This design comes from an exercise in tuning for small area, a short achievable clock period and few clock cycles on the open sky130 flow, not from production work. Function was checked by simulation only, so behaviour that the tests miss may differ from the original. Some runs may be left out. An edit can pass the tests and still lose a function that they never use. Power and IR drop assume default switching activity.

==> design.v <==
module Banco_reg (
  input  wire        Clk,
  input  wire        Reset,
  input  wire        RegWrite,
  input  wire [4:0]  ReadReg1,
  input  wire [4:0]  ReadReg2,
  input  wire [4:0]  WriteReg,
  input  wire [31:0] WriteData,
  output wire [31:0] ReadData1,
  output wire [31:0] ReadData2
);
  reg [31:0] Cluster [0:31];
  integer i;
  assign ReadData1 = Cluster[ReadReg1];
  assign ReadData2 = Cluster[ReadReg2];
  always @(posedge Clk or posedge Reset) begin
    if (Reset) begin
      for (i = 0; i < 32; i = i + 1)
        Cluster[i] <= 32'd0;
    end else if (RegWrite) begin
      Cluster[WriteReg] <= WriteData;
    end
  end
endmodule
module Instr_Reg (
  input  wire        Clk,
  input  wire        Reset,
  input  wire        Load_ir,
  input  wire [31:0] Entrada,
  output reg  [5:0]  Instr31_26,
  output reg  [4:0]  Instr25_21,
  output reg  [4:0]  Instr20_16,
  output reg  [15:0] Instr15_0
);
  always @(posedge Clk or posedge Reset) begin
    if (Reset) begin
      Instr31_26 <= 6'd0;
      Instr25_21 <= 5'd0;
      Instr20_16 <= 5'd0;
      Instr15_0  <= 16'd0;
    end else if (Load_ir) begin
      Instr31_26 <= Entrada[31:26];
      Instr25_21 <= Entrada[25:21];
      Instr20_16 <= Entrada[20:16];
      Instr15_0  <= Entrada[15:0];
    end
  end
endmodule
module RegDesloc (
  input  wire        Clk,
  input  wire        Reset,
  input  wire [2:0]  Shift,
  input  wire [4:0]  N,
  input  wire [31:0] Entrada,
  output wire [31:0] Saida
);
  reg [31:0] temp;
  reg [4:0]  n_shift;
  assign Saida = temp;
  always @(posedge Clk or posedge Reset) begin
    if (Reset) begin
      temp <= 32'd0;
    end else begin
      case (Shift)
        3'b001: temp <= Entrada;
        3'b010: temp <= temp << n_shift;
        3'b011: temp <= temp >> n_shift;
        3'b100: temp <= $signed(temp) >>> n_shift;
        3'b101: temp <= (temp >> n_shift) | (temp << (6'd32 - {1'b0, n_shift}));
        3'b110: temp <= (temp << n_shift) | (temp >> (6'd32 - {1'b0, n_shift}));
        default: temp <= temp;
      endcase
    end
  end
  always @(posedge Clk) begin
    if (Shift == 3'b001)
      n_shift <= N;
  end
endmodule
module Registrador (
  input  wire        Clk,
  input  wire        Reset,
  input  wire        Load,
  input  wire [31:0] Entrada,
  output reg  [31:0] Saida
);
  always @(posedge Clk or posedge Reset) begin
    if (Reset)
      Saida <= 32'd0;
    else if (Load)
      Saida <= Entrada;
  end
endmodule
module Shifterleft26to28(
    input wire [25:0] word26,
    output wire [27:0] word28
);
  assign word28 = {word26, 2'b00};
endmodule
module Shifterleft32(
  input wire [31:0] data_in,
  output wire [31:0] data_out
);
  assign data_out = data_in << 2;
endmodule
module controle(
  input wire clk, reset,
  input wire [5:0] OP, 
  input wire [5:0] func,
  input wire overflow, divzero,
  input wire GT, ET,
  output reg [2:0] MemReadCtrl, 
  output reg [1:0] EntEnd, 
  output reg [2:0] EntWrite, 
  output reg [1:0] ALUSrcA, 
  output reg [1:0] ALUSrcB,
  output reg [1:0] PCCtrl, 
  output reg [1:0] PCSource, 
  output reg [1:0] ShiftEntCtrl, 
  output reg [1:0] ShiftShiftCtrl,
  output reg LoCtrl, HiCtrl, DivSrcA, DivSrcB,
  output reg A_W, B_W, MDR_W, RegDiv_W, ALUOut_W,
  output reg PCWrite, EPC_W, Hi_W, Lo_W,
  output reg [2:0] ShifterCtrl,
  output reg [2:0] ALUCtrl,
  output reg [1:0] StoreCtrl, 
  output reg [1:0] LoadCtrl,
  output reg MemWrite, RegWrite, IRWrite, DivCtrl, MultCtrl
  );
    reg [5:0] state;
    reg [5:0] COUNTER;
    parameter RESET = 6'b000000;  
    parameter FETCH = 6'b000001;  
    parameter DECODE = 6'b000010;  
    parameter OP_ERROR = 6'b000011;  
    parameter OVERFLOW = 6'b000100;  
    parameter DIV_ZERO = 6'b000101;  
    parameter ADD = 6'b000110;  
    parameter AND = 6'b000111;  
    parameter DIV = 6'b001000;  
    parameter MULT = 6'b001001;  
    parameter JR = 6'b001010;  
    parameter MFHI = 6'b001011;
    parameter MFLO = 6'b001100;
    parameter SLL = 6'b001101;
    parameter SLLV = 6'b001111;
    parameter SLT = 6'b010000;
    parameter SRA = 6'b010001;
    parameter SRAV = 6'b010010;
    parameter SRL = 6'b010011;
    parameter SUB = 6'b010100;
    parameter BREAK = 6'b010101;
    parameter RTE = 6'b010110;
    parameter DIVM = 6'b010111;
    parameter ADDI = 6'b011000;
    parameter ADDIU = 6'b011001;
    parameter BEQ = 6'b011010;
    parameter BNE = 6'b011011;
    parameter BLE = 6'b011100;
    parameter BGT = 6'b011101;
    parameter SLLM = 6'b011110;
    parameter LB = 6'b011111;
    parameter LH = 6'b100000;
    parameter LUI = 6'b100001;
    parameter LW = 6'b100010;  
    parameter SB = 6'b100011;
    parameter SH = 6'b100100;
    parameter SLTI = 6'b100101;
    parameter SW = 6'b100111;  
    parameter J = 6'b101000;
    parameter JAL = 6'b101001;
    parameter ADDM = 6'b101010;
    parameter TypeR_OP = 6'b000000;
    parameter ADD_func = 6'b100000; 
    parameter AND_func = 6'b100100;
    parameter DIV_func = 6'b011010;
    parameter MULT_func = 6'b011000;
    parameter JR_func = 6'b001000;
    parameter MFHI_func = 6'b010000;
    parameter MFLO_func = 6'b010010;
    parameter SLL_func = 6'b000000;
    parameter SLLV_func = 6'b000100;
    parameter SLT_func = 6'b101010;
    parameter SRA_func = 6'b000011;
    parameter SRAV_func = 6'b000111;
    parameter SRL_func = 6'b000010;
    parameter SUB_func = 6'b100010;
    parameter BREAK_func = 6'b001101;
    parameter RTE_func = 6'b010011;
    parameter DIVM_func = 6'b000101;
    parameter ADDI_op = 6'b001000;
    parameter ADDIU_op = 6'b001001;
    parameter BEQ_op = 6'b000100;
    parameter BNE_op = 6'b000101;
    parameter BLE_op = 6'b000110;
    parameter BGT_op = 6'b000111;
    parameter ADDM_op = 6'b000001;
    parameter SLLM_op = 6'b000001;
    parameter LB_op = 6'b100000;
    parameter LH_op = 6'b100001;
    parameter LW_op = 6'b100011;
    parameter SB_op = 6'b101000;
    parameter SH_op = 6'b101001;
    parameter SW_op = 6'b101011;
    parameter SLTI_op = 6'b001010;
    parameter LUI_op = 6'b001111;
    parameter J_op = 6'b000010;
    parameter JAL_op = 6'b000011;
  reg [2:0] MemReadCtrl_v;
  reg [1:0] EntEnd_v;
  reg [2:0] EntWrite_v;
  reg [1:0] ALUSrcA_v;
  reg [1:0] ALUSrcB_v;
  reg [1:0] PCCtrl_v;
  reg [1:0] PCSource_v;
  reg [1:0] ShiftEntCtrl_v;
  reg [1:0] ShiftShiftCtrl_v;
  reg  LoCtrl_v;
  reg  HiCtrl_v;
  reg  DivSrcA_v;
  reg  DivSrcB_v;
  reg  A_W_v;
  reg  B_W_v;
  reg  MDR_W_v;
  reg  RegDiv_W_v;
  reg  ALUOut_W_v;
  reg  PCWrite_v;
  reg  EPC_W_v;
  reg  Hi_W_v;
  reg  Lo_W_v;
  reg [2:0] ShifterCtrl_v;
  reg [2:0] ALUCtrl_v;
  reg [1:0] StoreCtrl_v;
  reg [1:0] LoadCtrl_v;
  reg  MemWrite_v;
  reg  RegWrite_v;
  reg  IRWrite_v;
  reg  DivCtrl_v;
  reg  MultCtrl_v;
  reg [5:0] state_v;
  reg [5:0] COUNTER_v;
  always @(posedge clk) begin
    MemReadCtrl_v = MemReadCtrl;
    EntEnd_v = EntEnd;
    EntWrite_v = EntWrite;
    ALUSrcA_v = ALUSrcA;
    ALUSrcB_v = ALUSrcB;
    PCCtrl_v = PCCtrl;
    PCSource_v = PCSource;
    ShiftEntCtrl_v = ShiftEntCtrl;
    ShiftShiftCtrl_v = ShiftShiftCtrl;
    LoCtrl_v = LoCtrl;
    HiCtrl_v = HiCtrl;
    DivSrcA_v = DivSrcA;
    DivSrcB_v = DivSrcB;
    A_W_v = A_W;
    B_W_v = B_W;
    MDR_W_v = MDR_W;
    RegDiv_W_v = RegDiv_W;
    ALUOut_W_v = ALUOut_W;
    PCWrite_v = PCWrite;
    EPC_W_v = EPC_W;
    Hi_W_v = Hi_W;
    Lo_W_v = Lo_W;
    ShifterCtrl_v = ShifterCtrl;
    ALUCtrl_v = ALUCtrl;
    StoreCtrl_v = StoreCtrl;
    LoadCtrl_v = LoadCtrl;
    MemWrite_v = MemWrite;
    RegWrite_v = RegWrite;
    IRWrite_v = IRWrite;
    DivCtrl_v = DivCtrl;
    MultCtrl_v = MultCtrl;
    state_v = state;
    COUNTER_v = COUNTER;
      if(reset == 1'b1 || state_v == RESET) begin
          MemReadCtrl_v = 3'b000; 
          EntEnd_v = 2'b00; 
          EntWrite_v = 3'b000; 
          DivSrcA_v = 1'b0;
          DivSrcB_v = 1'b0;
          ALUSrcA_v = 2'b00; 
          ALUSrcB_v = 2'b00; 
          PCCtrl_v = 2'b00; 
          PCSource_v = 2'b00; 
          LoCtrl_v = 1'b0; 
          HiCtrl_v = 1'b0; 
          ShiftEntCtrl_v = 2'b00; 
          ShiftShiftCtrl_v = 2'b00; 
          A_W_v = 1'b0; 
          B_W_v = 1'b0;
          MDR_W_v = 1'b0;
          RegDiv_W_v = 1'b0;
          ALUOut_W_v = 1'b0;
          PCWrite_v = 1'b0;
          EPC_W_v = 1'b0;
          Hi_W_v = 1'b0;
          Lo_W_v = 1'b0;
          ShifterCtrl_v = 3'b000;
          ALUCtrl_v = 3'b000;
          StoreCtrl_v = 2'b00; 
          LoadCtrl_v = 2'b00;
          MemWrite_v = 1'b0;
          RegWrite_v = 1'b0;
          IRWrite_v = 1'b0;
          DivCtrl_v = 1'b0;
          MultCtrl_v = 1'b0;
          EntEnd_v = 2'b11;
          EntWrite_v = 3'b100;
          RegWrite_v = 1'b1;
          COUNTER_v = 6'b000000;
          state_v = FETCH;
      end 
      else begin
          case(state_v)
               FETCH: begin
                 if (COUNTER_v < 6'b000011) begin
                   A_W_v = 1'b0;
                   B_W_v = 1'b0;
                   MDR_W_v = 1'b0;
                   RegDiv_W_v = 1'b0; 
                   ALUOut_W_v = 1'b0;
                   PCWrite_v = 1'b0;
                   EPC_W_v = 1'b0;
                   Hi_W_v = 1'b0; 
                   Lo_W_v = 1'b0;
                   MemWrite_v = 1'b0;
                   RegWrite_v = 1'b0;
                   IRWrite_v = 1'b0;
                   MemReadCtrl_v = 3'b000;
                   ALUSrcA_v = 2'b00;
                   ALUSrcB_v = 2'b01;
                   ALUCtrl_v = 3'b001;
                   PCSource_v = 2'b01;
                   PCCtrl_v = 2'b01;
                   COUNTER_v = COUNTER_v + 6'b000001;  
                 end 
                 else begin
                  IRWrite_v = 1'b1;
                  PCWrite_v = 1'b1;
                  COUNTER_v = 6'b000000;
                  state_v = DECODE;
                 end
              end
              DECODE: begin
                if (COUNTER_v == 6'b000000) begin
                   A_W_v = 1'b0;
                   B_W_v = 1'b0;
                   MDR_W_v = 1'b0;
                   RegDiv_W_v = 1'b0; 
                   ALUOut_W_v = 1'b0;
                   PCWrite_v = 1'b0;
                   EPC_W_v = 1'b0;
                   Hi_W_v = 1'b0; 
                   Lo_W_v = 1'b0;
                   MemWrite_v = 1'b0;
                   RegWrite_v = 1'b0;
                   IRWrite_v = 1'b0;
                   A_W_v = 1'b1;
                   B_W_v = 1'b1;
                   ALUSrcA_v = 2'b00;
                   ALUSrcB_v = 2'b10;
                   ALUCtrl_v = 3'b001;
                   ALUOut_W_v = 1'b1;
                   	COUNTER_v = COUNTER_v + 6'b000001; 
                 	end
                  else if (COUNTER_v == 6'b000001) begin
                    A_W_v = 1'b1;
                    B_W_v = 1'b1;
                    ALUSrcA_v = 2'b00;
                    ALUSrcB_v = 2'b10;
                    ALUCtrl_v = 3'b001;
                    ALUOut_W_v = 1'b1;
                    COUNTER_v = 6'b000000;
                    case(OP)
                      TypeR_OP: begin
                        case (func)
                          ADD_func: state_v = ADD;
                          AND_func: state_v = AND;
                          SUB_func: state_v = SUB;
                          DIV_func: state_v = DIV;
                          MULT_func: state_v = MULT;
                          JR_func: state_v = JR;
                          MFHI_func: state_v = MFHI;
                          MFLO_func: state_v = MFLO;
                          SLL_func: state_v = SLL;
                          SLLV_func: state_v = SLLV;
                          SLT_func: state_v = SLT;
                          SRA_func: state_v = SRA;
                          SRAV_func: state_v = SRAV;
                          SRL_func: state_v = SRL;
                          BREAK_func: state_v = BREAK;
                          RTE_func: state_v = RTE;
                          DIVM_func: state_v = DIVM;
                          default: state_v = OP_ERROR;
                        endcase
                      end
                      ADDI_op: state_v = ADDI;
                      ADDIU_op: state_v = ADDIU;
                      BEQ_op: state_v = BEQ;
                      BNE_op: state_v = BNE;
                      BLE_op: state_v = BLE;
                      BGT_op: state_v = BGT;
                      ADDM_op: state_v = ADDM;
                      LB_op: state_v = LB;
                      LW_op: state_v = LW;
                      LH_op: state_v = LH;
                      LUI_op: state_v = LUI;
                      SB_op: state_v = SB;
                      SH_op: state_v = SH;
                      SW_op: state_v = SW;
                      SLTI_op: state_v = SLTI;
                      J_op: state_v = J;
                      JAL_op: state_v = JAL;
                      default: state_v = OP_ERROR;
                    endcase
                  end
              end
              OVERFLOW: begin  
                if(COUNTER_v < 6'b000011) begin
                  A_W_v = 1'b0;
                  B_W_v = 1'b0;
                  MDR_W_v = 1'b0;
                  RegDiv_W_v = 1'b0; 
                  ALUOut_W_v = 1'b0;
                  PCWrite_v = 1'b0;
                  EPC_W_v = 1'b0;
                  Hi_W_v = 1'b0; 
                  Lo_W_v = 1'b0;
                  MemWrite_v = 1'b0;
                  RegWrite_v = 1'b0;
                  IRWrite_v = 1'b0;
                  MemReadCtrl_v = 3'b010;
                  MemWrite_v = 1'b0;
                  ALUSrcA_v = 2'b00;
                  ALUSrcB_v = 3'b001;
                  ALUCtrl_v = 3'b010;
                  PCSource_v = 2'b01;
                  EPC_W_v = 1'b1;
                  COUNTER_v = COUNTER_v + 6'b000001;
                end
                else
                  if(COUNTER_v == 6'b000011) begin
                    PCCtrl_v = 2'b10;
                    PCWrite_v = 1'b1;
                    EPC_W_v = 1'b0;
                    COUNTER_v = COUNTER_v + 6'b000001;
                  end
                else
                if(COUNTER_v == 6'b000100) begin
                    COUNTER_v = 6'b000000;
                    state_v = FETCH;
                  end
              end
              OP_ERROR: begin  
                if(COUNTER_v < 6'b000011) begin
                  A_W_v = 1'b0;
                  B_W_v = 1'b0;
                  MDR_W_v = 1'b0;
                  RegDiv_W_v = 1'b0; 
                  ALUOut_W_v = 1'b0;
                  PCWrite_v = 1'b0;
                  EPC_W_v = 1'b0;
                  Hi_W_v = 1'b0; 
                  Lo_W_v = 1'b0;
                  MemWrite_v = 1'b0;
                  RegWrite_v = 1'b0;
                  IRWrite_v = 1'b0;
                  MemReadCtrl_v = 3'b001;
                  MemWrite_v = 1'b0;
                  ALUSrcA_v = 2'b00;
                  ALUSrcB_v = 3'b001;
                  ALUCtrl_v = 3'b010;
                  PCSource_v = 2'b01;
                  EPC_W_v = 1'b1;
                  COUNTER_v = COUNTER_v + 6'b000001;
                end
                else
                  if(COUNTER_v == 6'b000011) begin
                    PCCtrl_v = 2'b10;
                    PCWrite_v = 1'b1;
                    EPC_W_v = 1'b0;
                    COUNTER_v = COUNTER_v + 6'b000001;
                  end
                else
                if(COUNTER_v == 6'b000100) begin
                    COUNTER_v = 6'b000000;
                    state_v = FETCH;
                  end
              end
              DIV_ZERO: begin  
                if(COUNTER_v < 6'b000011) begin
                  A_W_v = 1'b0;
                  B_W_v = 1'b0;
                  MDR_W_v = 1'b0;
                  RegDiv_W_v = 1'b0; 
                  ALUOut_W_v = 1'b0;
                  PCWrite_v = 1'b0;
                  EPC_W_v = 1'b0;
                  Hi_W_v = 1'b0; 
                  Lo_W_v = 1'b0;
                  MemWrite_v = 1'b0;
                  RegWrite_v = 1'b0;
                  IRWrite_v = 1'b0;
                  MemReadCtrl_v = 3'b011;
                  MemWrite_v = 1'b0;
                  ALUSrcA_v = 2'b00;
                  ALUSrcB_v = 3'b001;
                  ALUCtrl_v = 3'b010;
                  PCSource_v = 2'b01;
                  EPC_W_v = 1'b1;
                  COUNTER_v = COUNTER_v + 6'b000001;
                end
                else
                  if(COUNTER_v == 6'b000011) begin
                    PCCtrl_v = 2'b10;
                    PCWrite_v = 1'b1;
                    EPC_W_v = 1'b0;
                    COUNTER_v = COUNTER_v + 6'b000001;
                  end
                else
                if(COUNTER_v == 6'b000100) begin
                    COUNTER_v = 6'b000000;
                    state_v = FETCH;
                  end
              end
              ADD: begin
                if(COUNTER_v == 6'b000000) begin
                  A_W_v = 1'b0;
                  B_W_v = 1'b0;
                  MDR_W_v = 1'b0;
                  RegDiv_W_v = 1'b0; 
                  ALUOut_W_v = 1'b0;
                  PCWrite_v = 1'b0;
                  EPC_W_v = 1'b0;
                  Hi_W_v = 1'b0; 
                  Lo_W_v = 1'b0;
                  MemWrite_v = 1'b0;
                  RegWrite_v = 1'b0;
                  IRWrite_v = 1'b0;
                  ALUSrcA_v = 2'b10;
                  ALUSrcB_v = 2'b00;
                  ALUCtrl_v = 3'b001;
				          ALUOut_W_v = 1'b1;
                  COUNTER_v = COUNTER_v + 6'b000001;
                end
                else
                  if(overflow == 1'b1) begin
                    state_v = OVERFLOW;
                    COUNTER_v = 6'b000000;
                  end
                else 
                  if(COUNTER_v == 6'b000001) begin
                    EntEnd_v = 2'b01;
                    EntWrite_v = 3'b000;
                    RegWrite_v = 1'b1;
                    COUNTER_v = 6'b000000;
                    state_v = FETCH;
                  end
              end
              AND: begin
                if(COUNTER_v == 6'b000000) begin
                  A_W_v = 1'b0;
                  B_W_v = 1'b0;
                  MDR_W_v = 1'b0;
                  RegDiv_W_v = 1'b0; 
                  ALUOut_W_v = 1'b0;
                  PCWrite_v = 1'b0;
                  EPC_W_v = 1'b0;
                  Hi_W_v = 1'b0; 
                  Lo_W_v = 1'b0;
                  MemWrite_v = 1'b0;
                  RegWrite_v = 1'b0;
                  IRWrite_v = 1'b0;
                  ALUSrcA_v = 2'b10;
                  ALUSrcB_v = 2'b00;
                  ALUCtrl_v = 3'b011;
                  ALUOut_W_v = 1'b1;
                  COUNTER_v = COUNTER_v + 6'b000001;
                end 
                else
                  if(COUNTER_v == 6'b000001) begin
                    EntEnd_v = 2'b01;
                    EntWrite_v = 3'b000;
                    RegWrite_v = 1'b1;
                    COUNTER_v = 6'b000000;
                    state_v = FETCH;
                  end
              end  
              SUB: begin
                if(COUNTER_v == 6'b000000) begin
                  A_W_v = 1'b0;
                  B_W_v = 1'b0;
                  MDR_W_v = 1'b0;
                  RegDiv_W_v = 1'b0; 
                  ALUOut_W_v = 1'b0;
                  PCWrite_v = 1'b0;
                  EPC_W_v = 1'b0;
                  Hi_W_v = 1'b0; 
                  Lo_W_v = 1'b0;
                  MemWrite_v = 1'b0;
                  RegWrite_v = 1'b0;
                  IRWrite_v = 1'b0;
                  ALUSrcA_v = 2'b10;
                  ALUSrcB_v = 2'b00;
                  ALUCtrl_v = 3'b010;
                  ALUOut_W_v = 1'b1;
                   COUNTER_v = COUNTER_v + 6'b000001;
                end
                else
                  if(overflow == 1'b1) begin
                    state_v = OVERFLOW;
                    COUNTER_v = 6'b000000;
                  end
                else 
                  if(COUNTER_v == 6'b000001) begin
                    EntEnd_v = 2'b01;
                    EntWrite_v = 3'b000;
                    RegWrite_v = 1'b1;
                    COUNTER_v = 6'b000000;
                    state_v = FETCH;
                  end 
              end
              ADDI: begin
                  if(COUNTER_v == 6'b000000) begin
                    A_W_v = 1'b0;
                    B_W_v = 1'b0;
                    MDR_W_v = 1'b0;
                    RegDiv_W_v = 1'b0; 
                    ALUOut_W_v = 1'b0;
                    PCWrite_v = 1'b0;
                    EPC_W_v = 1'b0;
                    Hi_W_v = 1'b0; 
                    Lo_W_v = 1'b0;
                    MemWrite_v = 1'b0;
                    RegWrite_v = 1'b0;
                    IRWrite_v = 1'b0;
                    ALUSrcA_v = 2'b10;
                    ALUSrcB_v = 2'b11;
                    ALUCtrl_v = 3'b001;
                    ALUOut_W_v = 1'b1;
                   COUNTER_v = COUNTER_v + 6'b000001;
                end
                else
                  if(overflow == 1'b1) begin
                    state_v = OVERFLOW;
                    COUNTER_v = 6'b000000;
                  end
                else
                  if(COUNTER_v == 6'b000001) begin
                    EntEnd_v = 2'b00;
                    EntWrite_v = 3'b000;
                    RegWrite_v = 1'b1;
                    COUNTER_v = 6'b000000;
                    state_v = FETCH;
                  end 
              end
              ADDIU: begin
                    if(COUNTER_v == 6'b000000) begin
                      A_W_v = 1'b0;
                      B_W_v = 1'b0;
                      MDR_W_v = 1'b0;
                      RegDiv_W_v = 1'b0; 
                      ALUOut_W_v = 1'b0;
                      PCWrite_v = 1'b0;
                      EPC_W_v = 1'b0;
                      Hi_W_v = 1'b0; 
                      Lo_W_v = 1'b0;
                      MemWrite_v = 1'b0;
                      RegWrite_v = 1'b0;
                      IRWrite_v = 1'b0;
                      ALUSrcA_v = 2'b10;
                      ALUSrcB_v = 2'b11;
                      ALUCtrl_v = 3'b001;
                      ALUOut_W_v = 1'b1;
                     COUNTER_v = COUNTER_v + 6'b000001;
                  end
                  else 
                    if(COUNTER_v == 6'b000001) begin
                      EntEnd_v = 2'b00;
                      EntWrite_v = 3'b000;
                      RegWrite_v = 1'b1;
                      COUNTER_v = 6'b000000;
                      state_v = FETCH;
                    end 
                end
              JR: begin
                      if(COUNTER_v == 6'b000000) begin
                        A_W_v = 1'b0;
                        B_W_v = 1'b0;
                        MDR_W_v = 1'b0;
                        RegDiv_W_v = 1'b0; 
                        ALUOut_W_v = 1'b0;
                        PCWrite_v = 1'b0;
                        EPC_W_v = 1'b0;
                        Hi_W_v = 1'b0; 
                        Lo_W_v = 1'b0;
                        MemWrite_v = 1'b0;
                        RegWrite_v = 1'b0;
                        IRWrite_v = 1'b0;
                        ALUSrcA_v = 2'b10;
                        ALUCtrl_v = 3'b000;
                        PCSource_v = 2'b01;
                        PCCtrl_v = 2'b01;
                        PCWrite_v = 1'b1;
                        COUNTER_v = 6'b000000;
                        state_v = FETCH;
                  end
		end
              MFHI: begin
                      if(COUNTER_v == 6'b000000) begin
                        A_W_v = 1'b0;
                        B_W_v = 1'b0;
                        MDR_W_v = 1'b0;
                        RegDiv_W_v = 1'b0; 
                        ALUOut_W_v = 1'b0;
                        PCWrite_v = 1'b0;
                        EPC_W_v = 1'b0;
                        Hi_W_v = 1'b0; 
                        Lo_W_v = 1'b0;
                        MemWrite_v = 1'b0;
                        RegWrite_v = 1'b0;
                        IRWrite_v = 1'b0;
                        EntWrite_v = 3'b010;
                        EntEnd_v = 2'b01;
                        RegWrite_v = 1'b1;
                        COUNTER_v = 6'b000000;
                        state_v = FETCH;
                  end
		        end
              MFLO: begin
                      if(COUNTER_v == 6'b000000) begin
                        A_W_v = 1'b0;
                        B_W_v = 1'b0;
                        MDR_W_v = 1'b0;
                        RegDiv_W_v = 1'b0; 
                        ALUOut_W_v = 1'b0;
                        PCWrite_v = 1'b0;
                        EPC_W_v = 1'b0;
                        Hi_W_v = 1'b0; 
                        Lo_W_v = 1'b0;
                        MemWrite_v = 1'b0;
                        RegWrite_v = 1'b0;
                        IRWrite_v = 1'b0;
                        EntWrite_v = 3'b011;
                        EntEnd_v = 2'b01;
                        RegWrite_v = 1'b1;
                        COUNTER_v = 6'b000000;
                        state_v = FETCH;
                    end
                  end
              SLL: begin
                if(COUNTER_v == 6'b000000) begin
                      A_W_v = 1'b0;
                      B_W_v = 1'b0;
                      MDR_W_v = 1'b0;
                      RegDiv_W_v = 1'b0; 
                      ALUOut_W_v = 1'b0;
                      PCWrite_v = 1'b0;
                      EPC_W_v = 1'b0;
                      Hi_W_v = 1'b0; 
                      Lo_W_v = 1'b0;
                      MemWrite_v = 1'b0;
                      RegWrite_v = 1'b0;
                      IRWrite_v = 1'b0;
                      ShiftEntCtrl_v = 2'b01;
                      ShiftShiftCtrl_v = 2'b01;
                      ShifterCtrl_v = 3'b001;
                     COUNTER_v = COUNTER_v + 6'b000001;
                  end
                  else 
                    if(COUNTER_v == 6'b000001) begin
                      ShifterCtrl_v = 3'b010;
                      COUNTER_v = COUNTER_v + 6'b000001;
                    end else if (COUNTER_v < 6'b000100) begin
                      ShifterCtrl_v = 3'b000;
                      COUNTER_v = COUNTER_v + 6'b000001;
                    end else if (COUNTER_v == 6'b000100) begin
                      EntWrite_v = 3'b001;
                      EntEnd_v = 2'b01;
                      RegWrite_v = 1'b1;
                      COUNTER_v = 6'b000000;
                      state_v = FETCH;
                    end
                end
              SRA: begin
                if(COUNTER_v == 6'b000000) begin
                      A_W_v = 1'b0;
                      B_W_v = 1'b0;
                      MDR_W_v = 1'b0;
                      RegDiv_W_v = 1'b0; 
                      ALUOut_W_v = 1'b0;
                      PCWrite_v = 1'b0;
                      EPC_W_v = 1'b0;
                      Hi_W_v = 1'b0; 
                      Lo_W_v = 1'b0;
                      MemWrite_v = 1'b0;
                      RegWrite_v = 1'b0;
                      IRWrite_v = 1'b0;
                      ShiftEntCtrl_v = 2'b01;
                      ShiftShiftCtrl_v = 2'b01;
                      ShifterCtrl_v = 3'b001;
                     COUNTER_v = COUNTER_v + 6'b000001;
                  end
                  else 
                    if(COUNTER_v == 6'b000001) begin
                      ShifterCtrl_v = 3'b100;
                      COUNTER_v = COUNTER_v + 6'b000001;
                    end else if (COUNTER_v < 6'b000100) begin
                      ShifterCtrl_v = 3'b000;
                      COUNTER_v = COUNTER_v + 6'b000001;
                    end else if (COUNTER_v == 6'b000100) begin
                      EntWrite_v = 3'b001;
                      EntEnd_v = 2'b01;
                      RegWrite_v = 1'b1;
                      COUNTER_v = 6'b000000;
                      state_v = FETCH;
                    end
                end
              SRL: begin
                if(COUNTER_v == 6'b000000) begin
                      A_W_v = 1'b0;
                      B_W_v = 1'b0;
                      MDR_W_v = 1'b0;
                      RegDiv_W_v = 1'b0; 
                      ALUOut_W_v = 1'b0;
                      PCWrite_v = 1'b0;
                      EPC_W_v = 1'b0;
                      Hi_W_v = 1'b0; 
                      Lo_W_v = 1'b0;
                      MemWrite_v = 1'b0;
                      RegWrite_v = 1'b0;
                      IRWrite_v = 1'b0;
                      ShiftEntCtrl_v = 2'b01;
                      ShiftShiftCtrl_v = 2'b01;
                      ShifterCtrl_v = 3'b001;
                     COUNTER_v = COUNTER_v + 6'b000001;
                  end
                  else 
                    if(COUNTER_v == 6'b000001) begin
                      ShifterCtrl_v = 3'b011;
                      COUNTER_v = COUNTER_v + 6'b000001;
                    end else if (COUNTER_v < 6'b000100) begin
                      ShifterCtrl_v = 3'b000;
                      COUNTER_v = COUNTER_v + 6'b000001;
                    end else if (COUNTER_v == 6'b000100) begin
                      EntWrite_v = 3'b001;
                      EntEnd_v = 2'b01;
                      RegWrite_v = 1'b1;
                      COUNTER_v = 6'b000000;
                      state_v = FETCH;
                    end
                end
              SLLV: begin
                if(COUNTER_v == 6'b000000) begin
                      A_W_v = 1'b0;
                      B_W_v = 1'b0;
                      MDR_W_v = 1'b0;
                      RegDiv_W_v = 1'b0; 
                      ALUOut_W_v = 1'b0;
                      PCWrite_v = 1'b0;
                      EPC_W_v = 1'b0;
                      Hi_W_v = 1'b0; 
                      Lo_W_v = 1'b0;
                      MemWrite_v = 1'b0;
                      RegWrite_v = 1'b0;
                      IRWrite_v = 1'b0;
                      ShiftEntCtrl_v = 2'b10;
                      ShiftShiftCtrl_v = 2'b00;
                      ShifterCtrl_v = 3'b001;
                     COUNTER_v = COUNTER_v + 6'b000001;
                  end
                  else 
                    if(COUNTER_v == 6'b000001) begin
                      ShifterCtrl_v = 3'b010;
                      COUNTER_v = COUNTER_v + 6'b000001;
                    end else if (COUNTER_v < 6'b000100) begin
                      ShifterCtrl_v = 3'b000;
                      COUNTER_v = COUNTER_v + 6'b000001;
                    end else if (COUNTER_v == 6'b000100) begin
                      EntWrite_v = 3'b001;
                      EntEnd_v = 2'b01;
                      RegWrite_v = 1'b1;
                      COUNTER_v = 6'b000000;
                      state_v = FETCH;
                    end
                end
              SRAV: begin
                if(COUNTER_v == 6'b000000) begin
                      A_W_v = 1'b0;
                      B_W_v = 1'b0;
                      MDR_W_v = 1'b0;
                      RegDiv_W_v = 1'b0; 
                      ALUOut_W_v = 1'b0;
                      PCWrite_v = 1'b0;
                      EPC_W_v = 1'b0;
                      Hi_W_v = 1'b0; 
                      Lo_W_v = 1'b0;
                      MemWrite_v = 1'b0;
                      RegWrite_v = 1'b0;
                      IRWrite_v = 1'b0;
                      ShiftEntCtrl_v = 2'b10;
                      ShiftShiftCtrl_v = 2'b00;
                      ShifterCtrl_v = 3'b001;
                     COUNTER_v = COUNTER_v + 6'b000001;
                  end
                  else 
                    if(COUNTER_v == 6'b000001) begin
                      ShifterCtrl_v = 3'b100;
                      COUNTER_v = COUNTER_v + 6'b000001;
                    end else if (COUNTER_v < 6'b000100) begin
                      ShifterCtrl_v = 3'b000;
                      COUNTER_v = COUNTER_v + 6'b000001;
                    end else if (COUNTER_v == 6'b000100) begin
                      EntWrite_v = 3'b001;
                      EntEnd_v = 2'b01;
                      RegWrite_v = 1'b1;
                      COUNTER_v = 6'b000000;
                      state_v = FETCH;
                    end
                end
              BEQ: begin
              	if(COUNTER_v == 6'b000000) begin
                      A_W_v = 1'b0;
                      B_W_v = 1'b0;
                      MDR_W_v = 1'b0;
                      RegDiv_W_v = 1'b0; 
                      ALUOut_W_v = 1'b0;
                      PCWrite_v = 1'b0;
                      EPC_W_v = 1'b0;
                      Hi_W_v = 1'b0; 
                      Lo_W_v = 1'b0;
                      MemWrite_v = 1'b0;
                      RegWrite_v = 1'b0;
                      IRWrite_v = 1'b0;
                      ALUSrcA_v = 2'b10;
                      ALUSrcB_v = 2'b00;
                      ALUCtrl_v = 3'b111;
                     COUNTER_v = COUNTER_v + 6'b000001;
                  end
                else if (COUNTER_v == 6'b000001) begin
                  if (ET == 1'b1) begin 
                    PCSource_v = 2'b10;
                    PCCtrl_v = 2'b01;
                    PCWrite_v = 1'b1;
                  end
                  COUNTER_v = COUNTER_v + 6'b000001;
                end
                else if (COUNTER_v == 6'b000010) begin
                  COUNTER_v = 6'b000000;
                  state_v = FETCH;
                end
	      end
              BNE: begin
              	if(COUNTER_v == 6'b000000) begin
                      A_W_v = 1'b0;
                      B_W_v = 1'b0;
                      MDR_W_v = 1'b0;
                      RegDiv_W_v = 1'b0; 
                      ALUOut_W_v = 1'b0;
                      PCWrite_v = 1'b0;
                      EPC_W_v = 1'b0;
                      Hi_W_v = 1'b0; 
                      Lo_W_v = 1'b0;
                      MemWrite_v = 1'b0;
                      RegWrite_v = 1'b0;
                      IRWrite_v = 1'b0;
                      ALUSrcA_v = 2'b10;
                      ALUSrcB_v = 2'b00;
                      ALUCtrl_v = 3'b111;
                     COUNTER_v = COUNTER_v + 6'b000001;
                  end
                else if (COUNTER_v == 6'b000001) begin
                  if (ET == 1'b0) begin 
                    PCSource_v = 2'b10;
                    PCCtrl_v = 2'b01;
                    PCWrite_v = 1'b1;
                  end
                  COUNTER_v = COUNTER_v + 6'b000001;
                end
                else if (COUNTER_v == 6'b000010) begin
                  COUNTER_v = 6'b000000;
                  state_v = FETCH;
                end
	      end
              BLE: begin
                if(COUNTER_v == 6'b000000) begin
                    A_W_v = 1'b0;
                    B_W_v = 1'b0;
                    MDR_W_v = 1'b0;
                    RegDiv_W_v = 1'b0; 
                    ALUOut_W_v = 1'b0;
                    PCWrite_v = 1'b0;
                    EPC_W_v = 1'b0;
                    Hi_W_v = 1'b0; 
                    Lo_W_v = 1'b0;
                    MemWrite_v = 1'b0;
                    RegWrite_v = 1'b0;
                    IRWrite_v = 1'b0;
                    ALUSrcA_v = 2'b10;
                    ALUSrcB_v = 2'b00;
                    ALUCtrl_v = 3'b111;
                   COUNTER_v = COUNTER_v + 6'b000001;
                  end
                else if (COUNTER_v == 6'b000001) begin
                  if (GT == 1'b0) begin 
                    PCSource_v = 2'b10;
                    PCCtrl_v = 2'b01;
                    PCWrite_v = 1'b1;
                  end
                  COUNTER_v = COUNTER_v + 6'b000001;
                end
                else if (COUNTER_v == 6'b000010) begin
                  COUNTER_v = 6'b000000;
                  state_v = FETCH;
                end
	       end
              BGT: begin
              if(COUNTER_v == 6'b000000) begin
                      A_W_v = 1'b0;
                      B_W_v = 1'b0;
                      MDR_W_v = 1'b0;
                      RegDiv_W_v = 1'b0; 
                      ALUOut_W_v = 1'b0;
                      PCWrite_v = 1'b0;
                      EPC_W_v = 1'b0;
                      Hi_W_v = 1'b0; 
                      Lo_W_v = 1'b0;
                      MemWrite_v = 1'b0;
                      RegWrite_v = 1'b0;
                      IRWrite_v = 1'b0;
                      ALUSrcA_v = 2'b10;
                      ALUSrcB_v = 2'b00;
                      ALUCtrl_v = 3'b111;
                     COUNTER_v = COUNTER_v + 6'b000001;
                  end
                else if (COUNTER_v == 6'b000001) begin
                  if (GT == 1'b1) begin 
                    PCSource_v = 2'b10;
                    PCCtrl_v = 2'b01;
                    PCWrite_v = 1'b1;
                  end
                  COUNTER_v = COUNTER_v + 6'b000001;
                end
                else if (COUNTER_v == 6'b000010) begin
                  COUNTER_v = 6'b000000;
                  state_v = FETCH;
                end
	      end 
              BREAK: begin
                if(COUNTER_v < 6'b000010) begin
                    A_W_v = 1'b0;
                    B_W_v = 1'b0;
                    MDR_W_v = 1'b0;
                    RegDiv_W_v = 1'b0; 
                    ALUOut_W_v = 1'b0;
                    PCWrite_v = 1'b0;
                    EPC_W_v = 1'b0;
                    Hi_W_v = 1'b0; 
                    Lo_W_v = 1'b0;
                    MemWrite_v = 1'b0;
                    RegWrite_v = 1'b0;
                    IRWrite_v = 1'b0;
                    ALUSrcA_v = 2'b00;
                    ALUSrcB_v = 2'b01;
                    ALUCtrl_v = 3'b010;
                    ALUOut_W_v = 1'b1;
                    COUNTER_v = COUNTER_v + 6'b000001;
                    end
                else if (COUNTER_v == 6'b000010) begin
                    PCSource_v = 2'b10;
                    PCCtrl_v = 2'b01;
                    PCWrite_v = 1'b1;
                    COUNTER_v = 6'b000000;
                    state_v = FETCH;
                  end
		end
              J: begin
                if(COUNTER_v == 6'b000000) begin
                    A_W_v = 1'b0;
                    B_W_v = 1'b0;
                    MDR_W_v = 1'b0;
                    RegDiv_W_v = 1'b0; 
                    ALUOut_W_v = 1'b0;
                    PCWrite_v = 1'b0;
                    EPC_W_v = 1'b0;
                    Hi_W_v = 1'b0; 
                    Lo_W_v = 1'b0;
                    MemWrite_v = 1'b0;
                    RegWrite_v = 1'b0;
                    IRWrite_v = 1'b0;
                    PCSource_v = 2'b00;
                    PCCtrl_v = 2'b01;
                    PCWrite_v = 1'b1;
                    COUNTER_v = 6'b000000;
                    state_v = FETCH;
                    end
		end
              JAL: begin
                if(COUNTER_v == 6'b000000) begin
                    A_W_v = 1'b0;
                    B_W_v = 1'b0;
                    MDR_W_v = 1'b0;
                    RegDiv_W_v = 1'b0; 
                    ALUOut_W_v = 1'b0;
                    PCWrite_v = 1'b0;
                    EPC_W_v = 1'b0;
                    Hi_W_v = 1'b0; 
                    Lo_W_v = 1'b0;
                    MemWrite_v = 1'b0;
                    RegWrite_v = 1'b0;
                    IRWrite_v = 1'b0;
                    EntEnd_v = 2'b10;
                    EntWrite_v = 3'b110;
                    RegWrite_v = 1'b1;
                    COUNTER_v = COUNTER_v + 6'b000001;
		end
                  else if (COUNTER_v == 6'b000001) begin
                    PCSource_v = 2'b00;
                    PCCtrl_v = 2'b01;
                    PCWrite_v = 1'b1;
                    COUNTER_v = 6'b000000;
                    state_v = FETCH;
                  end
                end
                LW: begin
                  if(COUNTER_v < 6'b000010) begin
                    A_W_v = 1'b0;
                    B_W_v = 1'b0;
                    MDR_W_v = 1'b0;
                    RegDiv_W_v = 1'b0; 
                    ALUOut_W_v = 1'b0;
                    PCWrite_v = 1'b0;
                    EPC_W_v = 1'b0;
                    Hi_W_v = 1'b0; 
                    Lo_W_v = 1'b0;
                    MemWrite_v = 1'b0;
                    RegWrite_v = 1'b0;
                    IRWrite_v = 1'b0;
                    ALUSrcA_v = 2'b10;
                    ALUSrcB_v = 2'b11;
                    ALUCtrl_v = 3'b001;
                    ALUOut_W_v = 1'b1;
                    COUNTER_v = COUNTER_v + 6'b000001;
                  end else if(COUNTER_v < 6'b000101) begin
                    MemReadCtrl_v = 3'b100;
                    MemWrite_v = 1'b0;
                    COUNTER_v = COUNTER_v + 6'b000001;
                  end else if(COUNTER_v < 6'b000111) begin
                    MDR_W_v = 1'b1;
                    COUNTER_v = COUNTER_v + 6'b000001;
                  end else if(COUNTER_v == 6'b000111) begin
                    LoadCtrl_v = 2'b01;
                    EntEnd_v = 2'b00;
                    EntWrite_v = 3'b101;
                    RegWrite_v = 1'b1;
                    COUNTER_v = 6'b000000;
                    state_v = FETCH;
                  end
                end
                LH: begin
                  if(COUNTER_v < 6'b000010) begin
                    A_W_v = 1'b0;
                    B_W_v = 1'b0;
                    MDR_W_v = 1'b0;
                    RegDiv_W_v = 1'b0; 
                    ALUOut_W_v = 1'b0;
                    PCWrite_v = 1'b0;
                    EPC_W_v = 1'b0;
                    Hi_W_v = 1'b0; 
                    Lo_W_v = 1'b0;
                    MemWrite_v = 1'b0;
                    RegWrite_v = 1'b0;
                    IRWrite_v = 1'b0;
                    ALUSrcA_v = 2'b10;
                    ALUSrcB_v = 2'b11;
                    ALUCtrl_v = 3'b001;
                    ALUOut_W_v = 1'b1;
                    COUNTER_v = COUNTER_v + 6'b000001;
                  end else if(COUNTER_v < 6'b000101) begin
                    MemReadCtrl_v = 3'b100;
                    MemWrite_v = 1'b0;
                    COUNTER_v = COUNTER_v + 6'b000001;
                  end else if(COUNTER_v < 6'b000111) begin
                    MDR_W_v = 1'b1;
                    COUNTER_v = COUNTER_v + 6'b000001;
                  end else if(COUNTER_v == 6'b000111) begin
                    LoadCtrl_v = 2'b10;
                    EntEnd_v = 2'b00;
                    EntWrite_v = 3'b101;
                    RegWrite_v = 1'b1;
                    COUNTER_v = 6'b000000;
                    state_v = FETCH;
                  end
		end
                LB: begin
                  if(COUNTER_v < 6'b000010) begin
                    A_W_v = 1'b0;
                    B_W_v = 1'b0;
                    MDR_W_v = 1'b0;
                    RegDiv_W_v = 1'b0; 
                    ALUOut_W_v = 1'b0;
                    PCWrite_v = 1'b0;
                    EPC_W_v = 1'b0;
                    Hi_W_v = 1'b0; 
                    Lo_W_v = 1'b0;
                    MemWrite_v = 1'b0;
                    RegWrite_v = 1'b0;
                    IRWrite_v = 1'b0;
                    ALUSrcA_v = 2'b10;
                    ALUSrcB_v = 2'b11;
                    ALUCtrl_v = 3'b001;
                    ALUOut_W_v = 1'b1;
                    COUNTER_v = COUNTER_v + 6'b000001;
                  end else if(COUNTER_v < 6'b000101) begin
                    MemReadCtrl_v = 3'b100;
                    MemWrite_v = 1'b0;
                    COUNTER_v = COUNTER_v + 6'b000001;
                  end else if(COUNTER_v < 6'b000111) begin
                    MDR_W_v = 1'b1;
                    COUNTER_v = COUNTER_v + 6'b000001;
                  end else if(COUNTER_v == 6'b000111) begin
                    LoadCtrl_v = 2'b11;
                    EntEnd_v = 2'b00;
                    EntWrite_v = 3'b101;
                    RegWrite_v = 1'b1;
                    COUNTER_v = 6'b000000;
                    state_v = FETCH;
                  end
		end
              SW: begin
                if(COUNTER_v < 6'b000010) begin
                    A_W_v = 1'b0;
                    B_W_v = 1'b0;
                    MDR_W_v = 1'b0;
                    RegDiv_W_v = 1'b0; 
                    ALUOut_W_v = 1'b0;
                    PCWrite_v = 1'b0;
                    EPC_W_v = 1'b0;
                    Hi_W_v = 1'b0; 
                    Lo_W_v = 1'b0;
                    MemWrite_v = 1'b0;
                    RegWrite_v = 1'b0;
                    IRWrite_v = 1'b0;
                    ALUSrcA_v = 2'b10;
                    ALUSrcB_v = 2'b11;
                    ALUCtrl_v = 3'b001;
                    ALUOut_W_v = 1'b1;
                    COUNTER_v = COUNTER_v + 6'b000001;
                end else if(COUNTER_v < 6'b000101) begin
                    MemReadCtrl_v = 3'b100;
                    MemWrite_v = 1'b0;
                    COUNTER_v = COUNTER_v + 6'b000001;
                end else if(COUNTER_v < 6'b000111) begin
                    MDR_W_v = 1'b1;
                    COUNTER_v = COUNTER_v + 6'b000001;
                end else if(COUNTER_v == 6'b000111) begin
                    StoreCtrl_v = 2'b01;
                    MemWrite_v = 1'b1;
                    COUNTER_v = 6'b000000;
                    state_v = FETCH;
                  end
              end      
              SH: begin
                if(COUNTER_v < 6'b000010) begin
                    A_W_v = 1'b0;
                    B_W_v = 1'b0;
                    MDR_W_v = 1'b0;
                    RegDiv_W_v = 1'b0; 
                    ALUOut_W_v = 1'b0;
                    PCWrite_v = 1'b0;
                    EPC_W_v = 1'b0;
                    Hi_W_v = 1'b0; 
                    Lo_W_v = 1'b0;
                    MemWrite_v = 1'b0;
                    RegWrite_v = 1'b0;
                    IRWrite_v = 1'b0;
                    ALUSrcA_v = 2'b10;
                    ALUSrcB_v = 2'b11;
                    ALUCtrl_v = 3'b001;
                    ALUOut_W_v = 1'b1;
                    COUNTER_v = COUNTER_v + 6'b000001;
                end else if(COUNTER_v < 6'b000101) begin
                    MemReadCtrl_v = 3'b100;
                    MemWrite_v = 1'b0;
                    COUNTER_v = COUNTER_v + 6'b000001;
                end else if(COUNTER_v < 6'b000111) begin
                    MDR_W_v = 1'b1;
                    COUNTER_v = COUNTER_v + 6'b000001;
                end else if(COUNTER_v == 6'b000111) begin
                    StoreCtrl_v = 2'b10;
                    MemWrite_v = 1'b1;
                    COUNTER_v = 6'b000000;
                    state_v = FETCH;
                  end
              end      
              SB: begin
                if(COUNTER_v < 6'b000010) begin
                    A_W_v = 1'b0;
                    B_W_v = 1'b0;
                    MDR_W_v = 1'b0;
                    RegDiv_W_v = 1'b0; 
                    ALUOut_W_v = 1'b0;
                    PCWrite_v = 1'b0;
                    EPC_W_v = 1'b0;
                    Hi_W_v = 1'b0; 
                    Lo_W_v = 1'b0;
                    MemWrite_v = 1'b0;
                    RegWrite_v = 1'b0;
                    IRWrite_v = 1'b0;
                    ALUSrcA_v = 2'b10;
                    ALUSrcB_v = 2'b11;
                    ALUCtrl_v = 3'b001;
                    ALUOut_W_v = 1'b1;
                    COUNTER_v = COUNTER_v + 6'b000001;
                end else if(COUNTER_v < 6'b000101) begin
                    MemReadCtrl_v = 3'b100;
                    MemWrite_v = 1'b0;
                    COUNTER_v = COUNTER_v + 6'b000001;
                end else if(COUNTER_v < 6'b000111) begin
                    MDR_W_v = 1'b1;
                    COUNTER_v = COUNTER_v + 6'b000001;
                end else if(COUNTER_v == 6'b000111) begin
                    StoreCtrl_v = 2'b11;
                    MemWrite_v = 1'b1;
                    COUNTER_v = 6'b000000;
                    state_v = FETCH;
                  end
		end
              LUI: begin
                if(COUNTER_v == 6'b000000) begin
                      A_W_v = 1'b0;
                      B_W_v = 1'b0;
                      MDR_W_v = 1'b0;
                      RegDiv_W_v = 1'b0; 
                      ALUOut_W_v = 1'b0;
                      PCWrite_v = 1'b0;
                      EPC_W_v = 1'b0;
                      Hi_W_v = 1'b0; 
                      Lo_W_v = 1'b0;
                      MemWrite_v = 1'b0;
                      RegWrite_v = 1'b0;
                      IRWrite_v = 1'b0;
                      ShiftEntCtrl_v = 2'b00;
                      ShiftShiftCtrl_v = 2'b10;
                      ShifterCtrl_v = 3'b001;
                     COUNTER_v = COUNTER_v + 6'b000001;
                  end
                  else 
                    if(COUNTER_v == 6'b000001) begin
                      ShifterCtrl_v = 3'b010;
                      COUNTER_v = COUNTER_v + 6'b000001;
                    end else if (COUNTER_v < 6'b000100) begin
                      ShifterCtrl_v = 3'b000;
                      COUNTER_v = COUNTER_v + 6'b000001;
                    end else if (COUNTER_v == 6'b000100) begin
                      EntWrite_v = 3'b001;
                      EntEnd_v = 2'b00;
                      RegWrite_v = 1'b1;
                      COUNTER_v = 6'b000000;
                      state_v = FETCH;
                    end
                end
              RTE: begin
                if(COUNTER_v == 6'b000000) begin
                    A_W_v = 1'b0;
                    B_W_v = 1'b0;
                    MDR_W_v = 1'b0;
                    RegDiv_W_v = 1'b0; 
                    ALUOut_W_v = 1'b0;
                    PCWrite_v = 1'b0;
                    EPC_W_v = 1'b0;
                    Hi_W_v = 1'b0; 
                    Lo_W_v = 1'b0;
                    MemWrite_v = 1'b0;
                    RegWrite_v = 1'b0;
                    IRWrite_v = 1'b0;
                    PCCtrl_v = 2'b00;
                    PCWrite_v = 1'b1;
                    COUNTER_v = 6'b000000;
                    state_v = FETCH;
                  end
		end
              SLT: begin
                if(COUNTER_v == 6'b000000) begin
                    A_W_v = 1'b0;
                    B_W_v = 1'b0;
                    MDR_W_v = 1'b0;
                    RegDiv_W_v = 1'b0; 
                    ALUOut_W_v = 1'b0;
                    PCWrite_v = 1'b0;
                    EPC_W_v = 1'b0;
                    Hi_W_v = 1'b0; 
                    Lo_W_v = 1'b0;
                    MemWrite_v = 1'b0;
                    RegWrite_v = 1'b0;
                    IRWrite_v = 1'b0;
                    ALUSrcA_v = 2'b10;
                    ALUSrcB_v = 2'b00;
                    ALUCtrl_v = 3'b111;
                    COUNTER_v = COUNTER_v + 6'b000001;
                 end else if (COUNTER_v == 6'b000001) begin
                    EntEnd_v = 2'b01;
                    EntWrite_v = 3'b111;
                    RegWrite_v = 1'b1;
                    COUNTER_v = 6'b000000;
                    state_v = FETCH;
                  end
                end
              SLTI: begin
                if(COUNTER_v == 6'b000000) begin
                    A_W_v = 1'b0;
                    B_W_v = 1'b0;
                    MDR_W_v = 1'b0;
                    RegDiv_W_v = 1'b0; 
                    ALUOut_W_v = 1'b0;
                    PCWrite_v = 1'b0;
                    EPC_W_v = 1'b0;
                    Hi_W_v = 1'b0; 
                    Lo_W_v = 1'b0;
                    MemWrite_v = 1'b0;
                    RegWrite_v = 1'b0;
                    IRWrite_v = 1'b0;
                    ALUSrcA_v = 2'b10;
                    ALUSrcB_v = 2'b11;
                    ALUCtrl_v = 3'b111;
                    COUNTER_v = COUNTER_v + 6'b000001;
                  end else if (COUNTER_v == 6'b000001) begin
                    EntEnd_v = 2'b00;
                    EntWrite_v = 3'b111;
                    RegWrite_v = 1'b1;
                    COUNTER_v = 6'b000000;
                    state_v = FETCH;
                  end
                end
              MULT: begin
                if(COUNTER_v == 6'b000000) begin
                    A_W_v = 1'b0;
                    B_W_v = 1'b0;
                    MDR_W_v = 1'b0;
                    RegDiv_W_v = 1'b0; 
                    ALUOut_W_v = 1'b0;
                    PCWrite_v = 1'b0;
                    EPC_W_v = 1'b0;
                    Hi_W_v = 1'b0; 
                    Lo_W_v = 1'b0;
                    MemWrite_v = 1'b0;
                    RegWrite_v = 1'b0;
                    IRWrite_v = 1'b0;
                    MultCtrl_v = 1'b1;
                    COUNTER_v = COUNTER_v + 6'b000001;
                end else if(COUNTER_v <= 6'b100001) begin
                    MultCtrl_v = 1'b0;
                    COUNTER_v = COUNTER_v + 6'b000001;
                  end
                else if (COUNTER_v == 6'b100010) begin
                  HiCtrl_v = 1'b1;
                  LoCtrl_v = 1'b1;
                  Hi_W_v = 1'b1;
                  Lo_W_v = 1'b1;
                  COUNTER_v = 6'b000000;
                  state_v = FETCH;
                end
              end
            DIV: begin
                if(COUNTER_v == 6'b000000) begin
                    A_W_v = 1'b0;
                    B_W_v = 1'b0;
                    MDR_W_v = 1'b0;
                    RegDiv_W_v = 1'b0; 
                    ALUOut_W_v = 1'b0;
                    PCWrite_v = 1'b0;
                    EPC_W_v = 1'b0;
                    Hi_W_v = 1'b0; 
                    Lo_W_v = 1'b0;
                    MemWrite_v = 1'b0;
                    RegWrite_v = 1'b0;
                    IRWrite_v = 1'b0;
                    DivSrcA_v = 1'b1;
                    DivSrcB_v = 1'b0;
                    DivCtrl_v = 1'b1;
                    COUNTER_v = COUNTER_v + 6'b000001;
                end else 
                  if(COUNTER_v < 6'b000011) begin
                    DivCtrl_v = 1'b0;
                    if (divzero == 1'b1 && COUNTER_v != 6'b000001) begin  
                        COUNTER_v = 6'b000000;
                        state_v = DIV_ZERO;
                      end
                    COUNTER_v = COUNTER_v + 6'b000001;
                  end else
                  if(COUNTER_v <= 6'b100010) begin
                    COUNTER_v = COUNTER_v + 6'b000001;
                  end else 
                    if (COUNTER_v == 6'b100011) begin
                      if (divzero == 1'b0) begin
                        HiCtrl_v = 1'b0;
                        LoCtrl_v = 1'b0;
                        Hi_W_v = 1'b1;
                        Lo_W_v = 1'b1;
                        COUNTER_v = 6'b000000;
                        state_v = FETCH;
                      end
                end
              end
            ADDM: begin
              if(COUNTER_v <= 6'b000001) begin
                    A_W_v = 1'b0;
                    B_W_v = 1'b0;
                    MDR_W_v = 1'b0;
                    RegDiv_W_v = 1'b0; 
                    ALUOut_W_v = 1'b0;
                    PCWrite_v = 1'b0;
                    EPC_W_v = 1'b0;
                    Hi_W_v = 1'b0; 
                    Lo_W_v = 1'b0;
                    MemWrite_v = 1'b0;
                    RegWrite_v = 1'b0;
                    IRWrite_v = 1'b0;
                    ALUSrcA_v = 2'b10;
                    ALUSrcB_v = 2'b11;
                    ALUCtrl_v = 3'b001;
                    ALUOut_W_v = 1'b1;
                    COUNTER_v = COUNTER_v + 6'b000001;
                end else
                  if(COUNTER_v < 6'b000101) begin
                    MemReadCtrl_v = 3'b100;
                    MemWrite_v = 1'b0;
                    COUNTER_v = COUNTER_v + 6'b000001;
                end else
                  if(COUNTER_v <= 6'b000110) begin
                    MDR_W_v = 1'b1;
                    COUNTER_v = COUNTER_v + 6'b000001;
                end else
                  if(COUNTER_v == 6'b000111) begin
                    ALUSrcA_v = 2'b01;
                    ALUSrcB_v = 2'b00;
                    ALUCtrl_v = 3'b001;
                    ALUOut_W_v = 1'b1;
                    COUNTER_v = COUNTER_v + 6'b000001;
                end else
                  if(COUNTER_v == 6'b001000) begin
                    EntEnd_v = 2'b00;
                    EntWrite_v = 3'b000;
                    RegWrite_v = 1'b1;
                    COUNTER_v = 6'b000000;
                    state_v = FETCH;
                  end
            end
            DIVM: begin
              if(COUNTER_v <= 6'b000001) begin  
                    A_W_v = 1'b0;
                    B_W_v = 1'b0;
                    MDR_W_v = 1'b0;
                    RegDiv_W_v = 1'b0; 
                    ALUOut_W_v = 1'b0;
                    PCWrite_v = 1'b0;
                    EPC_W_v = 1'b0;
                    Hi_W_v = 1'b0; 
                    Lo_W_v = 1'b0;
                    MemWrite_v = 1'b0;
                    RegWrite_v = 1'b0;
                    IRWrite_v = 1'b0;
                    ALUSrcA_v = 2'b10;
                    ALUCtrl_v = 3'b000;
                    ALUOut_W_v = 1'b1;
                    COUNTER_v = COUNTER_v + 6'b000001;
                end else
                  if(COUNTER_v < 6'b000100) begin  
                    ALUOut_W_v = 1'b0;
                    MemReadCtrl_v = 3'b100;
                    MemWrite_v = 1'b0;
                    COUNTER_v = COUNTER_v + 6'b000001;
                end else
                  if(COUNTER_v < 6'b000110) begin  
                    MDR_W_v = 1'b1;
                    COUNTER_v = COUNTER_v + 6'b000001;
                end else
                  if(COUNTER_v < 6'b001000) begin  
                    MDR_W_v = 1'b0;
                    RegDiv_W_v = 1'b1;
                    MemReadCtrl_v = 3'b101;
                    MemWrite_v = 1'b0;
                    COUNTER_v = COUNTER_v + 6'b000001;
                end else
                  if(COUNTER_v < 6'b001010) begin  
                    RegDiv_W_v = 1'b0;
                    MDR_W_v = 1'b1;
                  COUNTER_v = COUNTER_v + 6'b000001;
                end else
                  if(COUNTER_v == 6'b001010) begin
                    DivSrcA_v = 1'b0;
                    DivSrcB_v = 1'b1;
                    DivCtrl_v = 1'b1;
                    COUNTER_v = COUNTER_v + 6'b000001;
                end else
                  if(COUNTER_v < 6'b101101) begin
                    DivCtrl_v = 1'b0;
                    if (divzero == 1'b1 && COUNTER_v != 6'b001011) begin  
                        COUNTER_v = 6'b000000;
                        state_v = DIV_ZERO;
                      end
                    COUNTER_v = COUNTER_v + 6'b000001;
                end else
                  if(COUNTER_v == 6'b101101) begin
                    if (divzero == 1'b1) begin
                        COUNTER_v = 6'b000000;
                        state_v = DIV_ZERO;
                      end
                    else 
                    if (divzero == 1'b0) begin
                        HiCtrl_v = 1'b0;
                        LoCtrl_v = 1'b0;
                        Hi_W_v = 1'b1;
                        Lo_W_v = 1'b1;
                        COUNTER_v = 6'b000000;
                        state_v = FETCH;
                      end
                  end
            end
            endcase
        end
    MemReadCtrl <= MemReadCtrl_v;
    EntEnd <= EntEnd_v;
    EntWrite <= EntWrite_v;
    ALUSrcA <= ALUSrcA_v;
    ALUSrcB <= ALUSrcB_v;
    PCCtrl <= PCCtrl_v;
    PCSource <= PCSource_v;
    ShiftEntCtrl <= ShiftEntCtrl_v;
    ShiftShiftCtrl <= ShiftShiftCtrl_v;
    LoCtrl <= LoCtrl_v;
    HiCtrl <= HiCtrl_v;
    DivSrcA <= DivSrcA_v;
    DivSrcB <= DivSrcB_v;
    A_W <= A_W_v;
    B_W <= B_W_v;
    MDR_W <= MDR_W_v;
    RegDiv_W <= RegDiv_W_v;
    ALUOut_W <= ALUOut_W_v;
    PCWrite <= PCWrite_v;
    EPC_W <= EPC_W_v;
    Hi_W <= Hi_W_v;
    Lo_W <= Lo_W_v;
    ShifterCtrl <= ShifterCtrl_v;
    ALUCtrl <= ALUCtrl_v;
    StoreCtrl <= StoreCtrl_v;
    LoadCtrl <= LoadCtrl_v;
    MemWrite <= MemWrite_v;
    RegWrite <= RegWrite_v;
    IRWrite <= IRWrite_v;
    DivCtrl <= DivCtrl_v;
    MultCtrl <= MultCtrl_v;
    state <= state_v;
    COUNTER <= COUNTER_v;
  end
endmodule
module divider (
  input wire clk, reset, start,
  input wire [31:0] dividendo,
  input wire [31:0] divisor,
  output reg divzero,
  output reg [31:0] Hi, Lo
);
  reg [63:0] div;  
  reg [63:0] resto;  
  reg [31:0] quociente;
  reg [5:0] counter;
  reg [63:0] div_v;
  reg [63:0] resto_v;
  reg [31:0] quociente_v;
  reg [5:0] counter_v;
  reg  divzero_v;
  reg [31:0] Hi_v;
  reg [31:0] Lo_v;
  always @(posedge clk) begin
    div_v = div;
    resto_v = resto;
    quociente_v = quociente;
    counter_v = counter;
    divzero_v = divzero;
    Hi_v = Hi;
    Lo_v = Lo;
    if (reset == 1'b1 || start == 1'b1) begin
      if (divisor == 32'd0) begin  
        divzero_v = 1'b1;
        end 
      else begin
        if (dividendo[31] == 1'b1) begin
          resto_v[31:0] = ~dividendo + 1'b1;  
        end else begin
          resto_v[31:0] = dividendo;
        end
        if (divisor[31] == 1'b1) begin
          div_v[63:32] = ~divisor + 1'b1;  
        end else begin
          div_v[63:32] = divisor;
        end
        div_v[31:0] = 32'd0;
        resto_v[63:32] = 32'd0;
        quociente_v = 32'd0;
        Hi_v = 32'd0;
        Lo_v = 32'd0;
        divzero_v = 1'b0;
        counter_v = 6'd33;
      end
    end else 
      if (divzero_v != 1'b1 && counter_v != 6'd0) begin
        resto_v = resto_v - div_v;
        if (resto_v[63] == 1'b1) begin
          resto_v = resto_v + div_v;
          quociente_v = quociente_v << 1'b1;
          quociente_v[0] = 1'b0;
        end else begin
          quociente_v = quociente_v << 1'b1;
          quociente_v[0] = 1'b1;
        end
        div_v = div_v >> 1'b1;
        counter_v = counter_v - 6'd1;
        if (counter_v == 6'd0) begin  
          if (divisor[31] != dividendo[31]) begin  
            if (divisor[31] == 1'b1) begin  
              Hi_v = resto_v[31:0];
              Lo_v = ~quociente_v + 1'b1; 
            end else begin  
              Hi_v = ~resto_v[31:0] + 1'b1; 
              Lo_v = ~quociente_v + 1'b1; 
            end
          end else
            if (divisor[31] == 1'b1) begin  
              Hi_v = ~resto_v[31:0] + 1'b1;
              Lo_v = quociente_v;
          end else begin 
            Hi_v = resto_v[31:0];
            Lo_v = quociente_v;
        end
      end
    end
    div <= div_v;
    resto <= resto_v;
    quociente <= quociente_v;
    counter <= counter_v;
    divzero <= divzero_v;
    Hi <= Hi_v;
    Lo <= Lo_v;
  end
endmodule
module load_unit (
  input wire [31:0] mem_in, 
  input wire [1:0] LoadCtrl,
  output wire [31:0] data_out
);
  assign data_out = (LoadCtrl == 2'b01) ? mem_in : (LoadCtrl == 2'b10) ? {{16{1'b0}},mem_in[15:0]} : {{23{1'b0}},mem_in[7:0]};
endmodule
module logic_extend1to32(input wire input_data,
                          output wire [31:0] output_data);
  assign output_data ={{31'b0}, input_data};
endmodule
module logic_extend8to32(input wire [7:0] input_data,
                          output wire [31:0] output_data);
  assign output_data = {{24{1'b0}}, input_data};
endmodule 
module multiplier (input wire clk, reset, start,
            input wire [31:0] A, B,
            output reg [31:0] Hi, Lo
);
  reg [31:0] Q;  
  reg [31:0] Acc;  
  reg Q_minus;  
  reg [5:0] counter;
  reg [31:0] Complemento_A;
  reg [31:0] Q_v;
  reg [31:0] Acc_v;
  reg  Q_minus_v;
  reg [5:0] counter_v;
  reg [31:0] Complemento_A_v;
  reg [31:0] Hi_v;
  reg [31:0] Lo_v;
  always @(posedge clk) begin
    Q_v = Q;
    Acc_v = Acc;
    Q_minus_v = Q_minus;
    counter_v = counter;
    Complemento_A_v = Complemento_A;
    Hi_v = Hi;
    Lo_v = Lo;
    if (reset == 1'b1 || start == 1'b1) begin
      Q_v = B;  
      Acc_v = 32'd0;
      Q_minus_v = 1'b0;
      counter_v = 6'd32;
      Complemento_A_v = ~A + 1;
      Hi_v = 32'd0;
      Lo_v = 32'd0;
    end else if (counter_v != 6'd0) begin
      if (Q_v[0] == 1'b0 && Q_minus_v == 1'b1) begin
        Acc_v = Acc_v + A;
      end
      else if (Q_v[0] == 1'b1 && Q_minus_v == 1'b0) begin
        Acc_v = Acc_v + Complemento_A_v;  
      end
      {Acc_v,Q_v,Q_minus_v} = {Acc_v,Q_v,Q_minus_v} >>> 1'b1;
      if (Acc_v[30] == 1'b1) begin  
		    Acc_v[31] = 1'b1;
		  end
      counter_v = counter_v - 6'd1;
      if (counter_v == 6'd0) begin 
        if (Acc_v == 32'b11111111111111111111111111111111) begin
          Acc_v = 32'b00000000000000000000000000000000;
        end
        Hi_v = Acc_v;
        Lo_v = Q_v;
      end
    end
    Q <= Q_v;
    Acc <= Acc_v;
    Q_minus <= Q_minus_v;
    counter <= counter_v;
    Complemento_A <= Complemento_A_v;
    Hi <= Hi_v;
    Lo <= Lo_v;
  end 
endmodule
module mux2to1_32b(input wire [31:0] input0, 
		               input wire [31:0] input1,
		               input wire sel, 
               	   output wire [31:0] out);
  assign out = (sel == 1'b0) ? input0 :
	             (sel == 1'b1) ? input1 : 
	             32'd0;
endmodule
module mux3to1_32b(input wire [31:0] input00_0, 
	                 input wire [31:0] input01_1, 
	                 input wire [31:0] input10_2, 
                   input wire [1:0] sel, 
                   output wire [31:0] out);
  assign out = (sel == 2'b00) ? input00_0 : 
               (sel == 2'b01) ? input01_1 :
               (sel == 2'b10) ? input10_2 :
               32'd0;
endmodule
module mux3to1_5b(input wire [4:0] input00_0, 
	                input wire [4:0] input01_1, 
	                input wire [4:0] input10_2, 
                  input wire [1:0] sel, 
                  output wire [4:0] out);
  assign out = (sel == 2'b00) ? input00_0 : 
               (sel == 2'b01) ? input01_1 :
               (sel == 2'b10) ? input10_2 :
               5'd0;
endmodule
module mux4to1_32b(input wire [31:0] input00_0, 
                   input wire [31:0] input01_1, 
                   input wire [31:0] input10_2, 
                   input wire [31:0] input11_3, 
                   input wire [1:0] sel, 
                   output wire [31:0] out);
  assign out = (sel == 2'b00) ? input00_0 : 
               (sel == 2'b01) ? input01_1 :
               (sel == 2'b10) ? input10_2 :
               (sel == 2'b11) ? input11_3 :
               32'd0;
endmodule
module mux4to1_5b(input wire [4:0] input00_0, 
                  input wire [4:0] input01_1, 
       	          input wire [4:0] input10_2, 
                  input wire [4:0] input11_3, 
                  input wire [1:0] sel, 
                  output wire [4:0] out);
  assign out = (sel == 2'b00) ? input00_0 : 
               (sel == 2'b01) ? input01_1 :
               (sel == 2'b10) ? input10_2 :
	             (sel == 2'b11) ? input11_3 :
               5'd0;
endmodule
module mux6to1_32b(input wire [31:0] input000_0, 
                   input wire [31:0] input001_1, 
                   input wire [31:0] input010_2, 
                   input wire [31:0] input011_3, 
                   input wire [31:0] input100_4, 
                   input wire [31:0] input101_5, 
                   input wire [2:0] sel, 
                   output wire [31:0] out);
  assign out = (sel == 3'b000) ? input000_0 : 
               (sel == 3'b001) ? input001_1 :
               (sel == 3'b010) ? input010_2 :
               (sel == 3'b011) ? input011_3 :
	             (sel == 3'b100) ? input100_4 :
               (sel == 3'b101) ? input101_5 :
               32'd0;
endmodule
module mux8to1_32b(input wire [31:0] input000_0, 
              	   input wire [31:0] input001_1, 
            	     input wire [31:0] input010_2, 
             	     input wire [31:0] input011_3, 
               	   input wire [31:0] input100_4, 
             	     input wire [31:0] input101_5, 
             	     input wire [31:0] input110_6, 
             	     input wire [31:0] input111_7,
              	   input wire [2:0] sel, 
              	   output wire [31:0] out);
  assign out = (sel == 3'b000) ? input000_0 : 
               (sel == 3'b001) ? input001_1 :
               (sel == 3'b010) ? input010_2 :
               (sel == 3'b011) ? input011_3 :
	             (sel == 3'b100) ? input100_4 :
               (sel == 3'b101) ? input101_5 :
	             (sel == 3'b110) ? input110_6 :
               (sel == 3'b111) ? input111_7 :
               32'd0;
endmodule
module sign_extend16to32(input wire [15:0] input_data, 
                         output wire [31:0] output_data);
  assign output_data = (input_data[15]) ? {{16{1'b1}}, input_data} : {{16{1'b0}}, input_data};
endmodule
module store_unit (
  input wire [31:0] mem_in, 
  input wire [31:0]  B_in,
  input wire [1:0] StoreCtrl,
  output wire [31:0] data_out
);
  assign data_out = (StoreCtrl == 2'b01) ? B_in : (StoreCtrl == 2'b10) ? {mem_in[31:16],B_in[15:0]} : {mem_in[31:8],B_in[7:0]};
endmodule
module ula32 (
  input  wire [31:0] A,
  input  wire [31:0] B,
  input  wire [2:0]  Seletor,
  output wire [31:0] S,
  output wire        Overflow,
  output wire        Negativo,
  output wire        z,
  output wire        Igual,
  output wire        Maior,
  output wire        Menor
);
  reg  [31:0] s_temp;
  reg  [31:0] novo_B;
  wire [31:0] soma_temp;
  wire [31:0] carry_temp;
  wire        igual_temp;
  wire        overflow_temp;
  always @(*) begin
    case (Seletor)
      3'b000: s_temp = A;
      3'b001: s_temp = soma_temp;
      3'b010: s_temp = soma_temp;
      3'b011: s_temp = A & B;
      3'b110: s_temp = A ^ B;
      3'b101: s_temp = ~A;
      3'b100: s_temp = soma_temp;
      default: s_temp = 32'd0;
    endcase
  end
  always @(*) begin
    case (Seletor)
      3'b001: novo_B = B;
      3'b100: novo_B = 32'd1;
      default: novo_B = ~B;
    endcase
  end
  assign S = s_temp;
  assign Negativo = s_temp[31];
  assign z = (s_temp == 32'd0);
  assign soma_temp[0]  = A[0] ^ novo_B[0] ^ Seletor[1];
  assign carry_temp[0] = (Seletor[1] & (A[0] | novo_B[0])) | (A[0] & novo_B[0]);
  genvar k;
  generate
    for (k = 1; k < 32; k = k + 1) begin : g_rc
      assign soma_temp[k]  = A[k] ^ novo_B[k] ^ carry_temp[k-1];
      assign carry_temp[k] = (carry_temp[k-1] & (A[k] | novo_B[k])) | (A[k] & novo_B[k]);
    end
  endgenerate
  assign overflow_temp = carry_temp[31] ^ carry_temp[30];
  assign Overflow = overflow_temp;
  assign igual_temp = (soma_temp == 32'd0) ? ~overflow_temp : 1'b0;
  assign Igual = igual_temp;
  assign Maior = ((~soma_temp[31] & ~overflow_temp) | (overflow_temp & ~A[31])) & ~igual_temp;
  assign Menor = (soma_temp[31] & ~overflow_temp) | (overflow_temp & A[31]);
endmodule
module cpu (
  input  wire        clk,
  input  wire        reset,
  output wire [31:0] mem_addr,
  output wire        mem_we,
  output wire [31:0] mem_wdata,
  input  wire [31:0] mem_rdata
);
  integer k;
  reg        clr;           
  reg [31:0] fpc;           
  reg        fv;            
  reg        dh;            
  reg [31:0] d_ir, d_pc;
  reg        ev;            
  reg [31:0] e_ir, e_pc, A, B;
  reg        e_memop;       
  reg [1:0]  est;           
  reg [1:0]  xst;           
  reg [1:0]  xvec;
  reg [31:0] EPC;
  reg        busq, eaq, weq;    
  wire       st_wr = weq;
  reg        md_busy, md_div, md_mul, md_pb, negq, negr;
  reg [3:0]  md_cnt;
  reg [34:0] P;             
  wire [31:0] hi_v, lo_v;
  reg [31:0] LO;
  reg [32:0] M;
  wire [31:0] rfq [0:31];
  wire        rf_we;
  wire [4:0]  rf_wa;
  wire [31:0] wd;
  genvar g;
  generate
    for (g = 0; g < 32; g = g + 1) begin : R
      reg [31:0] q;
      always @(posedge clk)
        if (clr)
          q <= (g == 29) ? 32'd227 : 32'd0;
        else if (rf_we && rf_wa == g)
          q <= wd;
      assign rfq[g] = q;
    end
  endgenerate
  wire [31:0] id_ir = dh ? d_ir : mem_rdata;
  wire        id_v  = dh | fv;
  wire [4:0]  id_rs = id_ir[25:21];
  wire [4:0]  id_rt = id_ir[20:16];
  wire [5:0]  id_op = id_ir[31:26];
  wire [5:0]  id_fn = id_ir[5:0];
  wire id_j   = id_op == 6'h02;
  wire id_jal = id_op == 6'h03;
  wire id_brk = id_op == 6'h00 && id_fn == 6'h0D;
  wire id_rte = id_op == 6'h00 && id_fn == 6'h13;
  wire id_divm = id_op == 6'h00 && id_fn == 6'h05;
  wire id_sw   = id_op == 6'h2B;
  wire id_memop = id_op == 6'h23 || id_op == 6'h21 || id_op == 6'h20 || id_op == 6'h2B ||
                  id_op == 6'h29 || id_op == 6'h28 || id_op == 6'h01 ||
                  (id_op == 6'h00 && id_fn == 6'h05);
  wire [31:0] d_pc4;
  fadd #(30, 5) u_dpc4 (.a(d_pc[31:2]), .b(30'd1), .ci(1'b0), .s(d_pc4[31:2]));
  assign d_pc4[1:0] = d_pc[1:0];
  wire [31:0] id_target = {d_pc4[31:28], id_ir[25:0], 2'b00};
  reg [31:0] rs_rf, rt_rf;
  always @* begin
    rs_rf = 32'd0;
    rt_rf = 32'd0;
    for (k = 0; k < 32; k = k + 1) begin
      rs_rf = rs_rf | (rfq[k] & {32{id_rs == k}});
      rt_rf = rt_rf | (rfq[k] & {32{id_rt == k}});
    end
  end
  wire [5:0] op = e_ir[31:26];
  wire [5:0] fn = e_ir[5:0];
  wire r0 = op == 6'h00;
  wire x_add  = r0 && fn == 6'h20;
  wire x_sub  = r0 && fn == 6'h22;
  wire x_and  = r0 && fn == 6'h24;
  wire x_slt  = r0 && fn == 6'h2A;
  wire x_sll  = r0 && fn == 6'h00;
  wire x_srl  = r0 && fn == 6'h02;
  wire x_sra  = r0 && fn == 6'h03;
  wire x_sllv = r0 && fn == 6'h04;
  wire x_srav = r0 && fn == 6'h07;
  wire x_mfhi = r0 && fn == 6'h10;
  wire x_mflo = r0 && fn == 6'h12;
  wire x_mult = r0 && fn == 6'h18;
  wire x_div  = r0 && fn == 6'h1A;
  wire x_divm = r0 && fn == 6'h05;
  wire x_jr   = r0 && fn == 6'h08;
  wire x_brk  = r0 && fn == 6'h0D;
  wire x_rte  = r0 && fn == 6'h13;
  wire x_addi  = op == 6'h08;
  wire x_addiu = op == 6'h09;
  wire x_slti  = op == 6'h0A;
  wire x_lui   = op == 6'h0F;
  wire x_beq = op == 6'h04;
  wire x_bne = op == 6'h05;
  wire x_ble = op == 6'h06;
  wire x_bgt = op == 6'h07;
  wire x_lw = op == 6'h23;
  wire x_lh = op == 6'h21;
  wire x_lb = op == 6'h20;
  wire x_sw = op == 6'h2B;
  wire x_sh = op == 6'h29;
  wire x_sb = op == 6'h28;
  wire x_addm = op == 6'h01;
  wire x_j    = op == 6'h02;
  wire x_jal  = op == 6'h03;
  wire x_load  = x_lw | x_lh | x_lb;
  wire x_shsb  = x_sh | x_sb;
  wire x_br    = x_beq | x_bne | x_ble | x_bgt;
  wire x_shift = x_sll | x_srl | x_sra | x_sllv | x_srav;
  wire x_known = x_add | x_sub | x_and | x_slt | x_shift | x_mfhi | x_mflo | x_mult |
                 x_div | x_divm | x_jr | x_brk | x_rte | x_addi | x_addiu | x_slti |
                 x_lui | x_br | x_load | x_sw | x_shsb | x_addm | x_j | x_jal;
  wire [31:0] imm = {{16{e_ir[15]}}, e_ir[15:0]};
  wire        sub_op  = x_sub | x_slt | x_slti | x_br;
  wire        use_imm = x_addi | x_addiu | x_slti;
  wire [31:0] yv  = use_imm ? imm : B;
  wire [31:0] yx  = yv ^ {32{sub_op}};
  wire [31:0] sum;
  fadd #(32, 5) u_alu (.a(A), .b(yx), .ci(sub_op), .s(sum));
  wire        ovf = (A[31] == yx[31]) && (sum[31] != A[31]);
  wire        lt  = sum[31] ^ ovf;
  wire        eq  = A == B;
  wire        sh_var  = x_sllv | x_srav;
  wire        sh_left = x_sll | x_sllv;
  wire        sh_ar   = x_sra | x_srav;
  wire [31:0] sh_in   = sh_var ? A : B;
  wire [4:0]  sh_amt  = sh_var ? B[4:0] : e_ir[10:6];
  reg  [31:0] sh_inr, sh_outr;
  always @* for (k = 0; k < 32; k = k + 1) sh_inr[k] = sh_left ? sh_in[31-k] : sh_in[k];
  wire [32:0] sh_ext  = {sh_ar & sh_inr[31], sh_inr};
  wire [32:0] sh_y    = $signed(sh_ext) >>> sh_amt;
  always @* for (k = 0; k < 32; k = k + 1) sh_outr[k] = sh_left ? sh_y[31-k] : sh_y[k];
  wire [31:0] e_pc4;
  fadd #(30, 5) u_epc4 (.a(e_pc[31:2]), .b(30'd1), .ci(1'b0), .s(e_pc4[31:2]));
  assign e_pc4[1:0] = e_pc[1:0];
  reg [31:0] alu_res;
  always @* begin
    if (x_and)                alu_res = A & B;
    else if (x_slt | x_slti)  alu_res = {31'd0, lt};
    else if (x_shift)         alu_res = sh_outr;
    else if (x_lui)           alu_res = {e_ir[15:0], 16'd0};
    else if (x_mfhi)          alu_res = hi_v;
    else if (x_mflo)          alu_res = lo_v;
    else if (x_jal)           alu_res = e_pc4;
    else                      alu_res = sum;
  end
  wire [31:0] ld = x_lw ? mem_rdata :
                   x_lh ? {16'd0, mem_rdata[15:0]} : {24'd0, mem_rdata[7:0]};
  assign wd = x_load ? ld : alu_res;
  wire md_free = ~md_busy;
  wire bz = B == 32'd0;
  reg  ex_fin;
  always @* begin
    if (x_load)                      ex_fin = est == 2'd1;
    else if (x_addm | x_shsb)        ex_fin = est == 2'd2;
    else if (x_divm)                 ex_fin = (est == 2'd3) & (md_free | bz);
    else if (x_div)                  ex_fin = md_free | bz;
    else if (x_mult | x_mfhi | x_mflo) ex_fin = md_free;
    else                             ex_fin = 1'b1;
  end
  wire ex_done = (xst == 2'd0) & (~ev | ex_fin);
  wire est_inc = ev & ~ex_fin & (x_load | x_addm | x_shsb | x_divm) & (est != 2'd3);
  wire wr_rd  = x_add | x_sub | x_and | x_slt | x_shift | x_mfhi | x_mflo;
  wire wr_any = wr_rd | x_addi | x_addiu | x_slti | x_lui | x_jal | x_load | x_addm;
  wire ovf_chk = x_add | x_sub | x_addi;
  assign rf_wa = wr_rd ? e_ir[15:11] : x_jal ? 5'd31 : e_ir[20:16];
  assign rf_we = ev & wr_any & ex_fin & ~(ovf_chk & ovf);
  wire   byp   = ev & wr_any;
  wire exc_ovf = ev & ovf_chk & ovf;
  wire exc_dz  = ev & (x_div | (x_divm & est == 2'd3)) & bz;
  wire exc_ud  = ev & ~x_known;
  wire exc     = exc_ovf | exc_dz | exc_ud;
  wire [11:0] ea;
  fadd #(12, 4) u_ea (.a(A[11:0]), .b(e_ir[11:0]), .ci(1'b0), .s(ea));
  wire [11:0] smc_d = d_pc[11:0] - ea;
  wire smc = st_wr & id_v & ((smc_d[11:2] == 10'd0) | ((smc_d[11:2] == 10'h3FF) & (smc_d[1:0] != 2'd0)));
  wire taken = (x_beq & eq) | (x_bne & ~eq) | (x_ble & (lt | eq)) | (x_bgt & ~(lt | eq));
  wire [31:0] bt, bt4;    
  fadd2 #(30, 5) u_bt (.a(e_pc4[31:2]), .b(imm[29:0]), .s(bt[31:2]), .s1(bt4[31:2]));
  assign bt[1:0]  = e_pc4[1:0];
  assign bt4[1:0] = e_pc4[1:0];
  wire ex_redirect = exc | (xst == 2'd2) | (ev & x_br & taken) | (ev & (x_jr | x_brk | x_rte)) | smc;
  wire [31:0] ex_target = (xst == 2'd2) ? {24'd0, mem_rdata[7:0]} :
                          x_jr ? A : x_brk ? e_pc : x_rte ? EPC : smc ? d_pc : bt;
  wire bus_ex = busq;
  wire [11:0] ex_a = (xst == 2'd1) ? {4'd0, 6'b111111, xvec} : (est == 2'd0) ? A[11:0] : B[11:0];
  reg        e_beq, e_bne;           
  reg [11:0] e_bt12;                 
  wire        fast_br = (e_beq & eq) | (e_bne & ~eq);
  wire [11:0] fast_a  = e_bt12;
  wire [31:0] fast_t  = bt;
  wire [31:0] fast_t4 = bt4;
  wire [9:0]  id_bt;
  fadd #(10, 4) u_idbt (.a(d_pc[11:2]), .b(id_ir[9:0]), .ci(1'b1), .s(id_bt));
  assign mem_addr  = {20'd0, eaq ? ea : bus_ex ? ex_a : fast_br ? fast_a : fpc[11:0]};
  assign mem_we    = weq;
  assign mem_wdata = B;
  wire id_stall    = id_v & ~ex_done;
  wire ld_ex       = id_v & ex_done;
  wire id_go       = ld_ex & ~ex_redirect;
  wire id_jmp      = id_v & ex_done & (id_j | id_jal);    
  wire id_redirect = id_jmp & ~ex_redirect;
  wire fetch_ok    = ~bus_ex & ~ex_redirect & ~id_redirect & ~id_stall;
  wire [31:0] rsv = (byp && rf_wa == id_rs) ? wd : rs_rf;
  wire [31:0] rtv = (byp && rf_wa == id_rt) ? wd : rt_rf;
  wire [31:0] fpc4;
  fadd #(30, 5) u_fpc4 (.a(fpc[31:2]), .b(30'd1), .ci(1'b0), .s(fpc4[31:2]));
  assign fpc4[1:0] = fpc[1:0];
  wire [31:0] merged = x_sh ? {mem_rdata[31:16], B[15:0]} : {mem_rdata[31:8], B[7:0]};
  always @(posedge clk or posedge reset) begin
    if (reset) begin
      clr <= 1'b1;
      busq <= 1'b0;
      e_beq <= 1'b0;
      e_bne <= 1'b0;
      eaq  <= 1'b0;
      weq  <= 1'b0;
      fpc <= 32'd0;
      fv  <= 1'b0;
      dh  <= 1'b0;
      ev  <= 1'b0;
      est <= 2'd0;
      xst <= 2'd0;
      EPC <= 32'd0;
    end else begin
      clr <= 1'b0;
      e_beq <= id_go & (id_op == 6'h04);
      e_bne <= id_go & (id_op == 6'h05);
      busq <= (id_go & id_memop) | (ev & est == 2'd0 & x_divm) | (ev & est == 2'd1 & x_shsb) | exc;
      eaq  <= (id_go & id_memop & ~id_divm) | (ev & est == 2'd1 & x_shsb);
      weq  <= (id_go & id_sw) | (ev & est == 2'd1 & x_shsb);
      fv  <= fetch_ok | fast_br;
      dh  <= id_stall & ~ex_redirect;
      if (ex_done) ev <= id_go;
      if (id_redirect)      fpc <= id_target;
      else if (ex_redirect) fpc <= fast_br ? fast_t4 : ex_target;
      else if (~bus_ex & ~id_stall) fpc <= fpc4;
      if (ld_ex)        est <= 2'd0;
      else if (est_inc) est <= est + 2'd1;
      if (exc) begin
        xst <= 2'd1;
        EPC <= e_pc;
      end else if (xst == 2'd1) xst <= 2'd2;
      else if (xst == 2'd2) xst <= 2'd0;
    end
  end
  always @(posedge clk) begin
    if (~bus_ex & ~id_stall) d_pc <= fast_br ? fast_t : fpc;
    if (~dh) d_ir <= mem_rdata;
    if (exc) xvec <= exc_ud ? 2'b01 : exc_ovf ? 2'b10 : 2'b11;
    if (ld_ex) begin
      e_ir <= id_ir;
      e_pc <= d_pc;
      e_memop <= id_memop;
      e_bt12  <= {id_bt, d_pc[1:0]};
    end
    if (ld_ex) A <= rsv;
    else if (ev & est == 2'd1 & (x_divm | x_addm)) A <= mem_rdata;
    if (ld_ex) B <= rtv;
    else if (ev & est == 2'd2 & x_divm) B <= mem_rdata;
    else if (ev & est == 2'd1 & x_shsb) B <= merged;
  end
  wire md_start = ev & md_free & (x_mult | ((x_div | (x_divm & est == 2'd3)) & ~bz));
  wire [31:0] negA, negB;
  fadd #(32, 5) u_nega (.a(~A), .b(32'd0), .ci(1'b1), .s(negA));
  fadd #(32, 5) u_negb (.a(~B), .b(32'd0), .ci(1'b1), .s(negB));
  wire [31:0] absA = A[31] ? negA : A;
  wire [31:0] absB = B[31] ? negB : B;
  wire last = md_div ? (md_cnt == 4'd15) : (md_cnt == 4'd7);
  wire [33:0] nM  = ~{1'b0, M};
  wire [32:0] dx1 = {P[31:0], LO[31]};
  wire [32:0] dx2b = {P[30:0], LO[31], LO[30]};
  wire [33:0] ds1, ds2a, ds2b;
  fadd #(34, 6) u_d1  (.a({1'b0, dx1}), .b(nM), .ci(1'b1), .s(ds1));
  wire        dq1 = ~ds1[33];
  wire [32:0] dx2a = {ds1[31:0], LO[30]};
  fadd #(34, 6) u_d2a (.a({1'b0, dx2a}), .b(nM), .ci(1'b1), .s(ds2a));
  fadd #(34, 6) u_d2b (.a({1'b0, dx2b}), .b(nM), .ci(1'b1), .s(ds2b));
  wire        dq2 = dq1 ? ~ds2a[33] : ~ds2b[33];
  wire [31:0] dP  = dq1 ? (dq2 ? ds2a[31:0] : dx2a[31:0]) : (dq2 ? ds2b[31:0] : dx2b[31:0]);
  wire [31:0] dL  = {LO[29:0], dq1, dq2};
  function [36:0] bsel;    
    input [2:0]  bb;
    input [32:0] m;
    begin
      case (bb)
        3'b001, 3'b010: bsel = {{4{m[32]}}, m};
        3'b011:         bsel = {{3{m[32]}}, m, 1'b0};
        3'b100:         bsel = ~{{3{m[32]}}, m, 1'b0};
        3'b101, 3'b110: bsel = ~{{4{m[32]}}, m};
        default:        bsel = 37'd0;
      endcase
    end
  endfunction
  wire        ng1 = LO[1] & ~(LO[0] & md_pb);
  wire        ng2 = LO[3] & ~(LO[2] & LO[1]);
  wire [36:0] my1 = bsel({LO[1:0], md_pb}, M);
  wire [36:0] my2 = bsel(LO[3:1], M);
  wire [36:0] my2s = {my2[34:0], ng2, ng2};
  wire [36:0] mp  = {{2{P[34]}}, P};
  wire [36:0] cs_s = mp ^ my1 ^ my2s;
  wire [36:0] cs_c = {(mp[35:0] & my1[35:0]) | (mp[35:0] & my2s[35:0]) | (my1[35:0] & my2s[35:0]), ng1};
  wire [36:0] mt;
  fadd #(37, 6) u_m (.a(cs_s), .b(cs_c), .ci(ng2), .s(mt));
  wire [31:0] negP, negL;
  fadd #(32, 5) u_negp (.a(~P[31:0]), .b(32'd0), .ci(1'b1), .s(negP));
  fadd #(32, 5) u_negl (.a(~LO), .b(32'd0), .ci(1'b1), .s(negL));
  assign hi_v = md_mul ? ((P[31:0] == 32'hFFFFFFFF) ? 32'd0 : P[31:0]) : (negr ? negP : P[31:0]);
  assign lo_v = (~md_mul & negq) ? negL : LO;
  always @(posedge clk or posedge reset) begin
    if (reset) begin
      md_busy <= 1'b0;
      md_mul  <= 1'b1;
      P  <= 35'd0;
      LO <= 32'd0;
    end else if (md_start) begin
      md_busy <= 1'b1;
      md_mul  <= x_mult;
      P  <= 35'd0;
      LO <= x_mult ? A : absA;
    end else if (md_busy) begin
      P  <= md_div ? {3'b000, dP} : {{2{mt[36]}}, mt[36:4]};
      LO <= md_div ? dL : {mt[3:0], LO[31:4]};
      if (last) md_busy <= 1'b0;
    end
  end
  always @(posedge clk) begin
    if (md_start) begin
      md_cnt <= 4'd0;
      md_div <= ~x_mult;
      md_pb  <= 1'b0;
      M      <= x_mult ? {B[31] & (|B[30:0]), B} : {1'b0, absB};
      negq   <= A[31] ^ B[31];
      negr   <= A[31];
    end else if (md_busy) begin
      md_cnt <= md_cnt + 4'd1;
      md_pb  <= LO[3];
    end
  end
endmodule
module fadd #(parameter N = 32, parameter L = 5) (
  input  wire [N-1:0] a,
  input  wire [N-1:0] b,
  input  wire         ci,
  output wire [N-1:0] s
);
  wire [N*(L+1)-1:0] G, P;
  wire [N-1:0] p0 = a ^ b;
  assign G[N-1:0] = (a & b) | {{(N-1){1'b0}}, p0[0] & ci};
  assign P[N-1:0] = p0;
  genvar l, i;
  generate
    for (l = 0; l < L; l = l + 1) begin : lv
      for (i = 0; i < N; i = i + 1) begin : bt
        if ((i >> l) & 1) begin : c
          localparam integer J = ((i >> (l + 1)) << (l + 1)) + (1 << l) - 1;
          assign G[(l+1)*N + i] = G[l*N + i] | (P[l*N + i] & G[l*N + J]);
          assign P[(l+1)*N + i] = P[l*N + i] & P[l*N + J];
        end else begin : n
          assign G[(l+1)*N + i] = G[l*N + i];
          assign P[(l+1)*N + i] = P[l*N + i];
        end
      end
    end
  endgenerate
  wire [N-1:0] c = {G[L*N + N-2 : L*N], ci};
  assign s = p0 ^ c;
endmodule
module fadd2 #(parameter N = 32, parameter L = 5) (
  input  wire [N-1:0] a,
  input  wire [N-1:0] b,
  output wire [N-1:0] s,
  output wire [N-1:0] s1
);
  wire [N*(L+1)-1:0] G, P;
  wire [N-1:0] p0 = a ^ b;
  assign G[N-1:0] = a & b;
  assign P[N-1:0] = p0;
  genvar l, i;
  generate
    for (l = 0; l < L; l = l + 1) begin : lv
      for (i = 0; i < N; i = i + 1) begin : bt
        if ((i >> l) & 1) begin : c
          localparam integer J = ((i >> (l + 1)) << (l + 1)) + (1 << l) - 1;
          assign G[(l+1)*N + i] = G[l*N + i] | (P[l*N + i] & G[l*N + J]);
          assign P[(l+1)*N + i] = P[l*N + i] & P[l*N + J];
        end else begin : n
          assign G[(l+1)*N + i] = G[l*N + i];
          assign P[(l+1)*N + i] = P[l*N + i];
        end
      end
    end
  endgenerate
  wire [N-1:0] c  = {G[L*N + N-2 : L*N], 1'b0};
  wire [N-1:0] c1 = {G[L*N + N-2 : L*N] | P[L*N + N-2 : L*N], 1'b1};
  assign s  = p0 ^ c;
  assign s1 = p0 ^ c1;
endmodule
==> flow/run.sh <==
#!/bin/bash
# The standard layout, except that the port buffers are buf_4 cells instead of the
# slow delay buffers buffer_ports picks by default. All of make's output goes to
# standard.log.
set -euo pipefail
bash standard.sh 'BUFFER_PORTS_ARGS=-buffer_cell sky130_fd_sc_hd__buf_4' finish > standard.log 2>&1
==> standard.sh <==
#!/bin/bash
# synth_recipe.tcl (not shown) runs the flow's synth.tcl, then flattens the netlist and writes it again
# the make line also repeats each setting of config.mk as NAME=value (left out here)
make -C /OpenROAD-flow-scripts/flow DESIGN_CONFIG=/design/flow/config.mk WORK_HOME=/design/flow/orfs CLKGATE_MAP_FILE= SYNTH_SCRIPT=/design/flow/synth_recipe.tcl "${@:-finish}"
==> config.mk <==
export PLATFORM = sky130hd
export DESIGN_NAME = cpu
export DESIGN_NICKNAME = cpu
export VERILOG_FILES = /design/flow/design.v
export SDC_FILE = /design/flow/constraint.sdc
export NUM_CORES = 4
export LEC_CHECK = 0
export CAP_MARGIN = 20
export CELL_PAD_IN_SITES_DETAIL_PLACEMENT = 1
export CORE_MARGIN = 2
export CORE_UTILIZATION = 30
export PLACE_DENSITY = 0.4
export SLEW_MARGIN = 20
==> constraint.sdc <==
create_clock -name core_clock -period 15.0 [get_ports {clk}]
set_input_delay 3.0000 -clock core_clock [delete_from_list [all_inputs] [get_ports {clk}]]
set_output_delay 3.0000 -clock core_clock [all_outputs]
set_load 0.01 [all_outputs]
### Met1 routing, run 1

Bar = 200 um. Cells faint in the background.
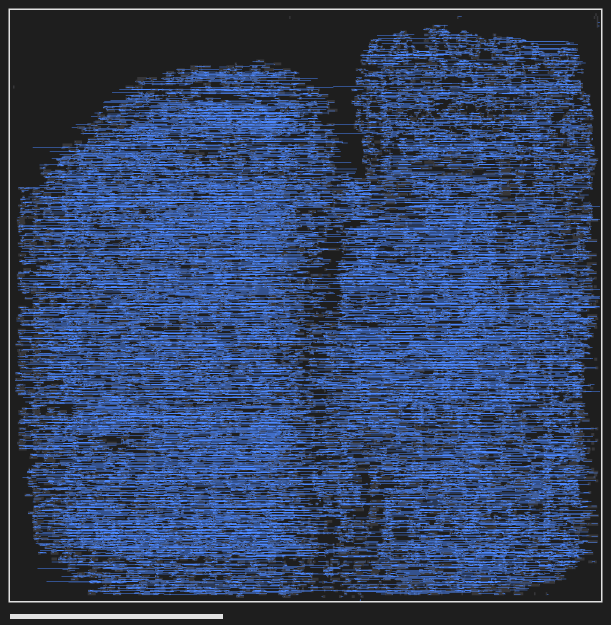
share of all routed wire = 39%
main direction = horizontal
wire length on this layer = 232 mm
nets with wire on the layer = 10,531
longest straight run = 127 um

### Metal 2, run 1

Bar = 200 um.
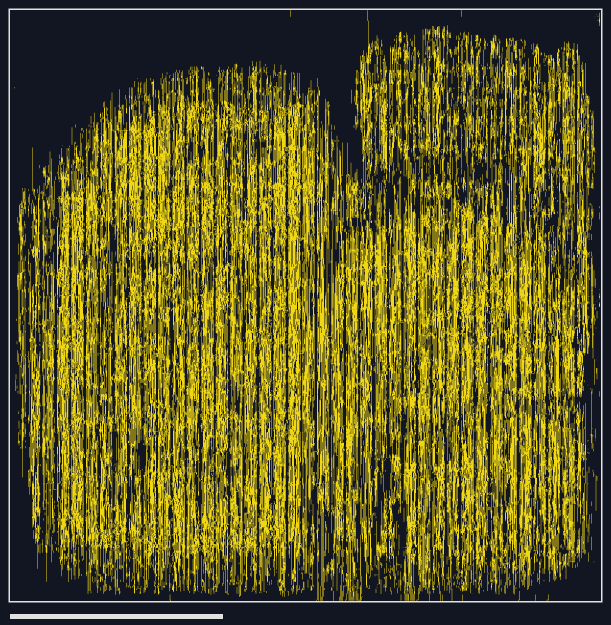
share of all routed wire = 42%
main direction = vertical

==> reports/qor.yml, run 1 <==
status: "finished clean"
ys_warn_count: 1
wl_per_cell_um: 40.1
largest_class: "multi-input gates"
drive_gt1_share_pct: 11.3
placed_cells: 14389
min_from: "R[10].q[15]"
top_layer: "met5"
synthAdderAreaFrac_pct: 5.59
synth-simple-area-share_pct: 17.8
nets: 10991
rr_startpoint: "e_ir[29]"
reg2reg_slack_ns: 6.95
yosysSeqAreaShare_pct: 34.0
ys_top_cells_by_count: "1,291 x nor2_1, 1,061 x dfxtp_1, 925 x nand2_1"
tightest_slew_ns: 1.35
maxCapViolCount: 0
layout.nonclk_buf_share_pct: 3.63
synth-edff-count: 203
drc_errors: 0
fin_crit_sh_pct: 54.5
post-place-ws_ns: 7.18
path_cells: "ha_1 -> nor4_1 -> nand2_1 -> nor4_1 -> buf_4 -> mux2_2 -> buf_4 -> nand2_1 -> nand2_1 -> nor2_1 -> a21oi_1 -> nor2_1 -> a21oi_1 -> buf_4"
rsz0062_at_grt: "no"
grt_max_degree: 160
synth_xor_area_share_pct: 4.19
power_density_mw_per_mm2: 268
drt_iter0_drc: 12726
fillers: 35088
netlist_area_sq_mm: 0.0911
p_leak_nw: 35.4
place_congestion: 0.995
wl_met2_um: 251000
power_leader: "combinational logic"
final_util_pct: 34.0
async_flop_share_pct: 10.2
num-multi-input-gates: 8258
slew_headroom_pct: 9.42
antenna_found_initial: 56
worstPathArrival_ns: 5.18
hold_buffers: 0
crit_slowest_cell: "edfxtp_1"
combinationalPower_w: 0.0177
met1Wirelength_um: 232000
io_buffers: 78
die_h_um: 555
post-route-min-period_ns: 8.18
synth-seq-cells: 1408
core_area_sq_mm: 0.303
cts_resized: 0
nNonClkInverters: 264
initial_core_util_pct: 30.1
min_path_type: "reg2reg"
crit_start: "B[18]"
clock_tree_area_fraction_pct: 6.03
path_delay_family: "buffers and inverters"
dr.pass1.iters: 8
setup_ws_ns: 6.82
synthToLayoutAreaGrowth_pct: 13.0
drv_slew: 0
taps: 3978
cts_tree: "yes"
grt_use_met2_pct: 55.3
cts_buffers: 181
seq_share_pct: 30.1
slowest_delay_ns: 0.80
antenna_left: 0
min_to: "R[10].q[15]"
largest_reg_flops: 1024
fmax_mhz: 122
grt_pass1_wl_um: 807000
Testbench counts for the RTL of run 1, summed over its fixed seeds: cycles 54,565.
### The metal 3 layer, run 1

Bar = 200 um.
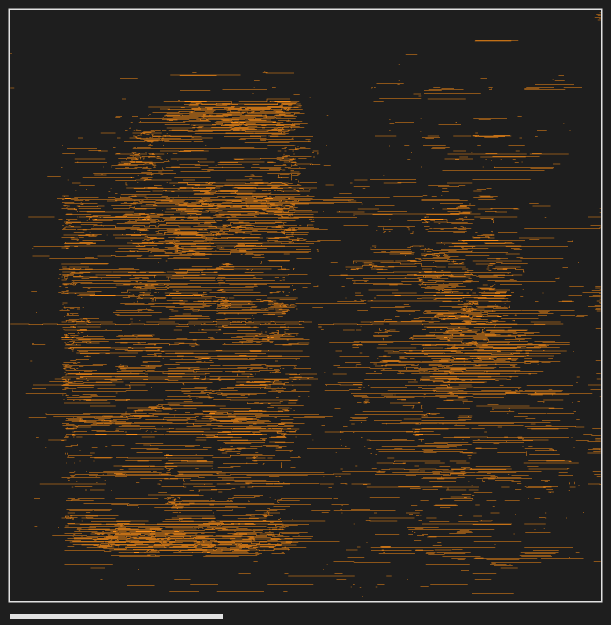
main direction = horizontal
longest straight run = 257 um
wire length on this layer = 60.3 mm
share of all routed wire = 10%
nets with wire on the layer = 1,203

### Metal 4, run 1

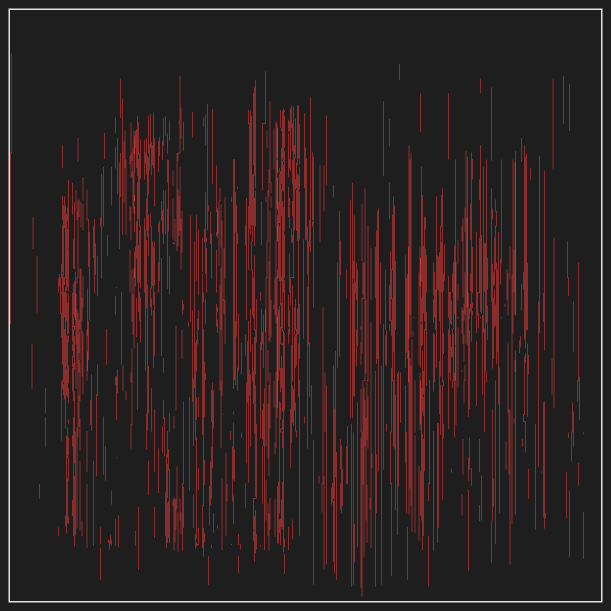
main direction = vertical
nets with wire on the layer = 393
share of all routed wire = 8.0%
wire length on this layer = 47.4 mm
longest straight run = 246 um

### Congestion heat map, run 1

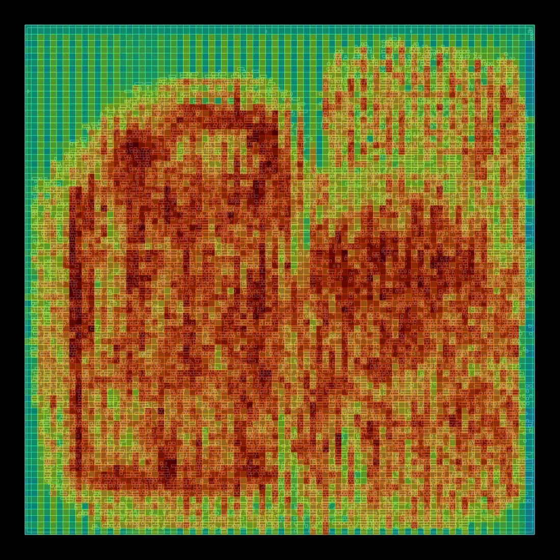

## Run 2: what changed since run 1
--- a/design.v
+++ b/design.v
@@ -2039,2 +2039,21 @@
                   (id_op == 6'h00 && id_fn == 6'h05);
+  wire id_r0 = id_op == 6'h00;
+  wire idf_add = id_r0 && id_fn == 6'h20, idf_sub = id_r0 && id_fn == 6'h22;
+  wire idf_and = id_r0 && id_fn == 6'h24, idf_slt = id_r0 && id_fn == 6'h2A;
+  wire idf_sll = id_r0 && id_fn == 6'h00, idf_srl = id_r0 && id_fn == 6'h02;
+  wire idf_sra = id_r0 && id_fn == 6'h03, idf_sllv = id_r0 && id_fn == 6'h04;
+  wire idf_srav = id_r0 && id_fn == 6'h07;
+  wire idf_mfhi = id_r0 && id_fn == 6'h10, idf_mflo = id_r0 && id_fn == 6'h12;
+  wire ido_addi = id_op == 6'h08, ido_addiu = id_op == 6'h09, ido_slti = id_op == 6'h0A;
+  wire ido_lui = id_op == 6'h0F, ido_br = id_op[5:2] == 4'b0001;
+  wire ido_load = id_op == 6'h23 || id_op == 6'h21 || id_op == 6'h20;
+  wire ido_addm = id_op == 6'h01;
+  wire id_shift = idf_sll | idf_srl | idf_sra | idf_sllv | idf_srav;
+  wire id_wrd   = idf_add | idf_sub | idf_and | idf_slt | id_shift | idf_mfhi | idf_mflo;
+  wire id_wr    = id_wrd | ido_addi | ido_addiu | ido_slti | ido_lui | id_jal | ido_load | ido_addm;
+  wire [4:0] id_wa = id_wrd ? id_ir[15:11] : id_jal ? 5'd31 : id_ir[20:16];
+  reg        e_sub, e_uimm, e_ovf, e_wr, e_ld;
+  reg [4:0]  e_wa;
+  reg        e_sand, e_sslt, e_ssh, e_slui, e_shi, e_slo, e_sjal, e_ssum;
+  reg        e_shv, e_shl, e_sha;
   wire [31:0] d_pc4;
@@ -2097,4 +2116,4 @@
   wire [31:0] imm = {{16{e_ir[15]}}, e_ir[15:0]};
-  wire        sub_op  = x_sub | x_slt | x_slti | x_br;
-  wire        use_imm = x_addi | x_addiu | x_slti;
+  wire        sub_op  = e_sub;
+  wire        use_imm = e_uimm;
   wire [31:0] yv  = use_imm ? imm : B;
@@ -2106,5 +2125,5 @@
   wire        eq  = A == B;
-  wire        sh_var  = x_sllv | x_srav;
-  wire        sh_left = x_sll | x_sllv;
-  wire        sh_ar   = x_sra | x_srav;
+  wire        sh_var  = e_shv;
+  wire        sh_left = e_shl;
+  wire        sh_ar   = e_sha;
   wire [31:0] sh_in   = sh_var ? A : B;
@@ -2119,16 +2138,9 @@
   assign e_pc4[1:0] = e_pc[1:0];
-  reg [31:0] alu_res;
-  always @* begin
-    if (x_and)                alu_res = A & B;
-    else if (x_slt | x_slti)  alu_res = {31'd0, lt};
-    else if (x_shift)         alu_res = sh_outr;
-    else if (x_lui)           alu_res = {e_ir[15:0], 16'd0};
-    else if (x_mfhi)          alu_res = hi_v;
-    else if (x_mflo)          alu_res = lo_v;
-    else if (x_jal)           alu_res = e_pc4;
-    else                      alu_res = sum;
-  end
+  wire [31:0] alu_res = ({32{e_sand}} & (A & B)) | {31'd0, e_sslt & lt} |
+                        ({32{e_ssh}} & sh_outr) | ({32{e_slui}} & {e_ir[15:0], 16'd0}) |
+                        ({32{e_shi}} & hi_v) | ({32{e_slo}} & lo_v) |
+                        ({32{e_sjal}} & e_pc4) | ({32{e_ssum}} & sum);
   wire [31:0] ld = x_lw ? mem_rdata :
                    x_lh ? {16'd0, mem_rdata[15:0]} : {24'd0, mem_rdata[7:0]};
-  assign wd = x_load ? ld : alu_res;
+  assign wd = e_ld ? ld : alu_res;
   wire md_free = ~md_busy;
@@ -2146,6 +2158,5 @@
   wire est_inc = ev & ~ex_fin & (x_load | x_addm | x_shsb | x_divm) & (est != 2'd3);
-  wire wr_rd  = x_add | x_sub | x_and | x_slt | x_shift | x_mfhi | x_mflo;
-  wire wr_any = wr_rd | x_addi | x_addiu | x_slti | x_lui | x_jal | x_load | x_addm;
-  wire ovf_chk = x_add | x_sub | x_addi;
-  assign rf_wa = wr_rd ? e_ir[15:11] : x_jal ? 5'd31 : e_ir[20:16];
+  wire wr_any = e_wr;
+  wire ovf_chk = e_ovf;
+  assign rf_wa = e_wa;
   assign rf_we = ev & wr_any & ex_fin & ~(ovf_chk & ovf);
@@ -2178,3 +2189,6 @@
   fadd #(10, 4) u_idbt (.a(d_pc[11:2]), .b(id_ir[9:0]), .ci(1'b1), .s(id_bt));
-  assign mem_addr  = {20'd0, eaq ? ea : bus_ex ? ex_a : fast_br ? fast_a : fpc[11:0]};
+  wire [11:0] base_a = bus_ex ? ex_a : fpc[11:0];
+  wire [11:0] a_eq   = e_beq ? fast_a : base_a;
+  wire [11:0] a_ne   = e_bne ? fast_a : base_a;
+  assign mem_addr  = {20'd0, eaq ? ea : eq ? a_eq : a_ne};
   assign mem_we    = weq;
@@ -2239,2 +2253,19 @@
       e_bt12  <= {id_bt, d_pc[1:0]};
+      e_sub   <= idf_sub | idf_slt | ido_slti | ido_br;
+      e_uimm  <= ido_addi | ido_addiu | ido_slti;
+      e_ovf   <= idf_add | idf_sub | ido_addi;
+      e_wr    <= id_wr;
+      e_wa    <= id_wa;
+      e_ld    <= ido_load;
+      e_sand  <= idf_and;
+      e_sslt  <= idf_slt | ido_slti;
+      e_ssh   <= id_shift;
+      e_slui  <= ido_lui;
+      e_shi   <= idf_mfhi;
+      e_slo   <= idf_mflo;
+      e_sjal  <= id_jal;
+      e_ssum  <= ~(idf_and | idf_slt | ido_slti | id_shift | ido_lui | idf_mfhi | idf_mflo | id_jal);
+      e_shv   <= idf_sllv | idf_srav;
+      e_shl   <= idf_sll | idf_sllv;
+      e_sha   <= idf_sra | idf_srav;
     end
==> flow/run.sh (replaced) <==
#!/bin/bash
# The standard layout, except that:
#  - the port buffers are buf_4 cells instead of the slow delay buffers buffer_ports
#    picks by default;
#  - global routing keeps more met1/met2 capacity free (flow/fastroute.tcl);
#  - repair_timing is asked for 8 ns of setup slack on the worst 20% of endpoints,
#    so that it sizes and buffers the longest paths (same constraints, more effort).
# All of make's output goes to standard.log.
set -euo pipefail
here=$(pwd)
bash standard.sh 'BUFFER_PORTS_ARGS=-buffer_cell sky130_fd_sc_hd__buf_4' \
  "FASTROUTE_TCL=$here/flow/fastroute.tcl" SETUP_SLACK_MARGIN=8 TNS_END_PERCENT=20 \
  finish > standard.log 2>&1
==> flow/fastroute.tcl (new file) <==
# Global-routing capacity: keep more of met1/met2 free for pin access, so that the
# detailed router has fewer shorts to clean up.
set_global_routing_layer_adjustment met1 0.5
set_global_routing_layer_adjustment met2 0.3
set_global_routing_layer_adjustment met3-$::env(MAX_ROUTING_LAYER) 0.15

set_routing_layers -clock $::env(MIN_CLK_ROUTING_LAYER)-$::env(MAX_ROUTING_LAYER)
set_routing_layers -signal $::env(MIN_ROUTING_LAYER)-$::env(MAX_ROUTING_LAYER)
--- a/config.mk
+++ b/config.mk
@@ -10,4 +10,4 @@
 export CORE_MARGIN = 2
-export CORE_UTILIZATION = 30
-export PLACE_DENSITY = 0.4
+export CORE_UTILIZATION = 35
+export PLACE_DENSITY = 0.45
 export SLEW_MARGIN = 20
### Congestion heat map, run 2

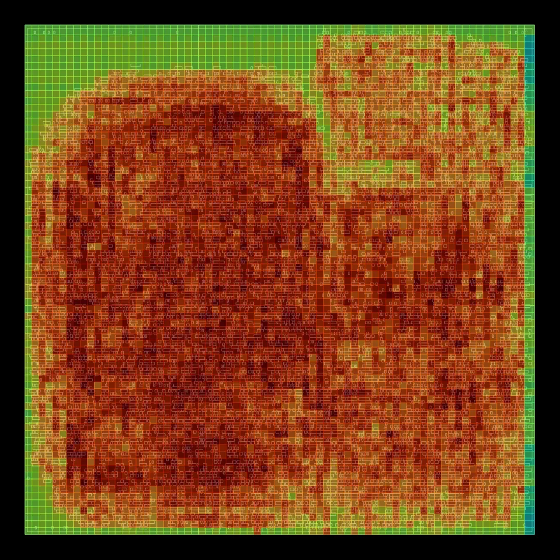
M3 GR Usage: 33.1%
total track usage: 51.0%

==> reports/qor.yml, run 2 <==
reg2reg_slack_ns: 8.18  # +1.23 ns
maxCapViolCount: 0  # unchanged
grt_pass1_wl_um: 779000  # -3.5%
crit_start: "mem_rdata[25]"
largest_class: "multi-input gates"
top_layer: "met5"
grt_use_met2_pct: 67.0  # +12 points
ys_top_cells_by_count: "1,769 x nand2_1, 1,061 x dfxtp_1, 954 x a21oi_1"
setup_ws_ns: 7.76  # +0.938 ns
nets: 10832  # -1.4%
dpl_cell_area_sq_mm: 0.0933
netlist_area_sq_mm: 0.0884  # -3.0%
die_h_um: 507  # -8.7%
worstPathArrival_ns: 7.92  # +2.74 ns
initial_core_util_pct: 35.2  # +5.1 points
synth-edff-count: 219  # +7.9%
seq_share_pct: 31.5  # +1.5 points
cts_tree: "yes"
met1Wirelength_um: 195000  # -16%
combinationalPower_w: 0.0156  # -12%
multi_input_area_sq_mm: 0.0534
min_path_type: "reg2reg"
tightest_slew_ns: 1.41  # +0.0607 ns
rsz0062_at_grt: "yes"
power_leader: "combinational logic"
syn_area_per_cell_sq_um: 8.23
cts_resized: 18  # +18
async_flop_share_pct: 10.1  # -0.11 points
min_to: "R[25].q[7]"
met1_usage_pct: 64.6
fmax_mhz: 138  # +13%
hold_buffers: 0  # unchanged
num-multi-input-gates: 8104  # -1.9%
synthToLayoutAreaGrowth_pct: 12.8
layout_commonest_cell: "nand2_1"
path_delay_family: "simple AND/OR/NAND/NOR gates"
grt_max_degree: 105  # -34%
antenna_found_initial: 80  # +43%
nNonClkInverters: 288  # +9.1%
ys_warn_count: 1  # unchanged
antenna_left: 0  # unchanged
min_from: "R[25].q[7]"
rr_startpoint: "B[1]"
fillers: 29310  # -16%
worstSetupEndpointType: "flip-flop"
synth-seq-cells: 1424  # +1.1%
yosysSeqAreaShare_pct: 35.5  # +1.6 points
slew_headroom_pct: 5.43  # -4.0 points
synth_xor_area_share_pct: 4.23  # +0.039 points
clock_tree_area_fraction_pct: 5.73  # -0.30 points
drv_slew: 0  # unchanged
wl_met2_um: 227000  # -9.4%
post-place-ws_ns: 7.45  # +0.274 ns
p_leak_nw: 36.2  # +2.2%
ys_types: 100
slowest_delay_ns: 1.10  # +0.30 ns
io_buffers: 78  # unchanged
placed_cells: 13591  # -5.5%
cts_buffers: 166  # -8.3%
core_area_sq_mm: 0.251  # -17%
clock_tree.root_cell: "clkbuf_16"
synthCells: 10741
drive_gt1_share_pct: 10.8  # -0.47 points
place_congestion: 1.03  # +3.7%
synthAdderAreaFrac_pct: 5.77  # +0.17 points
grt-ovfl-total: 0
status: "finished clean"
fin_crit_sh_pct: 48.3  # -6.3 points
path_cells: "buf_4 -> mux2i_1 -> nand2_1 -> nor2_4 -> buf_4 -> a22oi_1 -> nand4_1 -> nor3_1 -> a31oi_1 -> o21ai_0 -> nand2_1"
wl_met3_um: 85400
drt_iter0_drc: 6812  # -46%
wl_per_cell_um: 40.4  # +0.86%
synth-simple-area-share_pct: 17.9  # +0.096 points
drc_errors: 0  # unchanged
taps: 3348  # -16%
cts_buffer_depth: 3
final_util_pct: 39.7  # +5.7 points
crit_slowest_cell: "nor2_4"
top_regs: "R.q x1024, M x33, P x33"
layout.nonclk_buf_share_pct: 3.65  # +0.020 points
largest_reg_flops: 1024  # unchanged
reg2reg_to: "fpc[16]"
dr.pass1.iters: 8  # unchanged
post-route-min-period_ns: 7.24  # -0.938 ns
peakVddDrop_mv: 0.162
Testbench counts for the RTL of run 2, summed over its fixed seeds: cycles 54,565.
### IR drop map, run 2

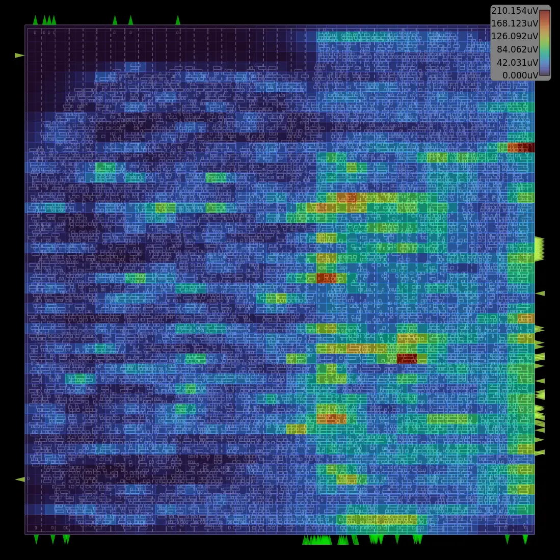
pwr dens: 253 mW/mm^2
Power Internal: 0.0119 W

### Met1 routing, run 2

Bar = 200 um. Cells faint in the background.
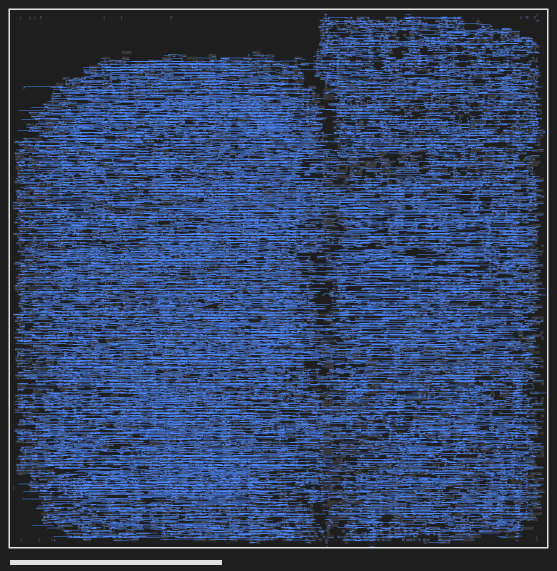

## Run 3: what changed since run 2
--- a/design.v
+++ b/design.v
@@ -2181,6 +2181,5 @@
   wire [11:0] ex_a = (xst == 2'd1) ? {4'd0, 6'b111111, xvec} : (est == 2'd0) ? A[11:0] : B[11:0];
-  reg        e_beq, e_bne;           
+  reg        e_pt;                   
   reg [11:0] e_bt12;                 
-  wire        fast_br = (e_beq & eq) | (e_bne & ~eq);
-  wire [11:0] fast_a  = e_bt12;
+  wire        fast_br = e_pt & taken;
   wire [31:0] fast_t  = bt;
@@ -2189,6 +2188,3 @@
   fadd #(10, 4) u_idbt (.a(d_pc[11:2]), .b(id_ir[9:0]), .ci(1'b1), .s(id_bt));
-  wire [11:0] base_a = bus_ex ? ex_a : fpc[11:0];
-  wire [11:0] a_eq   = e_beq ? fast_a : base_a;
-  wire [11:0] a_ne   = e_bne ? fast_a : base_a;
-  assign mem_addr  = {20'd0, eaq ? ea : eq ? a_eq : a_ne};
+  assign mem_addr  = {20'd0, eaq ? ea : bus_ex ? ex_a : e_pt ? e_bt12 : fpc[11:0]};
   assign mem_we    = weq;
@@ -2200,3 +2196,3 @@
   wire id_redirect = id_jmp & ~ex_redirect;
-  wire fetch_ok    = ~bus_ex & ~ex_redirect & ~id_redirect & ~id_stall;
+  wire fetch_ok    = ~bus_ex & ~e_pt & ~ex_redirect & ~id_redirect & ~id_stall;
   wire [31:0] rsv = (byp && rf_wa == id_rs) ? wd : rs_rf;
@@ -2211,4 +2207,3 @@
       busq <= 1'b0;
-      e_beq <= 1'b0;
-      e_bne <= 1'b0;
+      e_pt  <= 1'b0;
       eaq  <= 1'b0;
@@ -2224,4 +2219,3 @@
       clr <= 1'b0;
-      e_beq <= id_go & (id_op == 6'h04);
-      e_bne <= id_go & (id_op == 6'h05);
+      e_pt  <= id_go & ((id_op == 6'h05) | (id_op == 6'h06) | (id_op == 6'h07));
       busq <= (id_go & id_memop) | (ev & est == 2'd0 & x_divm) | (ev & est == 2'd1 & x_shsb) | exc;
@@ -2234,3 +2228,3 @@
       else if (ex_redirect) fpc <= fast_br ? fast_t4 : ex_target;
-      else if (~bus_ex & ~id_stall) fpc <= fpc4;
+      else if (~bus_ex & ~e_pt & ~id_stall) fpc <= fpc4;
       if (ld_ex)        est <= 2'd0;
### Met1 routing, run 3

Bar = 200 um. Cells faint in the background.
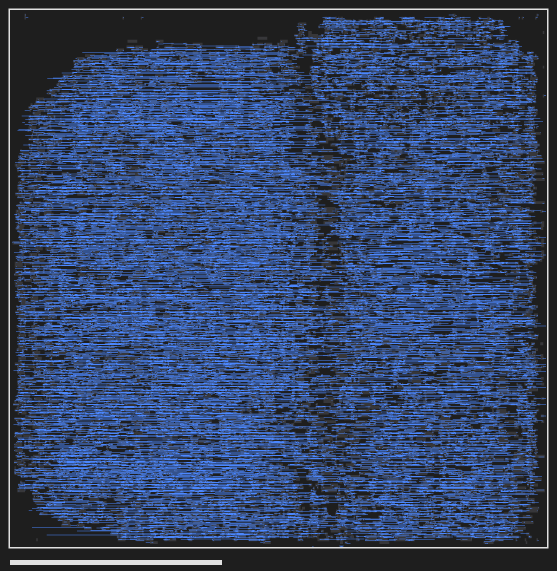
met1 GRT Util: 65.4%
Via Count: 95,699
final WL: 578,000 um

==> reports/qor.yml, run 3 <==
synth_top_family_by_area: "compound AO/OA/AOI/OAI gates"
peakVddDrop_mv: 0.203  # +25%
drv_slew: 0  # unchanged
synthFlopType: "dfxtp_1"
drc_errors: 0  # unchanged
seqCellArea_sq_mm: 0.0314
power_clock_w: 0.00445
met1Wirelength_um: 198000  # +1.6%
setup_ws_ns: 7.89  # +0.133 ns
ys_top_cells_by_count: "2,141 x nand2_1, 1,171 x a21oi_1, 1,061 x dfxtp_1"
slew_headroom_pct: 14.4  # +9.0 points
diodes: 89
clock_tree_area_fraction_pct: 5.87  # +0.14 points
clock_tree.root_cell: "clkbuf_16"
grt-busiest-layer: "met2"
ys_types: 108  # +8.0%
yosysMostFrequentCell: "nand2_1"
synth_compound_area_share_pct: 25.5
crit_start: "e_uimm"
num-multi-input-gates: 8284  # +2.2%
synth-edff-count: 219  # unchanged
combinationalPower_w: 0.0154  # about the same
viasPerCell: 6.75
synthTopCellsByArea: "dfxtp_1 24%, nand2_1 9.1%, edfxtp_1 7.4%"
total_power_w: 0.0252
grt_max_degree: 197  # +88%
taps: 3348  # unchanged
worstPathArrival_ns: 7.82  # -0.10 ns
min_to: "e_pc[31]"
startpoint_type: "flip-flop"
post-cts-setup-buffers: 0
rr_startpoint: "e_uimm"
clock_sinks: 1423
async_flop_share_pct: 10.0  # -0.063 points
setup_viol: 0
powerSeq_w: 0.00540
worstSetupEndpointType: "flip-flop"
yosysSeqAreaShare_pct: 35.5  # -0.054 points
fin_crit_sh_pct: 47.4  # -0.88 points
critPathMaxFanout: 20
io_buffers: 78  # unchanged
min_from: "d_pc[31]"
synth-simple-area-share_pct: 19.2  # +1.3 points
post-place-ws_ns: 7.76  # +0.302 ns
antenna_found_initial: 77  # -3.8%
wl_met3_um: 88900  # +4.1%
grt_pass1_wl_um: 792000  # +1.6%
power.switching_w: 0.0134
final_util_pct: 39.5  # -0.16 points
p_leak_nw: 35.3  # -2.5%
seq_share_pct: 31.6  # +0.072 points
synthCells: 10882  # +1.3%
final_cell_area_sq_mm: 0.0994
nFlopsAndLatches: 1423
syn_area_per_cell_sq_um: 8.13  # -1.2%
rsz0062_at_grt: "yes"
combPwrFrac_pct: 60.9
cp.required_ns: 15.71
path_clk_slew_ns: 0.07
cts_buffer_depth: 3  # unchanged
nets: 10987  # +1.4%
die_w_um: 507
netlist_area_sq_mm: 0.0885  # about the same
wl_per_cell_um: 40.8  # +0.94%
crit_buf_inv: 2
status: "finished clean"
synth_top_cell_area_share_pct: 24.0
clock_buffers: 261
fmax_mhz: 141  # +1.9%
grt_pass1_vias: 99433
rows: 184
n_all_buffers: 435
dpl.hpwl_um: 362000
dr.pass1.iters: 9  # +1
layout_commonest_cell: "nand2_1"
clk_latency_ns: 0.89
core_area_sq_mm: 0.251  # about the same
layout.nonclk_buf_share_pct: 3.45  # -0.20 points
critPathKind: "reg2reg"
regMostFlops: "R.q"
place_congestion: 1.02  # -1.5%
cts_tree: "yes"
largest_class: "multi-input gates"
ys_warn_count: 1  # unchanged
cts_buffers: 174  # +4.8%
synth.largest_area_cell: "dfxtp_1"
drt_iter0_drc: 7110  # +4.4%
placed_cells: 13748  # +1.2%
hold_viol: 0
worst-path-stages: 17
crit_slowest_cell: "nand2_2"
h-tree-depth: 4
tightest_slew_ns: 1.28  # -0.125 ns
p_clk_share_pct: 17.7
synthAdderAreaFrac_pct: 5.76  # about the same
r2r_cells: 17
multi_input_area_share_pct: 53.6
reg2reg_to: "R[4].q[21]"
synthToLayoutAreaGrowth_pct: 12.3
drive_gt1_share_pct: 10.6  # -0.22 points
synth_mux_area_share_pct: 4.27
endpoint: "R[4].q[21]"
grt-ovfl-total: 0  # unchanged
cts_resized: 5  # -13
wl_met2_um: 227000  # about the same
die_h_um: 507  # about the same
path_delay_family: "simple AND/OR/NAND/NOR gates"
post-route-min-period_ns: 7.11  # -0.133 ns
synth-seq-cells: 1423  # -0.070%
power_leader: "combinational logic"
power_density_mw_per_mm2: 254  # about the same
die_area_sq_mm: 0.257
path_common_cell: "o21ai_0"
path_cells: "buf_4 -> mux2i_1 -> o21ai_0 -> fa_1 -> a211oi_1 -> o21ai_0 -> a31oi_1 -> nor2_1 -> and4_4 -> nor2_4 -> mux2i_1 -> or3b_1 -> nor3_2 -> nand2_2 -> buf_4 -> nand3b_1 -> o21ai_0"
largest_reg_flops: 1024  # unchanged
antenna_left: 0  # unchanged
maxCapViolCount: 0  # unchanged
fillers: 29494  # +0.63%
fin_hold_ws_ns: 0.458
switching_share_pct: 53.0
top_regs: "R.q x1024, M x33, P x33"
tns_ns: 0
hold_buffers: 0  # unchanged
initial_core_util_pct: 35.2  # about the same
io-pin-count: 99
multi_input_area_sq_mm: 0.0533  # -0.22%
synth_xor_area_share_pct: 4.21  # -0.013 points
use_met3_pct: 34.2  # +1.1 points
stdcell_count: 14174
dpl_cell_area_sq_mm: 0.0930  # -0.26%
p_int_w: 0.0118  # -0.41%
final_cell_mix: "2,106 x nand2_1, 1,155 x a21oi_1, 1,061 x dfxtp_1"
nNonClkInverters: 274  # -4.9%
seq_power_share_pct: 21.4
min_path_type: "reg2reg"
finalClockSkew_ns: 0.0745
grt_usage_pct: 51.8  # +0.88 points
holdPathStages: 0
reg2reg_slack_ns: 7.89  # -0.29 ns
top_layer: "met5"
slowest_delay_ns: 0.88  # -0.22 ns
Testbench counts for the RTL of run 3, summed over its fixed seeds: cycles 54,758.
### Metal 2, run 3

Bar = 200 um.
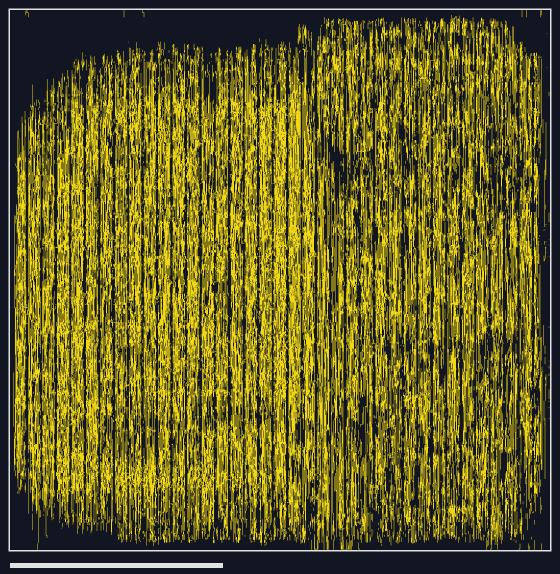
Global Route met2 Usage: 66.4%

### IR drop map, run 3

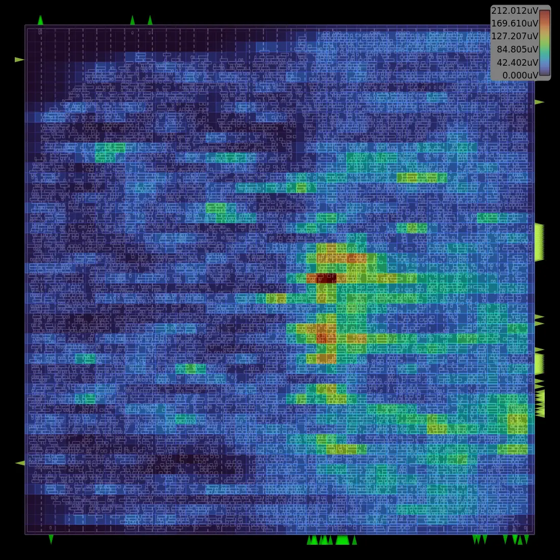

## Run 4: what changed since run 3
==> flow/run.sh (replaced) <==
#!/bin/bash
# The standard layout, except that:
#  - the port buffers are buf_4 cells instead of the slow delay buffers buffer_ports
#    picks by default;
#  - global routing keeps more met1/met2 capacity free (flow/fastroute.tcl);
#  - repair_timing is asked for 9 ns of setup slack on the worst 20% of endpoints,
#    so that it sizes and buffers the longest paths (same constraints, more effort).
# All of make's output goes to standard.log.
set -euo pipefail
here=$(pwd)
bash standard.sh 'BUFFER_PORTS_ARGS=-buffer_cell sky130_fd_sc_hd__buf_4' \
  "FASTROUTE_TCL=$here/flow/fastroute.tcl" SETUP_SLACK_MARGIN=9 TNS_END_PERCENT=20 \
  finish > standard.log 2>&1
### IR drop map, run 4

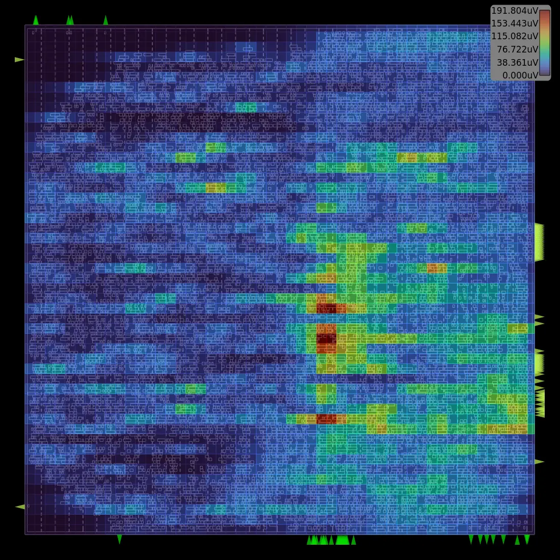
Power Internal: 0.0121 W
power consumption: 0.0256 W
pwr dens: 253 mW/mm^2
P_sw: 0.0134 W

### Metal 4, run 4

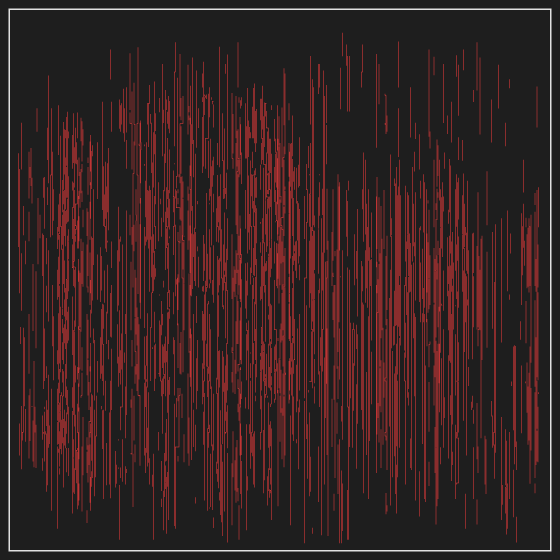
longest straight run = 297 um
share of all routed wire = 11%
main direction = vertical
wire length on this layer = 60.8 mm

==> reports/qor.yml, run 4 <==
hold_buffers: 0  # unchanged
nFlopsAndLatches: 1423  # unchanged
die_area_sq_mm: 0.257  # unchanged
r2r_cells: 20  # +3
dpl.hpwl_um: 362000  # about the same
path_common_cell: "fa_2"
synthFlopType: "dfxtp_1"
yosysSeqAreaShare_pct: 35.5  # unchanged
final_util_pct: 40.3  # +0.73 points
largest_class: "multi-input gates"
antenna_left: 0  # unchanged
n_all_buffers: 552  # +27%
grt_usage_pct: 51.5  # -0.34 points
taps: 3348  # unchanged
grt-ovfl-total: 0  # unchanged
seqCellArea_sq_mm: 0.0314  # about the same
netlist_area_sq_mm: 0.0885  # unchanged
synth-edff-count: 219  # unchanged
min_from: "d_pc[23]"
grt-busiest-layer: "met2"
nets: 11108  # +1.1%
slew_headroom_pct: 15.5  # +1.1 points
crit_start: "A[0]"
p_clk_share_pct: 17.7  # about the same
holdPathStages: 0  # unchanged
ys_types: 108  # unchanged
worstPathArrival_ns: 3.40  # -4.42 ns
stdcell_count: 14295  # +0.85%
cp.required_ns: 12.00  # -3.71 ns
path_cells: "ha_2 -> fa_2 -> a211oi_2 -> o21a_1 -> o21bai_4 -> nor2b_2 -> nor2_2 -> fa_2 -> a21oi_2 -> buf_4"
rows: 184  # unchanged
cts_buffer_depth: 3  # unchanged
critPathMaxFanout: 3  # -85%
endpoint: "mem_addr[8]"
top_regs: "R.q x1024, M x33, P x33"
nNonClkInverters: 274  # unchanged
setup_ws_ns: 8.60  # +0.710 ns
crit_buf_inv: 1  # -1
min_path_type: "reg2reg"
clock_buffers: 252  # -3.4%
diodes: 89  # unchanged
met1_usage_pct: 64.9  # -0.49 points
post-cts-setup-buffers: 33  # +33
h-tree-depth: 4  # unchanged
synthTopCellsByArea: "dfxtp_1 24%, nand2_1 9.1%, edfxtp_1 7.4%"
die_h_um: 507  # unchanged
synthToLayoutAreaGrowth_pct: 14.4
io_buffers: 78  # unchanged
drv_slew: 0  # unchanged
fin_hold_ws_ns: 0.439  # -0.0187 ns
synth_compound_area_share_pct: 25.5  # unchanged
status: "finished clean"
critPathKind: "reg2out"
top_layer: "met5"
clock_tree_area_fraction_pct: 5.92  # +0.055 points
synth.largest_area_cell: "dfxtp_1"
switching_share_pct: 52.5  # -0.48 points
layout_commonest_cell: "nand2_1"
clk_latency_ns: 0.87  # -0.02 ns
combPwrFrac_pct: 61.4  # +0.5 points
peakVddDrop_mv: 0.176  # -13%
power_clock_w: 0.00451  # +1%
die_w_um: 507  # unchanged
synth_mux_area_share_pct: 4.27  # unchanged
wl_met2_um: 230000  # +1.2%
combinationalPower_w: 0.0157  # about the same
ys_warn_count: 1  # unchanged
largest_reg_flops: 1024  # unchanged
worst-path-stages: 10  # -7
synthAdderAreaFrac_pct: 5.76  # unchanged
num-multi-input-gates: 8287  # +0.036%
tns_ns: 0  # unchanged
final_cell_mix: "2,103 x nand2_1, 1,150 x a21oi_1, 1,061 x dfxtp_1"
path_delay_family: "adder cells"
grt_pass1_vias: 99141  # -0.29%
final_cell_area_sq_mm: 0.101  # +1.9%
initial_core_util_pct: 35.2  # unchanged
synth_top_cell_area_share_pct: 24.0  # unchanged
viasPerCell: 6.72  # -0.54%
reg2reg_to: "fpc[24]"
wl_per_cell_um: 40.3  # -1.3%
fillers: 29504  # +0.034%
reg2reg_slack_ns: 9.12  # +1.23 ns
post-route-min-period_ns: 6.40  # -0.710 ns
fin_crit_sh_pct: 42.7  # -4.7 points
vias: 95994  # +0.31%
synth-seq-cells: 1423  # unchanged
yosysMostFrequentCell: "nand2_1"
drc_errors: 0  # unchanged
clock_sinks: 1423  # unchanged
core_area_sq_mm: 0.251  # unchanged
setup_viol: 0  # unchanged
cts_resized: 67  # +62
slowest_delay_ns: 0.51  # -0.37 ns
min_to: "e_pc[23]"
rsz0062_at_grt: "yes"
cts_tree: "yes"
drive_gt1_share_pct: 12.4  # +1.8 points
grt_max_degree: 111  # -44%
seq_power_share_pct: 21.0  # -0.4 points
wl_met3_um: 85200  # -4.1%
layout.nonclk_buf_share_pct: 4.46  # +1.0 points
placed_cells: 13769  # +0.15%
met1Wirelength_um: 197000  # -0.40%
place_congestion: 1.02  # +0.23%
drt_iter0_drc: 7311  # +2.8%
post-place-ws_ns: 7.44  # -0.318 ns
multi_input_area_share_pct: 53.2  # -0.41 points
worstSetupEndpointType: "output port"
fmax_mhz: 156  # +11%
clock_tree.root_cell: "clkbuf_16"
synth-simple-area-share_pct: 19.2  # unchanged
cts_buffers: 175  # +0.57%
finalClockSkew_ns: 0.0807  # +0.00613 ns
grt_pass1_wl_um: 787000  # -0.52%
path_clk_slew_ns: 0.07  # about the same
io-pin-count: 99  # unchanged
powerSeq_w: 0.00536  # -0.7%
synth_top_family_by_area: "compound AO/OA/AOI/OAI gates"
seq_share_pct: 31.0  # -0.57 points
async_flop_share_pct: 10.0  # unchanged
dr.pass1.iters: 8  # -1
### Congestion heat map, run 4

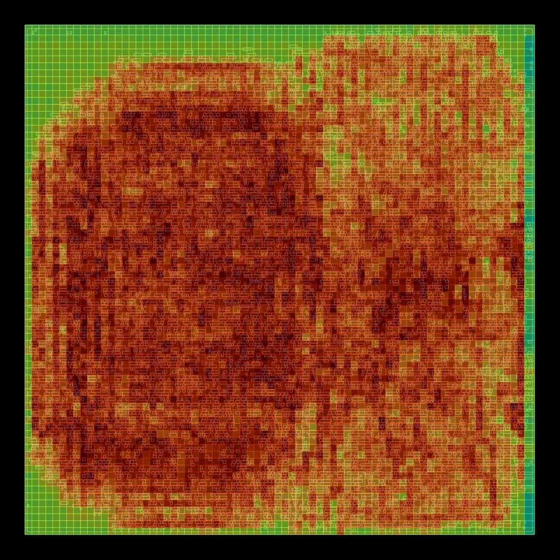

## Run 5: what changed since run 4
==> flow/run.sh (replaced) <==
#!/bin/bash
# The standard layout, except that:
#  - the port buffers are buf_4 cells instead of the slow delay buffers buffer_ports
#    picks by default;
#  - global routing keeps more met1/met2 capacity free (flow/fastroute.tcl);
#  - repair_timing is asked for 9.5 ns of setup slack on the worst 20% of endpoints,
#    so that it sizes and buffers the longest paths (same constraints, more effort).
# All of make's output goes to standard.log.
set -euo pipefail
here=$(pwd)
bash standard.sh 'BUFFER_PORTS_ARGS=-buffer_cell sky130_fd_sc_hd__buf_4' \
  "FASTROUTE_TCL=$here/flow/fastroute.tcl" SETUP_SLACK_MARGIN=9.5 TNS_END_PERCENT=20 \
  finish > standard.log 2>&1
### Congestion heat map, run 5

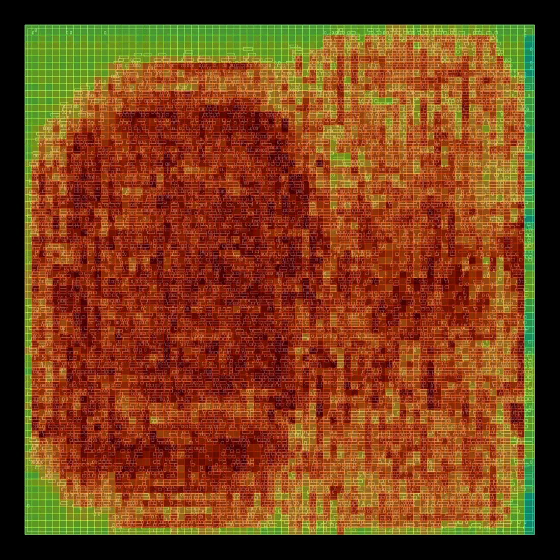
busiest layer in global routing: met2
routed wire length per instance: 40.4 um
Core Util, Final: 41.3%
Global Route met2 Usage: 67.8%

### Metal 4, run 5

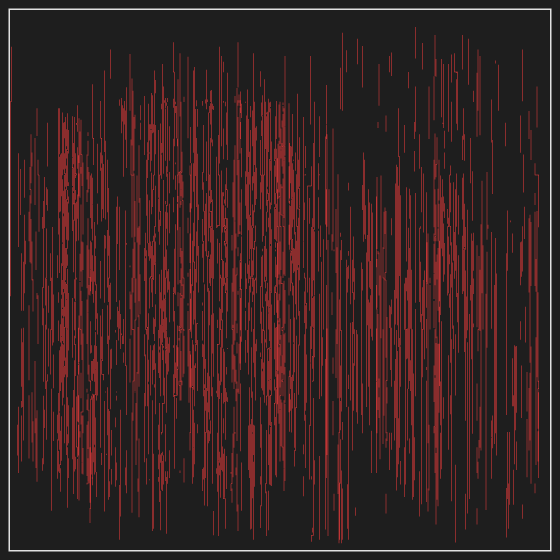
main direction = vertical
wire length on this layer = 62.0 mm
longest straight run = 277 um
nets with wire on the layer = 514
share of all routed wire = 11%

==> reports/qor.yml, run 5 <==
wl_met2_um: 232000  # +0.94%
seqCellArea_sq_mm: 0.0314  # about the same
wl_met3_um: 87600  # +2.8%
die_area_sq_mm: 0.257  # unchanged
diodes: 92  # +3.4%
nets: 11215  # +0.96%
post-place-ws_ns: 7.44  # unchanged
vias: 96831  # +0.87%
nNonClkInverters: 274  # unchanged
top_regs: "R.q x1024, M x33, P x33"
maxCapViolCount: 0
post-route-min-period_ns: 6.42  # +0.0229 ns
grt_pass1_vias: 99855  # +0.72%
drc_errors: 0  # unchanged
fin_crit_sh_pct: 42.8  # +0.15 points
slowest_delay_ns: 0.52  # about the same
io-pin-count: 99  # unchanged
grt_pass1_wl_um: 794000  # +0.87%
path_delay_family: "adder cells"
seq_power_share_pct: 20.5  # -0.5 points
p_clk_share_pct: 17.2  # -0.5 points
min_from: "d_pc[23]"
peakVddDrop_mv: 0.176  # -0.15%
multi_input_area_share_pct: 52.8  # -0.39 points
fin_hold_ws_ns: 0.444  # +0.00460 ns
core_area_sq_mm: 0.251  # unchanged
cts_buffers: 175  # unchanged
met1Wirelength_um: 197000  # about the same
combinationalPower_w: 0.0163  # +4%
io_buffers: 78  # unchanged
powerSeq_w: 0.00538  # about the same
rr_startpoint: "e_uimm"
nFlopsAndLatches: 1423  # unchanged
layout_commonest_cell: "nand2_1"
largest_reg_flops: 1024  # unchanged
ys_types: 108  # unchanged
regMostFlops: "R.q"
synth_mux_area_share_pct: 4.27  # unchanged
async_flop_share_pct: 10.0  # unchanged
num-multi-input-gates: 8291  # +0.048%
cts_tree: "yes"
synth.largest_area_cell: "dfxtp_1"
synthFlopType: "dfxtp_1"
rows: 184  # unchanged
crit_slowest_cell: "edfxtp_1"
clock_buffers: 252  # unchanged
synth-simple-area-share_pct: 19.2  # unchanged
grt-ovfl-total: 0  # unchanged
power_leader: "combinational logic"
clock_sinks: 1423  # unchanged
multi_input_area_sq_mm: 0.0548
clock_tree.root_cell: "clkbuf_16"
switching_share_pct: 52.5  # -0.053 points
worstSetupEndpointType: "output port"
worst-path-stages: 10  # unchanged
clock_tree_area_fraction_pct: 5.77  # -0.15 points
dpl_cell_area_sq_mm: 0.0931
yosysSeqAreaShare_pct: 35.5  # unchanged
grt_usage_pct: 52.0  # +0.46 points
path_common_cell: "fa_2"
crit_start: "A[0]"
drt_iter0_drc: 7178  # -1.8%
antenna_left: 0  # unchanged
synth_compound_area_share_pct: 25.5  # unchanged
n_all_buffers: 655  # +19%
finalClockSkew_ns: 0.0839  # +0.00321 ns
path_clk_slew_ns: 0.07  # about the same
grt_max_degree: 111  # unchanged
reg2reg_slack_ns: 9.27  # +0.15 ns
synth_top_cell_area_share_pct: 24.0  # unchanged
netlist_area_sq_mm: 0.0885  # unchanged
top_layer: "met5"
drive_gt1_share_pct: 14.7  # +2.3 points
synthAdderAreaFrac_pct: 5.76  # unchanged
setup_ws_ns: 8.58  # -0.0229 ns
startpoint_type: "flip-flop"
cp.required_ns: 12.00  # about the same
synthTopCellsByArea: "dfxtp_1 24%, nand2_1 9.1%, edfxtp_1 7.4%"
min_path_type: "reg2reg"
rsz0062_at_grt: "yes"
final_cell_area_sq_mm: 0.104  # +2.6%
status: "finished clean"
use_met3_pct: 34.6
initial_core_util_pct: 35.2  # unchanged
dpl.hpwl_um: 362000  # unchanged
viasPerCell: 6.72  # +0.10%
power_clock_w: 0.00451  # about the same
cts_resized: 246  # +270%
synth_top_family_by_area: "compound AO/OA/AOI/OAI gates"
synth_xor_area_share_pct: 4.21
slew_headroom_pct: 12.1  # -3.5 points
synth-edff-count: 219  # unchanged
die_w_um: 507  # unchanged
endpoint: "mem_addr[8]"
setup_viol: 0  # unchanged
clk_latency_ns: 0.87  # about the same
min_to: "e_pc[23]"
synth-seq-cells: 1423  # unchanged
seq_share_pct: 30.3  # -0.78 points
synthCells: 10882
cts_buffer_depth: 3  # unchanged
p_int_w: 0.0125  # +2.7%
layout.nonclk_buf_share_pct: 5.90  # +1.4 points
post-cts-setup-buffers: 91  # +180%
path_cells: "ha_2 -> fa_2 -> a211oi_2 -> o21a_1 -> o21bai_4 -> nor2b_2 -> nor2_2 -> fa_2 -> a21oi_2 -> buf_4"
r2r_cells: 19  # -5.0%
yosysMostFrequentCell: "nand2_1"
hold_buffers: 0  # unchanged
stdcell_count: 14405  # +0.77%
h-tree-depth: 4  # unchanged
critPathMaxFanout: 3  # unchanged
tns_ns: 0  # unchanged
antenna_found_initial: 69
crit_buf_inv: 1  # unchanged
p_leak_nw: 37.2
ys_warn_count: 1  # unchanged
holdPathStages: 0  # unchanged
taps: 3348  # unchanged
total_power_w: 0.0262  # +2.6%
place_congestion: 1.02  # unchanged
synthToLayoutAreaGrowth_pct: 17.4
critPathKind: "reg2out"
final_cell_mix: "2,086 x nand2_1, 1,124 x a21oi_1, 1,061 x dfxtp_1"
placed_cells: 13769  # unchanged
largest_class: "multi-input gates"
power_density_mw_per_mm2: 253  # about the same
drv_slew: 0  # unchanged
die_h_um: 507  # unchanged
fillers: 29321  # -0.62%
postRouteWirelength_um: 582000
hold_viol: 0
fmax_mhz: 156  # -0.36%
met1_usage_pct: 64.8  # -0.13 points
ys_top_cells_by_count: "2,141 x nand2_1, 1,171 x a21oi_1, 1,061 x dfxtp_1"
combPwrFrac_pct: 62.3  # +0.9 points
syn_area_per_cell_sq_um: 8.13
worstPathArrival_ns: 3.42  # +0.02 ns
dr.pass1.iters: 8  # unchanged
reg2reg_to: "R[31].q[27]"
power.switching_w: 0.0138  # +2.5%
tightest_slew_ns: 1.32

[afterwards: timing with drivers on the ports]
No port has a modelled driver above. Below, the same layouts with a new extraction and two added sets of constraints. Step 1: set_driving_cell puts a clkbuf_16 on clk and a buf_2 on each other input, an assumption about the parent block. Step 2 times the ports against the registers' clock, not the clock port: input delays grow and output delays shrink by t, the midpoint of the rising clock arrivals with the driver on. a / b / c = no drivers / after step 1 / after step 2; a / b = the first two.
run | t, ns | slack for setup (ns) | worst hold slack (ns) | clock arrival spread, ns | worst slew at a driven data input, ns
run 1 | 0.962 | 6.819 / 6.715 / 6.952 | 0.479 / 0.479 / 0.479 | 0.109 / 0.109 | 0.09
run 2 | 0.941 | 7.757 / 7.788 / 6.891 | 0.473 / 0.473 / 0.473 | 0.102 / 0.102 | 0.04
run 3 | 0.950 | 7.889 / 7.889 / 7.511 | 0.458 / 0.458 / 0.458 | 0.075 / 0.075 | 0.08
run 4 | 0.944 | 8.599 / 8.489 / 7.831 | 0.439 / 0.439 / 0.439 | 0.081 / 0.081 | 0.04
run 5 | 0.932 | 8.576 / 8.477 / 8.394 | 0.444 / 0.444 / 0.444 | 0.084 / 0.084 | 0.04
After both steps setup and hold are still met in every run listed. The setup slack of run 2, which loses most, moves by +0.031 ns with the drivers and by -0.866 ns with both steps.
